What follows belongs to an exercise in optimizing a design on an open flow for small area; a production flow would make more cautious choices.
The RTL was checked by simulation tests, not by an equivalence proof against the original design.
Some runs may be left out. An edit can pass the tests and still lose a function that they never use.

==> design.v <==
module VGA_Controller(clk, rst, xCount, yCount, ScreenArea, hsync, vsync, blank_n);
input clk, rst;
output reg [9:0]xCount, yCount; 
output reg ScreenArea;  
output hsync, vsync, blank_n;
reg p_hSync, p_vSync; 
localparam porchHF = 10'd640;  
localparam syncH = 10'd655; 
localparam porchHB = 10'd747;  
localparam maxH = 10'd793;  
localparam porchVF = 10'd480;  
localparam syncV = 10'd490;  
localparam porchVB = 10'd492;  
localparam maxV = 10'd525;  
always@(posedge clk)
	begin
		if(rst == 1'b1)
			xCount <= 10'd0;
		else if(xCount === maxH)
			xCount <= 10'd0;
		else
			xCount <= xCount + 10'd1;
	end
always@(posedge clk)
	begin
		if(rst == 1'b1)
			yCount <= 10'd0;
		else if(xCount === maxH)
			begin
				if(yCount === maxV)
					yCount <= 10'd0;
				else
					yCount <= yCount + 10'd1;
			end
	end
always@(posedge clk)  
	begin
		ScreenArea <= ((xCount < porchHF) && (yCount < porchVF)); 
	end
always@(posedge clk)  
	begin
		p_hSync <= ((xCount >= syncH) && (xCount < porchHB)); 
		p_vSync <= ((yCount >= syncV) && (yCount < porchVB)); 
	end
assign vsync = ~p_vSync; 
assign hsync = ~p_hSync;
assign blank_n = ScreenArea;
endmodule	
module player_frog (clk,rst,up,down,left,right,update,xCount,yCount,frog);
input clk,rst,up,down,left,right,update;
input [9:0]xCount;
input [9:0]yCount;
output frog;
reg frog;
wire rst;
reg [9:0] frogX[0:31];
reg [8:0] frogY[0:31];
wire [9:0] xCount;
wire [9:0] yCount;
always@(posedge clk) 
	begin	
		frog <= (xCount > frogX[0] && xCount < (frogX[0]+10'd15)) && (yCount > frogY[0] && yCount < (frogY[0]+10'd15));
	end
reg [2:0]S; 
reg [2:0]NS;
localparam move_up = 3'd0, move_down = 3'd1, move_left = 3'd2, move_right = 3'd3, dont_move = 3'd4;
always @(posedge clk) if (rst == 1'b1 || update == 1'b1) 
	begin
		if (rst == 1'b1)
			S <= dont_move;
		else
			S <= NS;
	end
always @(*) 
	case (S)
		move_up:
			begin
				if(up == 1'b0)
					NS = move_up;
				else
					NS = dont_move;
			end
		move_down:
			begin
				if(down == 1'b0)
					NS = move_down;
				else
					NS = dont_move;
			end
		move_left:
			begin
				if(left == 1'b0)
					NS = move_left;
				else
					NS = dont_move;
			end
		move_right:
			begin
				if(right == 1'b0)
					NS = move_right;
				else
					NS = dont_move;
			end
		dont_move: 
			begin
				if(up == 1'b0)
					NS = move_up;
				else if (down == 1'b0)
					NS = move_down;
				else if (left == 1'b0)
					NS = move_left;
				else if (right == 1'b0)
					NS = move_right;
				else
					NS = dont_move;
			end
		default:
			NS = dont_move;
	endcase
always @(posedge clk) if (rst == 1'b1 || update == 1'b1) 
	begin
	if (rst == 1'b1)
		begin  
			frogX[0] <= 10'd300;
			frogY[0] <= 9'd449;
		end
	else
		case(S)
			move_up:
				frogY[0] <= (frogY[0] - 9'd2);
			move_down:
				frogY[0] <= (frogY[0] + 9'd2);
			move_left:
				frogX[0] <= (frogX[0] - 10'd2);
			move_right:
				frogX[0] <= (frogX[0] + 10'd2);
			dont_move:
				begin
					frogX[0] <= frogX[0];
					frogY[0] <= frogY[0];
				end
		endcase
	end
endmodule 
module lv1car_generator (clk,update,rst,xCount,yCount,traffic);	 
input clk,rst,update;
input [9:0]xCount;
input [9:0]yCount;
wire [9:0] xCount;
wire [9:0] yCount;
output [114:0]traffic;  
assign traffic[0] = lane1c0;
assign traffic[1] = lane1c1;
assign traffic[2] = lane1c2;
assign traffic[3] = lane1c3;
assign traffic[4] = lane1c4;
assign traffic[5] = lane1c5;
assign traffic[6] = lane1c6;
assign traffic[7] = lane1c7;
assign traffic[8] = lane1c8;
assign traffic[9] = lane1c9;
assign traffic[10] = lane2c0;
assign traffic[11] = 1'b0;
assign traffic[12] = lane2c2;
assign traffic[13] = 1'b0;
assign traffic[14] = lane2c4;
assign traffic[15] = 1'b0;
assign traffic[16] = lane2c6;
assign traffic[10'd17] = 1'b0;
assign traffic[18] = lane2c8;
assign traffic[19] = 1'b0;
assign traffic[20] = 1'b0;
assign traffic[21] = lane3c0;
assign traffic[22] = lane3c1;
assign traffic[23] = 1'b0;
assign traffic[24] = lane3c3;
assign traffic[25] = lane3c4;
assign traffic[26] = 1'b0;
assign traffic[27] = lane3c6;
assign traffic[28] = lane3c7;
assign traffic[29] = 1'b0;
assign traffic[30] = 1'b0;
assign traffic[31] = 1'b0;
assign traffic[32] = 1'b0;
assign traffic[33] = 1'b0;
assign traffic[34] = 1'b0;
assign traffic[35] = 1'b0;
assign traffic[36] = 1'b0;
assign traffic[37] = lane5c1;
assign traffic[38] = lane5c2;
assign traffic[39] = 1'b0;
assign traffic[40] = lane5c4;
assign traffic[41] = lane5c5;
assign traffic[42] = 1'b0;
assign traffic[43] = lane5c7;
assign traffic[44] = lane5c8;
assign traffic[45] = lane6c0;
assign traffic[46] = 1'b0;
assign traffic[47] = lane6c2;
assign traffic[48] = lane6c3;
assign traffic[49] = 1'b0;
assign traffic[50] = lane6c5;
assign traffic[51] = lane6c6;
assign traffic[52] = 1'b0;
assign traffic[53] = lane6c8;
assign traffic[54] = lane6c9;
assign traffic[55] = lane6c10;
assign traffic[56] = 1'b0;
assign traffic[57] = lane6c12;
assign traffic[58] = lane7c0;
assign traffic[59] = lane7c1;
assign traffic[60] = lane7c2;
assign traffic[61] = lane7c3;
assign traffic[62] = lane7c4;
assign traffic[63] = lane7c5;
assign traffic[64] = lane7c6;
assign traffic[65] = 1'b0;
assign traffic[66] = lane9c0;
assign traffic[67] = lane9c1;
assign traffic[68] = lane9c2;
assign traffic[69] = lane9c3;
assign traffic[70] = lane9c4;
assign traffic[71] = lane9c5;
assign traffic[72] = lane10c0;
assign traffic[73] = 1'b0;
assign traffic[74] = lane10c2;
assign traffic[75] = lane10c3;
assign traffic[76] = lane10c4;
assign traffic[77] = lane10c5;
assign traffic[78] = 1'b0;
assign traffic[79] = lane10c7;
assign traffic[80] = lane10c8;
assign traffic[81] = 1'b0;
assign traffic[82] = lane11c0;
assign traffic[83] = lane11c1;
assign traffic[84] = lane11c2;
assign traffic[85] = lane11c3;
assign traffic[86] = lane11c4;
assign traffic[87] = lane11c5;
assign traffic[88] = lane11c6;
assign traffic[89] = lane11c7;
assign traffic[90] = lane11c8;
assign traffic[91] = lane12c0;
assign traffic[92] = lane12c1;
assign traffic[93] = lane12c2;
assign traffic[94] = lane12c3;
assign traffic[95] = lane12c4;
assign traffic[96] = lane12c5;
assign traffic[97] = 1'b0;
assign traffic[98] = 1'b0;
assign traffic[99] = 1'b0;
assign traffic[100] = 1'b0;
assign traffic[101] = 1'b0;
assign traffic[102] = 1'b0;
assign traffic[103] = lane14c0;
assign traffic[104] = lane14c1;
assign traffic[105] = lane14c2;
assign traffic[106] = lane14c3;
assign traffic[107] = lane14c4;
assign traffic[108] = lane15c0;
assign traffic[109] = 1'b0;
assign traffic[110] = lane15c2;
assign traffic[111] = lane15c3;
assign traffic[112] = lane15c4;
assign traffic[113] = 1'b0;
assign traffic[114] = lane15c6;
reg lane1c0;
reg lane1c1;
reg lane1c2;
reg lane1c3;
reg lane1c4;
reg lane1c5;
reg lane1c6;
reg lane1c7;
reg lane1c8;
reg lane1c9;
reg lane2c0;
reg lane2c2;
reg lane2c4;
reg lane2c6;
reg lane2c8;
reg lane3c0;
reg lane3c1;
reg lane3c3;
reg lane3c4;
reg lane3c6;
reg lane3c7;
reg lane5c1;
reg lane5c2;
reg lane5c4;
reg lane5c5;
reg lane5c7;
reg lane5c8;
reg lane6c0;
reg lane6c2;
reg lane6c3;
reg lane6c5;
reg lane6c6;
reg lane6c8;
reg lane6c9;
reg lane6c10;
reg lane6c12;
reg lane7c0;
reg lane7c1;
reg lane7c2;
reg lane7c3;
reg lane7c4;
reg lane7c5;
reg lane7c6;
reg lane9c0;
reg lane9c1;
reg lane9c2;
reg lane9c3;
reg lane9c4;
reg lane9c5;
reg lane10c0;
reg lane10c2;
reg lane10c3;
reg lane10c4;
reg lane10c5;
reg lane10c7;
reg lane10c8;
reg lane11c0;
reg lane11c1;
reg lane11c2;
reg lane11c3;
reg lane11c4;
reg lane11c5;
reg lane11c6;
reg lane11c7;
reg lane11c8;
reg lane12c0;
reg lane12c1;
reg lane12c2;
reg lane12c3;
reg lane12c4;
reg lane12c5;
reg lane14c0;
reg lane14c1;
reg lane14c2;
reg lane14c3;
reg lane14c4;
reg lane15c0;
reg lane15c2;
reg lane15c3;
reg lane15c4;
reg lane15c6;
reg [9:0] lane1c0X [0:31];
reg [8:0] lane1c0Y [0:31];
reg [9:0] lane1c1X [0:31];
reg [8:0] lane1c1Y [0:31];
reg [9:0] lane1c2X [0:31];
reg [8:0] lane1c2Y [0:31];
reg [9:0] lane1c3X [0:31];
reg [8:0] lane1c3Y [0:31];
reg [9:0] lane1c4X [0:31];
reg [8:0] lane1c4Y [0:31];
reg [9:0] lane1c5X [0:31];
reg [8:0] lane1c5Y [0:31];
reg [9:0] lane1c6X [0:31];
reg [8:0] lane1c6Y [0:31];
reg [9:0] lane1c7X [0:31];
reg [8:0] lane1c7Y [0:31];
reg [9:0] lane1c8X [0:31];
reg [8:0] lane1c8Y [0:31];
reg [9:0] lane1c9X [0:31];
reg [8:0] lane1c9Y [0:31];
reg [9:0] lane2c0X [0:31];
reg [8:0] lane2c0Y [0:31];
reg [9:0] lane2c2X [0:31];
reg [8:0] lane2c2Y [0:31];
reg [9:0] lane2c4X [0:31];
reg [8:0] lane2c4Y [0:31];
reg [9:0] lane2c6X [0:31];
reg [8:0] lane2c6Y [0:31];
reg [9:0] lane2c8X [0:31];
reg [8:0] lane2c8Y [0:31];
reg [9:0] lane3c0X [0:31];
reg [8:0] lane3c0Y [0:31];
reg [9:0] lane3c1X [0:31];
reg [8:0] lane3c1Y [0:31];
reg [9:0] lane3c3X [0:31];
reg [8:0] lane3c3Y [0:31];
reg [9:0] lane3c4X [0:31];
reg [8:0] lane3c4Y [0:31];
reg [9:0] lane3c6X [0:31];
reg [8:0] lane3c6Y [0:31];
reg [9:0] lane3c7X [0:31];
reg [8:0] lane3c7Y [0:31];
reg [9:0] lane5c1X [0:31];
reg [8:0] lane5c1Y [0:31];
reg [9:0] lane5c2X [0:31];
reg [8:0] lane5c2Y [0:31];
reg [9:0] lane5c4X [0:31];
reg [8:0] lane5c4Y [0:31];
reg [9:0] lane5c5X [0:31];
reg [8:0] lane5c5Y [0:31];
reg [9:0] lane5c7X [0:31];
reg [8:0] lane5c7Y [0:31];
reg [9:0] lane5c8X [0:31];
reg [8:0] lane5c8Y [0:31];
reg [9:0] lane6c0X [0:31];
reg [8:0] lane6c0Y [0:31];
reg [9:0] lane6c2X [0:31];
reg [8:0] lane6c2Y [0:31];
reg [9:0] lane6c3X [0:31];
reg [8:0] lane6c3Y [0:31];
reg [9:0] lane6c5X [0:31];
reg [8:0] lane6c5Y [0:31];
reg [9:0] lane6c6X [0:31];
reg [8:0] lane6c6Y [0:31];
reg [9:0] lane6c8X [0:31];
reg [8:0] lane6c8Y [0:31];
reg [9:0] lane6c9X [0:31];
reg [8:0] lane6c9Y [0:31];
reg [9:0] lane6c10X [0:31];
reg [8:0] lane6c10Y [0:31];
reg [9:0] lane6c12X [0:31];
reg [8:0] lane6c12Y [0:31];
reg [9:0] lane7c0X [0:31];
reg [8:0] lane7c0Y [0:31];
reg [9:0] lane7c1X [0:31];
reg [8:0] lane7c1Y [0:31];
reg [9:0] lane7c2X [0:31];
reg [8:0] lane7c2Y [0:31];
reg [9:0] lane7c3X [0:31];
reg [8:0] lane7c3Y [0:31];
reg [9:0] lane7c4X [0:31];
reg [8:0] lane7c4Y [0:31];
reg [9:0] lane7c5X [0:31];
reg [8:0] lane7c5Y [0:31];
reg [9:0] lane7c6X [0:31];
reg [8:0] lane7c6Y [0:31];
reg [9:0] lane9c0X [0:31];
reg [8:0] lane9c0Y [0:31];
reg [9:0] lane9c1X [0:31];
reg [8:0] lane9c1Y [0:31];
reg [9:0] lane9c2X [0:31];
reg [8:0] lane9c2Y [0:31];
reg [9:0] lane9c3X [0:31];
reg [8:0] lane9c3Y [0:31];
reg [9:0] lane9c4X [0:31];
reg [8:0] lane9c4Y [0:31];
reg [9:0] lane9c5X [0:31];
reg [8:0] lane9c5Y [0:31];
reg [9:0] lane10c0X [0:31];
reg [8:0] lane10c0Y [0:31];
reg [9:0] lane10c2X [0:31];
reg [8:0] lane10c2Y [0:31];
reg [9:0] lane10c3X [0:31];
reg [8:0] lane10c3Y [0:31];
reg [9:0] lane10c4X [0:31];
reg [8:0] lane10c4Y [0:31];
reg [9:0] lane10c5X [0:31];
reg [8:0] lane10c5Y [0:31];
reg [9:0] lane10c7X [0:31];
reg [8:0] lane10c7Y [0:31];
reg [9:0] lane10c8X [0:31];
reg [8:0] lane10c8Y [0:31];
reg [9:0] lane11c0X [0:31];
reg [8:0] lane11c0Y [0:31];
reg [9:0] lane11c1X [0:31];
reg [8:0] lane11c1Y [0:31];
reg [9:0] lane11c2X [0:31];
reg [8:0] lane11c2Y [0:31];
reg [9:0] lane11c3X [0:31];
reg [8:0] lane11c3Y [0:31];
reg [9:0] lane11c4X [0:31];
reg [8:0] lane11c4Y [0:31];
reg [9:0] lane11c5X [0:31];
reg [8:0] lane11c5Y [0:31];
reg [9:0] lane11c6X [0:31];
reg [8:0] lane11c6Y [0:31];
reg [9:0] lane11c7X [0:31];
reg [8:0] lane11c7Y [0:31];
reg [9:0] lane11c8X [0:31];
reg [8:0] lane11c8Y [0:31];
reg [9:0] lane12c0X [0:31];
reg [8:0] lane12c0Y [0:31];
reg [9:0] lane12c1X [0:31];
reg [8:0] lane12c1Y [0:31];
reg [9:0] lane12c2X [0:31];
reg [8:0] lane12c2Y [0:31];
reg [9:0] lane12c3X [0:31];
reg [8:0] lane12c3Y [0:31];
reg [9:0] lane12c4X [0:31];
reg [8:0] lane12c4Y [0:31];
reg [9:0] lane12c5X [0:31];
reg [8:0] lane12c5Y [0:31];
reg [9:0] lane14c0X [0:31];
reg [8:0] lane14c0Y [0:31];
reg [9:0] lane14c1X [0:31];
reg [8:0] lane14c1Y [0:31];
reg [9:0] lane14c2X [0:31];
reg [8:0] lane14c2Y [0:31];
reg [9:0] lane14c3X [0:31];
reg [8:0] lane14c3Y [0:31];
reg [9:0] lane14c4X [0:31];
reg [8:0] lane14c4Y [0:31];
reg [9:0] lane15c0X [0:31];
reg [8:0] lane15c0Y [0:31];
reg [9:0] lane15c2X [0:31];
reg [8:0] lane15c2Y [0:31];
reg [9:0] lane15c3X [0:31];
reg [8:0] lane15c3Y [0:31];
reg [9:0] lane15c4X [0:31];
reg [8:0] lane15c4Y [0:31];
reg [9:0] lane15c6X [0:31];
reg [8:0] lane15c6Y [0:31];
always@(posedge clk) 
	begin	
		lane1c0 <= (xCount > lane1c0X[0] && xCount < (lane1c0X[0]+10'd17)) && (yCount > lane1c0Y[0] && yCount < (lane1c0Y[0]+10'd17));
		lane1c1 <= (xCount > lane1c1X[0] && xCount < (lane1c1X[0]+10'd17)) && (yCount > lane1c1Y[0] && yCount < (lane1c1Y[0]+10'd17));
		lane1c2 <= (xCount > lane1c2X[0] && xCount < (lane1c2X[0]+10'd17)) && (yCount > lane1c2Y[0] && yCount < (lane1c2Y[0]+10'd17));
		lane1c3 <= (xCount > lane1c3X[0] && xCount < (lane1c3X[0]+10'd17)) && (yCount > lane1c3Y[0] && yCount < (lane1c3Y[0]+10'd17));
		lane1c4 <= (xCount > lane1c4X[0] && xCount < (lane1c4X[0]+10'd17)) && (yCount > lane1c4Y[0] && yCount < (lane1c4Y[0]+10'd17));
		lane1c5 <= (xCount > lane1c5X[0] && xCount < (lane1c5X[0]+10'd17)) && (yCount > lane1c5Y[0] && yCount < (lane1c5Y[0]+10'd17));
		lane1c6 <= (xCount > lane1c6X[0] && xCount < (lane1c6X[0]+10'd17)) && (yCount > lane1c6Y[0] && yCount < (lane1c6Y[0]+10'd17));
		lane1c7 <= (xCount > lane1c7X[0] && xCount < (lane1c7X[0]+10'd17)) && (yCount > lane1c7Y[0] && yCount < (lane1c7Y[0]+10'd17));
		lane1c8 <= (xCount > lane1c8X[0] && xCount < (lane1c8X[0]+10'd17)) && (yCount > lane1c8Y[0] && yCount < (lane1c8Y[0]+10'd17));
		lane1c9 <= (xCount > lane1c9X[0] && xCount < (lane1c9X[0]+10'd17)) && (yCount > lane1c9Y[0] && yCount < (lane1c9Y[0]+10'd17));
		lane2c0 <= (xCount > lane2c0X[0] && xCount < (lane2c0X[0]+10'd17)) && (yCount > lane2c0Y[0] && yCount < (lane2c0Y[0]+10'd17));
		lane2c2 <= (xCount > lane2c2X[0] && xCount < (lane2c2X[0]+10'd17)) && (yCount > lane2c2Y[0] && yCount < (lane2c2Y[0]+10'd17));
		lane2c4 <= (xCount > lane2c4X[0] && xCount < (lane2c4X[0]+10'd17)) && (yCount > lane2c4Y[0] && yCount < (lane2c4Y[0]+10'd17));
		lane2c6 <= (xCount > lane2c6X[0] && xCount < (lane2c6X[0]+10'd17)) && (yCount > lane2c6Y[0] && yCount < (lane2c6Y[0]+10'd17));
		lane2c8 <= (xCount > lane2c8X[0] && xCount < (lane2c8X[0]+10'd17)) && (yCount > lane2c8Y[0] && yCount < (lane2c8Y[0]+10'd17));
		lane3c0 <= (xCount > lane3c0X[0] && xCount < (lane3c0X[0]+10'd17)) && (yCount > lane3c0Y[0] && yCount < (lane3c0Y[0]+10'd17));
		lane3c1 <= (xCount > lane3c1X[0] && xCount < (lane3c1X[0]+10'd17)) && (yCount > lane3c1Y[0] && yCount < (lane3c1Y[0]+10'd17));
		lane3c3 <= (xCount > lane3c3X[0] && xCount < (lane3c3X[0]+10'd17)) && (yCount > lane3c3Y[0] && yCount < (lane3c3Y[0]+10'd17));
		lane3c4 <= (xCount > lane3c4X[0] && xCount < (lane3c4X[0]+10'd17)) && (yCount > lane3c4Y[0] && yCount < (lane3c4Y[0]+10'd17));
		lane3c6 <= (xCount > lane3c6X[0] && xCount < (lane3c6X[0]+10'd17)) && (yCount > lane3c6Y[0] && yCount < (lane3c6Y[0]+10'd17));
		lane3c7 <= (xCount > lane3c7X[0] && xCount < (lane3c7X[0]+10'd17)) && (yCount > lane3c7Y[0] && yCount < (lane3c7Y[0]+10'd17));
		lane5c1 <= (xCount > lane5c1X[0] && xCount < (lane5c1X[0]+10'd17)) && (yCount > lane5c1Y[0] && yCount < (lane5c1Y[0]+10'd17));
		lane5c2 <= (xCount > lane5c2X[0] && xCount < (lane5c2X[0]+10'd17)) && (yCount > lane5c2Y[0] && yCount < (lane5c2Y[0]+10'd17));
		lane5c4 <= (xCount > lane5c4X[0] && xCount < (lane5c4X[0]+10'd17)) && (yCount > lane5c4Y[0] && yCount < (lane5c4Y[0]+10'd17));
		lane5c5 <= (xCount > lane5c5X[0] && xCount < (lane5c5X[0]+10'd17)) && (yCount > lane5c5Y[0] && yCount < (lane5c5Y[0]+10'd17));
		lane5c7 <= (xCount > lane5c7X[0] && xCount < (lane5c7X[0]+10'd17)) && (yCount > lane5c7Y[0] && yCount < (lane5c7Y[0]+10'd17));
		lane5c8 <= (xCount > lane5c8X[0] && xCount < (lane5c8X[0]+10'd17)) && (yCount > lane5c8Y[0] && yCount < (lane5c8Y[0]+10'd17));
		lane6c0 <= (xCount > lane6c0X[0] && xCount < (lane6c0X[0]+10'd17)) && (yCount > lane6c0Y[0] && yCount < (lane6c0Y[0]+10'd17));
		lane6c2 <= (xCount > lane6c2X[0] && xCount < (lane6c2X[0]+10'd17)) && (yCount > lane6c2Y[0] && yCount < (lane6c2Y[0]+10'd17));
		lane6c3 <= (xCount > lane6c3X[0] && xCount < (lane6c3X[0]+10'd17)) && (yCount > lane6c3Y[0] && yCount < (lane6c3Y[0]+10'd17));
		lane6c5 <= (xCount > lane6c5X[0] && xCount < (lane6c5X[0]+10'd17)) && (yCount > lane6c5Y[0] && yCount < (lane6c5Y[0]+10'd17));
		lane6c6 <= (xCount > lane6c6X[0] && xCount < (lane6c6X[0]+10'd17)) && (yCount > lane6c6Y[0] && yCount < (lane6c6Y[0]+10'd17));
		lane6c8 <= (xCount > lane6c8X[0] && xCount < (lane6c8X[0]+10'd17)) && (yCount > lane6c8Y[0] && yCount < (lane6c8Y[0]+10'd17));
		lane6c9 <= (xCount > lane6c9X[0] && xCount < (lane6c9X[0]+10'd17)) && (yCount > lane6c9Y[0] && yCount < (lane6c9Y[0]+10'd17));
		lane6c10 <= (xCount > lane6c10X[0] && xCount < (lane6c10X[0]+10'd17)) && (yCount > lane6c10Y[0] && yCount < (lane6c10Y[0]+10'd17));
		lane6c12 <= (xCount > lane6c12X[0] && xCount < (lane6c12X[0]+10'd17)) && (yCount > lane6c12Y[0] && yCount < (lane6c12Y[0]+10'd17));
		lane7c0 <= (xCount > lane7c0X[0] && xCount < (lane7c0X[0]+10'd17)) && (yCount > lane7c0Y[0] && yCount < (lane7c0Y[0]+10'd17));
		lane7c1 <= (xCount > lane7c1X[0] && xCount < (lane7c1X[0]+10'd17)) && (yCount > lane7c1Y[0] && yCount < (lane7c1Y[0]+10'd17));
		lane7c2 <= (xCount > lane7c2X[0] && xCount < (lane7c2X[0]+10'd17)) && (yCount > lane7c2Y[0] && yCount < (lane7c2Y[0]+10'd17));
		lane7c3 <= (xCount > lane7c3X[0] && xCount < (lane7c3X[0]+10'd17)) && (yCount > lane7c3Y[0] && yCount < (lane7c3Y[0]+10'd17));
		lane7c4 <= (xCount > lane7c4X[0] && xCount < (lane7c4X[0]+10'd17)) && (yCount > lane7c4Y[0] && yCount < (lane7c4Y[0]+10'd17));
		lane7c5 <= (xCount > lane7c5X[0] && xCount < (lane7c5X[0]+10'd17)) && (yCount > lane7c5Y[0] && yCount < (lane7c5Y[0]+10'd17));
		lane7c6 <= (xCount > lane7c6X[0] && xCount < (lane7c6X[0]+10'd17)) && (yCount > lane7c6Y[0] && yCount < (lane7c6Y[0]+10'd17));
		lane9c0 <= (xCount > lane9c0X[0] && xCount < (lane9c0X[0]+10'd17)) && (yCount > lane9c0Y[0] && yCount < (lane9c0Y[0]+10'd17));
		lane9c1 <= (xCount > lane9c1X[0] && xCount < (lane9c1X[0]+10'd17)) && (yCount > lane9c1Y[0] && yCount < (lane9c1Y[0]+10'd17));
		lane9c2 <= (xCount > lane9c2X[0] && xCount < (lane9c2X[0]+10'd17)) && (yCount > lane9c2Y[0] && yCount < (lane9c2Y[0]+10'd17));
		lane9c3 <= (xCount > lane9c3X[0] && xCount < (lane9c3X[0]+10'd17)) && (yCount > lane9c3Y[0] && yCount < (lane9c3Y[0]+10'd17));
		lane9c4 <= (xCount > lane9c4X[0] && xCount < (lane9c4X[0]+10'd17)) && (yCount > lane9c4Y[0] && yCount < (lane9c4Y[0]+10'd17));
		lane9c5 <= (xCount > lane9c5X[0] && xCount < (lane9c5X[0]+10'd17)) && (yCount > lane9c5Y[0] && yCount < (lane9c5Y[0]+10'd17));
		lane10c0 <= (xCount > lane10c0X[0] && xCount < (lane10c0X[0]+10'd17)) && (yCount > lane10c0Y[0] && yCount < (lane10c0Y[0]+10'd17));
		lane10c2 <= (xCount > lane10c2X[0] && xCount < (lane10c2X[0]+10'd17)) && (yCount > lane10c2Y[0] && yCount < (lane10c2Y[0]+10'd17));
		lane10c3 <= (xCount > lane10c3X[0] && xCount < (lane10c3X[0]+10'd17)) && (yCount > lane10c3Y[0] && yCount < (lane10c3Y[0]+10'd17));
		lane10c4 <= (xCount > lane10c4X[0] && xCount < (lane10c4X[0]+10'd17)) && (yCount > lane10c4Y[0] && yCount < (lane10c4Y[0]+10'd17));
		lane10c5 <= (xCount > lane10c5X[0] && xCount < (lane10c5X[0]+10'd17)) && (yCount > lane10c5Y[0] && yCount < (lane10c5Y[0]+10'd17));
		lane10c7 <= (xCount > lane10c7X[0] && xCount < (lane10c7X[0]+10'd17)) && (yCount > lane10c7Y[0] && yCount < (lane10c7Y[0]+10'd17));
		lane10c8 <= (xCount > lane10c8X[0] && xCount < (lane10c8X[0]+10'd17)) && (yCount > lane10c8Y[0] && yCount < (lane10c8Y[0]+10'd17));
		lane11c0 <= (xCount > lane11c0X[0] && xCount < (lane11c0X[0]+10'd17)) && (yCount > lane11c0Y[0] && yCount < (lane11c0Y[0]+10'd17));
		lane11c1 <= (xCount > lane11c1X[0] && xCount < (lane11c1X[0]+10'd17)) && (yCount > lane11c1Y[0] && yCount < (lane11c1Y[0]+10'd17));
		lane11c2 <= (xCount > lane11c2X[0] && xCount < (lane11c2X[0]+10'd17)) && (yCount > lane11c2Y[0] && yCount < (lane11c2Y[0]+10'd17));
		lane11c3 <= (xCount > lane11c3X[0] && xCount < (lane11c3X[0]+10'd17)) && (yCount > lane11c3Y[0] && yCount < (lane11c3Y[0]+10'd17));
		lane11c4 <= (xCount > lane11c4X[0] && xCount < (lane11c4X[0]+10'd17)) && (yCount > lane11c4Y[0] && yCount < (lane11c4Y[0]+10'd17));
		lane11c5 <= (xCount > lane11c5X[0] && xCount < (lane11c5X[0]+10'd17)) && (yCount > lane11c5Y[0] && yCount < (lane11c5Y[0]+10'd17));
		lane11c6 <= (xCount > lane11c6X[0] && xCount < (lane11c6X[0]+10'd17)) && (yCount > lane11c6Y[0] && yCount < (lane11c6Y[0]+10'd17));
		lane11c7 <= (xCount > lane11c7X[0] && xCount < (lane11c7X[0]+10'd17)) && (yCount > lane11c7Y[0] && yCount < (lane11c7Y[0]+10'd17));
		lane11c8 <= (xCount > lane11c8X[0] && xCount < (lane11c8X[0]+10'd17)) && (yCount > lane11c8Y[0] && yCount < (lane11c8Y[0]+10'd17));
		lane12c0 <= (xCount > lane12c0X[0] && xCount < (lane12c0X[0]+10'd17)) && (yCount > lane12c0Y[0] && yCount < (lane12c0Y[0]+10'd17));
		lane12c1 <= (xCount > lane12c1X[0] && xCount < (lane12c1X[0]+10'd17)) && (yCount > lane12c1Y[0] && yCount < (lane12c1Y[0]+10'd17));
		lane12c2 <= (xCount > lane12c2X[0] && xCount < (lane12c2X[0]+10'd17)) && (yCount > lane12c2Y[0] && yCount < (lane12c2Y[0]+10'd17));
		lane12c3 <= (xCount > lane12c3X[0] && xCount < (lane12c3X[0]+10'd17)) && (yCount > lane12c3Y[0] && yCount < (lane12c3Y[0]+10'd17));
		lane12c4 <= (xCount > lane12c4X[0] && xCount < (lane12c4X[0]+10'd17)) && (yCount > lane12c4Y[0] && yCount < (lane12c4Y[0]+10'd17));
		lane12c5 <= (xCount > lane12c5X[0] && xCount < (lane12c5X[0]+10'd17)) && (yCount > lane12c5Y[0] && yCount < (lane12c5Y[0]+10'd17));
		lane14c0 <= (xCount > lane14c0X[0] && xCount < (lane14c0X[0]+10'd17)) && (yCount > lane14c0Y[0] && yCount < (lane14c0Y[0]+10'd17));
		lane14c1 <= (xCount > lane14c1X[0] && xCount < (lane14c1X[0]+10'd17)) && (yCount > lane14c1Y[0] && yCount < (lane14c1Y[0]+10'd17));
		lane14c2 <= (xCount > lane14c2X[0] && xCount < (lane14c2X[0]+10'd17)) && (yCount > lane14c2Y[0] && yCount < (lane14c2Y[0]+10'd17));
		lane14c3 <= (xCount > lane14c3X[0] && xCount < (lane14c3X[0]+10'd17)) && (yCount > lane14c3Y[0] && yCount < (lane14c3Y[0]+10'd17));
		lane14c4 <= (xCount > lane14c4X[0] && xCount < (lane14c4X[0]+10'd17)) && (yCount > lane14c4Y[0] && yCount < (lane14c4Y[0]+10'd17));
		lane15c0 <= (xCount > lane15c0X[0] && xCount < (lane15c0X[0]+10'd17)) && (yCount > lane15c0Y[0] && yCount < (lane15c0Y[0]+10'd17));
		lane15c2 <= (xCount > lane15c2X[0] && xCount < (lane15c2X[0]+10'd17)) && (yCount > lane15c2Y[0] && yCount < (lane15c2Y[0]+10'd17));
		lane15c3 <= (xCount > lane15c3X[0] && xCount < (lane15c3X[0]+10'd17)) && (yCount > lane15c3Y[0] && yCount < (lane15c3Y[0]+10'd17));
		lane15c4 <= (xCount > lane15c4X[0] && xCount < (lane15c4X[0]+10'd17)) && (yCount > lane15c4Y[0] && yCount < (lane15c4Y[0]+10'd17));
		lane15c6 <= (xCount > lane15c6X[0] && xCount < (lane15c6X[0]+10'd17)) && (yCount > lane15c6Y[0] && yCount < (lane15c6Y[0]+10'd17));
	end
always @(posedge clk) if (rst == 1'b1 || update == 1'b1)
	begin
		if (rst == 1'b1)
			begin  
				lane1c0X[0] <= 10'd20;
				lane1c0Y[0] <= 9'd74;
				lane1c1X[0] <= 10'd90;
				lane1c1Y[0] <= 9'd74;
				lane1c2X[0] <= 10'd160;
				lane1c2Y[0] <= 9'd74;
				lane1c3X[0] <= 10'd230;
				lane1c3Y[0] <= 9'd74;
				lane1c4X[0] <= 10'd300;
				lane1c4Y[0] <= 9'd74;
				lane1c5X[0] <= 10'd370;
				lane1c5Y[0] <= 9'd74;
				lane1c6X[0] <= 10'd440;
				lane1c6Y[0] <= 9'd74;
				lane1c7X[0] <= 10'd510;
				lane1c7Y[0] <= 9'd74;
				lane1c8X[0] <= 10'd580;
				lane1c8Y[0] <= 9'd74;
				lane1c9X[0] <= 10'd610;
				lane1c9Y[0] <= 9'd74;
			end
		else if (lane1c0X[0] >= 10'd640)
			lane1c0X[0] <= 10'd0;
		else if (lane1c1X[0] >= 10'd640)
			lane1c1X[0] <= 10'd0;
		else if (lane1c2X[0] >= 10'd640)
			lane1c2X[0] <= 10'd0;
		else if (lane1c3X[0] >= 10'd640)
			lane1c3X[0] <= 10'd0;
		else if (lane1c4X[0] >= 10'd640)
			lane1c4X[0] <= 10'd0;
		else if (lane1c5X[0] >= 10'd640)
			lane1c5X[0] <= 10'd0;
		else if (lane1c6X[0] >= 10'd640)
			lane1c6X[0] <= 10'd0;
		else if (lane1c7X[0] >= 10'd640)
			lane1c7X[0] <= 10'd0;
		else if (lane1c8X[0] >= 10'd640)
			lane1c8X[0] <= 10'd0;
		else if (lane1c9X[0] >= 10'd640)
			lane1c9X[0] <= 10'd0;
		else
			begin  
				lane1c0X[0] <= lane1c0X[0] + 10'd1;
				lane1c1X[0] <= lane1c1X[0] + 10'd1;
				lane1c2X[0] <= lane1c2X[0] + 10'd1;
				lane1c3X[0] <= lane1c3X[0] + 10'd1;
				lane1c4X[0] <= lane1c4X[0] + 10'd1;
				lane1c5X[0] <= lane1c5X[0] + 10'd1;
				lane1c6X[0] <= lane1c6X[0] + 10'd1;
				lane1c7X[0] <= lane1c7X[0] + 10'd1;
				lane1c8X[0] <= lane1c8X[0] + 10'd1;
				lane1c9X[0] <= lane1c9X[0] + 10'd1;	
			end
	end
always @(posedge clk) if (rst == 1'b1 || update == 1'b1)
	begin
		if (rst == 1'b1)  
			begin
				lane2c0X[0] <= 10'd20;
				lane2c0Y[0] <= 9'd99;
				lane2c2X[0] <= 10'd160;
				lane2c2Y[0] <= 9'd99;
				lane2c4X[0] <= 10'd300;
				lane2c4Y[0] <= 9'd99;
				lane2c6X[0] <= 10'd440;
				lane2c6Y[0] <= 9'd99;
				lane2c8X[0] <= 10'd580;
				lane2c8Y[0] <= 9'd99;
			end
		else if (lane2c0X[0] >= 10'd640)
			lane2c0X[0] <= 10'd0;
		else if (lane2c2X[0] >= 10'd640)
			lane2c2X[0] <= 10'd0;
		else if (lane2c4X[0] >= 10'd640)
			lane2c4X[0] <= 10'd0;
		else if (lane2c6X[0] >= 10'd640)
			lane2c6X[0] <= 10'd0;
		else if (lane2c8X[0] >= 10'd640)
			lane2c8X[0] <= 10'd0;
		else  
			begin
				lane2c0X[0] <= lane2c0X[0] + 10'd2;
				lane2c2X[0] <= lane2c2X[0] + 10'd2;
				lane2c4X[0] <= lane2c4X[0] + 10'd2;
				lane2c6X[0] <= lane2c6X[0] + 10'd2;
				lane2c8X[0] <= lane2c8X[0] + 10'd2;
			end
		end
always @(posedge clk) if (rst == 1'b1 || update == 1'b1)
	begin
		if (rst == 1'b1)
			begin  
				lane3c0X[0] <= 10'd30;
				lane3c0Y[0] <= 9'd124;
				lane3c1X[0] <= 10'd100;
				lane3c1Y[0] <= 9'd124;
				lane3c3X[0] <= 10'd240;
				lane3c3Y[0] <= 9'd124;
				lane3c4X[0] <= 10'd310;
				lane3c4Y[0] <= 9'd124;
				lane3c6X[0] <= 10'd450;
				lane3c6Y[0] <= 9'd124;
				lane3c7X[0] <= 10'd520;
				lane3c7Y[0] <= 9'd124;
			end
		else if (lane3c0X[0] == 10'd0)
			lane3c0X[0] <= 10'd640;
		else if (lane3c1X[0] == 10'd0)
			lane3c1X[0] <= 10'd640;
		else if (lane3c3X[0] == 10'd0)
			lane3c3X[0] <= 10'd640;
		else if (lane3c4X[0] == 10'd0)
			lane3c4X[0] <= 10'd640;
		else if (lane3c6X[0] == 10'd0)
			lane3c6X[0] <= 10'd640;
		else if (lane3c7X[0] == 10'd0)
			lane3c7X[0] <= 10'd640;
		else
			begin  
				lane3c0X[0] <= lane3c0X[0] - 10'd2;
				lane3c1X[0] <= lane3c1X[0] - 10'd2;
				lane3c3X[0] <= lane3c3X[0] - 10'd2;
				lane3c4X[0] <= lane3c4X[0] - 10'd2;
				lane3c6X[0] <= lane3c6X[0] - 10'd2;
				lane3c7X[0] <= lane3c7X[0] - 10'd2;
			end
	end
always @(posedge clk) if (rst == 1'b1 || update == 1'b1)
	begin
		if (rst == 1'b1)
			begin  
				lane5c1X[0] <= 10'd90;
				lane5c1Y[0] <= 9'd174;
				lane5c2X[0] <= 10'd160;
				lane5c2Y[0] <= 9'd174;
				lane5c4X[0] <= 10'd300;
				lane5c4Y[0] <= 9'd174;
				lane5c5X[0] <= 10'd370;
				lane5c5Y[0] <= 9'd174;
				lane5c7X[0] <= 10'd510;
				lane5c7Y[0] <= 9'd174;
				lane5c8X[0] <= 10'd580;
				lane5c8Y[0] <= 9'd174;
			end
		else if (lane5c1X[0] == 10'd0)
			lane5c1X[0] <= 10'd640;
		else if (lane5c2X[0] == 10'd0)
			lane5c2X[0] <= 10'd640;
		else if (lane5c4X[0] == 10'd0)
			lane5c4X[0] <= 10'd640;
		else if (lane5c5X[0] == 10'd0)
			lane5c5X[0] <= 10'd640;
		else if (lane5c7X[0] == 10'd0)
			lane5c7X[0] <= 10'd640;
		else if (lane5c8X[0] == 10'd0)
			lane5c8X[0] <= 10'd640;
		else
			begin  
				lane5c1X[0] <= lane5c1X[0] - 10'd1;
				lane5c2X[0] <= lane5c2X[0] - 10'd1;
				lane5c4X[0] <= lane5c4X[0] - 10'd1;
				lane5c5X[0] <= lane5c5X[0] - 10'd1;
				lane5c7X[0] <= lane5c7X[0] - 10'd1;
				lane5c8X[0] <= lane5c8X[0] - 10'd1;
			end
	end
always @(posedge clk) if (rst == 1'b1 || update == 1'b1)
	begin
		if (rst == 1'b1)
			begin  
				lane6c0X[0] <= 10'd20;
				lane6c0Y[0] <= 9'd199;
				lane6c2X[0] <= 10'd160;
				lane6c2Y[0] <= 9'd199;
				lane6c3X[0] <= 10'd230;
				lane6c3Y[0] <= 9'd199;
				lane6c5X[0] <= 10'd370;
				lane6c5Y[0] <= 9'd199;
				lane6c6X[0] <= 10'd440;
				lane6c6Y[0] <= 9'd199;
				lane6c8X[0] <= 10'd580;
				lane6c8Y[0] <= 9'd199;
				lane6c9X[0] <= 10'd610;
				lane6c9Y[0] <= 9'd199;
				lane6c10X[0] <= 10'd470;
				lane6c10Y[0] <= 9'd199;
				lane6c12X[0] <= 10'd130;
				lane6c12Y[0] <= 9'd199;
			end
		else if (lane6c0X[0] == 10'd0)
			lane6c0X[0] <= 10'd640;
		else if (lane6c2X[0] == 10'd0)
			lane6c2X[0] <= 10'd640;
		else if (lane6c3X[0] == 10'd0)
			lane6c3X[0] <= 10'd640;
		else if (lane6c5X[0] == 10'd0)
			lane6c5X[0] <= 10'd640;
		else if (lane6c6X[0] == 10'd0)
			lane6c6X[0] <= 10'd640;
		else if (lane6c8X[0] == 10'd0)
			lane6c8X[0] <= 10'd640;
		else if (lane6c9X[0] == 10'd0)
			lane6c9X[0] <= 10'd640;
		else if (lane6c10X[0] == 10'd0)
			lane6c10X[0] <= 10'd640;
		else if (lane6c12X[0] == 10'd0)
			lane6c12X[0] <= 10'd640;
		else
			begin  
				lane6c0X[0] <= lane6c0X[0] - 10'd2;
				lane6c2X[0] <= lane6c2X[0] - 10'd2;
				lane6c3X[0] <= lane6c3X[0] - 10'd2;
				lane6c5X[0] <= lane6c5X[0] - 10'd2;
				lane6c6X[0] <= lane6c6X[0] - 10'd2;
				lane6c8X[0] <= lane6c8X[0] - 10'd2;
				lane6c9X[0] <= lane6c9X[0] - 10'd2;
				lane6c10X[0] <= lane6c10X[0] - 10'd2;
				lane6c12X[0] <= lane6c12X[0] - 10'd2;
			end
	end
always @(posedge clk) if (rst == 1'b1 || update == 1'b1)
	begin
		if (rst == 1'b1)
			begin  
				lane7c0X[0] <= 10'd20;
				lane7c0Y[0] <= 9'd224;
				lane7c1X[0] <= 10'd115;
				lane7c1Y[0] <= 9'd224;
				lane7c2X[0] <= 10'd200;
				lane7c2Y[0] <= 9'd224;
				lane7c3X[0] <= 10'd310;
				lane7c3Y[0] <= 9'd224;
				lane7c4X[0] <= 10'd415;
				lane7c4Y[0] <= 9'd224;
				lane7c5X[0] <= 10'd570;
				lane7c5Y[0] <= 9'd224;
				lane7c6X[0] <= 10'd495;
				lane7c6Y[0] <= 9'd224;
			end
		else if (lane7c0X[0] >= 10'd640)
			lane7c0X[0] <= 10'd0;
		else if (lane7c1X[0] >= 10'd640)
			lane7c1X[0] <= 10'd0;
		else if (lane7c2X[0] >= 10'd640)
			lane7c2X[0] <= 10'd0;
		else if (lane7c3X[0] >= 10'd640)
			lane7c3X[0] <= 10'd0;
		else if (lane7c4X[0] >= 10'd640)
			lane7c4X[0] <= 10'd0;
		else if (lane7c5X[0] >= 10'd640)
			lane7c5X[0] <= 10'd0;
		else if (lane7c6X[0] >= 10'd640)
			lane7c6X[0] <= 10'd0;
		else
			begin  
				lane7c0X[0] <= lane7c0X[0] + 10'd1;
				lane7c1X[0] <= lane7c1X[0] + 10'd1;
				lane7c2X[0] <= lane7c2X[0] + 10'd1;
				lane7c3X[0] <= lane7c3X[0] + 10'd1;
				lane7c4X[0] <= lane7c4X[0] + 10'd1;
				lane7c5X[0] <= lane7c5X[0] + 10'd1;
				lane7c6X[0] <= lane7c6X[0] + 10'd1;
			end
	end
always @(posedge clk) if (rst == 1'b1 || update == 1'b1)
	begin
		if (rst == 1'b1)
			begin  
				lane9c0X[0] <= 10'd30;
				lane9c0Y[0] <= 9'd274;
				lane9c1X[0] <= 10'd150;
				lane9c1Y[0] <= 9'd274;
				lane9c2X[0] <= 10'd255;
				lane9c2Y[0] <= 9'd274;
				lane9c3X[0] <= 10'd365;
				lane9c3Y[0] <= 9'd274;
				lane9c4X[0] <= 10'd465;
				lane9c4Y[0] <= 9'd274;
				lane9c5X[0] <= 10'd570;
				lane9c5Y[0] <= 9'd274;
			end
		else if (lane9c0X[0] >= 10'd640)
			lane9c0X[0] <= 10'd0;
		else if (lane9c1X[0] >= 10'd640)
			lane9c1X[0] <= 10'd0;
		else if (lane9c2X[0] >= 10'd640)
			lane9c2X[0] <= 10'd0;
		else if (lane9c3X[0] >= 10'd640)
			lane9c3X[0] <= 10'd0;
		else if (lane9c4X[0] >= 10'd640)
			lane9c4X[0] <= 10'd0;
		else if (lane9c5X[0] >= 10'd640)
			lane9c5X[0] <= 10'd0;
		else
			begin  
				lane9c0X[0] <= lane9c0X[0] + 10'd1;
				lane9c1X[0] <= lane9c1X[0] + 10'd1;
				lane9c2X[0] <= lane9c2X[0] + 10'd1;
				lane9c3X[0] <= lane9c3X[0] + 10'd1;
				lane9c4X[0] <= lane9c4X[0] + 10'd1;
				lane9c5X[0] <= lane9c5X[0] + 10'd1;
			end
	end
always @(posedge clk) if (rst == 1'b1 || update == 1'b1)
	begin
		if (rst == 1'b1)
			begin  
				lane10c0X[0] <= 10'd10;
				lane10c0Y[0] <= 9'd299;
				lane10c2X[0] <= 10'd130;
				lane10c2Y[0] <= 9'd299;
				lane10c3X[0] <= 10'd190;
				lane10c3Y[0] <= 9'd299;
				lane10c4X[0] <= 10'd250;
				lane10c4Y[0] <= 9'd299;
				lane10c5X[0] <= 10'd315;
				lane10c5Y[0] <= 9'd299;
				lane10c7X[0] <= 10'd440;
				lane10c7Y[0] <= 9'd299;
				lane10c8X[0] <= 10'd510;
				lane10c8Y[0] <= 9'd299;
			end
		else if (lane10c0X[0] >= 10'd640)
			lane10c0X[0] <= 10'd0;
		else if (lane10c2X[0] >= 10'd640)
			lane10c2X[0] <= 10'd0;
		else if (lane10c3X[0] >= 10'd640)
			lane10c3X[0] <= 10'd0;
		else if (lane10c4X[0] >= 10'd640)
			lane10c4X[0] <= 10'd0;
		else if (lane10c5X[0] >= 10'd640)
			lane10c5X[0] <= 10'd0;
		else if (lane10c7X[0] >= 10'd640)
			lane10c7X[0] <= 10'd0;
		else if (lane10c8X[0] >= 10'd640)
			lane10c8X[0] <= 10'd0;
		else
			begin  
				lane10c0X[0] <= lane10c0X[0] + 10'd2;
				lane10c2X[0] <= lane10c2X[0] + 10'd2;
				lane10c3X[0] <= lane10c3X[0] + 10'd2;
				lane10c4X[0] <= lane10c4X[0] + 10'd2;
				lane10c5X[0] <= lane10c5X[0] + 10'd2;
				lane10c7X[0] <= lane10c7X[0] + 10'd2;
				lane10c8X[0] <= lane10c8X[0] + 10'd2;
			end
	end
always @(posedge clk) if (rst == 1'b1 || update == 1'b1)
	begin
		if (rst == 1'b1)
			begin  
				lane11c0X[0] <= 10'd30;
				lane11c0Y[0] <= 9'd324;
				lane11c1X[0] <= 10'd100;
				lane11c1Y[0] <= 9'd324;
				lane11c2X[0] <= 10'd170;
				lane11c2Y[0] <= 9'd324;
				lane11c3X[0] <= 10'd240;
				lane11c3Y[0] <= 9'd324;
				lane11c4X[0] <= 10'd310;
				lane11c4Y[0] <= 9'd324;
				lane11c5X[0] <= 10'd385;
				lane11c5Y[0] <= 9'd324;
				lane11c6X[0] <= 10'd450;
				lane11c6Y[0] <= 9'd324;
				lane11c7X[0] <= 10'd520;
				lane11c7Y[0] <= 9'd324;
				lane11c8X[0] <= 10'd580;
				lane11c8Y[0] <= 9'd324;
			end
		else if (lane11c0X[0] == 10'd0)
			lane11c0X[0] <= 10'd640;
		else if (lane11c1X[0] == 10'd0)
			lane11c1X[0] <= 10'd640;
		else if (lane11c2X[0] == 10'd0)
			lane11c2X[0] <= 10'd640;
		else if (lane11c3X[0] == 10'd0)
			lane11c3X[0] <= 10'd640;
		else if (lane11c4X[0] == 10'd0)
			lane11c4X[0] <= 10'd640;
		else if (lane11c5X[0] == 10'd0)
			lane11c5X[0] <= 10'd640;
		else if (lane11c6X[0] == 10'd0)
			lane11c6X[0] <= 10'd640;
		else if (lane11c7X[0] == 10'd0)
			lane11c7X[0] <= 10'd640;
		else if (lane11c8X[0] == 10'd0)
			lane11c8X[0] <= 10'd640;
		else
			begin  
				lane11c0X[0] <= lane11c0X[0] - 10'd1;
				lane11c1X[0] <= lane11c1X[0] - 10'd1;
				lane11c2X[0] <= lane11c2X[0] - 10'd1;
				lane11c3X[0] <= lane11c3X[0] - 10'd1;
				lane11c4X[0] <= lane11c4X[0] - 10'd1;
				lane11c5X[0] <= lane11c5X[0] - 10'd1;
				lane11c6X[0] <= lane11c6X[0] - 10'd1;
				lane11c7X[0] <= lane11c7X[0] - 10'd1;
				lane11c8X[0] <= lane11c8X[0] - 10'd1;
			end
	end
always @(posedge clk) if (rst == 1'b1 || update == 1'b1)
	begin
		if (rst == 1'b1)
			begin  
				lane12c0X[0] <= 10'd20;
				lane12c0Y[0] <= 9'd349;
				lane12c1X[0] <= 10'd110;
				lane12c1Y[0] <= 9'd349;
				lane12c2X[0] <= 10'd210;
				lane12c2Y[0] <= 9'd349;
				lane12c3X[0] <= 10'd330;
				lane12c3Y[0] <= 9'd349;
				lane12c4X[0] <= 10'd450;
				lane12c4Y[0] <= 9'd349;
				lane12c5X[0] <= 10'd570;
				lane12c5Y[0] <= 9'd349;			
			end
		else if (lane12c0X[0] == 10'd0)
			lane12c0X[0] <= 10'd640;
		else if (lane12c1X[0] == 10'd0)
			lane12c1X[0] <= 10'd640;
		else if (lane12c2X[0] == 10'd0)
			lane12c2X[0] <= 10'd640;
		else if (lane12c3X[0] == 10'd0)
			lane12c3X[0] <= 10'd640;
		else if (lane12c4X[0] == 10'd0)
			lane12c4X[0] <= 10'd640;
		else if (lane12c5X[0] == 10'd0)
			lane12c5X[0] <= 10'd640;			
		else
			begin  
				lane12c0X[0] <= lane12c0X[0] - 10'd2;
				lane12c1X[0] <= lane12c1X[0] - 10'd2;
				lane12c2X[0] <= lane12c2X[0] - 10'd2;
				lane12c3X[0] <= lane12c3X[0] - 10'd2;
				lane12c4X[0] <= lane12c4X[0] - 10'd2;
				lane12c5X[0] <= lane12c5X[0] - 10'd2;
			end
	end
always @(posedge clk) if (rst == 1'b1 || update == 1'b1)
	begin
		if (rst == 1'b1)
			begin  
				lane14c0X[0] <= 10'd24;
				lane14c0Y[0] <= 9'd399;
				lane14c1X[0] <= 10'd150;
				lane14c1Y[0] <= 9'd399;
				lane14c2X[0] <= 10'd290;
				lane14c2Y[0] <= 9'd399;
				lane14c3X[0] <= 10'd440;
				lane14c3Y[0] <= 9'd399;
				lane14c4X[0] <= 10'd570;
				lane14c4Y[0] <= 9'd399;
			end
		else if (lane14c0X[0] == 10'd0)
			lane14c0X[0] <= 10'd640;
		else if (lane14c1X[0] == 10'd0)
			lane14c1X[0] <= 10'd640;
		else if (lane14c2X[0] == 10'd0)
			lane14c2X[0] <= 10'd640;
		else if (lane14c3X[0] == 10'd0)
			lane14c3X[0] <= 10'd640;
		else if (lane14c4X[0] == 10'd0)
			lane14c4X[0] <= 10'd640;
		else
			begin  
				lane14c0X[0] <= lane14c0X[0] - 10'd2;
				lane14c1X[0] <= lane14c1X[0] - 10'd2;
				lane14c2X[0] <= lane14c2X[0] - 10'd2;
				lane14c3X[0] <= lane14c3X[0] - 10'd2;
				lane14c4X[0] <= lane14c4X[0] - 10'd2;
			end
	end
always @(posedge clk) if (rst == 1'b1 || update == 1'b1)
	begin
		if (rst == 1'b1)
			begin  
				lane15c0X[0] <= 10'd20;
				lane15c0Y[0] <= 9'd424;
				lane15c2X[0] <= 10'd200;
				lane15c2Y[0] <= 9'd424;
				lane15c3X[0] <= 10'd310;
				lane15c3Y[0] <= 9'd424;
				lane15c4X[0] <= 10'd415;
				lane15c4Y[0] <= 9'd424;
				lane15c6X[0] <= 10'd495;
				lane15c6Y[0] <= 9'd424;
			end
		else if (lane15c0X[0] == 10'd0)
			lane15c0X[0] <= 10'd640;
		else if (lane15c2X[0] == 10'd0)
			lane15c2X[0] <= 10'd640;
		else if (lane15c3X[0] == 10'd0)
			lane15c3X[0] <= 10'd640;
		else if (lane15c4X[0] == 10'd0)
			lane15c4X[0] <= 10'd640;
		else if (lane15c6X[0] == 10'd0)
			lane15c6X[0] <= 10'd640;
		else
			begin  
				lane15c0X[0] <= lane15c0X[0] - 10'd1;
				lane15c2X[0] <= lane15c2X[0] - 10'd1;
				lane15c3X[0] <= lane15c3X[0] - 10'd1;
				lane15c4X[0] <= lane15c4X[0] - 10'd1;
				lane15c6X[0] <= lane15c6X[0] - 10'd1;
			end
	end
endmodule 
module lv2car_generator (clk,update,rst,xCount,yCount,traffic);	 
input clk,rst,update;
input [9:0]xCount;
input [9:0]yCount;
wire [9:0] xCount;
wire [9:0] yCount;
output [114:0]traffic; 
assign traffic[0] = lane1c0;
assign traffic[1] = lane1c1;
assign traffic[2] = lane1c2;
assign traffic[3] = lane1c3;
assign traffic[4] = lane1c4;
assign traffic[5] = lane1c5;
assign traffic[6] = lane1c6;
assign traffic[7] = lane1c7;
assign traffic[8] = lane1c8;
assign traffic[9] = lane1c9;
assign traffic[10] = lane2c0;
assign traffic[11] = lane2c1;
assign traffic[12] = lane2c2;
assign traffic[13] = lane2c3;
assign traffic[14] = lane2c4;
assign traffic[15] = lane2c5;
assign traffic[16] = lane2c6;
assign traffic[17] = lane2c7;
assign traffic[18] = lane2c8;
assign traffic[19] = lane2c9;
assign traffic[20] = lane2c10;
assign traffic[21] = lane3c0;
assign traffic[22] = lane3c1;
assign traffic[23] = lane3c2;
assign traffic[24] = lane3c3;
assign traffic[25] = lane3c4;
assign traffic[26] = lane3c5;
assign traffic[27] = lane3c6;
assign traffic[28] = lane3c7;
assign traffic[29] = lane3c8;
assign traffic[30] = lane4c0;
assign traffic[31] = lane4c1;
assign traffic[32] = lane4c2;
assign traffic[33] = lane4c3;
assign traffic[34] = lane4c4;
assign traffic[35] = lane4c5;
assign traffic[36] = lane5c0;
assign traffic[37] = lane5c1;
assign traffic[38] = lane5c2;
assign traffic[39] = lane5c3;
assign traffic[40] = lane5c4;
assign traffic[41] = lane5c5;
assign traffic[42] = lane5c6;
assign traffic[43] = lane5c7;
assign traffic[44] = lane5c8;
assign traffic[45] = lane6c0;
assign traffic[46] = lane6c1;
assign traffic[47] = lane6c2;
assign traffic[48] = lane6c3;
assign traffic[49] = lane6c4;
assign traffic[50] = lane6c5;
assign traffic[51] = lane6c6;
assign traffic[52] = lane6c7;
assign traffic[53] = lane6c8;
assign traffic[54] = lane6c9;
assign traffic[55] = lane6c10;
assign traffic[56] = lane6c11;
assign traffic[57] = lane6c12;
assign traffic[58] = lane7c0;
assign traffic[59] = lane7c1;
assign traffic[60] = lane7c2;
assign traffic[61] = lane7c3;
assign traffic[62] = lane7c4;
assign traffic[63] = lane7c5;
assign traffic[64] = lane7c6;
assign traffic[65] = lane8c0;
assign traffic[66] = lane9c0;
assign traffic[67] = lane9c1;
assign traffic[68] = lane9c2;
assign traffic[69] = lane9c3;
assign traffic[70] = lane9c4;
assign traffic[71] = lane9c5;
assign traffic[72] = lane10c0;
assign traffic[73] = lane10c1;
assign traffic[74] = lane10c2;
assign traffic[75] = lane10c3;
assign traffic[76] = lane10c4;
assign traffic[77] = lane10c5;
assign traffic[78] = lane10c6;
assign traffic[79] = lane10c7;
assign traffic[80] = lane10c8;
assign traffic[81] = lane10c9;
assign traffic[82] = lane11c0;
assign traffic[83] = lane11c1;
assign traffic[84] = lane11c2;
assign traffic[85] = lane11c3;
assign traffic[86] = lane11c4;
assign traffic[87] = lane11c5;
assign traffic[88] = lane11c6;
assign traffic[89] = lane11c7;
assign traffic[90] = lane11c8;
assign traffic[91] = lane12c0;
assign traffic[92] = lane12c1;
assign traffic[93] = lane12c2;
assign traffic[94] = lane12c3;
assign traffic[95] = lane12c4;
assign traffic[96] = lane12c5;
assign traffic[97] = lane13c0;
assign traffic[98] = lane13c1;
assign traffic[99] = lane13c2;
assign traffic[100] = lane13c3;
assign traffic[101] = lane13c4;
assign traffic[102] = lane13c5;
assign traffic[103] = lane14c0;
assign traffic[104] = lane14c1;
assign traffic[105] = lane14c2;
assign traffic[106] = lane14c3;
assign traffic[107] = lane14c4;
assign traffic[108] = lane15c0;
assign traffic[109] = lane15c1;
assign traffic[110] = lane15c2;
assign traffic[111] = lane15c3;
assign traffic[112] = lane15c4;
assign traffic[113] = lane15c5;
assign traffic[114] = lane15c6;
reg lane1c0;
reg lane1c1;
reg lane1c2;
reg lane1c3;
reg lane1c4;
reg lane1c5;
reg lane1c6;
reg lane1c7;
reg lane1c8;
reg lane1c9;
reg lane2c0;
reg lane2c1;
reg lane2c2;
reg lane2c3;
reg lane2c4;
reg lane2c5;
reg lane2c6;
reg lane2c7;
reg lane2c8;
reg lane2c9;
reg lane2c10;
reg lane3c0;
reg lane3c1;
reg lane3c2;
reg lane3c3;
reg lane3c4;
reg lane3c5;
reg lane3c6;
reg lane3c7;
reg lane3c8;
reg lane4c0;
reg lane4c1;
reg lane4c2;
reg lane4c3;
reg lane4c4;
reg lane4c5;
reg lane5c0;
reg lane5c1;
reg lane5c2;
reg lane5c3;
reg lane5c4;
reg lane5c5;
reg lane5c6;
reg lane5c7;
reg lane5c8;
reg lane6c0;
reg lane6c1;
reg lane6c2;
reg lane6c3;
reg lane6c4;
reg lane6c5;
reg lane6c6;
reg lane6c7;
reg lane6c8;
reg lane6c9;
reg lane6c10;
reg lane6c11;
reg lane6c12;
reg lane7c0;
reg lane7c1;
reg lane7c2;
reg lane7c3;
reg lane7c4;
reg lane7c5;
reg lane7c6;
reg lane8c0;
reg lane9c0;
reg lane9c1;
reg lane9c2;
reg lane9c3;
reg lane9c4;
reg lane9c5;
reg lane10c0;
reg lane10c1;
reg lane10c2;
reg lane10c3;
reg lane10c4;
reg lane10c5;
reg lane10c6;
reg lane10c7;
reg lane10c8;
reg lane10c9;
reg lane11c0;
reg lane11c1;
reg lane11c2;
reg lane11c3;
reg lane11c4;
reg lane11c5;
reg lane11c6;
reg lane11c7;
reg lane11c8;
reg lane12c0;
reg lane12c1;
reg lane12c2;
reg lane12c3;
reg lane12c4;
reg lane12c5;
reg lane13c0;
reg lane13c1;
reg lane13c2;
reg lane13c3;
reg lane13c4;
reg lane13c5;
reg lane14c0;
reg lane14c1;
reg lane14c2;
reg lane14c3;
reg lane14c4;
reg lane15c0;
reg lane15c1;
reg lane15c2;
reg lane15c3;
reg lane15c4;
reg lane15c5;
reg lane15c6;
reg [9:0] lane1c0X [0:31];
reg [8:0] lane1c0Y [0:31];
reg [9:0] lane1c1X [0:31];
reg [8:0] lane1c1Y [0:31];
reg [9:0] lane1c2X [0:31];
reg [8:0] lane1c2Y [0:31];
reg [9:0] lane1c3X [0:31];
reg [8:0] lane1c3Y [0:31];
reg [9:0] lane1c4X [0:31];
reg [8:0] lane1c4Y [0:31];
reg [9:0] lane1c5X [0:31];
reg [8:0] lane1c5Y [0:31];
reg [9:0] lane1c6X [0:31];
reg [8:0] lane1c6Y [0:31];
reg [9:0] lane1c7X [0:31];
reg [8:0] lane1c7Y [0:31];
reg [9:0] lane1c8X [0:31];
reg [8:0] lane1c8Y [0:31];
reg [9:0] lane1c9X [0:31];
reg [8:0] lane1c9Y [0:31];
reg [9:0] lane2c0X [0:31];
reg [8:0] lane2c0Y [0:31];
reg [9:0] lane2c1X [0:31];
reg [8:0] lane2c1Y [0:31];
reg [9:0] lane2c2X [0:31];
reg [8:0] lane2c2Y [0:31];
reg [9:0] lane2c3X [0:31];
reg [8:0] lane2c3Y [0:31];
reg [9:0] lane2c4X [0:31];
reg [8:0] lane2c4Y [0:31];
reg [9:0] lane2c5X [0:31];
reg [8:0] lane2c5Y [0:31];
reg [9:0] lane2c6X [0:31];
reg [8:0] lane2c6Y [0:31];
reg [9:0] lane2c7X [0:31];
reg [8:0] lane2c7Y [0:31];
reg [9:0] lane2c8X [0:31];
reg [8:0] lane2c8Y [0:31];
reg [9:0] lane2c9X [0:31];
reg [8:0] lane2c9Y [0:31];
reg [9:0] lane2c10X [0:31];
reg [8:0] lane2c10Y [0:31];
reg [9:0] lane3c0X [0:31];
reg [8:0] lane3c0Y [0:31];
reg [9:0] lane3c1X [0:31];
reg [8:0] lane3c1Y [0:31];
reg [9:0] lane3c2X [0:31];
reg [8:0] lane3c2Y [0:31];
reg [9:0] lane3c3X [0:31];
reg [8:0] lane3c3Y [0:31];
reg [9:0] lane3c4X [0:31];
reg [8:0] lane3c4Y [0:31];
reg [9:0] lane3c5X [0:31];
reg [8:0] lane3c5Y [0:31];
reg [9:0] lane3c6X [0:31];
reg [8:0] lane3c6Y [0:31];
reg [9:0] lane3c7X [0:31];
reg [8:0] lane3c7Y [0:31];
reg [9:0] lane3c8X [0:31];
reg [8:0] lane3c8Y [0:31];
reg [9:0] lane4c0X [0:31];
reg [8:0] lane4c0Y [0:31];
reg [9:0] lane4c1X [0:31];
reg [8:0] lane4c1Y [0:31];
reg [9:0] lane4c2X [0:31];
reg [8:0] lane4c2Y [0:31];
reg [9:0] lane4c3X [0:31];
reg [8:0] lane4c3Y [0:31];
reg [9:0] lane4c4X [0:31];
reg [8:0] lane4c4Y [0:31];
reg [9:0] lane4c5X [0:31];
reg [8:0] lane4c5Y [0:31];
reg [9:0] lane5c0X [0:31];
reg [8:0] lane5c0Y [0:31];
reg [9:0] lane5c1X [0:31];
reg [8:0] lane5c1Y [0:31];
reg [9:0] lane5c2X [0:31];
reg [8:0] lane5c2Y [0:31];
reg [9:0] lane5c3X [0:31];
reg [8:0] lane5c3Y [0:31];
reg [9:0] lane5c4X [0:31];
reg [8:0] lane5c4Y [0:31];
reg [9:0] lane5c5X [0:31];
reg [8:0] lane5c5Y [0:31];
reg [9:0] lane5c6X [0:31];
reg [8:0] lane5c6Y [0:31];
reg [9:0] lane5c7X [0:31];
reg [8:0] lane5c7Y [0:31];
reg [9:0] lane5c8X [0:31];
reg [8:0] lane5c8Y [0:31];
reg [9:0] lane6c0X [0:31];
reg [8:0] lane6c0Y [0:31];
reg [9:0] lane6c1X [0:31];
reg [8:0] lane6c1Y [0:31];
reg [9:0] lane6c2X [0:31];
reg [8:0] lane6c2Y [0:31];
reg [9:0] lane6c3X [0:31];
reg [8:0] lane6c3Y [0:31];
reg [9:0] lane6c4X [0:31];
reg [8:0] lane6c4Y [0:31];
reg [9:0] lane6c5X [0:31];
reg [8:0] lane6c5Y [0:31];
reg [9:0] lane6c6X [0:31];
reg [8:0] lane6c6Y [0:31];
reg [9:0] lane6c7X [0:31];
reg [8:0] lane6c7Y [0:31];
reg [9:0] lane6c8X [0:31];
reg [8:0] lane6c8Y [0:31];
reg [9:0] lane6c9X [0:31];
reg [8:0] lane6c9Y [0:31];
reg [9:0] lane6c10X [0:31];
reg [8:0] lane6c10Y [0:31];
reg [9:0] lane6c11X [0:31];
reg [8:0] lane6c11Y [0:31];
reg [9:0] lane6c12X [0:31];
reg [8:0] lane6c12Y [0:31];
reg [9:0] lane7c0X [0:31];
reg [8:0] lane7c0Y [0:31];
reg [9:0] lane7c1X [0:31];
reg [8:0] lane7c1Y [0:31];
reg [9:0] lane7c2X [0:31];
reg [8:0] lane7c2Y [0:31];
reg [9:0] lane7c3X [0:31];
reg [8:0] lane7c3Y [0:31];
reg [9:0] lane7c4X [0:31];
reg [8:0] lane7c4Y [0:31];
reg [9:0] lane7c5X [0:31];
reg [8:0] lane7c5Y [0:31];
reg [9:0] lane7c6X [0:31];
reg [8:0] lane7c6Y [0:31];
reg [9:0] lane8c0X [0:31];
reg [8:0] lane8c0Y [0:31];
reg [9:0] lane9c0X [0:31];
reg [8:0] lane9c0Y [0:31];
reg [9:0] lane9c1X [0:31];
reg [8:0] lane9c1Y [0:31];
reg [9:0] lane9c2X [0:31];
reg [8:0] lane9c2Y [0:31];
reg [9:0] lane9c3X [0:31];
reg [8:0] lane9c3Y [0:31];
reg [9:0] lane9c4X [0:31];
reg [8:0] lane9c4Y [0:31];
reg [9:0] lane9c5X [0:31];
reg [8:0] lane9c5Y [0:31];
reg [9:0] lane10c0X [0:31];
reg [8:0] lane10c0Y [0:31];
reg [9:0] lane10c1X [0:31];
reg [8:0] lane10c1Y [0:31];
reg [9:0] lane10c2X [0:31];
reg [8:0] lane10c2Y [0:31];
reg [9:0] lane10c3X [0:31];
reg [8:0] lane10c3Y [0:31];
reg [9:0] lane10c4X [0:31];
reg [8:0] lane10c4Y [0:31];
reg [9:0] lane10c5X [0:31];
reg [8:0] lane10c5Y [0:31];
reg [9:0] lane10c6X [0:31];
reg [8:0] lane10c6Y [0:31];
reg [9:0] lane10c7X [0:31];
reg [8:0] lane10c7Y [0:31];
reg [9:0] lane10c8X [0:31];
reg [8:0] lane10c8Y [0:31];
reg [9:0] lane10c9X [0:31];
reg [8:0] lane10c9Y [0:31];
reg [9:0] lane11c0X [0:31];
reg [8:0] lane11c0Y [0:31];
reg [9:0] lane11c1X [0:31];
reg [8:0] lane11c1Y [0:31];
reg [9:0] lane11c2X [0:31];
reg [8:0] lane11c2Y [0:31];
reg [9:0] lane11c3X [0:31];
reg [8:0] lane11c3Y [0:31];
reg [9:0] lane11c4X [0:31];
reg [8:0] lane11c4Y [0:31];
reg [9:0] lane11c5X [0:31];
reg [8:0] lane11c5Y [0:31];
reg [9:0] lane11c6X [0:31];
reg [8:0] lane11c6Y [0:31];
reg [9:0] lane11c7X [0:31];
reg [8:0] lane11c7Y [0:31];
reg [9:0] lane11c8X [0:31];
reg [8:0] lane11c8Y [0:31];
reg [9:0] lane12c0X [0:31];
reg [8:0] lane12c0Y [0:31];
reg [9:0] lane12c1X [0:31];
reg [8:0] lane12c1Y [0:31];
reg [9:0] lane12c2X [0:31];
reg [8:0] lane12c2Y [0:31];
reg [9:0] lane12c3X [0:31];
reg [8:0] lane12c3Y [0:31];
reg [9:0] lane12c4X [0:31];
reg [8:0] lane12c4Y [0:31];
reg [9:0] lane12c5X [0:31];
reg [8:0] lane12c5Y [0:31];
reg [9:0] lane13c0X [0:31];
reg [8:0] lane13c0Y [0:31];
reg [9:0] lane13c1X [0:31];
reg [8:0] lane13c1Y [0:31];
reg [9:0] lane13c2X [0:31];
reg [8:0] lane13c2Y [0:31];
reg [9:0] lane13c3X [0:31];
reg [8:0] lane13c3Y [0:31];
reg [9:0] lane13c4X [0:31];
reg [8:0] lane13c4Y [0:31];
reg [9:0] lane13c5X [0:31];
reg [8:0] lane13c5Y [0:31];
reg [9:0] lane14c0X [0:31];
reg [8:0] lane14c0Y [0:31];
reg [9:0] lane14c1X [0:31];
reg [8:0] lane14c1Y [0:31];
reg [9:0] lane14c2X [0:31];
reg [8:0] lane14c2Y [0:31];
reg [9:0] lane14c3X [0:31];
reg [8:0] lane14c3Y [0:31];
reg [9:0] lane14c4X [0:31];
reg [8:0] lane14c4Y [0:31];
reg [9:0] lane15c0X [0:31];
reg [8:0] lane15c0Y [0:31];
reg [9:0] lane15c1X [0:31];
reg [8:0] lane15c1Y [0:31];
reg [9:0] lane15c2X [0:31];
reg [8:0] lane15c2Y [0:31];
reg [9:0] lane15c3X [0:31];
reg [8:0] lane15c3Y [0:31];
reg [9:0] lane15c4X [0:31];
reg [8:0] lane15c4Y [0:31];
reg [9:0] lane15c5X [0:31];
reg [8:0] lane15c5Y [0:31];
reg [9:0] lane15c6X [0:31];
reg [8:0] lane15c6Y [0:31];
always@(posedge clk) 
	begin	
		lane1c0 <= (xCount > lane1c0X[0] && xCount < (lane1c0X[0]+10'd17)) && (yCount > lane1c0Y[0] && yCount < (lane1c0Y[0]+10'd17));
		lane1c1 <= (xCount > lane1c1X[0] && xCount < (lane1c1X[0]+10'd30)) && (yCount > lane1c1Y[0] && yCount < (lane1c1Y[0]+10'd17));
		lane1c2 <= (xCount > lane1c2X[0] && xCount < (lane1c2X[0]+10'd17)) && (yCount > lane1c2Y[0] && yCount < (lane1c2Y[0]+10'd17));
		lane1c3 <= (xCount > lane1c3X[0] && xCount < (lane1c3X[0]+10'd25)) && (yCount > lane1c3Y[0] && yCount < (lane1c3Y[0]+10'd17));
		lane1c4 <= (xCount > lane1c4X[0] && xCount < (lane1c4X[0]+10'd17)) && (yCount > lane1c4Y[0] && yCount < (lane1c4Y[0]+10'd17));
		lane1c5 <= (xCount > lane1c5X[0] && xCount < (lane1c5X[0]+10'd27)) && (yCount > lane1c5Y[0] && yCount < (lane1c5Y[0]+10'd17));
		lane1c6 <= (xCount > lane1c6X[0] && xCount < (lane1c6X[0]+10'd17)) && (yCount > lane1c6Y[0] && yCount < (lane1c6Y[0]+10'd17));
		lane1c7 <= (xCount > lane1c7X[0] && xCount < (lane1c7X[0]+10'd33)) && (yCount > lane1c7Y[0] && yCount < (lane1c7Y[0]+10'd17));
		lane1c8 <= (xCount > lane1c8X[0] && xCount < (lane1c8X[0]+10'd17)) && (yCount > lane1c8Y[0] && yCount < (lane1c8Y[0]+10'd17));
		lane1c9 <= (xCount > lane1c9X[0] && xCount < (lane1c9X[0]+10'd31)) && (yCount > lane1c9Y[0] && yCount < (lane1c9Y[0]+10'd17));
		lane2c0 <= (xCount > lane2c0X[0] && xCount < (lane2c0X[0]+10'd17)) && (yCount > lane2c0Y[0] && yCount < (lane2c0Y[0]+10'd17));
		lane2c1 <= (xCount > lane2c1X[0] && xCount < (lane2c1X[0]+10'd17)) && (yCount > lane2c1Y[0] && yCount < (lane2c1Y[0]+10'd17));
		lane2c2 <= (xCount > lane2c2X[0] && xCount < (lane2c2X[0]+10'd26)) && (yCount > lane2c2Y[0] && yCount < (lane2c2Y[0]+10'd17));
		lane2c3 <= (xCount > lane2c3X[0] && xCount < (lane2c3X[0]+10'd17)) && (yCount > lane2c3Y[0] && yCount < (lane2c3Y[0]+10'd17));
		lane2c4 <= (xCount > lane2c4X[0] && xCount < (lane2c4X[0]+10'd17)) && (yCount > lane2c4Y[0] && yCount < (lane2c4Y[0]+10'd17));
		lane2c5 <= (xCount > lane2c5X[0] && xCount < (lane2c5X[0]+10'd17)) && (yCount > lane2c5Y[0] && yCount < (lane2c5Y[0]+10'd17));
		lane2c6 <= (xCount > lane2c6X[0] && xCount < (lane2c6X[0]+10'd17)) && (yCount > lane2c6Y[0] && yCount < (lane2c6Y[0]+10'd17));
		lane2c7 <= (xCount > lane2c7X[0] && xCount < (lane2c7X[0]+10'd17)) && (yCount > lane2c7Y[0] && yCount < (lane2c7Y[0]+10'd17));
		lane2c8 <= (xCount > lane2c8X[0] && xCount < (lane2c8X[0]+10'd17)) && (yCount > lane2c8Y[0] && yCount < (lane2c8Y[0]+10'd17));
		lane2c9 <= (xCount > lane2c9X[0] && xCount < (lane2c9X[0]+10'd17)) && (yCount > lane2c9Y[0] && yCount < (lane2c9Y[0]+10'd17));
		lane2c10 <= (xCount > lane2c10X[0] && xCount < (lane2c10X[0]+10'd17)) && (yCount > lane2c10Y[0] && yCount < (lane2c10Y[0]+10'd17));
		lane3c0 <= (xCount > lane3c0X[0] && xCount < (lane3c0X[0]+10'd17)) && (yCount > lane3c0Y[0] && yCount < (lane3c0Y[0]+10'd17));
		lane3c1 <= (xCount > lane3c1X[0] && xCount < (lane3c1X[0]+10'd17)) && (yCount > lane3c1Y[0] && yCount < (lane3c1Y[0]+10'd17));
		lane3c2 <= (xCount > lane3c2X[0] && xCount < (lane3c2X[0]+10'd17)) && (yCount > lane3c2Y[0] && yCount < (lane3c2Y[0]+10'd17));
		lane3c3 <= (xCount > lane3c3X[0] && xCount < (lane3c3X[0]+10'd17)) && (yCount > lane3c3Y[0] && yCount < (lane3c3Y[0]+10'd17));
		lane3c4 <= (xCount > lane3c4X[0] && xCount < (lane3c4X[0]+10'd17)) && (yCount > lane3c4Y[0] && yCount < (lane3c4Y[0]+10'd17));
		lane3c5 <= (xCount > lane3c5X[0] && xCount < (lane3c5X[0]+10'd17)) && (yCount > lane3c5Y[0] && yCount < (lane3c5Y[0]+10'd17));
		lane3c6 <= (xCount > lane3c6X[0] && xCount < (lane3c6X[0]+10'd17)) && (yCount > lane3c6Y[0] && yCount < (lane3c6Y[0]+10'd17));
		lane3c7 <= (xCount > lane3c7X[0] && xCount < (lane3c7X[0]+10'd17)) && (yCount > lane3c7Y[0] && yCount < (lane3c7Y[0]+10'd17));
		lane3c8 <= (xCount > lane3c8X[0] && xCount < (lane3c8X[0]+10'd17)) && (yCount > lane3c8Y[0] && yCount < (lane3c8Y[0]+10'd17));
		lane4c0 <= (xCount > lane4c0X[0] && xCount < (lane4c0X[0]+10'd17)) && (yCount > lane4c0Y[0] && yCount < (lane4c0Y[0]+10'd17));
		lane4c1 <= (xCount > lane4c1X[0] && xCount < (lane4c1X[0]+10'd40)) && (yCount > lane4c1Y[0] && yCount < (lane4c1Y[0]+10'd17));
		lane4c2 <= (xCount > lane4c2X[0] && xCount < (lane4c2X[0]+10'd35)) && (yCount > lane4c2Y[0] && yCount < (lane4c2Y[0]+10'd17));
		lane4c3 <= (xCount > lane4c3X[0] && xCount < (lane4c3X[0]+10'd25)) && (yCount > lane4c3Y[0] && yCount < (lane4c3Y[0]+10'd17));
		lane4c4 <= (xCount > lane4c4X[0] && xCount < (lane4c4X[0]+10'd17)) && (yCount > lane4c4Y[0] && yCount < (lane4c4Y[0]+10'd17));
		lane4c5 <= (xCount > lane4c5X[0] && xCount < (lane4c5X[0]+10'd30)) && (yCount > lane4c5Y[0] && yCount < (lane4c5Y[0]+10'd17));
		lane5c0 <= (xCount > lane5c0X[0] && xCount < (lane5c0X[0]+10'd17)) && (yCount > lane5c0Y[0] && yCount < (lane5c0Y[0]+10'd17));
		lane5c1 <= (xCount > lane5c1X[0] && xCount < (lane5c1X[0]+10'd17)) && (yCount > lane5c1Y[0] && yCount < (lane5c1Y[0]+10'd17));
		lane5c2 <= (xCount > lane5c2X[0] && xCount < (lane5c2X[0]+10'd17)) && (yCount > lane5c2Y[0] && yCount < (lane5c2Y[0]+10'd17));
		lane5c3 <= (xCount > lane5c3X[0] && xCount < (lane5c3X[0]+10'd17)) && (yCount > lane5c3Y[0] && yCount < (lane5c3Y[0]+10'd17));
		lane5c4 <= (xCount > lane5c4X[0] && xCount < (lane5c4X[0]+10'd17)) && (yCount > lane5c4Y[0] && yCount < (lane5c4Y[0]+10'd17));
		lane5c5 <= (xCount > lane5c5X[0] && xCount < (lane5c5X[0]+10'd17)) && (yCount > lane5c5Y[0] && yCount < (lane5c5Y[0]+10'd17));
		lane5c6 <= (xCount > lane5c6X[0] && xCount < (lane5c6X[0]+10'd17)) && (yCount > lane5c6Y[0] && yCount < (lane5c6Y[0]+10'd17));
		lane5c7 <= (xCount > lane5c7X[0] && xCount < (lane5c7X[0]+10'd17)) && (yCount > lane5c7Y[0] && yCount < (lane5c7Y[0]+10'd17));
		lane5c8 <= (xCount > lane5c8X[0] && xCount < (lane5c8X[0]+10'd17)) && (yCount > lane5c8Y[0] && yCount < (lane5c8Y[0]+10'd17));
		lane6c0 <= (xCount > lane6c0X[0] && xCount < (lane6c0X[0]+10'd17)) && (yCount > lane6c0Y[0] && yCount < (lane6c0Y[0]+10'd17));
		lane6c1 <= (xCount > lane6c1X[0] && xCount < (lane6c1X[0]+10'd17)) && (yCount > lane6c1Y[0] && yCount < (lane6c1Y[0]+10'd17));
		lane6c2 <= (xCount > lane6c2X[0] && xCount < (lane6c2X[0]+10'd17)) && (yCount > lane6c2Y[0] && yCount < (lane6c2Y[0]+10'd17));
		lane6c3 <= (xCount > lane6c3X[0] && xCount < (lane6c3X[0]+10'd17)) && (yCount > lane6c3Y[0] && yCount < (lane6c3Y[0]+10'd17));
		lane6c4 <= (xCount > lane6c4X[0] && xCount < (lane6c4X[0]+10'd17)) && (yCount > lane6c4Y[0] && yCount < (lane6c4Y[0]+10'd17));
		lane6c5 <= (xCount > lane6c5X[0] && xCount < (lane6c5X[0]+10'd17)) && (yCount > lane6c5Y[0] && yCount < (lane6c5Y[0]+10'd17));
		lane6c6 <= (xCount > lane6c6X[0] && xCount < (lane6c6X[0]+10'd17)) && (yCount > lane6c6Y[0] && yCount < (lane6c6Y[0]+10'd17));
		lane6c7 <= (xCount > lane6c7X[0] && xCount < (lane6c7X[0]+10'd17)) && (yCount > lane6c7Y[0] && yCount < (lane6c7Y[0]+10'd17));
		lane6c8 <= (xCount > lane6c8X[0] && xCount < (lane6c8X[0]+10'd17)) && (yCount > lane6c8Y[0] && yCount < (lane6c8Y[0]+10'd17));
		lane6c9 <= (xCount > lane6c9X[0] && xCount < (lane6c9X[0]+10'd17)) && (yCount > lane6c9Y[0] && yCount < (lane6c9Y[0]+10'd17));
		lane6c10 <= (xCount > lane6c10X[0] && xCount < (lane6c10X[0]+10'd17)) && (yCount > lane6c10Y[0] && yCount < (lane6c10Y[0]+10'd17));
		lane6c11 <= (xCount > lane6c11X[0] && xCount < (lane6c11X[0]+10'd17)) && (yCount > lane6c11Y[0] && yCount < (lane6c11Y[0]+10'd17));
		lane6c12 <= (xCount > lane6c12X[0] && xCount < (lane6c12X[0]+10'd17)) && (yCount > lane6c12Y[0] && yCount < (lane6c12Y[0]+10'd17));
		lane7c0 <= (xCount > lane7c0X[0] && xCount < (lane7c0X[0]+10'd25)) && (yCount > lane7c0Y[0] && yCount < (lane7c0Y[0]+10'd17));
		lane7c1 <= (xCount > lane7c1X[0] && xCount < (lane7c1X[0]+10'd25)) && (yCount > lane7c1Y[0] && yCount < (lane7c1Y[0]+10'd17));
		lane7c2 <= (xCount > lane7c2X[0] && xCount < (lane7c2X[0]+10'd25)) && (yCount > lane7c2Y[0] && yCount < (lane7c2Y[0]+10'd17));
		lane7c3 <= (xCount > lane7c3X[0] && xCount < (lane7c3X[0]+10'd25)) && (yCount > lane7c3Y[0] && yCount < (lane7c3Y[0]+10'd17));
		lane7c4 <= (xCount > lane7c4X[0] && xCount < (lane7c4X[0]+10'd25)) && (yCount > lane7c4Y[0] && yCount < (lane7c4Y[0]+10'd17));
		lane7c5 <= (xCount > lane7c5X[0] && xCount < (lane7c5X[0]+10'd25)) && (yCount > lane7c5Y[0] && yCount < (lane7c5Y[0]+10'd17));
		lane7c6 <= (xCount > lane7c6X[0] && xCount < (lane7c6X[0]+10'd25)) && (yCount > lane7c6Y[0] && yCount < (lane7c6Y[0]+10'd17));
		lane8c0 <= (xCount > lane8c0X[0] && xCount < (lane8c0X[0]+10'd17)) && (yCount > lane8c0Y[0] && yCount < (lane8c0Y[0]+10'd17));
		lane9c0 <= (xCount > lane9c0X[0] && xCount < (lane9c0X[0]+10'd20)) && (yCount > lane9c0Y[0] && yCount < (lane9c0Y[0]+10'd17));
		lane9c1 <= (xCount > lane9c1X[0] && xCount < (lane9c1X[0]+10'd20)) && (yCount > lane9c1Y[0] && yCount < (lane9c1Y[0]+10'd17));
		lane9c2 <= (xCount > lane9c2X[0] && xCount < (lane9c2X[0]+10'd20)) && (yCount > lane9c2Y[0] && yCount < (lane9c2Y[0]+10'd17));
		lane9c3 <= (xCount > lane9c3X[0] && xCount < (lane9c3X[0]+10'd20)) && (yCount > lane9c3Y[0] && yCount < (lane9c3Y[0]+10'd17));
		lane9c4 <= (xCount > lane9c4X[0] && xCount < (lane9c4X[0]+10'd20)) && (yCount > lane9c4Y[0] && yCount < (lane9c4Y[0]+10'd17));
		lane9c5 <= (xCount > lane9c5X[0] && xCount < (lane9c5X[0]+10'd20)) && (yCount > lane9c5Y[0] && yCount < (lane9c5Y[0]+10'd17));
		lane10c0 <= (xCount > lane10c0X[0] && xCount < (lane10c0X[0]+10'd17)) && (yCount > lane10c0Y[0] && yCount < (lane10c0Y[0]+10'd17));
		lane10c1 <= (xCount > lane10c1X[0] && xCount < (lane10c1X[0]+10'd17)) && (yCount > lane10c1Y[0] && yCount < (lane10c1Y[0]+10'd17));
		lane10c2 <= (xCount > lane10c2X[0] && xCount < (lane10c2X[0]+10'd17)) && (yCount > lane10c2Y[0] && yCount < (lane10c2Y[0]+10'd17));
		lane10c3 <= (xCount > lane10c3X[0] && xCount < (lane10c3X[0]+10'd17)) && (yCount > lane10c3Y[0] && yCount < (lane10c3Y[0]+10'd17));
		lane10c4 <= (xCount > lane10c4X[0] && xCount < (lane10c4X[0]+10'd17)) && (yCount > lane10c4Y[0] && yCount < (lane10c4Y[0]+10'd17));
		lane10c5 <= (xCount > lane10c5X[0] && xCount < (lane10c5X[0]+10'd17)) && (yCount > lane10c5Y[0] && yCount < (lane10c5Y[0]+10'd17));
		lane10c6 <= (xCount > lane10c6X[0] && xCount < (lane10c6X[0]+10'd17)) && (yCount > lane10c6Y[0] && yCount < (lane10c6Y[0]+10'd17));
		lane10c7 <= (xCount > lane10c7X[0] && xCount < (lane10c7X[0]+10'd17)) && (yCount > lane10c7Y[0] && yCount < (lane10c7Y[0]+10'd17));
		lane10c8 <= (xCount > lane10c8X[0] && xCount < (lane10c8X[0]+10'd17)) && (yCount > lane10c8Y[0] && yCount < (lane10c8Y[0]+10'd17));
		lane10c9 <= (xCount > lane10c9X[0] && xCount < (lane10c9X[0]+10'd17)) && (yCount > lane10c9Y[0] && yCount < (lane10c9Y[0]+10'd17));
		lane11c0 <= (xCount > lane11c0X[0] && xCount < (lane11c0X[0]+10'd17)) && (yCount > lane11c0Y[0] && yCount < (lane11c0Y[0]+10'd17));
		lane11c1 <= (xCount > lane11c1X[0] && xCount < (lane11c1X[0]+10'd17)) && (yCount > lane11c1Y[0] && yCount < (lane11c1Y[0]+10'd17));
		lane11c2 <= (xCount > lane11c2X[0] && xCount < (lane11c2X[0]+10'd17)) && (yCount > lane11c2Y[0] && yCount < (lane11c2Y[0]+10'd17));
		lane11c3 <= (xCount > lane11c3X[0] && xCount < (lane11c3X[0]+10'd17)) && (yCount > lane11c3Y[0] && yCount < (lane11c3Y[0]+10'd17));
		lane11c4 <= (xCount > lane11c4X[0] && xCount < (lane11c4X[0]+10'd17)) && (yCount > lane11c4Y[0] && yCount < (lane11c4Y[0]+10'd17));
		lane11c5 <= (xCount > lane11c5X[0] && xCount < (lane11c5X[0]+10'd17)) && (yCount > lane11c5Y[0] && yCount < (lane11c5Y[0]+10'd17));
		lane11c6 <= (xCount > lane11c6X[0] && xCount < (lane11c6X[0]+10'd17)) && (yCount > lane11c6Y[0] && yCount < (lane11c6Y[0]+10'd17));
		lane11c7 <= (xCount > lane11c7X[0] && xCount < (lane11c7X[0]+10'd17)) && (yCount > lane11c7Y[0] && yCount < (lane11c7Y[0]+10'd17));
		lane11c8 <= (xCount > lane11c8X[0] && xCount < (lane11c8X[0]+10'd17)) && (yCount > lane11c8Y[0] && yCount < (lane11c8Y[0]+10'd17));
		lane12c0 <= (xCount > lane12c0X[0] && xCount < (lane12c0X[0]+10'd17)) && (yCount > lane12c0Y[0] && yCount < (lane12c0Y[0]+10'd17));
		lane12c1 <= (xCount > lane12c1X[0] && xCount < (lane12c1X[0]+10'd17)) && (yCount > lane12c1Y[0] && yCount < (lane12c1Y[0]+10'd17));
		lane12c2 <= (xCount > lane12c2X[0] && xCount < (lane12c2X[0]+10'd17)) && (yCount > lane12c2Y[0] && yCount < (lane12c2Y[0]+10'd17));
		lane12c3 <= (xCount > lane12c3X[0] && xCount < (lane12c3X[0]+10'd17)) && (yCount > lane12c3Y[0] && yCount < (lane12c3Y[0]+10'd17));
		lane12c4 <= (xCount > lane12c4X[0] && xCount < (lane12c4X[0]+10'd17)) && (yCount > lane12c4Y[0] && yCount < (lane12c4Y[0]+10'd17));
		lane12c5 <= (xCount > lane12c5X[0] && xCount < (lane12c5X[0]+10'd17)) && (yCount > lane12c5Y[0] && yCount < (lane12c5Y[0]+10'd17));
		lane13c0 <= (xCount > lane13c0X[0] && xCount < (lane13c0X[0]+10'd22)) && (yCount > lane13c0Y[0] && yCount < (lane13c0Y[0]+10'd17));
		lane13c1 <= (xCount > lane13c1X[0] && xCount < (lane13c1X[0]+10'd22)) && (yCount > lane13c1Y[0] && yCount < (lane13c1Y[0]+10'd17));
		lane13c2 <= (xCount > lane13c2X[0] && xCount < (lane13c2X[0]+10'd22)) && (yCount > lane13c2Y[0] && yCount < (lane13c2Y[0]+10'd17));
		lane13c3 <= (xCount > lane13c3X[0] && xCount < (lane13c3X[0]+10'd22)) && (yCount > lane13c3Y[0] && yCount < (lane13c3Y[0]+10'd17));
		lane13c4 <= (xCount > lane13c4X[0] && xCount < (lane13c4X[0]+10'd22)) && (yCount > lane13c4Y[0] && yCount < (lane13c4Y[0]+10'd17));
		lane13c5 <= (xCount > lane13c5X[0] && xCount < (lane13c5X[0]+10'd22)) && (yCount > lane13c5Y[0] && yCount < (lane13c5Y[0]+10'd17));
		lane14c0 <= (xCount > lane14c0X[0] && xCount < (lane14c0X[0]+10'd30)) && (yCount > lane14c0Y[0] && yCount < (lane14c0Y[0]+10'd17));
		lane14c1 <= (xCount > lane14c1X[0] && xCount < (lane14c1X[0]+10'd30)) && (yCount > lane14c1Y[0] && yCount < (lane14c1Y[0]+10'd17));
		lane14c2 <= (xCount > lane14c2X[0] && xCount < (lane14c2X[0]+10'd30)) && (yCount > lane14c2Y[0] && yCount < (lane14c2Y[0]+10'd17));
		lane14c3 <= (xCount > lane14c3X[0] && xCount < (lane14c3X[0]+10'd30)) && (yCount > lane14c3Y[0] && yCount < (lane14c3Y[0]+10'd17));
		lane14c4 <= (xCount > lane14c4X[0] && xCount < (lane14c4X[0]+10'd30)) && (yCount > lane14c4Y[0] && yCount < (lane14c4Y[0]+10'd17));
		lane15c0 <= (xCount > lane15c0X[0] && xCount < (lane15c0X[0]+10'd17)) && (yCount > lane15c0Y[0] && yCount < (lane15c0Y[0]+10'd17));
		lane15c1 <= (xCount > lane15c1X[0] && xCount < (lane15c1X[0]+10'd17)) && (yCount > lane15c1Y[0] && yCount < (lane15c1Y[0]+10'd17));
		lane15c2 <= (xCount > lane15c2X[0] && xCount < (lane15c2X[0]+10'd17)) && (yCount > lane15c2Y[0] && yCount < (lane15c2Y[0]+10'd17));
		lane15c3 <= (xCount > lane15c3X[0] && xCount < (lane15c3X[0]+10'd17)) && (yCount > lane15c3Y[0] && yCount < (lane15c3Y[0]+10'd17));
		lane15c4 <= (xCount > lane15c4X[0] && xCount < (lane15c4X[0]+10'd17)) && (yCount > lane15c4Y[0] && yCount < (lane15c4Y[0]+10'd17));
		lane15c5 <= (xCount > lane15c5X[0] && xCount < (lane15c5X[0]+10'd17)) && (yCount > lane15c5Y[0] && yCount < (lane15c5Y[0]+10'd17));
		lane15c6 <= (xCount > lane15c6X[0] && xCount < (lane15c6X[0]+10'd17)) && (yCount > lane15c6Y[0] && yCount < (lane15c6Y[0]+10'd17));
	end
always @(posedge clk) if (rst == 1'b1 || update == 1'b1)
	begin
		if (rst == 1'b1)
			begin  
				lane1c0X[0] <= 10'd20;
				lane1c0Y[0] <= 9'd74;
				lane1c1X[0] <= 10'd90;
				lane1c1Y[0] <= 9'd74;
				lane1c2X[0] <= 10'd160;
				lane1c2Y[0] <= 9'd74;
				lane1c3X[0] <= 10'd230;
				lane1c3Y[0] <= 9'd74;
				lane1c4X[0] <= 10'd300;
				lane1c4Y[0] <= 9'd74;
				lane1c5X[0] <= 10'd370;
				lane1c5Y[0] <= 9'd74;
				lane1c6X[0] <= 10'd440;
				lane1c6Y[0] <= 9'd74;
				lane1c7X[0] <= 10'd510;
				lane1c7Y[0] <= 9'd74;
				lane1c8X[0] <= 10'd580;
				lane1c8Y[0] <= 9'd74;
				lane1c9X[0] <= 10'd610;
				lane1c9Y[0] <= 9'd74;
			end
		else if (lane1c0X[0] >= 10'd640)
			lane1c0X[0] <= 10'd0;
		else if (lane1c1X[0] >= 10'd640)
			lane1c1X[0] <= 10'd0;
		else if (lane1c2X[0] >= 10'd640)
			lane1c2X[0] <= 10'd0;
		else if (lane1c3X[0] >= 10'd640)
			lane1c3X[0] <= 10'd0;
		else if (lane1c4X[0] >= 10'd640)
			lane1c4X[0] <= 10'd0;
		else if (lane1c5X[0] >= 10'd640)
			lane1c5X[0] <= 10'd0;
		else if (lane1c6X[0] >= 10'd640)
			lane1c6X[0] <= 10'd0;
		else if (lane1c7X[0] >= 10'd640)
			lane1c7X[0] <= 10'd0;
		else if (lane1c8X[0] >= 10'd640)
			lane1c8X[0] <= 10'd0;
		else if (lane1c9X[0] >= 10'd640)
			lane1c9X[0] <= 10'd0;
		else
			begin  
				lane1c0X[0] <= lane1c0X[0] + 10'd2;
				lane1c1X[0] <= lane1c1X[0] + 10'd2;
				lane1c2X[0] <= lane1c2X[0] + 10'd2;
				lane1c3X[0] <= lane1c3X[0] + 10'd2;
				lane1c4X[0] <= lane1c4X[0] + 10'd2;
				lane1c5X[0] <= lane1c5X[0] + 10'd2;
				lane1c6X[0] <= lane1c6X[0] + 10'd2;
				lane1c7X[0] <= lane1c7X[0] + 10'd2;
				lane1c8X[0] <= lane1c8X[0] + 10'd2;
				lane1c9X[0] <= lane1c9X[0] + 10'd2;	
			end
	end
always @(posedge clk) if (rst == 1'b1 || update == 1'b1)
	begin
		if (rst == 1'b1)  
			begin
				lane2c0X[0] <= 10'd20;
				lane2c0Y[0] <= 9'd99;
				lane2c1X[0] <= 10'd90;
				lane2c1Y[0] <= 9'd99;
				lane2c2X[0] <= 10'd160;
				lane2c2Y[0] <= 9'd99;
				lane2c3X[0] <= 10'd230;
				lane2c3Y[0] <= 9'd99;
				lane2c4X[0] <= 10'd300;
				lane2c4Y[0] <= 9'd99;
				lane2c5X[0] <= 10'd370;
				lane2c5Y[0] <= 9'd99;
				lane2c6X[0] <= 10'd440;
				lane2c6Y[0] <= 9'd99;
				lane2c7X[0] <= 10'd510;
				lane2c7Y[0] <= 9'd99;
				lane2c8X[0] <= 10'd580;
				lane2c8Y[0] <= 9'd99;
				lane2c9X[0] <= 10'd610;
				lane2c9Y[0] <= 9'd99;
				lane2c10X[0] <= 10'd470;
				lane2c10Y[0] <= 9'd99;
			end
		else if (lane2c0X[0] >= 10'd640)
			lane2c0X[0] <= 10'd0;
		else if (lane2c1X[0] >= 10'd640)
			lane2c1X[0] <= 10'd0;
		else if (lane2c2X[0] >= 10'd640)
			lane2c2X[0] <= 10'd0;
		else if (lane2c3X[0] >= 10'd640)
			lane2c3X[0] <= 10'd0;
		else if (lane2c4X[0] >= 10'd640)
			lane2c4X[0] <= 10'd0;
		else if (lane2c5X[0] >= 10'd640)
			lane2c5X[0] <= 10'd0;
		else if (lane2c6X[0] >= 10'd640)
			lane2c6X[0] <= 10'd0;
		else if (lane2c7X[0] >= 10'd640)
			lane2c7X[0] <= 10'd0;
		else if (lane2c8X[0] >= 10'd640)
			lane2c8X[0] <= 10'd0;
		else if (lane2c9X[0] >= 10'd640)
			lane2c9X[0] <= 10'd0;
		else if (lane2c10X[0] >= 10'd640)
			lane2c10X[0] <= 10'd0;
		else  
			begin
				lane2c0X[0] <= lane2c0X[0] + 10'd1;
				lane2c1X[0] <= lane2c1X[0] + 10'd1;
				lane2c2X[0] <= lane2c2X[0] + 10'd1;
				lane2c3X[0] <= lane2c3X[0] + 10'd1;
				lane2c4X[0] <= lane2c4X[0] + 10'd1;
				lane2c5X[0] <= lane2c5X[0] + 10'd1;
				lane2c6X[0] <= lane2c6X[0] + 10'd1;
				lane2c7X[0] <= lane2c7X[0] + 10'd1;
				lane2c8X[0] <= lane2c8X[0] + 10'd1;
				lane2c9X[0] <= lane2c9X[0] + 10'd1;
				lane2c10X[0] <= lane2c10X[0] + 10'd1;
			end
		end
always @(posedge clk) if (rst == 1'b1 || update == 1'b1)
	begin
		if (rst == 1'b1)
			begin  
				lane3c0X[0] <= 10'd30;
				lane3c0Y[0] <= 9'd124;
				lane3c1X[0] <= 10'd100;
				lane3c1Y[0] <= 9'd124;
				lane3c2X[0] <= 10'd170;
				lane3c2Y[0] <= 9'd124;
				lane3c3X[0] <= 10'd240;
				lane3c3Y[0] <= 9'd124;
				lane3c4X[0] <= 10'd310;
				lane3c4Y[0] <= 9'd124;
				lane3c5X[0] <= 10'd380;
				lane3c5Y[0] <= 9'd124;
				lane3c6X[0] <= 10'd450;
				lane3c6Y[0] <= 9'd124;
				lane3c7X[0] <= 10'd520;
				lane3c7Y[0] <= 9'd124;
				lane3c8X[0] <= 10'd580;
				lane3c8Y[0] <= 9'd124;
			end
		else if (lane3c0X[0] == 10'd0)
			lane3c0X[0] <= 10'd640;
		else if (lane3c1X[0] == 10'd0)
			lane3c1X[0] <= 10'd640;
		else if (lane3c2X[0] == 10'd0)
			lane3c2X[0] <= 10'd640;
		else if (lane3c3X[0] == 10'd0)
			lane3c3X[0] <= 10'd640;
		else if (lane3c4X[0] == 10'd0)
			lane3c4X[0] <= 10'd640;
		else if (lane3c5X[0] == 10'd0)
			lane3c5X[0] <= 10'd640;
		else if (lane3c6X[0] == 10'd0)
			lane3c6X[0] <= 10'd640;
		else if (lane3c7X[0] == 10'd0)
			lane3c7X[0] <= 10'd640;
		else if (lane3c8X[0] == 10'd0)
			lane3c8X[0] <= 10'd640;
		else
			begin  
				lane3c0X[0] <= lane3c0X[0] - 10'd1;
				lane3c1X[0] <= lane3c1X[0] - 10'd1;
				lane3c2X[0] <= lane3c2X[0] - 10'd1;
				lane3c3X[0] <= lane3c3X[0] - 10'd1;
				lane3c4X[0] <= lane3c4X[0] - 10'd1;
				lane3c5X[0] <= lane3c5X[0] - 10'd1;
				lane3c6X[0] <= lane3c6X[0] - 10'd1;
				lane3c7X[0] <= lane3c7X[0] - 10'd1;
				lane3c8X[0] <= lane3c8X[0] - 10'd1;
			end
	end
always @(posedge clk) if (rst == 1'b1 || update == 1'b1)
	begin
		if (rst == 1'b1)
			begin  
				lane4c0X[0] <= 10'd20;
				lane4c0Y[0] <= 9'd149;
				lane4c1X[0] <= 10'd90;
				lane4c1Y[0] <= 9'd149;
				lane4c2X[0] <= 10'd210;
				lane4c2Y[0] <= 9'd149;
				lane4c3X[0] <= 10'd330;
				lane4c3Y[0] <= 9'd149;
				lane4c4X[0] <= 10'd450;
				lane4c4Y[0] <= 9'd149;
				lane4c5X[0] <= 10'd570;
				lane4c5Y[0] <= 9'd149;
			end
		else if (lane4c0X[0] >= 10'd640)
			lane4c0X[0] <= 10'd0;
		else if (lane4c1X[0] >= 10'd640)
			lane4c1X[0] <= 10'd0;
		else if (lane4c2X[0] >= 10'd640)
			lane4c2X[0] <= 10'd0;
		else if (lane4c3X[0] >= 10'd640)
			lane4c3X[0] <= 10'd0;
		else if (lane4c4X[0] >= 10'd640)
			lane4c4X[0] <= 10'd0;
		else if (lane4c5X[0] >= 10'd640)
			lane4c5X[0] <= 10'd0;
		else
			begin  
				lane4c0X[0] <= lane4c0X[0] + 10'd3;
				lane4c1X[0] <= lane4c1X[0] + 10'd3;
				lane4c2X[0] <= lane4c2X[0] + 10'd3;
				lane4c3X[0] <= lane4c3X[0] + 10'd3;
				lane4c4X[0] <= lane4c4X[0] + 10'd3;
				lane4c5X[0] <= lane4c5X[0] + 10'd3;
			end
	end
always @(posedge clk) if (rst == 1'b1 || update == 1'b1)
	begin
		if (rst == 1'b1)
			begin  
				lane5c0X[0] <= 10'd20;
				lane5c0Y[0] <= 9'd174;
				lane5c1X[0] <= 10'd90;
				lane5c1Y[0] <= 9'd174;
				lane5c2X[0] <= 10'd160;
				lane5c2Y[0] <= 9'd174;
				lane5c3X[0] <= 10'd230;
				lane5c3Y[0] <= 9'd174;
				lane5c4X[0] <= 10'd300;
				lane5c4Y[0] <= 9'd174;
				lane5c5X[0] <= 10'd370;
				lane5c5Y[0] <= 9'd174;
				lane5c6X[0] <= 10'd440;
				lane5c6Y[0] <= 9'd174;
				lane5c7X[0] <= 10'd510;
				lane5c7Y[0] <= 9'd174;
				lane5c8X[0] <= 10'd580;
				lane5c8Y[0] <= 9'd174;
			end
		else if (lane5c0X[0] == 10'd0)
			lane5c0X[0] <= 10'd640;
		else if (lane5c1X[0] == 10'd0)
			lane5c1X[0] <= 10'd640;
		else if (lane5c2X[0] == 10'd0)
			lane5c2X[0] <= 10'd640;
		else if (lane5c3X[0] == 10'd0)
			lane5c3X[0] <= 10'd640;
		else if (lane5c4X[0] == 10'd0)
			lane5c4X[0] <= 10'd640;
		else if (lane5c5X[0] == 10'd0)
			lane5c5X[0] <= 10'd640;
		else if (lane5c6X[0] == 10'd0)
			lane5c6X[0] <= 10'd640;
		else if (lane5c7X[0] == 10'd0)
			lane5c7X[0] <= 10'd640;
		else if (lane5c8X[0] == 10'd0)
			lane5c8X[0] <= 10'd640;
		else
			begin  
				lane5c0X[0] <= lane5c0X[0] - 10'd2;
				lane5c1X[0] <= lane5c1X[0] - 10'd2;
				lane5c2X[0] <= lane5c2X[0] - 10'd2;
				lane5c3X[0] <= lane5c3X[0] - 10'd2;
				lane5c4X[0] <= lane5c4X[0] - 10'd2;
				lane5c5X[0] <= lane5c5X[0] - 10'd2;
				lane5c6X[0] <= lane5c6X[0] - 10'd2;
				lane5c7X[0] <= lane5c7X[0] - 10'd2;
				lane5c8X[0] <= lane5c8X[0] - 10'd2;
			end
	end
always @(posedge clk) if (rst == 1'b1 || update == 1'b1)
	begin
		if (rst == 1'b1)
			begin  
				lane6c0X[0] <= 10'd20;
				lane6c0Y[0] <= 9'd199;
				lane6c1X[0] <= 10'd90;
				lane6c1Y[0] <= 9'd199;
				lane6c2X[0] <= 10'd160;
				lane6c2Y[0] <= 9'd199;
				lane6c3X[0] <= 10'd230;
				lane6c3Y[0] <= 9'd199;
				lane6c4X[0] <= 10'd300;
				lane6c4Y[0] <= 9'd199;
				lane6c5X[0] <= 10'd370;
				lane6c5Y[0] <= 9'd199;
				lane6c6X[0] <= 10'd440;
				lane6c6Y[0] <= 9'd199;
				lane6c7X[0] <= 10'd510;
				lane6c7Y[0] <= 9'd199;
				lane6c8X[0] <= 10'd580;
				lane6c8Y[0] <= 9'd199;
				lane6c9X[0] <= 10'd610;
				lane6c9Y[0] <= 9'd199;
				lane6c10X[0] <= 10'd470;
				lane6c10Y[0] <= 9'd199;
				lane6c11X[0] <= 10'd260;
				lane6c11Y[0] <= 9'd199;
				lane6c12X[0] <= 10'd130;
				lane6c12Y[0] <= 9'd199;
			end
		else if (lane6c0X[0] == 10'd0)
			lane6c0X[0] <= 10'd640;
		else if (lane6c1X[0] == 10'd0)
			lane6c1X[0] <= 10'd640;
		else if (lane6c2X[0] == 10'd0)
			lane6c2X[0] <= 10'd640;
		else if (lane6c3X[0] == 10'd0)
			lane6c3X[0] <= 10'd640;
		else if (lane6c4X[0] == 10'd0)
			lane6c4X[0] <= 10'd640;
		else if (lane6c5X[0] == 10'd0)
			lane6c5X[0] <= 10'd640;
		else if (lane6c6X[0] == 10'd0)
			lane6c6X[0] <= 10'd640;
		else if (lane6c7X[0] == 10'd0)
			lane6c7X[0] <= 10'd640;
		else if (lane6c8X[0] == 10'd0)
			lane6c8X[0] <= 10'd640;
		else if (lane6c9X[0] == 10'd0)
			lane6c9X[0] <= 10'd640;
		else if (lane6c10X[0] == 10'd0)
			lane6c10X[0] <= 10'd640;
		else if (lane6c11X[0] == 10'd0)
			lane6c11X[0] <= 10'd640;
		else if (lane6c12X[0] == 10'd0)
			lane6c12X[0] <= 10'd640;
		else
			begin  
				lane6c0X[0] <= lane6c0X[0] - 10'd1;
				lane6c1X[0] <= lane6c1X[0] - 10'd1;
				lane6c2X[0] <= lane6c2X[0] - 10'd1;
				lane6c3X[0] <= lane6c3X[0] - 10'd1;
				lane6c4X[0] <= lane6c4X[0] - 10'd1;
				lane6c5X[0] <= lane6c5X[0] - 10'd1;
				lane6c6X[0] <= lane6c6X[0] - 10'd1;
				lane6c7X[0] <= lane6c7X[0] - 10'd1;
				lane6c8X[0] <= lane6c8X[0] - 10'd1;
				lane6c9X[0] <= lane6c9X[0] - 10'd1;
				lane6c10X[0] <= lane6c10X[0] - 10'd1;
				lane6c11X[0] <= lane6c11X[0] - 10'd1;
				lane6c12X[0] <= lane6c12X[0] - 10'd1;
			end
	end
always @(posedge clk) if (rst == 1'b1 || update == 1'b1)
	begin
		if (rst == 1'b1)
			begin  
				lane7c0X[0] <= 10'd20;
				lane7c0Y[0] <= 9'd224;
				lane7c1X[0] <= 10'd115;
				lane7c1Y[0] <= 9'd224;
				lane7c2X[0] <= 10'd200;
				lane7c2Y[0] <= 9'd224;
				lane7c3X[0] <= 10'd310;
				lane7c3Y[0] <= 9'd224;
				lane7c4X[0] <= 10'd415;
				lane7c4Y[0] <= 9'd224;
				lane7c5X[0] <= 10'd570;
				lane7c5Y[0] <= 9'd224;
				lane7c6X[0] <= 10'd495;
				lane7c6Y[0] <= 9'd224;
			end
		else if (lane7c0X[0] >= 10'd640)
			lane7c0X[0] <= 10'd0;
		else if (lane7c1X[0] >= 10'd640)
			lane7c1X[0] <= 10'd0;
		else if (lane7c2X[0] >= 10'd640)
			lane7c2X[0] <= 10'd0;
		else if (lane7c3X[0] >= 10'd640)
			lane7c3X[0] <= 10'd0;
		else if (lane7c4X[0] >= 10'd640)
			lane7c4X[0] <= 10'd0;
		else if (lane7c5X[0] >= 10'd640)
			lane7c5X[0] <= 10'd0;
		else if (lane7c6X[0] >= 10'd640)
			lane7c6X[0] <= 10'd0;
		else
			begin  
				lane7c0X[0] <= lane7c0X[0] + 10'd1;
				lane7c1X[0] <= lane7c1X[0] + 10'd1;
				lane7c2X[0] <= lane7c2X[0] + 10'd1;
				lane7c3X[0] <= lane7c3X[0] + 10'd1;
				lane7c4X[0] <= lane7c4X[0] + 10'd1;
				lane7c5X[0] <= lane7c5X[0] + 10'd1;
				lane7c6X[0] <= lane7c6X[0] + 10'd1;
			end
	end
always @(posedge clk) if (rst == 1'b1 || update == 1'b1)
	begin
		if (rst == 1'b1)
			begin
				lane8c0X[0] <= 10'd300;
				lane8c0Y[0] <= 9'd249;
			end
		else if (lane8c0X[0] == 0)
			lane8c0X[0] <= 10'd640;
		else
			lane8c0X[0] <= lane8c0X[0] - 10'd9;                                                                                                      ;
	end
always @(posedge clk) if (rst == 1'b1 || update == 1'b1)
	begin
		if (rst == 1'b1)
			begin  
				lane9c0X[0] <= 10'd30;
				lane9c0Y[0] <= 9'd274;
				lane9c1X[0] <= 10'd150;
				lane9c1Y[0] <= 9'd274;
				lane9c2X[0] <= 10'd255;
				lane9c2Y[0] <= 9'd274;
				lane9c3X[0] <= 10'd365;
				lane9c3Y[0] <= 9'd274;
				lane9c4X[0] <= 10'd465;
				lane9c4Y[0] <= 9'd274;
				lane9c5X[0] <= 10'd570;
				lane9c5Y[0] <= 9'd274;
			end
		else if (lane9c0X[0] >= 10'd640)
			lane9c0X[0] <= 10'd0;
		else if (lane9c1X[0] >= 10'd640)
			lane9c1X[0] <= 10'd0;
		else if (lane9c2X[0] >= 10'd640)
			lane9c2X[0] <= 10'd0;
		else if (lane9c3X[0] >= 10'd640)
			lane9c3X[0] <= 10'd0;
		else if (lane9c4X[0] >= 10'd640)
			lane9c4X[0] <= 10'd0;
		else if (lane9c5X[0] >= 10'd640)
			lane9c5X[0] <= 10'd0;
		else
			begin  
				lane9c0X[0] <= lane9c0X[0] + 10'd3;
				lane9c1X[0] <= lane9c1X[0] + 10'd3;
				lane9c2X[0] <= lane9c2X[0] + 10'd3;
				lane9c3X[0] <= lane9c3X[0] + 10'd3;
				lane9c4X[0] <= lane9c4X[0] + 10'd3;
				lane9c5X[0] <= lane9c5X[0] + 10'd3;
			end
	end
always @(posedge clk) if (rst == 1'b1 || update == 1'b1)
	begin
		if (rst == 1'b1)
			begin  
				lane10c0X[0] <= 10'd10;
				lane10c0Y[0] <= 9'd299;
				lane10c1X[0] <= 10'd70;
				lane10c1Y[0] <= 9'd299;
				lane10c2X[0] <= 10'd130;
				lane10c2Y[0] <= 9'd299;
				lane10c3X[0] <= 10'd190;
				lane10c3Y[0] <= 9'd299;
				lane10c4X[0] <= 10'd250;
				lane10c4Y[0] <= 9'd299;
				lane10c5X[0] <= 10'd315;
				lane10c5Y[0] <= 9'd299;
				lane10c6X[0] <= 10'd380;
				lane10c6Y[0] <= 9'd299;
				lane10c7X[0] <= 10'd440;
				lane10c7Y[0] <= 9'd299;
				lane10c8X[0] <= 10'd510;
				lane10c8Y[0] <= 9'd299;
				lane10c9X[0] <= 10'd580;
				lane10c9Y[0] <= 9'd299;
			end
		else if (lane10c0X[0] >= 10'd640)
			lane10c0X[0] <= 10'd0;
		else if (lane10c1X[0] >= 10'd640)
			lane10c1X[0] <= 10'd0;
		else if (lane10c2X[0] >= 10'd640)
			lane10c2X[0] <= 10'd0;
		else if (lane10c3X[0] >= 10'd640)
			lane10c3X[0] <= 10'd0;
		else if (lane10c4X[0] >= 10'd640)
			lane10c4X[0] <= 10'd0;
		else if (lane10c5X[0] >= 10'd640)
			lane10c5X[0] <= 10'd0;
		else if (lane10c6X[0] >= 10'd640)
			lane10c6X[0] <= 10'd0;
		else if (lane10c7X[0] >= 10'd640)
			lane10c7X[0] <= 10'd0;
		else if (lane10c8X[0] >= 10'd640)
			lane10c8X[0] <= 10'd0;
		else if (lane10c9X[0] >= 10'd640)
			lane10c9X[0] <= 10'd0;
		else
			begin  
				lane10c0X[0] <= lane10c0X[0] + 10'd1;
				lane10c1X[0] <= lane10c1X[0] + 10'd1;
				lane10c2X[0] <= lane10c2X[0] + 10'd1;
				lane10c3X[0] <= lane10c3X[0] + 10'd1;
				lane10c4X[0] <= lane10c4X[0] + 10'd1;
				lane10c5X[0] <= lane10c5X[0] + 10'd1;
				lane10c6X[0] <= lane10c6X[0] + 10'd1;
				lane10c7X[0] <= lane10c7X[0] + 10'd1;
				lane10c8X[0] <= lane10c8X[0] + 10'd1;
				lane10c9X[0] <= lane10c9X[0] + 10'd1;
			end
	end
always @(posedge clk) if (rst == 1'b1 || update == 1'b1)
	begin
		if (rst == 1'b1)
			begin  
				lane11c0X[0] <= 10'd30;
				lane11c0Y[0] <= 9'd324;
				lane11c1X[0] <= 10'd100;
				lane11c1Y[0] <= 9'd324;
				lane11c2X[0] <= 10'd170;
				lane11c2Y[0] <= 9'd324;
				lane11c3X[0] <= 10'd240;
				lane11c3Y[0] <= 9'd324;
				lane11c4X[0] <= 10'd310;
				lane11c4Y[0] <= 9'd324;
				lane11c5X[0] <= 10'd385;
				lane11c5Y[0] <= 9'd324;
				lane11c6X[0] <= 10'd450;
				lane11c6Y[0] <= 9'd324;
				lane11c7X[0] <= 10'd520;
				lane11c7Y[0] <= 9'd324;
				lane11c8X[0] <= 10'd580;
				lane11c8Y[0] <= 9'd324;
			end
		else if (lane11c0X[0] == 10'd0)
			lane11c0X[0] <= 10'd640;
		else if (lane11c1X[0] == 10'd0)
			lane11c1X[0] <= 10'd640;
		else if (lane11c2X[0] == 10'd0)
			lane11c2X[0] <= 10'd640;
		else if (lane11c3X[0] == 10'd0)
			lane11c3X[0] <= 10'd640;
		else if (lane11c4X[0] == 10'd0)
			lane11c4X[0] <= 10'd640;
		else if (lane11c5X[0] == 10'd0)
			lane11c5X[0] <= 10'd640;
		else if (lane11c6X[0] == 10'd0)
			lane11c6X[0] <= 10'd640;
		else if (lane11c7X[0] == 10'd0)
			lane11c7X[0] <= 10'd640;
		else if (lane11c8X[0] == 10'd0)
			lane11c8X[0] <= 10'd640;
		else
			begin  
				lane11c0X[0] <= lane11c0X[0] - 10'd2;
				lane11c1X[0] <= lane11c1X[0] - 10'd2;
				lane11c2X[0] <= lane11c2X[0] - 10'd2;
				lane11c3X[0] <= lane11c3X[0] - 10'd2;
				lane11c4X[0] <= lane11c4X[0] - 10'd2;
				lane11c5X[0] <= lane11c5X[0] - 10'd2;
				lane11c6X[0] <= lane11c6X[0] - 10'd2;
				lane11c7X[0] <= lane11c7X[0] - 10'd2;
				lane11c8X[0] <= lane11c8X[0] - 10'd2;
			end
	end
always @(posedge clk) if (rst == 1'b1 || update == 1'b1)
	begin
		if (rst == 1'b1)
			begin  
				lane12c0X[0] <= 10'd20;
				lane12c0Y[0] <= 9'd349;
				lane12c1X[0] <= 10'd110;
				lane12c1Y[0] <= 9'd349;
				lane12c2X[0] <= 10'd210;
				lane12c2Y[0] <= 9'd349;
				lane12c3X[0] <= 10'd330;
				lane12c3Y[0] <= 9'd349;
				lane12c4X[0] <= 10'd450;
				lane12c4Y[0] <= 9'd349;
				lane12c5X[0] <= 10'd570;
				lane12c5Y[0] <= 9'd349;			
			end
		else if (lane12c0X[0] == 10'd0)
			lane12c0X[0] <= 10'd640;
		else if (lane12c1X[0] == 10'd0)
			lane12c1X[0] <= 10'd640;
		else if (lane12c2X[0] == 10'd0)
			lane12c2X[0] <= 10'd640;
		else if (lane12c3X[0] == 10'd0)
			lane12c3X[0] <= 10'd640;
		else if (lane12c4X[0] == 10'd0)
			lane12c4X[0] <= 10'd640;
		else if (lane12c5X[0] == 10'd0)
			lane12c5X[0] <= 10'd640;			
		else
			begin  
				lane12c0X[0] <= lane12c0X[0] - 10'd1;
				lane12c1X[0] <= lane12c1X[0] - 10'd1;
				lane12c2X[0] <= lane12c2X[0] - 10'd1;
				lane12c3X[0] <= lane12c3X[0] - 10'd1;
				lane12c4X[0] <= lane12c4X[0] - 10'd1;
				lane12c5X[0] <= lane12c5X[0] - 10'd1;
			end
	end
always @(posedge clk) if (rst == 1'b1 || update == 1'b1)
	begin
		if (rst == 1'b1)
			begin  
				lane13c0X[0] <= 10'd20;
				lane13c0Y[0] <= 9'd374;
				lane13c1X[0] <= 10'd115;
				lane13c1Y[0] <= 9'd374;
				lane13c2X[0] <= 10'd225;
				lane13c2Y[0] <= 9'd374;
				lane13c3X[0] <= 10'd335;
				lane13c3Y[0] <= 9'd374;
				lane13c4X[0] <= 10'd445;
				lane13c4Y[0] <= 9'd374;
				lane13c5X[0] <= 10'd555;
				lane13c5Y[0] <= 9'd374;			
			end
		else if (lane13c0X[0] >= 10'd640)
			lane13c0X[0] <= 10'd0;
		else if (lane13c1X[0] >= 10'd640)
			lane13c1X[0] <= 10'd0;
		else if (lane13c2X[0] >= 10'd640)
			lane13c2X[0] <= 10'd0;
		else if (lane13c3X[0] >= 10'd640)
			lane13c3X[0] <= 10'd0;
		else if (lane13c4X[0] >= 10'd640)
			lane13c4X[0] <= 10'd0;
		else if (lane13c5X[0] >= 10'd640)
			lane13c5X[0] <= 10'd0;
		else
			begin  
				lane13c0X[0] <= lane13c0X[0] + 10'd1;
				lane13c1X[0] <= lane13c1X[0] + 10'd1;
				lane13c2X[0] <= lane13c2X[0] + 10'd1;
				lane13c3X[0] <= lane13c3X[0] + 10'd1;
				lane13c4X[0] <= lane13c4X[0] + 10'd1;
				lane13c5X[0] <= lane13c5X[0] + 10'd1;
			end
	end
always @(posedge clk) if (rst == 1'b1 || update == 1'b1)
	begin
		if (rst == 1'b1)
			begin  
				lane14c0X[0] <= 10'd24;
				lane14c0Y[0] <= 9'd399;
				lane14c1X[0] <= 10'd150;
				lane14c1Y[0] <= 9'd399;
				lane14c2X[0] <= 10'd290;
				lane14c2Y[0] <= 9'd399;
				lane14c3X[0] <= 10'd440;
				lane14c3Y[0] <= 9'd399;
				lane14c4X[0] <= 10'd570;
				lane14c4Y[0] <= 9'd399;
			end
		else if (lane14c0X[0] == 10'd0)
			lane14c0X[0] <= 10'd640;
		else if (lane14c1X[0] == 10'd0)
			lane14c1X[0] <= 10'd640;
		else if (lane14c2X[0] == 10'd0)
			lane14c2X[0] <= 10'd640;
		else if (lane14c3X[0] == 10'd0)
			lane14c3X[0] <= 10'd640;
		else if (lane14c4X[0] == 10'd0)
			lane14c4X[0] <= 10'd640;
		else
			begin  
				lane14c0X[0] <= lane14c0X[0] - 10'd2;
				lane14c1X[0] <= lane14c1X[0] - 10'd2;
				lane14c2X[0] <= lane14c2X[0] - 10'd2;
				lane14c3X[0] <= lane14c3X[0] - 10'd2;
				lane14c4X[0] <= lane14c4X[0] - 10'd2;
			end
	end
always @(posedge clk) if (rst == 1'b1 || update == 1'b1)
	begin
		if (rst == 1'b1)
			begin  
				lane15c0X[0] <= 10'd20;
				lane15c0Y[0] <= 9'd424;
				lane15c1X[0] <= 10'd115;
				lane15c1Y[0] <= 9'd424;
				lane15c2X[0] <= 10'd200;
				lane15c2Y[0] <= 9'd424;
				lane15c3X[0] <= 10'd310;
				lane15c3Y[0] <= 9'd424;
				lane15c4X[0] <= 10'd415;
				lane15c4Y[0] <= 9'd424;
				lane15c5X[0] <= 10'd570;
				lane15c5Y[0] <= 9'd424;
				lane15c6X[0] <= 10'd495;
				lane15c6Y[0] <= 9'd424;
			end
		else if (lane15c0X[0] == 10'd0)
			lane15c0X[0] <= 10'd640;
		else if (lane15c1X[0] == 10'd0)
			lane15c1X[0] <= 10'd640;
		else if (lane15c2X[0] == 10'd0)
			lane15c2X[0] <= 10'd640;
		else if (lane15c3X[0] == 10'd0)
			lane15c3X[0] <= 10'd640;
		else if (lane15c4X[0] == 10'd0)
			lane15c4X[0] <= 10'd640;
		else if (lane15c5X[0] == 10'd0)
			lane15c5X[0] <= 10'd640;
		else if (lane15c6X[0] == 10'd0)
			lane15c6X[0] <= 10'd640;
		else
			begin  
				lane15c0X[0] <= lane15c0X[0] - 10'd1;
				lane15c1X[0] <= lane15c1X[0] - 10'd1;
				lane15c2X[0] <= lane15c2X[0] - 10'd1;
				lane15c3X[0] <= lane15c3X[0] - 10'd1;
				lane15c4X[0] <= lane15c4X[0] - 10'd1;
				lane15c5X[0] <= lane15c5X[0] - 10'd1;
				lane15c6X[0] <= lane15c6X[0] - 10'd1;
			end
	end
endmodule 
module collision (clk,rst,frog,traffic,border,end_zone,xCount,yCount,win,game_over); 
input clk, rst, frog, border, end_zone;
input [114:0]traffic;
input [9:0]xCount;
input [9:0]yCount;
output win, game_over;  
wire frog;
wire end_zone;
wire border;
wire [114:0]traffic;
wire [9:0] xCount;
wire [9:0] yCount;
reg game_over; 
reg win; 
wire squish;  
wire splash;  
assign splash = frog && end_zone;
assign squish = (frog && border) || (frog && (traffic[0] || traffic[1] || traffic[2] || traffic[3] || traffic[4] || traffic[5] || traffic[6] || traffic[7] || traffic[8] || traffic[9] || traffic[10] || traffic [11] || traffic[12] || traffic[13] || traffic[14] || traffic[15] || traffic[16] || traffic[17] || traffic[18] || traffic[19] || traffic[20] || traffic[21] || traffic[22] || traffic[23] || traffic[24] || traffic[25] || traffic[26] || traffic[27] || traffic[28] || traffic[29] || traffic[30] || traffic[31] || traffic[32] || traffic[33] || traffic[34] || traffic[35] || traffic[36] || traffic[37] || traffic[38] || traffic[39] || traffic[40] || traffic[41] || traffic[42] || traffic[43] || traffic[44] || traffic[45] || traffic[46] || traffic[47] || traffic[48] || traffic[49] || traffic[50] || traffic[51] || traffic[52] || traffic[53] || traffic[54] || traffic[55] || traffic [56] || traffic[57] || traffic[58] || traffic[59] || traffic[60] || traffic[61] || traffic[62] || traffic[63] || traffic[64] || traffic[65] || traffic[66] || traffic[67] || traffic[68] || traffic[69] || traffic[70] || traffic[71] || traffic[72] || traffic[73] || traffic[74] || traffic[75] || traffic[76] || traffic[77] || traffic[78] || traffic[79] || traffic[80] || traffic[81] || traffic[82] || traffic[83] || traffic[84] || traffic[85] || traffic[86] || traffic[87] || traffic[88] || traffic[89] || traffic[90] || traffic[91] || traffic[92] || traffic[93] || traffic[94] || traffic[95] || traffic[96] || traffic[97] || traffic[98] || traffic[99] || traffic[100] || traffic[101] || traffic[102] || traffic[103] || traffic[104] || traffic[105] || traffic[106] || traffic[107] || traffic[108] || traffic[109] || traffic[110] || traffic[111] || traffic[112] || traffic[113] || traffic[114]));
localparam alive = 2'd0, winner = 2'd1, loser = 2'd2;
reg [1:0]S;
reg [1:0]NS;
always @(posedge clk)
	begin
		if (rst == 1'b1)
			S <= alive;
		else
			S <= NS;
	end
always @(*) 
	case (S)
		alive: 
			begin
				if (splash == 1'b1)
					NS = winner;
				else if (squish == 1'b1)
					NS = loser;
				else
					NS = alive;
			end
		winner:							 
			NS = winner;
		loser:
			NS = loser;
		default:
			NS = alive;
	endcase
always @(posedge clk) 
	begin
		if (rst == 1'b1)
			begin
				win <= 1'b0;
				game_over <= 1'b0;
			end
		else
			begin
				case (S)
					alive:
						begin
							win <= 1'b0;
							game_over <= 1'b0;
						end
					winner:
						win <= 1'b1;
					loser:
						game_over <= 1'b1;
				endcase
			end
	end
endmodule
module text(clk,rst,xCount,yCount,game_over_text,win_text,level_text,level_num1_text,level_num2_text,safezone_L4,safezone_L8,safezone_L13);
input clk,rst;
input [9:0]xCount;
input [9:0] yCount;
wire [9:0] xCount;
wire [9:0] yCount;
output game_over_text;
output win_text;
output level_text;
output level_num1_text;
output level_num2_text;
output safezone_L4;
output safezone_L8;
output safezone_L13;
wire game_over_text;
assign game_over_text = (go1 || go2 || go3 || go4 || go5 || go6 || go7 || go8 || go9 || go10);
reg [9:0] game_overX[0:31];
reg [8:0] game_overY[0:31];
reg go1, go2, go3, go4, go5;
reg go6, go7, go8, go9, go10;
always@(posedge clk) 
	begin	
			if (rst == 1'b1)
				begin
					game_overX[0] = 10'd200;
					game_overY[0] = 9'd200;
				end
			else
				begin
					go1 <= ((yCount >= (game_overY[0] + 9'd0))  && (yCount < (game_overY[0] + 9'd10)))  &&  ( ( (xCount >= (game_overX[0] + 10'd10)) && (xCount < (game_overX[0] + 10'd50)) ) || ( (xCount >= (game_overX[0] + 10'd90)) && (xCount < (game_overX[0] + 10'd100)) ) || ( (xCount >= (game_overX[0] + 10'd140)) && (xCount < (game_overX[0] + 10'd150)) ) || ( (xCount >= (game_overX[0] + 10'd180)) && (xCount < (game_overX[0] + 10'd190)) ) || ( (xCount >= (game_overX[0] + 10'd210)) && (xCount < (game_overX[0] + 10'd260)) )  );
					go2 <= ((yCount >= (game_overY[0] + 9'd10)) && (yCount < (game_overY[0] + 9'd20)))  &&  ( ( (xCount >= (game_overX[0] + 10'd0)) && (xCount < (game_overX[0] + 10'd10)) ) || ( (xCount >= (game_overX[0] + 10'd80)) && (xCount < (game_overX[0] + 10'd90)) ) || ( (xCount >= (game_overX[0] + 10'd100)) && (xCount < (game_overX[0] + 10'd110)) ) || ( (xCount >= (game_overX[0] + 10'd140)) && (xCount < (game_overX[0] + 10'd160)) ) || ( (xCount >= (game_overX[0] + 10'd170)) && (xCount < (game_overX[0] + 10'd190)) ) || ( (xCount >= (game_overX[0] + 10'd210)) && (xCount < (game_overX[0] + 10'd220)) ) );
					go3 <= ((yCount >= (game_overY[0] + 9'd20)) && (yCount < (game_overY[0] + 9'd30)))  &&  ( ( (xCount >= (game_overX[0] + 10'd0)) && (xCount < (game_overX[0] + 10'd10)) ) || ( (xCount >= (game_overX[0] + 10'd30)) && (xCount < (game_overX[0] + 10'd50)) ) || ( (xCount >= (game_overX[0] + 10'd70)) && (xCount < (game_overX[0] + 10'd80)) ) || ( (xCount >= (game_overX[0] + 10'd110)) && (xCount < (game_overX[0] + 10'd120)) ) || ( (xCount >= (game_overX[0] + 10'd140)) && (xCount < (game_overX[0] + 10'd150)) ) || ( (xCount >= (game_overX[0] + 10'd160)) && (xCount < (game_overX[0] + 10'd170)) ) || ( (xCount >= (game_overX[0] + 10'd180)) && (xCount < (game_overX[0] + 10'd190)) ) || ( (xCount >= (game_overX[0] + 10'd210)) && (xCount < (game_overX[0] + 10'd240)) ) );
					go4 <= ((yCount >= (game_overY[0] + 9'd30)) && (yCount < (game_overY[0] + 9'd40)))  &&  ( ( (xCount >= (game_overX[0] + 10'd0)) && (xCount < (game_overX[0] + 10'd10)) ) || ( (xCount >= (game_overX[0] + 10'd40)) && (xCount < (game_overX[0] + 10'd50)) ) || ( (xCount >= (game_overX[0] + 10'd70)) && (xCount < (game_overX[0] + 10'd120)) ) || ( (xCount >= (game_overX[0] + 10'd140)) && (xCount < (game_overX[0] + 10'd150)) ) || ( (xCount >= (game_overX[0] + 10'd180)) && (xCount < (game_overX[0] + 10'd190)) ) || ( (xCount >= (game_overX[0] + 10'd210)) && (xCount < (game_overX[0] + 10'd220)) ) );
					go5 <= ((yCount >= (game_overY[0] + 9'd40)) && (yCount < (game_overY[0] + 9'd50)))  &&  ( ( (xCount >= (game_overX[0] + 10'd10)) && (xCount < (game_overX[0] + 10'd50)) ) || ( (xCount >= (game_overX[0] + 10'd70)) && (xCount < (game_overX[0] + 10'd80)) ) || ( (xCount >= (game_overX[0] + 10'd110)) && (xCount < (game_overX[0] + 10'd120)) ) || ( (xCount >= (game_overX[0] + 10'd140)) && (xCount < (game_overX[0] + 10'd150)) ) || ( (xCount >= (game_overX[0] + 10'd180)) && (xCount < (game_overX[0] + 10'd190)) ) || ( (xCount >= (game_overX[0] + 10'd210)) && (xCount < (game_overX[0] + 10'd260)) ) );
					go6 <=  ((yCount >= (game_overY[0] + 9'd60))  && (yCount < (game_overY[0] + 9'd70)))  &&  ( ( (xCount >= (game_overX[0] + 10'd10)) && (xCount < (game_overX[0] + 10'd40)) ) || ( (xCount >= (game_overX[0] + 10'd70)) && (xCount < (game_overX[0] + 10'd80)) ) || ( (xCount >= (game_overX[0] + 10'd110)) && (xCount < (game_overX[0] + 10'd120)) ) || ( (xCount >= (game_overX[0] + 10'd140)) && (xCount < (game_overX[0] + 10'd190)) ) || ( (xCount >= (game_overX[0] + 10'd210)) && (xCount < (game_overX[0] + 10'd250)) ) );
					go7 <=  ((yCount >= (game_overY[0] + 9'd70))  && (yCount < (game_overY[0] + 9'd80)))  &&  ( ( (xCount >= (game_overX[0] + 10'd0)) && (xCount < (game_overX[0] + 10'd10)) ) || ( (xCount >= (game_overX[0] + 10'd40)) && (xCount < (game_overX[0] + 10'd50)) ) || ( (xCount >= (game_overX[0] + 10'd70)) && (xCount < (game_overX[0] + 10'd80)) ) || ( (xCount >= (game_overX[0] + 10'd110)) && (xCount < (game_overX[0] + 10'd120)) ) || ( (xCount >= (game_overX[0] + 10'd140)) && (xCount < (game_overX[0] + 10'd150)) ) || ( (xCount >= (game_overX[0] + 10'd210)) && (xCount < (game_overX[0] + 10'd220)) ) || ( (xCount >= (game_overX[0] + 10'd250)) && (xCount < (game_overX[0] + 10'd260)) ) );
					go8 <=  ((yCount >= (game_overY[0] + 9'd80))  && (yCount < (game_overY[0] + 9'd90)))  &&  ( ( (xCount >= (game_overX[0] + 10'd0)) && (xCount < (game_overX[0] + 10'd10)) ) || ( (xCount >= (game_overX[0] + 10'd40)) && (xCount < (game_overX[0] + 10'd50)) ) || ( (xCount >= (game_overX[0] + 10'd70)) && (xCount < (game_overX[0] + 10'd80)) ) || ( (xCount >= (game_overX[0] + 10'd110)) && (xCount < (game_overX[0] + 10'd120)) ) || ( (xCount >= (game_overX[0] + 10'd140)) && (xCount < (game_overX[0] + 10'd170)) ) || ( (xCount >= (game_overX[0] + 10'd210)) && (xCount < (game_overX[0] + 10'd250)) ) );
					go9 <=  ((yCount >= (game_overY[0] + 9'd90))  && (yCount < (game_overY[0] + 9'd100))) &&  ( ( (xCount >= (game_overX[0] + 10'd0)) && (xCount < (game_overX[0] + 10'd10)) ) || ( (xCount >= (game_overX[0] + 10'd40)) && (xCount < (game_overX[0] + 10'd50)) ) || ( (xCount >= (game_overX[0] + 10'd80)) && (xCount < (game_overX[0] + 10'd90)) ) || ( (xCount >= (game_overX[0] + 10'd100)) && (xCount < (game_overX[0] + 10'd110)) ) || ( (xCount >= (game_overX[0] + 10'd140)) && (xCount < (game_overX[0] + 10'd150)) ) || ( (xCount >= (game_overX[0] + 10'd210)) && (xCount < (game_overX[0] + 10'd220)) ) || ( (xCount >= (game_overX[0] + 10'd250)) && (xCount < (game_overX[0] + 10'd260)) ) );
					go10 <= ((yCount >= (game_overY[0] + 9'd100)) && (yCount < (game_overY[0] + 9'd110))) &&  ( ( (xCount >= (game_overX[0] + 10'd10)) && (xCount < (game_overX[0] + 10'd40)) ) || ( (xCount >= (game_overX[0] + 10'd90)) && (xCount < (game_overX[0] + 10'd100)) ) || ( (xCount >= (game_overX[0] + 10'd140)) && (xCount < (game_overX[0] + 10'd190)) ) || ( (xCount >= (game_overX[0] + 10'd210)) && (xCount < (game_overX[0] + 10'd220)) ) || ( (xCount >= (game_overX[0] + 10'd250)) && (xCount < (game_overX[0] + 10'd260)) ) );
				end
	end
wire win_text;
assign win_text = (win1 || win2 || win3 || win4 || win5);
reg [9:0] wt_X[0:31];
reg [8:0] wt_Y[0:31];
reg win1, win2, win3, win4, win5;
always @(posedge clk)
	begin
		if (rst == 1'b1)
			begin
				wt_X[0] = 10'd230;
				wt_Y[0] = 9'd230;
			end
		else
			begin
			win1 <= ((yCount >= (wt_Y[0] + 9'd0))  && (yCount < (wt_Y[0] + 9'd10)))  && ( ( (xCount >= (wt_X[0] + 10'd0)) && (xCount < (wt_X[0] + 10'd10)) ) || ( (xCount >= (wt_X[0] + 10'd40)) && (xCount < (wt_X[0] + 10'd50)) ) || ( (xCount >= (wt_X[0] + 10'd70)) && (xCount < (wt_X[0] + 10'd120)) ) || ( (xCount >= (wt_X[0] + 10'd140)) && (xCount < (wt_X[0] + 10'd150)) ) || ((xCount >= (wt_X[0] + 10'd180)) && (xCount < (wt_X[0] + 10'd190)) ) || ( (xCount >= (wt_X[0] + 10'd200)) && (xCount < (wt_X[0] + 10'd210)) ) );
			win2 <= ((yCount >= (wt_Y[0] + 9'd10)) && (yCount < (wt_Y[0] + 9'd20)))  && ( ( (xCount >= (wt_X[0] + 10'd0)) && (xCount < (wt_X[0] + 10'd10)) ) || ( (xCount >= (wt_X[0] + 10'd40)) && (xCount < (wt_X[0] + 10'd50)) ) || ( (xCount >= (wt_X[0] + 10'd90)) && (xCount < (wt_X[0] + 10'd100)) ) || ( (xCount >= (wt_X[0] + 10'd140)) && (xCount < (wt_X[0] + 10'd160)) ) || ((xCount >= (wt_X[0] + 10'd180)) && (xCount < (wt_X[0] + 10'd190)) ) || ( (xCount >= (wt_X[0] + 10'd200)) && (xCount < (wt_X[0] + 10'd210)) ) );
			win3 <= ((yCount >= (wt_Y[0] + 9'd20)) && (yCount < (wt_Y[0] + 9'd30)))  && ( ( (xCount >= (wt_X[0] + 10'd0)) && (xCount < (wt_X[0] + 10'd10)) ) || ( (xCount >= (wt_X[0] + 10'd20)) && (xCount < (wt_X[0] + 10'd30)) ) || ( (xCount >= (wt_X[0] + 10'd40)) && (xCount < (wt_X[0] + 10'd50)) ) || ( (xCount >= (wt_X[0] + 10'd90)) && (xCount < (wt_X[0] + 10'd100)) ) || ( (xCount >= (wt_X[0] + 10'd140)) && (xCount < (wt_X[0] + 10'd150)) ) || ((xCount >= (wt_X[0] + 10'd160)) && (xCount < (wt_X[0] + 10'd170)) ) || ( (xCount >= (wt_X[0] + 10'd180)) && (xCount < (wt_X[0] + 10'd190)) ) || ( (xCount >= (wt_X[0] + 10'd200)) && (xCount < (wt_X[0] + 10'd210)) ) );
			win4 <= ((yCount >= (wt_Y[0] + 9'd30)) && (yCount < (wt_Y[0] + 9'd40)))  && ( ( (xCount >= (wt_X[0] + 10'd0)) && (xCount < (wt_X[0] + 10'd20)) ) || ( (xCount >= (wt_X[0] + 10'd30)) && (xCount < (wt_X[0] + 10'd50)) ) || ( (xCount >= (wt_X[0] + 10'd90)) && (xCount < (wt_X[0] + 10'd100)) ) || ( (xCount >= (wt_X[0] + 10'd140)) && (xCount < (wt_X[0] + 10'd150)) ) || ((xCount >= (wt_X[0] + 10'd170)) && (xCount < (wt_X[0] + 10'd190)) ) );
			win5 <= ((yCount >= (wt_Y[0] + 9'd40)) && (yCount < (wt_Y[0] + 9'd50)))  && ( ( (xCount >= (wt_X[0] + 10'd0)) && (xCount < (wt_X[0] + 10'd10)) ) || ( (xCount >= (wt_X[0] + 10'd40)) && (xCount < (wt_X[0] + 10'd50)) ) || ( (xCount >= (wt_X[0] + 10'd70)) && (xCount < (wt_X[0] + 10'd120)) ) || ( (xCount >= (wt_X[0] + 10'd140)) && (xCount < (wt_X[0] + 10'd150)) ) || ((xCount >= (wt_X[0] + 10'd180)) && (xCount < (wt_X[0] + 10'd190)) ) || ( (xCount >= (wt_X[0] + 10'd200)) && (xCount < (wt_X[0] + 10'd210)) ) );
			end
	end
wire level_text;
wire level_num1_text;
wire level_num2_text;
reg [9:0] level_X[0:31];
reg [8:0] level_Y[0:31];
assign level_text = (lvl1 || lvl2 || lvl3 || lvl4 || lvl5);
assign level_num1_text = (lvone1 || lvone2 || lvone3 || lvone4 || lvone5);
assign level_num2_text = (lvtwo1 || lvtwo2 || lvtwo3 || lvtwo4 || lvtwo5);
reg lvl1, lvl2, lvl3, lvl4, lvl5;
reg lvone1, lvone2, lvone3, lvone4, lvone5;
reg lvtwo1, lvtwo2, lvtwo3, lvtwo4, lvtwo5;
always @(posedge clk)
	begin
		level_X[0] = 10'd15;
		level_Y[0] = 9'd3;
		lvl1 <= ((yCount >= (level_Y[0] + 9'd0))  && (yCount < (level_Y[0] + 9'd2)))  && ( ( (xCount >= (level_X[0] + 10'd0)) && (xCount < (level_X[0] + 10'd2)) )  || ( (xCount >= (level_X[0] + 10'd12)) && (xCount < (level_X[0] + 10'd22)) ) || ( (xCount >= (level_X[0] + 10'd24)) && (xCount < (level_X[0] + 10'd26)) ) || ( (xCount >= (level_X[0] + 10'd32)) && (xCount < (level_X[0] + 10'd34)) ) || ( (xCount >= (level_X[0] + 10'd36)) && (xCount < (level_X[0] + 10'd46)) ) || ( (xCount >= (level_X[0] + 10'd48)) && (xCount < (level_X[0] + 10'd50)) ) );
		lvl2 <= ((yCount >= (level_Y[0] + 9'd2))  && (yCount < (level_Y[0] + 9'd4)))  && ( ( (xCount >= (level_X[0] + 10'd0)) && (xCount < (level_X[0] + 10'd2)) )  || ( (xCount >= (level_X[0] + 10'd12)) && (xCount < (level_X[0] + 10'd14)) ) || ( (xCount >= (level_X[0] + 10'd24)) && (xCount < (level_X[0] + 10'd26)) ) || ( (xCount >= (level_X[0] + 10'd32)) && (xCount < (level_X[0] + 10'd34)) ) || ( (xCount >= (level_X[0] + 10'd36)) && (xCount < (level_X[0] + 10'd38)) ) || ( (xCount >= (level_X[0] + 10'd48)) && (xCount < (level_X[0] + 10'd50)) ) );
		lvl3 <= ((yCount >= (level_Y[0] + 9'd4))  && (yCount < (level_Y[0] + 9'd6)))  && ( ( (xCount >= (level_X[0] + 10'd0)) && (xCount < (level_X[0] + 10'd2)) )  || ( (xCount >= (level_X[0] + 10'd12)) && (xCount < (level_X[0] + 10'd18)) ) || ( (xCount >= (level_X[0] + 10'd24)) && (xCount < (level_X[0] + 10'd26)) ) || ( (xCount >= (level_X[0] + 10'd32)) && (xCount < (level_X[0] + 10'd34)) ) || ( (xCount >= (level_X[0] + 10'd36)) && (xCount < (level_X[0] + 10'd42)) ) || ( (xCount >= (level_X[0] + 10'd48)) && (xCount < (level_X[0] + 10'd50)) ) );
		lvl4 <= ((yCount >= (level_Y[0] + 9'd6))  && (yCount < (level_Y[0] + 9'd8)))  && ( ( (xCount >= (level_X[0] + 10'd0)) && (xCount < (level_X[0] + 10'd2)) )  || ( (xCount >= (level_X[0] + 10'd12)) && (xCount < (level_X[0] + 10'd14)) ) || ( (xCount >= (level_X[0] + 10'd26)) && (xCount < (level_X[0] + 10'd28)) ) || ( (xCount >= (level_X[0] + 10'd30)) && (xCount < (level_X[0] + 10'd32)) ) || ( (xCount >= (level_X[0] + 10'd36)) && (xCount < (level_X[0] + 10'd38)) ) || ( (xCount >= (level_X[0] + 10'd48)) && (xCount < (level_X[0] + 10'd50)) ) );
		lvl5 <= ((yCount >= (level_Y[0] + 9'd8))  && (yCount < (level_Y[0] + 9'd10))) && ( ( (xCount >= (level_X[0] + 10'd0)) && (xCount < (level_X[0] + 10'd10)) ) || ( (xCount >= (level_X[0] + 10'd12)) && (xCount < (level_X[0] + 10'd22)) ) || ( (xCount >= (level_X[0] + 10'd28)) && (xCount < (level_X[0] + 10'd30)) ) || ( (xCount >= (level_X[0] + 10'd36)) && (xCount < (level_X[0] + 10'd46)) ) || ( (xCount >= (level_X[0] + 10'd48)) && (xCount < (level_X[0] + 10'd58)) )  );
		lvone1 <= ((yCount >= (level_Y[0] + 9'd0))  && (yCount < (level_Y[0] + 9'd2)))   && ( (xCount >= (level_X[0] + 10'd62)) && (xCount < (level_X[0] + 10'd66)) );
		lvone2 <= ((yCount >= (level_Y[0] + 9'd2))  && (yCount < (level_Y[0] + 9'd4)))   && ( (xCount >= (level_X[0] + 10'd64)) && (xCount < (level_X[0] + 10'd66)) );
		lvone3 <= ((yCount >= (level_Y[0] + 9'd4))  && (yCount < (level_Y[0] + 9'd6)))   && ( (xCount >= (level_X[0] + 10'd64)) && (xCount < (level_X[0] + 10'd66)) );
		lvone4 <= ((yCount >= (level_Y[0] + 9'd6))  && (yCount < (level_Y[0] + 9'd8)))   && ( (xCount >= (level_X[0] + 10'd64)) && (xCount < (level_X[0] + 10'd66)) );
		lvone5 <= ((yCount >= (level_Y[0] + 9'd8))  && (yCount < (level_Y[0] + 9'd10)))  && ( (xCount >= (level_X[0] + 10'd62)) && (xCount < (level_X[0] + 10'd68)) );
		lvtwo1 <= ((yCount >= (level_Y[0] + 9'd0))  && (yCount < (level_Y[0] + 9'd2)))   && ( (xCount >= (level_X[0] + 10'd60)) && (xCount < (level_X[0] + 10'd68)) );
		lvtwo2 <= ((yCount >= (level_Y[0] + 9'd2))  && (yCount < (level_Y[0] + 9'd4)))   && ( (xCount >= (level_X[0] + 10'd68)) && (xCount < (level_X[0] + 10'd70)) );
		lvtwo3 <= ((yCount >= (level_Y[0] + 9'd4))  && (yCount < (level_Y[0] + 9'd6)))   && ( (xCount >= (level_X[0] + 10'd62)) && (xCount < (level_X[0] + 10'd68)) );
		lvtwo4 <= ((yCount >= (level_Y[0] + 9'd6))  && (yCount < (level_Y[0] + 9'd8)))   && ( (xCount >= (level_X[0] + 10'd60)) && (xCount < (level_X[0] + 10'd62)) );
		lvtwo5 <= ((yCount >= (level_Y[0] + 9'd8))  && (yCount < (level_Y[0] + 9'd10)))  && ( (xCount >= (level_X[0] + 10'd60)) && (xCount < (level_X[0] + 10'd70)) );
	end
wire safezone_L4;   
wire safezone_L8;   
wire safezone_L13;  
reg [9:0] sz4_X[0:31];
reg [8:0] sz4_Y[0:31];
reg [9:0] sz8_X[0:31];
reg [8:0] sz8_Y[0:31];
reg [9:0] sz13_X[0:31];
reg [8:0] sz13_Y[0:31];
assign safezone_L4 = (s4_1 || s4_2 || s4_3 || s4_4 || s4_5);
assign safezone_L8 = (s8_1 || s8_2 || s8_3 || s8_4 || s8_5);
assign safezone_L13 = (s13_1 || s13_2 || s13_3 || s13_4 || s13_5);
reg s4_1, s4_2, s4_3, s4_4, s4_5;
reg s8_1, s8_2, s8_3, s8_4, s8_5;
reg s13_1, s13_2, s13_3, s13_4, s13_5;
always @(posedge clk)
	begin
		sz4_X[0] = 10'd20;
		sz4_Y[0] = 9'd150;
		sz8_X[0] = 10'd20;
		sz8_Y[0] = 9'd250;
		sz13_X[0] = 10'd20;
		sz13_Y[0] = 9'd375;
		s4_1 <= ((yCount >= (sz4_Y[0] + 9'd0))  && (yCount < (sz4_Y[0] + 9'd3)))   && ( ( (xCount >= (sz4_X[0] + 10'd3)) && (xCount < (sz4_X[0] + 10'd15)) ) || ( (xCount >= (sz4_X[0] + 10'd24)) && (xCount < (sz4_X[0] + 10'd27)) ) || ( (xCount >= (sz4_X[0] + 10'd36)) && (xCount < (sz4_X[0] + 10'd51)) ) || ( (xCount >= (sz4_X[0] + 10'd54)) && (xCount < (sz4_X[0] + 10'd69)) ) || ( (xCount >= (sz4_X[0] + 10'd72)) && (xCount < (sz4_X[0] + 10'd87)) ) || ( (xCount >= (sz4_X[0] + 10'd93)) && (xCount < (sz4_X[0] + 10'd102)) ) || ( (xCount >= (sz4_X[0] + 10'd108)) && (xCount < (sz4_X[0] + 10'd111)) ) || ( (xCount >= (sz4_X[0] + 10'd120)) && (xCount < (sz4_X[0] + 10'd123)) ) || ( (xCount >= (sz4_X[0] + 10'd126)) && (xCount < (sz4_X[0] + 10'd141)) ) );
		s4_2 <= ((yCount >= (sz4_Y[0] + 9'd3))  && (yCount < (sz4_Y[0] + 9'd6)))   && ( ( (xCount >= (sz4_X[0] + 10'd0)) && (xCount < (sz4_X[0] + 10'd3)) ) ||  ( (xCount >= (sz4_X[0] + 10'd21)) && (xCount < (sz4_X[0] + 10'd24)) ) || ( (xCount >= (sz4_X[0] + 10'd27)) && (xCount < (sz4_X[0] + 10'd30)) ) || ( (xCount >= (sz4_X[0] + 10'd36)) && (xCount < (sz4_X[0] + 10'd39)) ) || ( (xCount >= (sz4_X[0] + 10'd54)) && (xCount < (sz4_X[0] + 10'd57)) ) || ( (xCount >= (sz4_X[0] + 10'd81)) && (xCount < (sz4_X[0] + 10'd84)) ) || ( (xCount >= (sz4_X[0] + 10'd90)) && (xCount < (sz4_X[0] + 10'd93)) ) || ( (xCount >= (sz4_X[0] + 10'd102)) && (xCount < (sz4_X[0] + 10'd105)) ) || ( (xCount >= (sz4_X[0] + 10'd108)) && (xCount < (sz4_X[0] + 10'd114)) ) || ( (xCount >= (sz4_X[0] + 10'd120)) && (xCount < (sz4_X[0] + 10'd123)) ) || ( (xCount >= (sz4_X[0] + 10'd126)) && (xCount < (sz4_X[0] + 10'd129)) ) );
		s4_3 <= ((yCount >= (sz4_Y[0] + 9'd6))  && (yCount < (sz4_Y[0] + 9'd9)))   && ( ( (xCount >= (sz4_X[0] + 10'd3)) && (xCount < (sz4_X[0] + 10'd12)) ) ||  ( (xCount >= (sz4_X[0] + 10'd18)) && (xCount < (sz4_X[0] + 10'd21)) ) || ( (xCount >= (sz4_X[0] + 10'd30)) && (xCount < (sz4_X[0] + 10'd33)) ) || ( (xCount >= (sz4_X[0] + 10'd36)) && (xCount < (sz4_X[0] + 10'd45)) ) || ( (xCount >= (sz4_X[0] + 10'd54)) && (xCount < (sz4_X[0] + 10'd63)) ) || ( (xCount >= (sz4_X[0] + 10'd78)) && (xCount < (sz4_X[0] + 10'd81)) ) || ( (xCount >= (sz4_X[0] + 10'd90)) && (xCount < (sz4_X[0] + 10'd93)) ) || ( (xCount >= (sz4_X[0] + 10'd102)) && (xCount < (sz4_X[0] + 10'd105)) ) || ( (xCount >= (sz4_X[0] + 10'd108)) && (xCount < (sz4_X[0] + 10'd111)) ) || ( (xCount >= (sz4_X[0] + 10'd114)) && (xCount < (sz4_X[0] + 10'd117)) ) || ( (xCount >= (sz4_X[0] + 10'd120)) && (xCount < (sz4_X[0] + 10'd123)) ) || ( (xCount >= (sz4_X[0] + 10'd126)) && (xCount < (sz4_X[0] + 10'd135)) ) );
		s4_4 <= ((yCount >= (sz4_Y[0] + 9'd9))  && (yCount < (sz4_Y[0] + 9'd12)))  && ( ( (xCount >= (sz4_X[0] + 10'd12)) && (xCount < (sz4_X[0] + 10'd15)) ) || ( (xCount >= (sz4_X[0] + 10'd18)) && (xCount < (sz4_X[0] + 10'd33)) ) || ( (xCount >= (sz4_X[0] + 10'd36)) && (xCount < (sz4_X[0] + 10'd39)) ) || ( (xCount >= (sz4_X[0] + 10'd54)) && (xCount < (sz4_X[0] + 10'd57)) ) || ( (xCount >= (sz4_X[0] + 10'd75)) && (xCount < (sz4_X[0] + 10'd78)) ) || ( (xCount >= (sz4_X[0] + 10'd90)) && (xCount < (sz4_X[0] + 10'd93)) ) || ( (xCount >= (sz4_X[0] + 10'd102)) && (xCount < (sz4_X[0] + 10'd105)) ) || ( (xCount >= (sz4_X[0] + 10'd108)) && (xCount < (sz4_X[0] + 10'd111)) ) || ( (xCount >= (sz4_X[0] + 10'd117)) && (xCount < (sz4_X[0] + 10'd123)) ) || ( (xCount >= (sz4_X[0] + 10'd126)) && (xCount < (sz4_X[0] + 10'd129)) ) );
		s4_5 <= ((yCount >= (sz4_Y[0] + 9'd12)) && (yCount < (sz4_Y[0] + 9'd15)))  && ( ( (xCount >= (sz4_X[0] + 10'd0)) && (xCount < (sz4_X[0] + 10'd12)) ) || ( (xCount >= (sz4_X[0] + 10'd18)) && (xCount < (sz4_X[0] + 10'd21)) ) || ( (xCount >= (sz4_X[0] + 10'd30)) && (xCount < (sz4_X[0] + 10'd33)) ) || ( (xCount >= (sz4_X[0] + 10'd36)) && (xCount < (sz4_X[0] + 10'd39)) ) || ( (xCount >= (sz4_X[0] + 10'd54)) && (xCount < (sz4_X[0] + 10'd69)) ) || ( (xCount >= (sz4_X[0] + 10'd72)) && (xCount < (sz4_X[0] + 10'd87)) ) || ( (xCount >= (sz4_X[0] + 10'd93)) && (xCount < (sz4_X[0] + 10'd102)) ) || ( (xCount >= (sz4_X[0] + 10'd108)) && (xCount < (sz4_X[0] + 10'd111)) ) || ( (xCount >= (sz4_X[0] + 10'd120)) && (xCount < (sz4_X[0] + 10'd123)) ) || ( (xCount >= (sz4_X[0] + 10'd126)) && (xCount < (sz4_X[0] + 10'd141)) ) );		
		s8_1 <= ((yCount >= (sz8_Y[0] + 9'd0))  && (yCount < (sz8_Y[0] + 9'd3)))   && ( ( (xCount >= (sz8_X[0] + 10'd3)) && (xCount < (sz8_X[0] + 10'd15)) ) || ( (xCount >= (sz8_X[0] + 10'd24)) && (xCount < (sz8_X[0] + 10'd27)) ) || ( (xCount >= (sz8_X[0] + 10'd36)) && (xCount < (sz8_X[0] + 10'd51)) ) || ( (xCount >= (sz8_X[0] + 10'd54)) && (xCount < (sz8_X[0] + 10'd69)) ) || ( (xCount >= (sz8_X[0] + 10'd72)) && (xCount < (sz8_X[0] + 10'd87)) ) || ( (xCount >= (sz8_X[0] + 10'd93)) && (xCount < (sz8_X[0] + 10'd102)) ) || ( (xCount >= (sz8_X[0] + 10'd108)) && (xCount < (sz8_X[0] + 10'd111)) ) || ( (xCount >= (sz8_X[0] + 10'd120)) && (xCount < (sz8_X[0] + 10'd123)) ) || ( (xCount >= (sz8_X[0] + 10'd126)) && (xCount < (sz8_X[0] + 10'd141)) ) );
		s8_2 <= ((yCount >= (sz8_Y[0] + 9'd3))  && (yCount < (sz8_Y[0] + 9'd6)))   && ( ( (xCount >= (sz8_X[0] + 10'd0)) && (xCount < (sz8_X[0] + 10'd3)) ) ||  ( (xCount >= (sz8_X[0] + 10'd21)) && (xCount < (sz8_X[0] + 10'd24)) ) || ( (xCount >= (sz8_X[0] + 10'd27)) && (xCount < (sz8_X[0] + 10'd30)) ) || ( (xCount >= (sz8_X[0] + 10'd36)) && (xCount < (sz8_X[0] + 10'd39)) ) || ( (xCount >= (sz8_X[0] + 10'd54)) && (xCount < (sz8_X[0] + 10'd57)) ) || ( (xCount >= (sz8_X[0] + 10'd81)) && (xCount < (sz8_X[0] + 10'd84)) ) || ( (xCount >= (sz8_X[0] + 10'd90)) && (xCount < (sz8_X[0] + 10'd93)) ) || ( (xCount >= (sz8_X[0] + 10'd102)) && (xCount < (sz8_X[0] + 10'd105)) ) || ( (xCount >= (sz8_X[0] + 10'd108)) && (xCount < (sz8_X[0] + 10'd114)) ) || ( (xCount >= (sz8_X[0] + 10'd120)) && (xCount < (sz8_X[0] + 10'd123)) ) || ( (xCount >= (sz8_X[0] + 10'd126)) && (xCount < (sz8_X[0] + 10'd129)) ) );
		s8_3 <= ((yCount >= (sz8_Y[0] + 9'd6))  && (yCount < (sz8_Y[0] + 9'd9)))   && ( ( (xCount >= (sz8_X[0] + 10'd3)) && (xCount < (sz8_X[0] + 10'd12)) ) ||  ( (xCount >= (sz8_X[0] + 10'd18)) && (xCount < (sz8_X[0] + 10'd21)) ) || ( (xCount >= (sz8_X[0] + 10'd30)) && (xCount < (sz8_X[0] + 10'd33)) ) || ( (xCount >= (sz8_X[0] + 10'd36)) && (xCount < (sz8_X[0] + 10'd45)) ) || ( (xCount >= (sz8_X[0] + 10'd54)) && (xCount < (sz8_X[0] + 10'd63)) ) ||  ( (xCount >= (sz8_X[0] + 10'd78)) && (xCount < (sz8_X[0] + 10'd81)) ) || ( (xCount >= (sz8_X[0] + 10'd90)) && (xCount < (sz8_X[0] + 10'd93)) ) || ( (xCount >= (sz8_X[0] + 10'd102)) && (xCount < (sz8_X[0] + 10'd105)) ) || ( (xCount >= (sz8_X[0] + 10'd108)) && (xCount < (sz8_X[0] + 10'd111)) ) || ( (xCount >= (sz8_X[0] + 10'd114)) && (xCount < (sz8_X[0] + 10'd117)) ) || ( (xCount >= (sz8_X[0] + 10'd120)) && (xCount < (sz8_X[0] + 10'd123)) ) || ( (xCount >= (sz8_X[0] + 10'd126)) && (xCount < (sz8_X[0] + 10'd135)) ) );
		s8_4 <= ((yCount >= (sz8_Y[0] + 9'd9))  && (yCount < (sz8_Y[0] + 9'd12)))  && ( ( (xCount >= (sz8_X[0] + 10'd12)) && (xCount < (sz8_X[0] + 10'd15)) ) || ( (xCount >= (sz8_X[0] + 10'd18)) && (xCount < (sz8_X[0] + 10'd33)) ) || ( (xCount >= (sz8_X[0] + 10'd36)) && (xCount < (sz8_X[0] + 10'd39)) ) || ( (xCount >= (sz8_X[0] + 10'd54)) && (xCount < (sz8_X[0] + 10'd57)) ) || ( (xCount >= (sz8_X[0] + 10'd75)) && (xCount < (sz8_X[0] + 10'd78)) ) || ( (xCount >= (sz8_X[0] + 10'd90)) && (xCount < (sz8_X[0] + 10'd93)) ) || ( (xCount >= (sz8_X[0] + 10'd102)) && (xCount < (sz8_X[0] + 10'd105)) ) || ( (xCount >= (sz8_X[0] + 10'd108)) && (xCount < (sz8_X[0] + 10'd111)) ) || ( (xCount >= (sz8_X[0] + 10'd117)) && (xCount < (sz8_X[0] + 10'd123)) ) || ( (xCount >= (sz8_X[0] + 10'd126)) && (xCount < (sz8_X[0] + 10'd129)) ) );
		s8_5 <= ((yCount >= (sz8_Y[0] + 9'd12)) && (yCount < (sz8_Y[0] + 9'd15)))  && ( ( (xCount >= (sz8_X[0] + 10'd0)) && (xCount < (sz8_X[0] + 10'd12)) ) || ( (xCount >= (sz8_X[0] + 10'd18)) && (xCount < (sz8_X[0] + 10'd21)) ) || ( (xCount >= (sz8_X[0] + 10'd30)) && (xCount < (sz8_X[0] + 10'd33)) ) || ( (xCount >= (sz8_X[0] + 10'd36)) && (xCount < (sz8_X[0] + 10'd39)) ) || ( (xCount >= (sz8_X[0] + 10'd54)) && (xCount < (sz8_X[0] + 10'd69)) ) || ( (xCount >= (sz8_X[0] + 10'd72)) && (xCount < (sz8_X[0] + 10'd87)) ) || ( (xCount >= (sz8_X[0] + 10'd93)) && (xCount < (sz8_X[0] + 10'd102)) ) || ( (xCount >= (sz8_X[0] + 10'd108)) && (xCount < (sz8_X[0] + 10'd111)) ) || ( (xCount >= (sz8_X[0] + 10'd120)) && (xCount < (sz8_X[0] + 10'd123)) ) || ( (xCount >= (sz8_X[0] + 10'd126)) && (xCount < (sz8_X[0] + 10'd141)) ) );		
		s13_1 <= ((yCount >= (sz13_Y[0] + 9'd0))  && (yCount < (sz13_Y[0] + 9'd3)))   && ( ( (xCount >= (sz13_X[0] + 10'd3)) && (xCount < (sz13_X[0] + 10'd15)) ) || ( (xCount >= (sz13_X[0] + 10'd24)) && (xCount < (sz13_X[0] + 10'd27)) ) || ( (xCount >= (sz13_X[0] + 10'd36)) && (xCount < (sz13_X[0] + 10'd51)) ) || ( (xCount >= (sz13_X[0] + 10'd54)) && (xCount < (sz13_X[0] + 10'd69)) ) || ( (xCount >= (sz13_X[0] + 10'd72)) && (xCount < (sz13_X[0] + 10'd87)) ) || ( (xCount >= (sz13_X[0] + 10'd93)) && (xCount < (sz13_X[0] + 10'd102)) ) || ( (xCount >= (sz13_X[0] + 10'd108)) && (xCount < (sz13_X[0] + 10'd111)) ) || ( (xCount >= (sz13_X[0] + 10'd120)) && (xCount < (sz13_X[0] + 10'd123)) ) || ( (xCount >= (sz13_X[0] + 10'd126)) && (xCount < (sz13_X[0] + 10'd141)) ) );
		s13_2 <= ((yCount >= (sz13_Y[0] + 9'd3))  && (yCount < (sz13_Y[0] + 9'd6)))   && ( ( (xCount >= (sz13_X[0] + 10'd0)) && (xCount < (sz13_X[0] + 10'd3)) ) ||  ( (xCount >= (sz13_X[0] + 10'd21)) && (xCount < (sz13_X[0] + 10'd24)) ) || ( (xCount >= (sz13_X[0] + 10'd27)) && (xCount < (sz13_X[0] + 10'd30)) ) || ( (xCount >= (sz13_X[0] + 10'd36)) && (xCount < (sz13_X[0] + 10'd39)) ) || ( (xCount >= (sz13_X[0] + 10'd54)) && (xCount < (sz13_X[0] + 10'd57)) ) || ( (xCount >= (sz13_X[0] + 10'd81)) && (xCount < (sz13_X[0] + 10'd84)) ) || ( (xCount >= (sz13_X[0] + 10'd90)) && (xCount < (sz13_X[0] + 10'd93)) ) || ( (xCount >= (sz13_X[0] + 10'd102)) && (xCount < (sz13_X[0] + 10'd105)) ) || ( (xCount >= (sz13_X[0] + 10'd108)) && (xCount < (sz13_X[0] + 10'd114)) ) || ( (xCount >= (sz13_X[0] + 10'd120)) && (xCount < (sz13_X[0] + 10'd123)) ) || ( (xCount >= (sz13_X[0] + 10'd126)) && (xCount < (sz13_X[0] + 10'd129)) ) );
		s13_3 <= ((yCount >= (sz13_Y[0] + 9'd6))  && (yCount < (sz13_Y[0] + 9'd9)))   && ( ( (xCount >= (sz13_X[0] + 10'd3)) && (xCount < (sz13_X[0] + 10'd12)) ) ||  ( (xCount >= (sz13_X[0] + 10'd18)) && (xCount < (sz13_X[0] + 10'd21)) ) || ( (xCount >= (sz13_X[0] + 10'd30)) && (xCount < (sz13_X[0] + 10'd33)) ) || ( (xCount >= (sz13_X[0] + 10'd36)) && (xCount < (sz13_X[0] + 10'd45)) ) || ( (xCount >= (sz13_X[0] + 10'd54)) && (xCount < (sz13_X[0] + 10'd63)) ) ||  ( (xCount >= (sz13_X[0] + 10'd78)) && (xCount < (sz13_X[0] + 10'd81)) ) || ( (xCount >= (sz13_X[0] + 10'd90)) && (xCount < (sz13_X[0] + 10'd93)) ) || ( (xCount >= (sz13_X[0] + 10'd102)) && (xCount < (sz13_X[0] + 10'd105)) ) || ( (xCount >= (sz13_X[0] + 10'd108)) && (xCount < (sz13_X[0] + 10'd111)) ) || ( (xCount >= (sz13_X[0] + 10'd114)) && (xCount < (sz13_X[0] + 10'd117)) ) || ( (xCount >= (sz13_X[0] + 10'd120)) && (xCount < (sz13_X[0] + 10'd123)) ) || ( (xCount >= (sz13_X[0] + 10'd126)) && (xCount < (sz13_X[0] + 10'd135)) ) );
		s13_4 <= ((yCount >= (sz13_Y[0] + 9'd9))  && (yCount < (sz13_Y[0] + 9'd12)))  && ( ( (xCount >= (sz13_X[0] + 10'd12)) && (xCount < (sz13_X[0] + 10'd15)) ) || ( (xCount >= (sz13_X[0] + 10'd18)) && (xCount < (sz13_X[0] + 10'd33)) ) || ( (xCount >= (sz13_X[0] + 10'd36)) && (xCount < (sz13_X[0] + 10'd39)) ) || ( (xCount >= (sz13_X[0] + 10'd54)) && (xCount < (sz13_X[0] + 10'd57)) ) || ( (xCount >= (sz13_X[0] + 10'd75)) && (xCount < (sz13_X[0] + 10'd78)) ) || ( (xCount >= (sz13_X[0] + 10'd90)) && (xCount < (sz13_X[0] + 10'd93)) ) || ( (xCount >= (sz13_X[0] + 10'd102)) && (xCount < (sz13_X[0] + 10'd105)) ) || ( (xCount >= (sz13_X[0] + 10'd108)) && (xCount < (sz13_X[0] + 10'd111)) ) || ( (xCount >= (sz13_X[0] + 10'd117)) && (xCount < (sz13_X[0] + 10'd123)) ) || ( (xCount >= (sz13_X[0] + 10'd126)) && (xCount < (sz13_X[0] + 10'd129)) ) );
		s13_5 <= ((yCount >= (sz13_Y[0] + 9'd12)) && (yCount < (sz13_Y[0] + 9'd15)))  && ( ( (xCount >= (sz13_X[0] + 10'd0)) && (xCount < (sz13_X[0] + 10'd12)) ) || ( (xCount >= (sz13_X[0] + 10'd18)) && (xCount < (sz13_X[0] + 10'd21)) ) || ( (xCount >= (sz13_X[0] + 10'd30)) && (xCount < (sz13_X[0] + 10'd33)) ) || ( (xCount >= (sz13_X[0] + 10'd36)) && (xCount < (sz13_X[0] + 10'd39)) ) || ( (xCount >= (sz13_X[0] + 10'd54)) && (xCount < (sz13_X[0] + 10'd69)) ) || ( (xCount >= (sz13_X[0] + 10'd72)) && (xCount < (sz13_X[0] + 10'd87)) ) || ( (xCount >= (sz13_X[0] + 10'd93)) && (xCount < (sz13_X[0] + 10'd102)) ) || ( (xCount >= (sz13_X[0] + 10'd108)) && (xCount < (sz13_X[0] + 10'd111)) ) || ( (xCount >= (sz13_X[0] + 10'd120)) && (xCount < (sz13_X[0] + 10'd123)) ) || ( (xCount >= (sz13_X[0] + 10'd126)) && (xCount < (sz13_X[0] + 10'd141)) ) );		
	end
endmodule
module frogger (clk, rst, update, VGA_R, VGA_G, VGA_B, hsync, vsync, blank_n, up, down, left, right, levelselect);
input clk, rst;  
input update;  
input up,down,left,right;   
input levelselect;  
output hsync, vsync, blank_n;  
player_frog	froggy (clk,rst,up,down,left,right,update,xCount,yCount,frog);
wire frog;
lv1car_generator cars1(clk,update,rst,xCount,yCount,traffic1);
lv2car_generator cars2(clk,update,rst,xCount,yCount,traffic2);
wire [114:0]traffic1;
wire [114:0]traffic2;
reg [114:0]traffic;
always @(posedge clk)
	begin
		if (levelselect == 1'b0)
			traffic <= traffic1;
		else
			traffic <= traffic2;
	end
collision WL(clk,rst,frog,traffic,border,end_zone,xCount,yCount,win,game_over);
wire game_over;
wire win;
reg end_zone;
always @(posedge clk)
	begin
		end_zone <= ((yCount >= 15) && (yCount <= 65)) ;
	end
reg  border;
always @(posedge clk) 
	begin
		border <= (((xCount >= 0) && (xCount < 15) || (xCount >= 630) && (xCount < 641)) || ((yCount >= 0) && (yCount < 15) || (yCount >= 465) && (yCount < 481)));
	end
reg yellow_roadlines;   
reg white_roadlines;  
always @(posedge clk)
	begin
		yellow_roadlines <= ( ((yCount >= 69) && (yCount <= 70 )) || ((yCount >= 119) && (yCount <= 120 )) || ((yCount >= 144) && (yCount <= 145 )) || ((yCount >= 169) && (yCount <= 170 )) || ((yCount >= 219) && (yCount <= 220 )) || ((yCount >= 244) && (yCount <= 245 )) || ((yCount >= 269) && (yCount <= 270)) || ((yCount >= 319) && (yCount <= 320 )) || ((yCount >= 369) && (yCount <= 370 )) || ((yCount >= 394) && (yCount <= 395 )) || ((yCount >= 444) && (yCount <= 445 )) );                                                                                                                                                                                                                                                                                                           
		white_roadlines <= (( ((xCount > 15) && (xCount <= 30)) || ((xCount >= 45) && (xCount <= 60)) || ((xCount >= 75) && (xCount <= 90)) || ((xCount >= 105) && (xCount <= 120)) || ((xCount >= 135) && (xCount <= 150)) || ((xCount >= 165) && (xCount <= 180)) || ((xCount >= 195) && (xCount <= 210)) || ((xCount >= 225) && (xCount <= 240)) || ((xCount >= 255) && (xCount <= 270)) || ((xCount >= 285) && (xCount <= 300)) || ((xCount >= 315) && (xCount <= 330)) || ((xCount >= 345) && (xCount <= 360)) || ((xCount >= 375) && (xCount <= 390)) || ((xCount >= 405) && (xCount <= 420)) || ((xCount >= 435) && (xCount <= 450)) || ((xCount >= 465) && (xCount <= 480)) || ((xCount >= 495) && (xCount <= 510)) || ((xCount >= 525) && (xCount <= 540)) || ((xCount >= 555) && (xCount <= 570)) || ((xCount >= 585) && (xCount <= 600)) || ((xCount >= 615) && (xCount < 630)) ) && (((yCount >= 94) && (yCount <= 95 )) || ((yCount >= 194) && (yCount <= 195 )) || ((yCount >= 294) && (yCount <= 295 )) || ((yCount >= 344) && (yCount <= 345 )) || ((yCount >= 419) && (yCount <= 420 )) ));
	end
wire game_over_text;
wire win_text;
wire level_text;
wire level_num1_text;
wire level_num2_text;
wire safezone_L4;
wire safezone_L8;
wire safezone_L13;
text words(clk,rst,xCount,yCount,game_over_text,win_text,level_text,level_num1_text,level_num2_text,safezone_L4,safezone_L8,safezone_L13);
wire [9:0] xCount; 
wire [9:0] yCount;
wire ScreenArea;
VGA_Controller VGA(clk, rst, xCount, yCount, ScreenArea, hsync, vsync, blank_n);
output reg [7:0]VGA_R, VGA_G, VGA_B;
reg R;
reg G;
reg B;
always @(posedge clk)
	begin
		if (game_over == 1'b0)
			begin
				if (win == 1'b0)
					begin;
						if (levelselect == 1'b0)
							begin
								R <= (( (border && !level_text && !level_num1_text) || (!frog && safezone_L4) || (!frog && safezone_L8) || (!frog && safezone_L13) || (yellow_roadlines && !frog) || (white_roadlines && !frog) || traffic[0] || traffic [1] || traffic[3] || traffic[4] || traffic[5] || traffic[8] || traffic[9] || traffic[10] || traffic [11] || traffic[13] || traffic[15] || traffic[16] || traffic[17] || traffic[19] || traffic[21] || traffic[22] || traffic[23] || traffic[27] || traffic[28] || traffic[29] || traffic[30] || traffic[32] || traffic[33] || traffic[34] || traffic[35] || traffic[36] || traffic[38] || traffic[40] || traffic[41] || traffic[44] || traffic[45] || traffic[47] || traffic[48] || traffic[50] || traffic[51] || traffic[55] || traffic [56] || traffic[59] || traffic[60] || traffic[62] || traffic[64] || traffic[65] || traffic[67] || traffic[69] || traffic[70] || traffic[72] || traffic[74] || traffic[75] || traffic[77] || traffic[80] || traffic[82] || traffic[84] || traffic[85] || traffic[87] || traffic[89] || traffic[91] || traffic[92] || traffic[94] || traffic[97] || traffic[99] || traffic[101] || traffic[104] || traffic[105] || traffic[106] || traffic[109] || traffic[112] || traffic[113] || traffic[114]));
								G <= ((border && !level_text && !level_num1_text) || frog || end_zone || safezone_L4 || safezone_L8 || safezone_L13 || yellow_roadlines || white_roadlines || traffic[9] || traffic[4] || traffic[5] || traffic[6] || traffic[7] || traffic[12] || traffic[13] || traffic[16] || traffic[17] || traffic[18] || traffic[19] || traffic[20] || traffic[21] || traffic[22] || traffic[24] || traffic[25] || traffic[31] || traffic[34] || traffic[35] || traffic[37] || traffic[38] || traffic[40] || traffic[41] || traffic[42] || traffic[44] || traffic[46] || traffic[48] || traffic[49] || traffic[51] || traffic[53] || traffic[55] || traffic[57] || traffic[59] || traffic[61] || traffic[62] || traffic[63] || traffic[65] || traffic[66] || traffic[68] || traffic[70] || traffic[72] || traffic[76] || traffic[77] || traffic[79] || traffic[81] || traffic[82] || traffic[83] || traffic[85] || traffic[86] || traffic[90] || traffic[92] || traffic[93] || traffic[94] || traffic[96] || traffic[98] || traffic[99] || traffic[101] || traffic[102] || traffic[106] || traffic[107] || traffic[108] || traffic[109] || traffic[110] || traffic[113]);
								B <= (!frog &&((border && !level_text && !level_num1_text) || end_zone || safezone_L4 || safezone_L8 || safezone_L13 || (white_roadlines && !frog) || traffic[0] || traffic[2] || traffic[3] || traffic[5] || traffic[7] || traffic[11] || traffic[14] || traffic[16] || traffic[20] || traffic[21] || traffic[24] || traffic[26] || traffic[28] || traffic[30] || traffic[31] || traffic[32] || traffic[35] || traffic[39] || traffic[40] || traffic[42] || traffic[43] || traffic[44] || traffic[45] || traffic[46] || traffic[48] || traffic[50] || traffic[52] || traffic[54] || traffic[55] || traffic[57] || traffic[58] || traffic[60] || traffic[61] || traffic[62] || traffic[65] || traffic[67] || traffic[68] || traffic[70] || traffic[71] || traffic[73] || traffic[75] || traffic[77] || traffic[78] || traffic[79] || traffic[82] || traffic[84] || traffic[86] || traffic[88] || traffic[89] || traffic[90] || traffic[91] || traffic[92] || traffic[95] || traffic[96] || traffic[98] || traffic[100] || traffic[101] || traffic[103] || traffic[105] || traffic[107] || traffic[108] || traffic[109] || traffic[111] || traffic[114]));
							end
						else
							begin
								R <= (( (border && !level_text && !level_num2_text) || (yellow_roadlines && !frog) || (white_roadlines && !frog) || traffic[0] || traffic [1] || traffic[3] || traffic[4] || traffic[5] || traffic[8] || traffic[9] || traffic[10] || traffic [11] || traffic[13] || traffic[15] || traffic[16] || traffic[17] || traffic[19] || traffic[21] || traffic[22] || traffic[23] || traffic[27] || traffic[28] || traffic[29] || traffic[30] || traffic[32] || traffic[33] || traffic[34] || traffic[35] || traffic[36] || traffic[38] || traffic[40] || traffic[41] || traffic[44] || traffic[45] || traffic[47] || traffic[48] || traffic[50] || traffic[51] || traffic[55] || traffic [56] || traffic[59] || traffic[60] || traffic[62] || traffic[64] || traffic[65] || traffic[67] || traffic[69] || traffic[70] || traffic[72] || traffic[74] || traffic[75] || traffic[77] || traffic[80] || traffic[82] || traffic[84] || traffic[85] || traffic[87] || traffic[89] || traffic[91] || traffic[92] || traffic[94] || traffic[97] || traffic[99] || traffic[101] || traffic[104] || traffic[105] || traffic[106] || traffic[109] || traffic[112] || traffic[113] || traffic[114]));
								G <= ((border && !level_text && !level_num2_text) || frog || end_zone || yellow_roadlines || white_roadlines || traffic[9] || traffic[4] || traffic[5] || traffic[6] || traffic[7] || traffic[12] || traffic[13] || traffic[16] || traffic[17] || traffic[18] || traffic[19] || traffic[20] || traffic[21] || traffic[22] || traffic[24] || traffic[25] || traffic[31] || traffic[34] || traffic[35] || traffic[37] || traffic[38] || traffic[40] || traffic[41] || traffic[42] || traffic[44] || traffic[46] || traffic[48] || traffic[49] || traffic[51] || traffic[53] || traffic[55] || traffic[57] || traffic[59] || traffic[61] || traffic[62] || traffic[63] || traffic[65] || traffic[66] || traffic[68] || traffic[70] || traffic[72] || traffic[76] || traffic[77] || traffic[79] || traffic[81] || traffic[82] || traffic[83] || traffic[85] || traffic[86] || traffic[90] || traffic[92] || traffic[93] || traffic[94] || traffic[96] || traffic[98] || traffic[99] || traffic[101] || traffic[102] || traffic[106] || traffic[107] || traffic[108] || traffic[109] || traffic[110] || traffic[113]);
								B <= (!frog &&((border && !level_text && !level_num2_text) || end_zone || (white_roadlines && !frog) || traffic[0] || traffic[2] || traffic[3] || traffic[5] || traffic[7] || traffic[11] || traffic[14] || traffic[16] || traffic[20] || traffic[21] || traffic[24] || traffic[26] || traffic[28] || traffic[30] || traffic[31] || traffic[32] || traffic[35] || traffic[39] || traffic[40] || traffic[42] || traffic[43] || traffic[44] || traffic[45] || traffic[46] || traffic[48] || traffic[50] || traffic[52] || traffic[54] || traffic[55] || traffic[57] || traffic[58] || traffic[60] || traffic[61] || traffic[62] || traffic[65] || traffic[67] || traffic[68] || traffic[70] || traffic[71] || traffic[73] || traffic[75] || traffic[77] || traffic[78] || traffic[79] || traffic[82] || traffic[84] || traffic[86] || traffic[88] || traffic[89] || traffic[90] || traffic[91] || traffic[92] || traffic[95] || traffic[96] || traffic[98] || traffic[100] || traffic[101] || traffic[103] || traffic[105] || traffic[107] || traffic[108] || traffic[109] || traffic[111] || traffic[114]));
							end
					end
				else
					begin
						R <= 1'b0;
						G <= ScreenArea & !win_text;
						B <= 1'b0;
					end
			end
		else
			begin
				R <= ScreenArea & !game_over_text;
				G <= 1'b0;
				B <= 1'b0;
			end
	end
always@(posedge clk)
	begin
		VGA_R <= {8{R}};
		VGA_G <= {8{G}};
		VGA_B <= {8{B}};
	end 
endmodule
==> run.sh <==
#!/bin/bash
# synth_recipe.tcl (not shown) runs the flow's synth.tcl, then flattens the netlist and writes it again
# the make line also repeats each setting of config.mk as NAME=value (left out here)
make -C /OpenROAD-flow-scripts/flow DESIGN_CONFIG=/design/flow/config.mk WORK_HOME=/design/flow/orfs CLKGATE_MAP_FILE= SYNTH_SCRIPT=/design/flow/synth_recipe.tcl finish
==> config.mk <==
export PLATFORM = sky130hd
export DESIGN_NAME = frogger
export DESIGN_NICKNAME = frogger
export VERILOG_FILES = /design/flow/design.v
export SDC_FILE = /design/flow/constraint.sdc
export NUM_CORES = 4
export LEC_CHECK = 0
export CAP_MARGIN = 20
export CORE_MARGIN = 2
export CORE_UTILIZATION = 40
export SLEW_MARGIN = 20
==> constraint.sdc <==
create_clock -name core_clock -period 20.0 [get_ports {clk}]
set_input_delay 4.0000 -clock core_clock [delete_from_list [all_inputs] [get_ports {clk}]]
set_output_delay 4.0000 -clock core_clock [all_outputs]
set_load 0.01 [all_outputs]
Run 1, sequential cells coloured by instance or generate block:
Bar = 200 um. Other sequential cells in the stronger grey, the rest of the logic in the fainter grey.
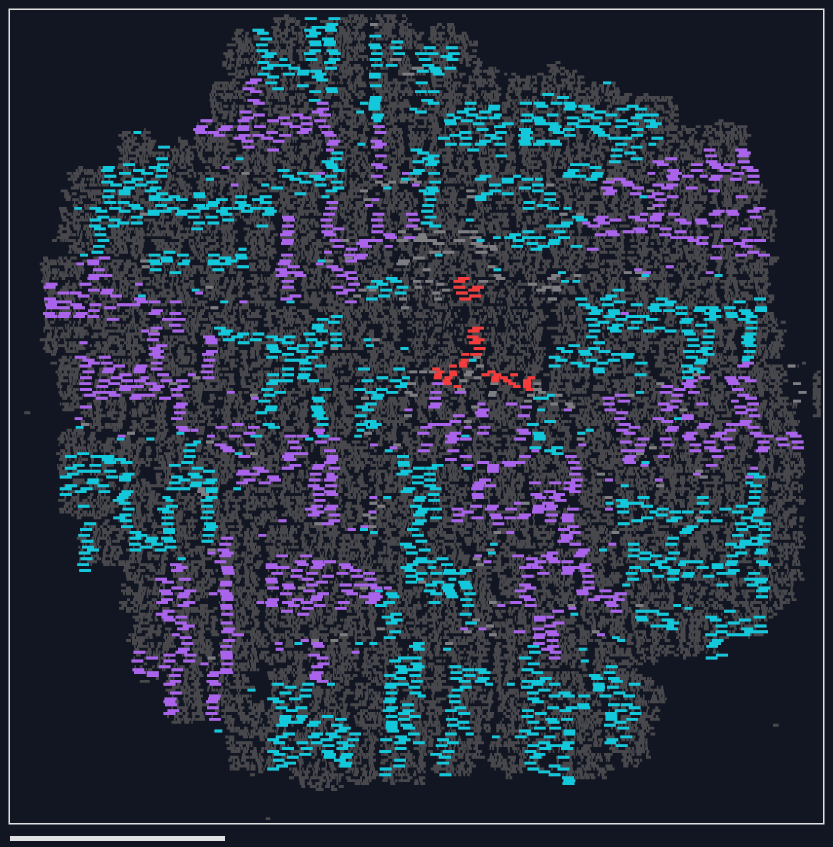
Key: cyan = `cars2` [flops 1261, where widely spread]; purple = `cars1` [flops 885]; red = `words` [flops 45, where centre]

Run 1, clock tree branches:
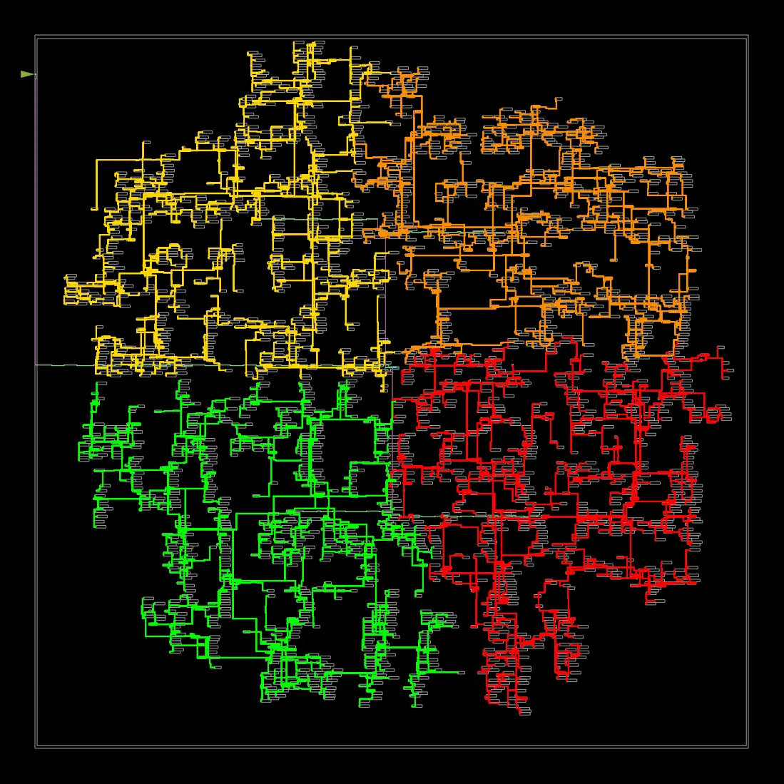
sequential cell count: 2364
Inserted Clock Buffers: 297
Root Buffer: clkbuf_16

==> metrics.md, run 1 <==
| Metric | Value |
|---|---|
| Largest net degree at the start of global routing | roughly 140 |
| Most used cell, CP | buf_4 |
| Metal3 WL | 27810 um |
| Router iterations before antenna repair | 8 |
| Placed cells | 32260 |
| CTS tree | done |
| Placed inst area | about 240000 um^2 |
| Synthesized Nets | 29520 |
| Finished Layout Cells | 32810 |
| CP peak stage delay | between 700 and 800 ps |
| Worst-case clock buffer depth | 4 |
| Syn Area/Cell | between 9 and 10 um^2 |
| WL met1 | between 200000 and 300000 um |
| Final #Nets | 29520 |
| Port buffer count | 34 |
| Reg clk slew, reported paths | 60 ps |
| # setup viols final | 0 |
| Core Region | 565300 um^2 |
| Final hold slack | ~430 ps |
| DR top layer | met5 |
| Status | finished clean |
| Top FF cell, synth | edfxtp_1 |
| Post-synth EDFFs | 1985 |
| Via/cell ratio | 5.562 |
| WL met2 | 278600 um |
| Critical-path top delay cell | buf_4 |
| HP Class | flip-flop to flip-flop |
| CP Cell Sequence | buf_8, inv_8, buf_4, buf_4, buf_4, nand2_1, a31oi_1, nor2_1 |
| Crit path DAT | ~7600 ps |
| Fin crit share | a little over a third |
| Die height | 757.4 um |
| Cell Area, Synth | 227000 um^2 |
| Startpoint Class | input port |
| Worst EP required | 20630 ps |
| Layout cells sized above 1 | under 10% |
| ANT nets after route | 0 |
| Worst Skew | about 45 ps |
| Die area | 573600 um^2 |
| Post-synthesis sequential area ratio | around 30% |
| Synthesis-to-layout area growth | 8.792% |
| Cell variety after synth | 107 |
| Final Slew Violations | 0 |
Run 1, wiring by layer:
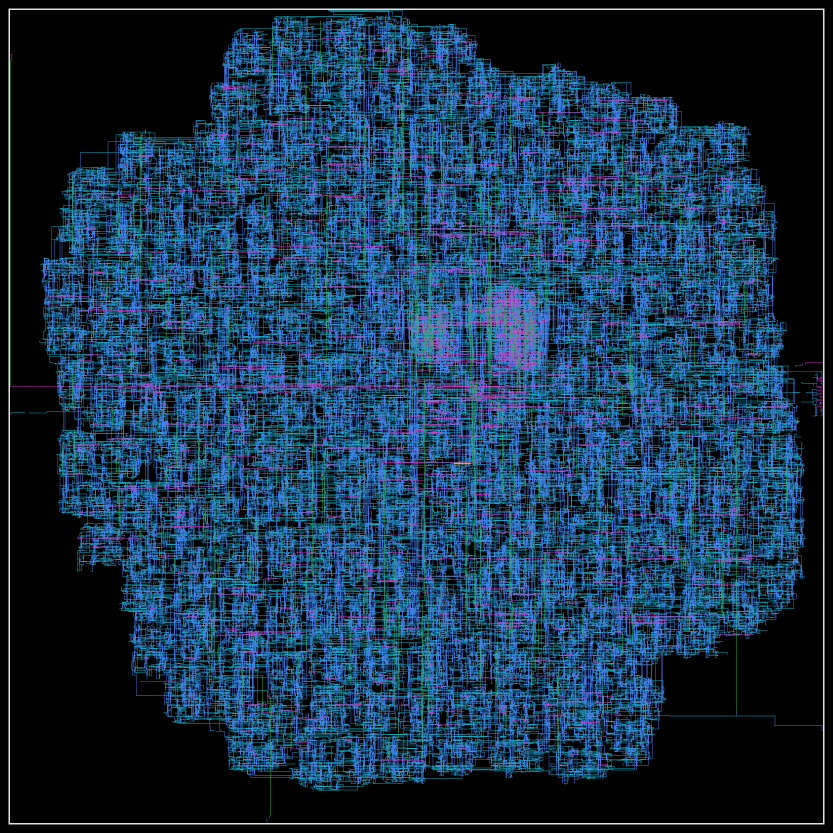
Key: green = metal 4 [wire length 16200 um]; yellow = metal 5 [wire length 13.8 um]; cyan = metal 1 [wire length 287 mm]; blue = metal 2 [wire length 279 mm]; magenta = metal 3 [wire length 27.8 mm]
Tot GR Track Use: 20.57%
routed wire length: 609300 um
vias post-DR: 182500

## run 1: final timing paths
kind / start / to / slack [ps] / cells after the start
worst min register to register: cars2.lane5c6$_DFF_P_ / traffic[42]$_SDFF_PN0_ / 430 / 1
worst min-delay path: cars2.lane5c6$_DFF_P_ / traffic[42]$_SDFF_PN0_ / 430 / 1
worst max register to register: VGA.xCount[6]$_SDFF_PP0_ / cars2.lane7c3$_DFF_P_ / 14350 / 9
worst max-delay path: rst / cars2.lane1c2X[0][1]$_SDFFCE_PP0P_ / 12990 / 8
## run 1: final cells by class
| type | count | area [um^2] |
|---|---|---|
| antenna | 6 | 15.01 |
| clock buffer | 371 | 7966 |
| clock inverter | 173 | 2171 |
| fill | 54610 | 318300 |
| inverter | 2344 | 8813 |
| multi-input combinational | 19780 | 149000 |
| sequential | 2364 | 67230 |
| tap | 7506 | 9392 |
| timing repair buffer | 268 | 2404 |
## run 1: cell usage after synthesis, drive strengths merged (40+ instances only)
cell     number  area share, %
nand4       662            1.8
o211a        58           0.26
nand3       824            1.8
nor3        853            1.9
nand2b      211           0.58
and2         71           0.20
xnor2      2525            9.7
a31oi       259           0.71
a211oi      166           0.55
ha         4457             25
a2111oi      71           0.28
edfxtp     1985             26
o31ai        48           0.16
o211ai      165           0.55
buf         105           0.24
clkbuf      459           0.76
inv        2307            3.8
nor4        238           0.68
nor2       1941            3.2
a221o        44           0.19
xor2         40           0.15
o2111ai      78           0.30
nand2      1395            2.3
a211o       123           0.47
a21o        467            1.5
nor2b       473            1.3
o21a        458            1.5
or3         197           0.55
and3        279           0.77
a311oi       67           0.26
or2          52           0.14
o21ai      1499            3.3
mux2         82           0.41
o21bai       51           0.17
nand3b       95           0.31
dfxtp       379            3.3
a21oi      1389            3.1
## run 1: cells in the final DEF (no fill, tap or decap), types with 123 or more instances in the layout
cell       instances
nor2_1          1935
dfxtp_1          369
nor3_1           838
clkbuf_16        302
o21a_1           458
nand2_1         1394
a211oi_1         165
nor4_1           219
and3_1           279
inv_1           2299
xnor2_1         2525
nand2b_1         211
nor2b_1          473
a21oi_1         1383
a21o_1           467
or3_1            196
edfxtp_1        1985
o21ai_0         1468
nand3_1          822
a211o_1          123
o211ai_1         165
ha_1            4457
nand4_1          662
a31oi_1          256
buf_4            211
## run 1: layer usage
metal | GRT usage (%) | vias to the layer above
met2 | 34.53 | 3849
met3 | 2.168 | 909
met5 | 0 | -
li1 | - | 90700
met1 | 28.27 | 87040
met4 | 5.101 | 2
## run 1: critical path, delay by kind of cell
kind / cells / cell delay (ps)
simple gates: 2 / 560
compound gates: 1 / 240
buf+inv: 5 / 2720
## run 1: per-stage QoR
step                      worst slack (ps)
after floorplan                       8262
after global placement               12030
after detailed placement             12000
after CTS                            13040
after global routing                 12670
final                                12990
## run 1: cell families (layout without fill, tap and decap cells)
logic type / after synthesis / count (layout) / synth area share (%)
flip-flops: 2364 / 2364 / 29.60
multiplexers: 105 / 105 / 0.5081
buffers and inverters: 2908 / 3156 / 4.873
AO/OA/AOI/OAI: 5143 / 5143 / 14.10
AND/OR/NAND/NOR: 7507 / 7507 / 16.45
XOR/XNOR: 2565 / 2565 / 9.895
adder cells (fa/ha/maj): 4460 / 4460 / 24.58
other: 0 / 6 / 0
--- run 2: outline of the changes from run 1 ---
design.v: 2700 -> 1126 lines; modules unchanged: 2
  lanes: new, 448 lines
  carpix: new, 280 lines
  cars: new, 60 lines
  collision: edited, 69 -> 57 lines
  text: edited, 133 -> 56 lines
  frogger: edited, 97 -> 81 lines
  removed: lv1car_generator, lv2car_generator
==> module frogger as of run 2 <==
module frogger (clk, rst, update, VGA_R, VGA_G, VGA_B, hsync, vsync, blank_n, up, down, left, right, levelselect);
input clk, rst;  
input update;  
input up,down,left,right;   
input levelselect;  
output hsync, vsync, blank_n;  
output [7:0] VGA_R, VGA_G, VGA_B;
wire [9:0] xCount; 
wire [9:0] yCount;
wire ScreenArea;
VGA_Controller VGA(clk, rst, xCount, yCount, ScreenArea, hsync, vsync, blank_n);
wire frog;
player_frog froggy (clk,rst,up,down,left,right,update,xCount,yCount,frog);
wire [3:0] c1, c2;
cars traffic_gen(clk, rst, update, xCount, yCount, c1, c2);
reg [3:0] traffic;  
always @(posedge clk)
	traffic <= levelselect ? c2 : c1;
wire game_over;
wire win;
reg border, end_zone;
collision WL(clk,rst,frog,traffic[3],border,end_zone,win,game_over);
wire game_over_text_c, win_text_c, level_text_c, level_num1_text_c, level_num2_text_c, safezone_c;
text words(xCount,yCount,game_over_text_c,win_text_c,level_text_c,level_num1_text_c,level_num2_text_c,safezone_c);
wire border_c = (((xCount >= 0) && (xCount < 15) || (xCount >= 630) && (xCount < 641)) || ((yCount >= 0) && (yCount < 15) || (yCount >= 465) && (yCount < 481)));
wire yellow_c = ( ((yCount >= 69) && (yCount <= 70 )) || ((yCount >= 119) && (yCount <= 120 )) || ((yCount >= 144) && (yCount <= 145 )) || ((yCount >= 169) && (yCount <= 170 )) || ((yCount >= 219) && (yCount <= 220 )) || ((yCount >= 244) && (yCount <= 245 )) || ((yCount >= 269) && (yCount <= 270)) || ((yCount >= 319) && (yCount <= 320 )) || ((yCount >= 369) && (yCount <= 370 )) || ((yCount >= 394) && (yCount <= 395 )) || ((yCount >= 444) && (yCount <= 445 )) );
wire white_c = (( ((xCount > 15) && (xCount <= 30)) || ((xCount >= 45) && (xCount <= 60)) || ((xCount >= 75) && (xCount <= 90)) || ((xCount >= 105) && (xCount <= 120)) || ((xCount >= 135) && (xCount <= 150)) || ((xCount >= 165) && (xCount <= 180)) || ((xCount >= 195) && (xCount <= 210)) || ((xCount >= 225) && (xCount <= 240)) || ((xCount >= 255) && (xCount <= 270)) || ((xCount >= 285) && (xCount <= 300)) || ((xCount >= 315) && (xCount <= 330)) || ((xCount >= 345) && (xCount <= 360)) || ((xCount >= 375) && (xCount <= 390)) || ((xCount >= 405) && (xCount <= 420)) || ((xCount >= 435) && (xCount <= 450)) || ((xCount >= 465) && (xCount <= 480)) || ((xCount >= 495) && (xCount <= 510)) || ((xCount >= 525) && (xCount <= 540)) || ((xCount >= 555) && (xCount <= 570)) || ((xCount >= 585) && (xCount <= 600)) || ((xCount >= 615) && (xCount < 630)) ) && (((yCount >= 94) && (yCount <= 95 )) || ((yCount >= 194) && (yCount <= 195 )) || ((yCount >= 294) && (yCount <= 295 )) || ((yCount >= 344) && (yCount <= 345 )) || ((yCount >= 419) && (yCount <= 420 )) ));
reg border1, border2;  
reg safezone, roadlines, white_roadlines;
reg game_over_text, win_text;
always @(posedge clk)
	begin
		end_zone <= ((yCount >= 15) && (yCount <= 65)) ;
		border <= border_c;
		border1 <= border_c && !level_text_c && !level_num1_text_c;
		border2 <= border_c && !level_text_c && !level_num2_text_c;
		safezone <= safezone_c;
		roadlines <= yellow_c || white_c;
		white_roadlines <= white_c;
		game_over_text <= game_over_text_c;
		win_text <= win_text_c;
	end
reg R, G, B;
always @(posedge clk)
	begin
		if (game_over == 1'b1)
			begin
				R <= ScreenArea & !game_over_text;
				G <= 1'b0;
				B <= 1'b0;
			end
		else if (win == 1'b1)
			begin
				R <= 1'b0;
				G <= ScreenArea & !win_text;
				B <= 1'b0;
			end
		else if (levelselect == 1'b0)
			begin
				R <= border1 || (!frog && (safezone || roadlines)) || traffic[0];
				G <= border1 || frog || end_zone || safezone || roadlines || traffic[1];
				B <= !frog && (border1 || end_zone || safezone || white_roadlines || traffic[2]);
			end
		else
			begin
				R <= border2 || (!frog && roadlines) || traffic[0];
				G <= border2 || frog || end_zone || roadlines || traffic[1];
				B <= !frog && (border2 || end_zone || white_roadlines || traffic[2]);
			end
	end
reg VR, VG, VB;
always @(posedge clk)
	begin
		VR <= R;
		VG <= G;
		VB <= B;
	end
assign VGA_R = {8{VR}};
assign VGA_G = {8{VG}};
assign VGA_B = {8{VB}};
endmodule
==> module cars as of run 2 <==
module cars(clk, rst, update, xCount, yCount, c1, c2);
input clk, rst, update;
input [9:0] xCount, yCount;
output [3:0] c1, c2;
wire [9:0] L1_1_U;
wire L1_1_P;
wire [9:0] L1_2_U;
wire L1_2_P;
wire [9:0] L1_3_U;
wire L1_3_P;
wire [9:0] L1_5_U;
wire L1_5_P;
wire [9:0] L1_6_U;
wire L1_6_P;
wire [9:0] L1_7_U;
wire L1_7_P;
wire [9:0] L1_9_U;
wire L1_9_P;
wire [9:0] L1_10_U;
wire L1_10_P;
wire L1_10_lap_lane10c5;
wire [9:0] L1_11_U;
wire L1_11_P;
wire [9:0] L1_12_U;
wire L1_12_P;
wire [9:0] L1_14_U;
wire L1_14_P;
wire [9:0] L1_15_U;
wire L1_15_P;
wire [9:0] L2_1_U;
wire L2_1_P;
wire [9:0] L2_2_U;
wire L2_2_P;
wire [9:0] L2_3_U;
wire L2_3_P;
wire [9:0] L2_4_U;
wire L2_4_P;
wire L2_4_lap_lane4c0;
wire [9:0] L2_5_U;
wire L2_5_P;
wire [9:0] L2_6_U;
wire L2_6_P;
wire [9:0] L2_8_X;
wire [9:0] L2_9_U;
wire L2_9_P;
wire L2_9_lap_lane9c3;
wire [9:0] L2_10_U;
wire L2_10_P;
wire [9:0] L2_11_U;
wire L2_11_P;
wire [8:0] L2_11_J_lane11c5;
wire [9:0] L2_12_U;
wire L2_12_P;
wire [9:0] L2_13_U;
wire L2_13_P;
wire [9:0] L2_15_U;
wire L2_15_P;
lanes st(.clk(clk), .rst(rst), .update(update), .L1_1_U(L1_1_U), .L1_1_P(L1_1_P), .L1_2_U(L1_2_U), .L1_2_P(L1_2_P), .L1_3_U(L1_3_U), .L1_3_P(L1_3_P), .L1_5_U(L1_5_U), .L1_5_P(L1_5_P), .L1_6_U(L1_6_U), .L1_6_P(L1_6_P), .L1_7_U(L1_7_U), .L1_7_P(L1_7_P), .L1_9_U(L1_9_U), .L1_9_P(L1_9_P), .L1_10_U(L1_10_U), .L1_10_P(L1_10_P), .L1_10_lap_lane10c5(L1_10_lap_lane10c5), .L1_11_U(L1_11_U), .L1_11_P(L1_11_P), .L1_12_U(L1_12_U), .L1_12_P(L1_12_P), .L1_14_U(L1_14_U), .L1_14_P(L1_14_P), .L1_15_U(L1_15_U), .L1_15_P(L1_15_P), .L2_1_U(L2_1_U), .L2_1_P(L2_1_P), .L2_2_U(L2_2_U), .L2_2_P(L2_2_P), .L2_3_U(L2_3_U), .L2_3_P(L2_3_P), .L2_4_U(L2_4_U), .L2_4_P(L2_4_P), .L2_4_lap_lane4c0(L2_4_lap_lane4c0), .L2_5_U(L2_5_U), .L2_5_P(L2_5_P), .L2_6_U(L2_6_U), .L2_6_P(L2_6_P), .L2_8_X(L2_8_X), .L2_9_U(L2_9_U), .L2_9_P(L2_9_P), .L2_9_lap_lane9c3(L2_9_lap_lane9c3), .L2_10_U(L2_10_U), .L2_10_P(L2_10_P), .L2_11_U(L2_11_U), .L2_11_P(L2_11_P), .L2_11_J_lane11c5(L2_11_J_lane11c5), .L2_12_U(L2_12_U), .L2_12_P(L2_12_P), .L2_13_U(L2_13_U), .L2_13_P(L2_13_P), .L2_15_U(L2_15_U), .L2_15_P(L2_15_P));
carpix pix(.clk(clk), .xCount(xCount), .yCount(yCount), .L1_1_U(L1_1_U), .L1_1_P(L1_1_P), .L1_2_U(L1_2_U), .L1_2_P(L1_2_P), .L1_3_U(L1_3_U), .L1_3_P(L1_3_P), .L1_5_U(L1_5_U), .L1_5_P(L1_5_P), .L1_6_U(L1_6_U), .L1_6_P(L1_6_P), .L1_7_U(L1_7_U), .L1_7_P(L1_7_P), .L1_9_U(L1_9_U), .L1_9_P(L1_9_P), .L1_10_U(L1_10_U), .L1_10_P(L1_10_P), .L1_10_lap_lane10c5(L1_10_lap_lane10c5), .L1_11_U(L1_11_U), .L1_11_P(L1_11_P), .L1_12_U(L1_12_U), .L1_12_P(L1_12_P), .L1_14_U(L1_14_U), .L1_14_P(L1_14_P), .L1_15_U(L1_15_U), .L1_15_P(L1_15_P), .L2_1_U(L2_1_U), .L2_1_P(L2_1_P), .L2_2_U(L2_2_U), .L2_2_P(L2_2_P), .L2_3_U(L2_3_U), .L2_3_P(L2_3_P), .L2_4_U(L2_4_U), .L2_4_P(L2_4_P), .L2_4_lap_lane4c0(L2_4_lap_lane4c0), .L2_5_U(L2_5_U), .L2_5_P(L2_5_P), .L2_6_U(L2_6_U), .L2_6_P(L2_6_P), .L2_8_X(L2_8_X), .L2_9_U(L2_9_U), .L2_9_P(L2_9_P), .L2_9_lap_lane9c3(L2_9_lap_lane9c3), .L2_10_U(L2_10_U), .L2_10_P(L2_10_P), .L2_11_U(L2_11_U), .L2_11_P(L2_11_P), .L2_11_J_lane11c5(L2_11_J_lane11c5), .L2_12_U(L2_12_U), .L2_12_P(L2_12_P), .L2_13_U(L2_13_U), .L2_13_P(L2_13_P), .L2_15_U(L2_15_U), .L2_15_P(L2_15_P), .c1(c1), .c2(c2));
endmodule
==> module collision as of run 2 <==
module collision (clk,rst,frog,traffic_any,border,end_zone,win,game_over); 
input clk, rst, frog, border, end_zone;
input traffic_any;  
output reg win, game_over;  
wire splash = frog && end_zone;  
wire squish = frog && (border || traffic_any);  
localparam alive = 2'd0, winner = 2'd1, loser = 2'd2;
reg [1:0]S;
reg [1:0]NS;
always @(posedge clk)
	begin
		if (rst == 1'b1)
			S <= alive;
		else
			S <= NS;
	end
always @(*) 
	case (S)
		alive: 
			begin
				if (splash == 1'b1)
					NS = winner;
				else if (squish == 1'b1)
					NS = loser;
				else
					NS = alive;
			end
		winner:
			NS = winner;
		loser:
			NS = loser;
		default:
			NS = alive;
	endcase
always @(posedge clk) 
	begin
		if (rst == 1'b1)
			begin
				win <= 1'b0;
				game_over <= 1'b0;
			end
		else
			begin
				case (S)
					alive:
						begin
							win <= 1'b0;
							game_over <= 1'b0;
						end
					winner:
						win <= 1'b1;
					loser:
						game_over <= 1'b1;
				endcase
			end
	end
endmodule
Run 2, clock tree branches:
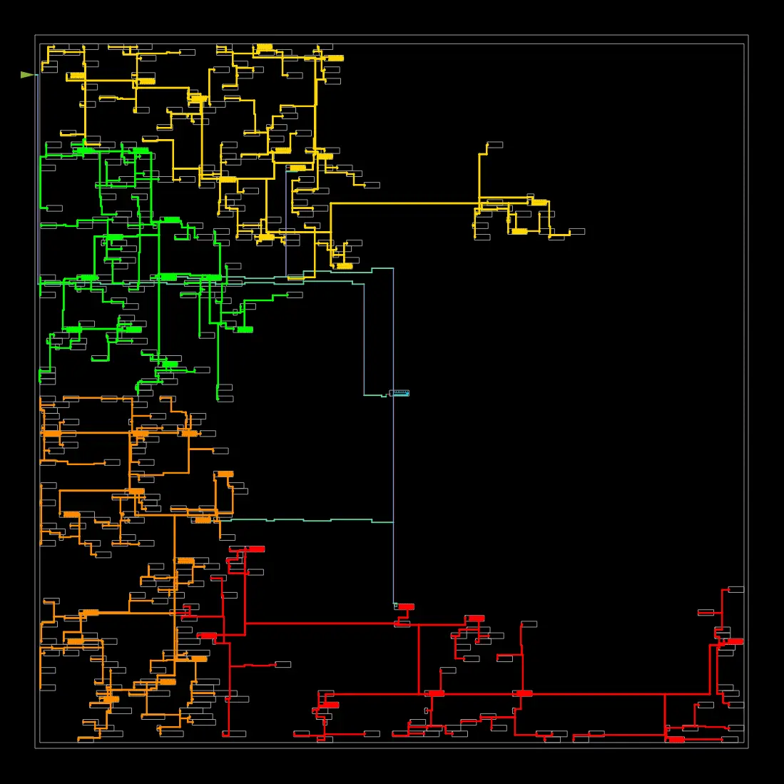
Inserted Clock Buffers: 47
H-tree levels: 2

==> run 2 against run 1 <==
Net effect:
- sequential share of layout area is 12 points lower
- worst hold slack worse by 110 ps
- largest cell class unchanged
- highest routed layer unchanged
==> metrics.md, run 2 <==
| Metric | Value |
|---|---|
| Fill cell count | 11490 (was 54610) |
| Finished Layout Cells | 7938 (was 32810) |
| Worst R2R Setup Slack | 8820 ps (was 14350 ps) |
| R2R cell count | 27 (was 9) |
| Port buffer count | 34 (unchanged) |
| Routed wire length | 261700 um (was 609300 um) |
| Synth area leader | dfxtp_1 (was edfxtp_1) |
| Commonest cells post-synth | 840 x nor2_1, 721 x nand2_1, 527 x a21oi_1 (was 4457 x ha_1, 2525 x xnor2_1, 2302 x inv_1) |
| Worst setup endpoint | traffic_gen.pix.c1[3]$_DFF_P_ (was cars2.lane1c2X[0][1]$_SDFFCE_PP0P_) |
| Yosys warning count | 8 (was 413) |
| Vias in the first global route | 50950 (was 179300) |
| Final Slew Violations | 0 (unchanged) |
| Vias post-DR | 57060 (was 182500) |
| Yosys reg bits | 352 (was 2364) |
| Worst-case clock buffer depth | 3 (was 4) |
| Most frequent cell after synthesis | nor2_1 (was ha_1) |
| Worst R2R End | traffic_gen.pix.c1[3]$_DFF_P_ (was cars2.lane7c3$_DFF_P_) |
| Final Critical Period | 11180 ps (was 7012 ps) |
| Synthesized Nets | 6809 (was 29520) |
| Num ports | 35 (unchanged) |
| Startpoint Class | flip-flop (was input port) |
| CP startpoint | VGA.yCount[1]$_SDFFE_PP0P_ (was rst) |
| Post-CTS sizing | 0 (unchanged) |
| Most common cell after layout, fill and taps aside | nor2_1 (was ha_1) |
| RePlAce Congestion | 1.173 (was 0.9204) |
| Post-Synthesis Cells | 6618 (was 25050) |
| Die span in x | 336.0 um (was 757.4 um) |
| CTS Hold Bufs | 0 (unchanged) |
| # rows | 121 (was 276) |
| CP Class | flip-flop to flip-flop (was input port to flip-flop) |
| CTS tree | done (unchanged) |
| Cell variety after synth | 124 (was 107) |
| Fin crit share | 55.91% (was 35.06%) |
| Register area | 7253 um^2 (was 67230 um^2) |
| HP Class | flip-flop to flip-flop (unchanged) |
| Slew margin rel. | 4.942% (was 20.89%) |
| Largest net degree at the start of global routing | 185 (was 138) |
| Cell Area, Synth | 44090 um^2 (was 227000 um^2) |
| ANT nets after route | 0 (unchanged) |
| TritonCTS Sinks | 352 (was 2364) |
| CP peak stage delay | 1030 ps (was 760 ps) |
| Post-CTS Setup Bufs | 0 (unchanged) |
| Final hold vios | 0 (unchanged) |
| Root Buffer | clkbuf_16 (unchanged) |
| Commonest cells after routing, fill and taps aside | 831 x nor2_1, 720 x nand2_1, 524 x a21oi_1 (was 4457 x ha_1, 2525 x xnor2_1, 2299 x inv_1) |
| Die area | 112900 um^2 (was 573600 um^2) |
| # setup viols final | 0 (unchanged) |
| Top FF cell, synth | dfxtp_1 (was edfxtp_1) |
| Status | finished clean (unchanged) |
| Router iterations before antenna repair | 15 (was 8) |
| Buffers and inverters on the worst path | 4 (was 5) |
| Layout cells sized above 1 | 7.404% (was 3.759%) |
| Initial Utilization | 40.39% (was 40.16%) |
| Most used cell, CP | inv_1 (was buf_4) |
| Area of the multi-input gates | 34340 um^2 (was 149000 um^2) |
| Clk latency of the worst-skew pair | 640 ps (was 980 ps) |
| Residual overflow from global routing | 0 (unchanged) |
| Total of max-cap violations | 0 (unchanged) |
| Final #Nets | 6613 (was 29520) |
| Die height | 336.0 um (was 757.4 um) |
| Synth async-reset ratio | 0% (unchanged) |
| Fin Setup TNS | 0 ps (unchanged) |
| Crit path DAT | 11680 ps (was 7640 ps) |
| Worst R2R Start | VGA.yCount[1]$_SDFFE_PP0P_ (was VGA.xCount[6]$_SDFF_PP0_) |
| DP HPWL | 193500 um (was 431000 um) |
| Final routed DRC violation total | 0 (unchanged) |
| Placed cells | 7848 (was 32260) |
| Synthesis-to-layout area growth | 7.910% (was 8.792%) |
| First-pass GRT wire length | 368500 um (was 975300 um) |
| Via/cell ratio | 7.188 (was 5.562) |
| Synth area leaders | dfxtp_1 15%, nor2_1 7.2%, nand2_1 6.1%, a21oi_1 6.0%, ha_1 5.1% (was edfxtp_1 26%, ha_1 25%, xnor2_1 9.7%, inv_1 3.8%, dfxtp_1 3.3%) |
| Initial antenna violation count | 18 (was 21) |
| Syn Area/Cell | 6.662 um^2 (was 9.063 um^2) |
| Starting DRT DRC Count | 9620 (was 13000) |
| Worst EP required | 20500 ps (was 20630 ps) |
| Crit-path leading delay family | compound AO/OA/AOI/OAI gates (was buffers and inverters) |
| Endpoint class of the critical path | flip-flop (unchanged) |
| Top cell type's share of synthesized area | 15.08% (was 26.25%) |
| Fmax | 89.43 MHz (was 142.6 MHz) |
| Post-synth EDFFs | 20 (was 1985) |
| Reg clk slew, reported paths | 60 ps (about the same) |
| Critical-path maximum fanout | 21 (was 122) |
| Cell count along the critical path | 27 (was 8) |
| Tot GR Track Use | 44.29% (was 20.57%) |
| Post-synthesis sequential area ratio | 16.44% (was 29.60%) |
| Worst Skew | 37.02 ps (was 45.39 ps) |
| Critical-path top delay cell | a2111oi_2 (was buf_4) |
Run 2, cell classes on the final placement:
Bar = 100 um.
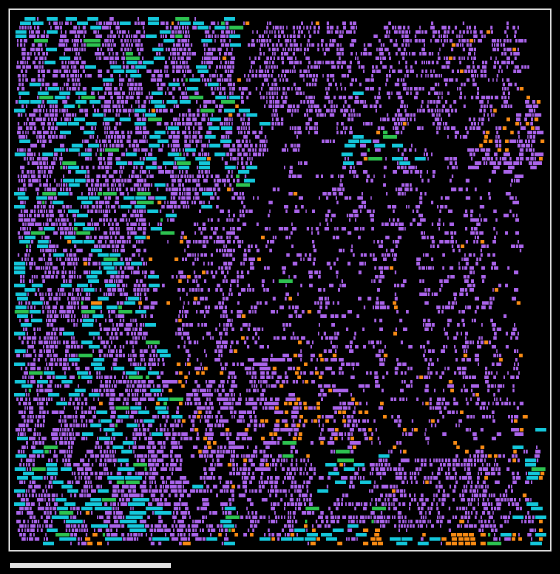
Key: purple = combinational and other logic [cells 5779, share of their area 77%]; green = clock drivers and dummy loads [cells 83, share of their area 3.3%]; orange = remaining buffers and delay cells [cells 242, share of their area 4.2%]; cyan = sequential cells [cells 352, share of their area 16%]
fin util: 43.58%
Final Instance Area: 47570 um^2
Core Region: 109200 um^2

run 2: cell types whose count changed in the layout (fill, tap and decap cells not counted), moves of 427 or more:
| cell | previous run | this run |
|---|---|---|
| a21oi_1 | 1383 | 524 |
| edfxtp_1 | 1985 | 20 |
| ha_1 | 4457 | 179 |
| inv_1 | 2299 | 174 |
| nand2_1 | 1394 | 720 |
| nand3_1 | 822 | 279 |
| nand4_1 | 662 | 137 |
| nor2_1 | 1935 | 831 |
| nor3_1 | 838 | 283 |
| o21a_1 | 458 | 31 |
| o21ai_0 | 1468 | 415 |
| xnor2_1 | 2525 | 147 |
run 2: kinds of logic (layout without fill, tap and decap cells):
| logic type | count (synthesis) | after routing | share of synthesized area (%) |
|---|---|---|---|
| simple gates | 2953 | 2953 | 32.38 |
| compound gates | 2138 | 2138 | 32.98 |
| buf+inv | 673 | 511 | 6.374 |
| flops | 352 | 352 | 16.44 |
| xor+xnor | 268 | 268 | 5.324 |
| fa+ha+maj | 185 | 185 | 5.307 |
| mux | 49 | 49 | 1.195 |
| other cells | 0 | 6 | 0 |
run 2: area by class of cell:
cell class / count / area share (%)
tap: 1476 / 3.882
clock buffer: 59 / 2.675
inverter: 186 / 1.468
multi-input combinational: 5593 / 72.18
clock inverter: 24 / 0.4971
antenna: 6 / 0.03156
sequential: 352 / 15.25
timing repair buffer: 242 / 4.024
run 2: worst min path at each step:
stage | from | endpoint | slack [ps] | depth (start not counted)
2_1_floorplan | B$_SDFF_PP0_ | VB$_DFF_P_ | 310 | 0
3_3_place_gp | B$_SDFF_PP0_ | VB$_DFF_P_ | 310 | 0
3_5_place_dp | G$_SDFF_PP0_ | VG$_DFF_P_ | 310 | 0
4_1_cts | G$_SDFF_PP0_ | VG$_DFF_P_ | 330 | 0
5_1_grt | B$_SDFF_PP0_ | VB$_DFF_P_ | 340 | 0
6_report | G$_SDFF_PP0_ | VG$_DFF_P_ | 330 | 0
run 2: metal layers:
layer | vias to the layer above | track usage [%] | part of all wire (%)
met2 | 4413 | 60.77 | 38
met1 | 26950 | 57.07 | 39
met5 | - | 0.6809 | 0.11
li1 | 24560 | - | -
met3 | 1126 | 19.65 | 15
met4 | 14 | 24.49 | 7.4
run 2: metrics by stage:
| stage | hold slack, ps | instance area (um^2) | setup slack, ps |
|---|---|---|---|
| after global placement | 310.8 | 45970 | 9423 |
| after detailed placement | 312.1 | 45990 | 9528 |
| after CTS | 326.1 | 47500 | 9473 |
| after global routing | 341.8 | 47560 | 8587 |
| final | 326.1 | 47570 | 8817 |
| after floorplan | 309.6 | 44090 | 11980 |
run 2: worst register-to-register path, delay by kind of cell (launching register included):
family | cells | cell delay [ps]
compound gates | 12 | 4930
fa+ha+maj | 3 | 990
buf+inv | 4 | 1360
flops | 1 | 820
simple gates | 8 | 2930

[re-timing with driven ports]
How much do the figures lean on ideal ports? The routed layouts below were timed once more, with nothing changed but the port constraints.
Step 1, drivers: a clkbuf_16 drives clk and a buf_2 each remaining input, both assumed.
Step 2, shift: input delay + t, output delay - t, t = (earliest + latest rising clock arrival at the registers) / 2. This alone moves slack from input paths to output paths.
Slacks: ideal / step 1 / step 2; pairs: ideal / step 1.
run | t (ns) | setup slack, ns | worst hold slack (ns) | clock arrival spread, ns | worst data-port slew with drivers (ns)
run 1 | 1.070 | 12.988 / 13.051 / 11.981 | 0.432 / 0.432 / 0.432 | 0.067 / 0.067 | 0.09
run 2 | 0.710 | 8.817 / 8.817 / 8.817 | 0.326 / 0.326 / 0.326 | 0.055 / 0.055 | 0.07
After both steps every run listed still meets setup and hold. The setup slack of run 1, which loses most, moves by +0.063 ns with the drivers and by -1.007 ns with both steps.
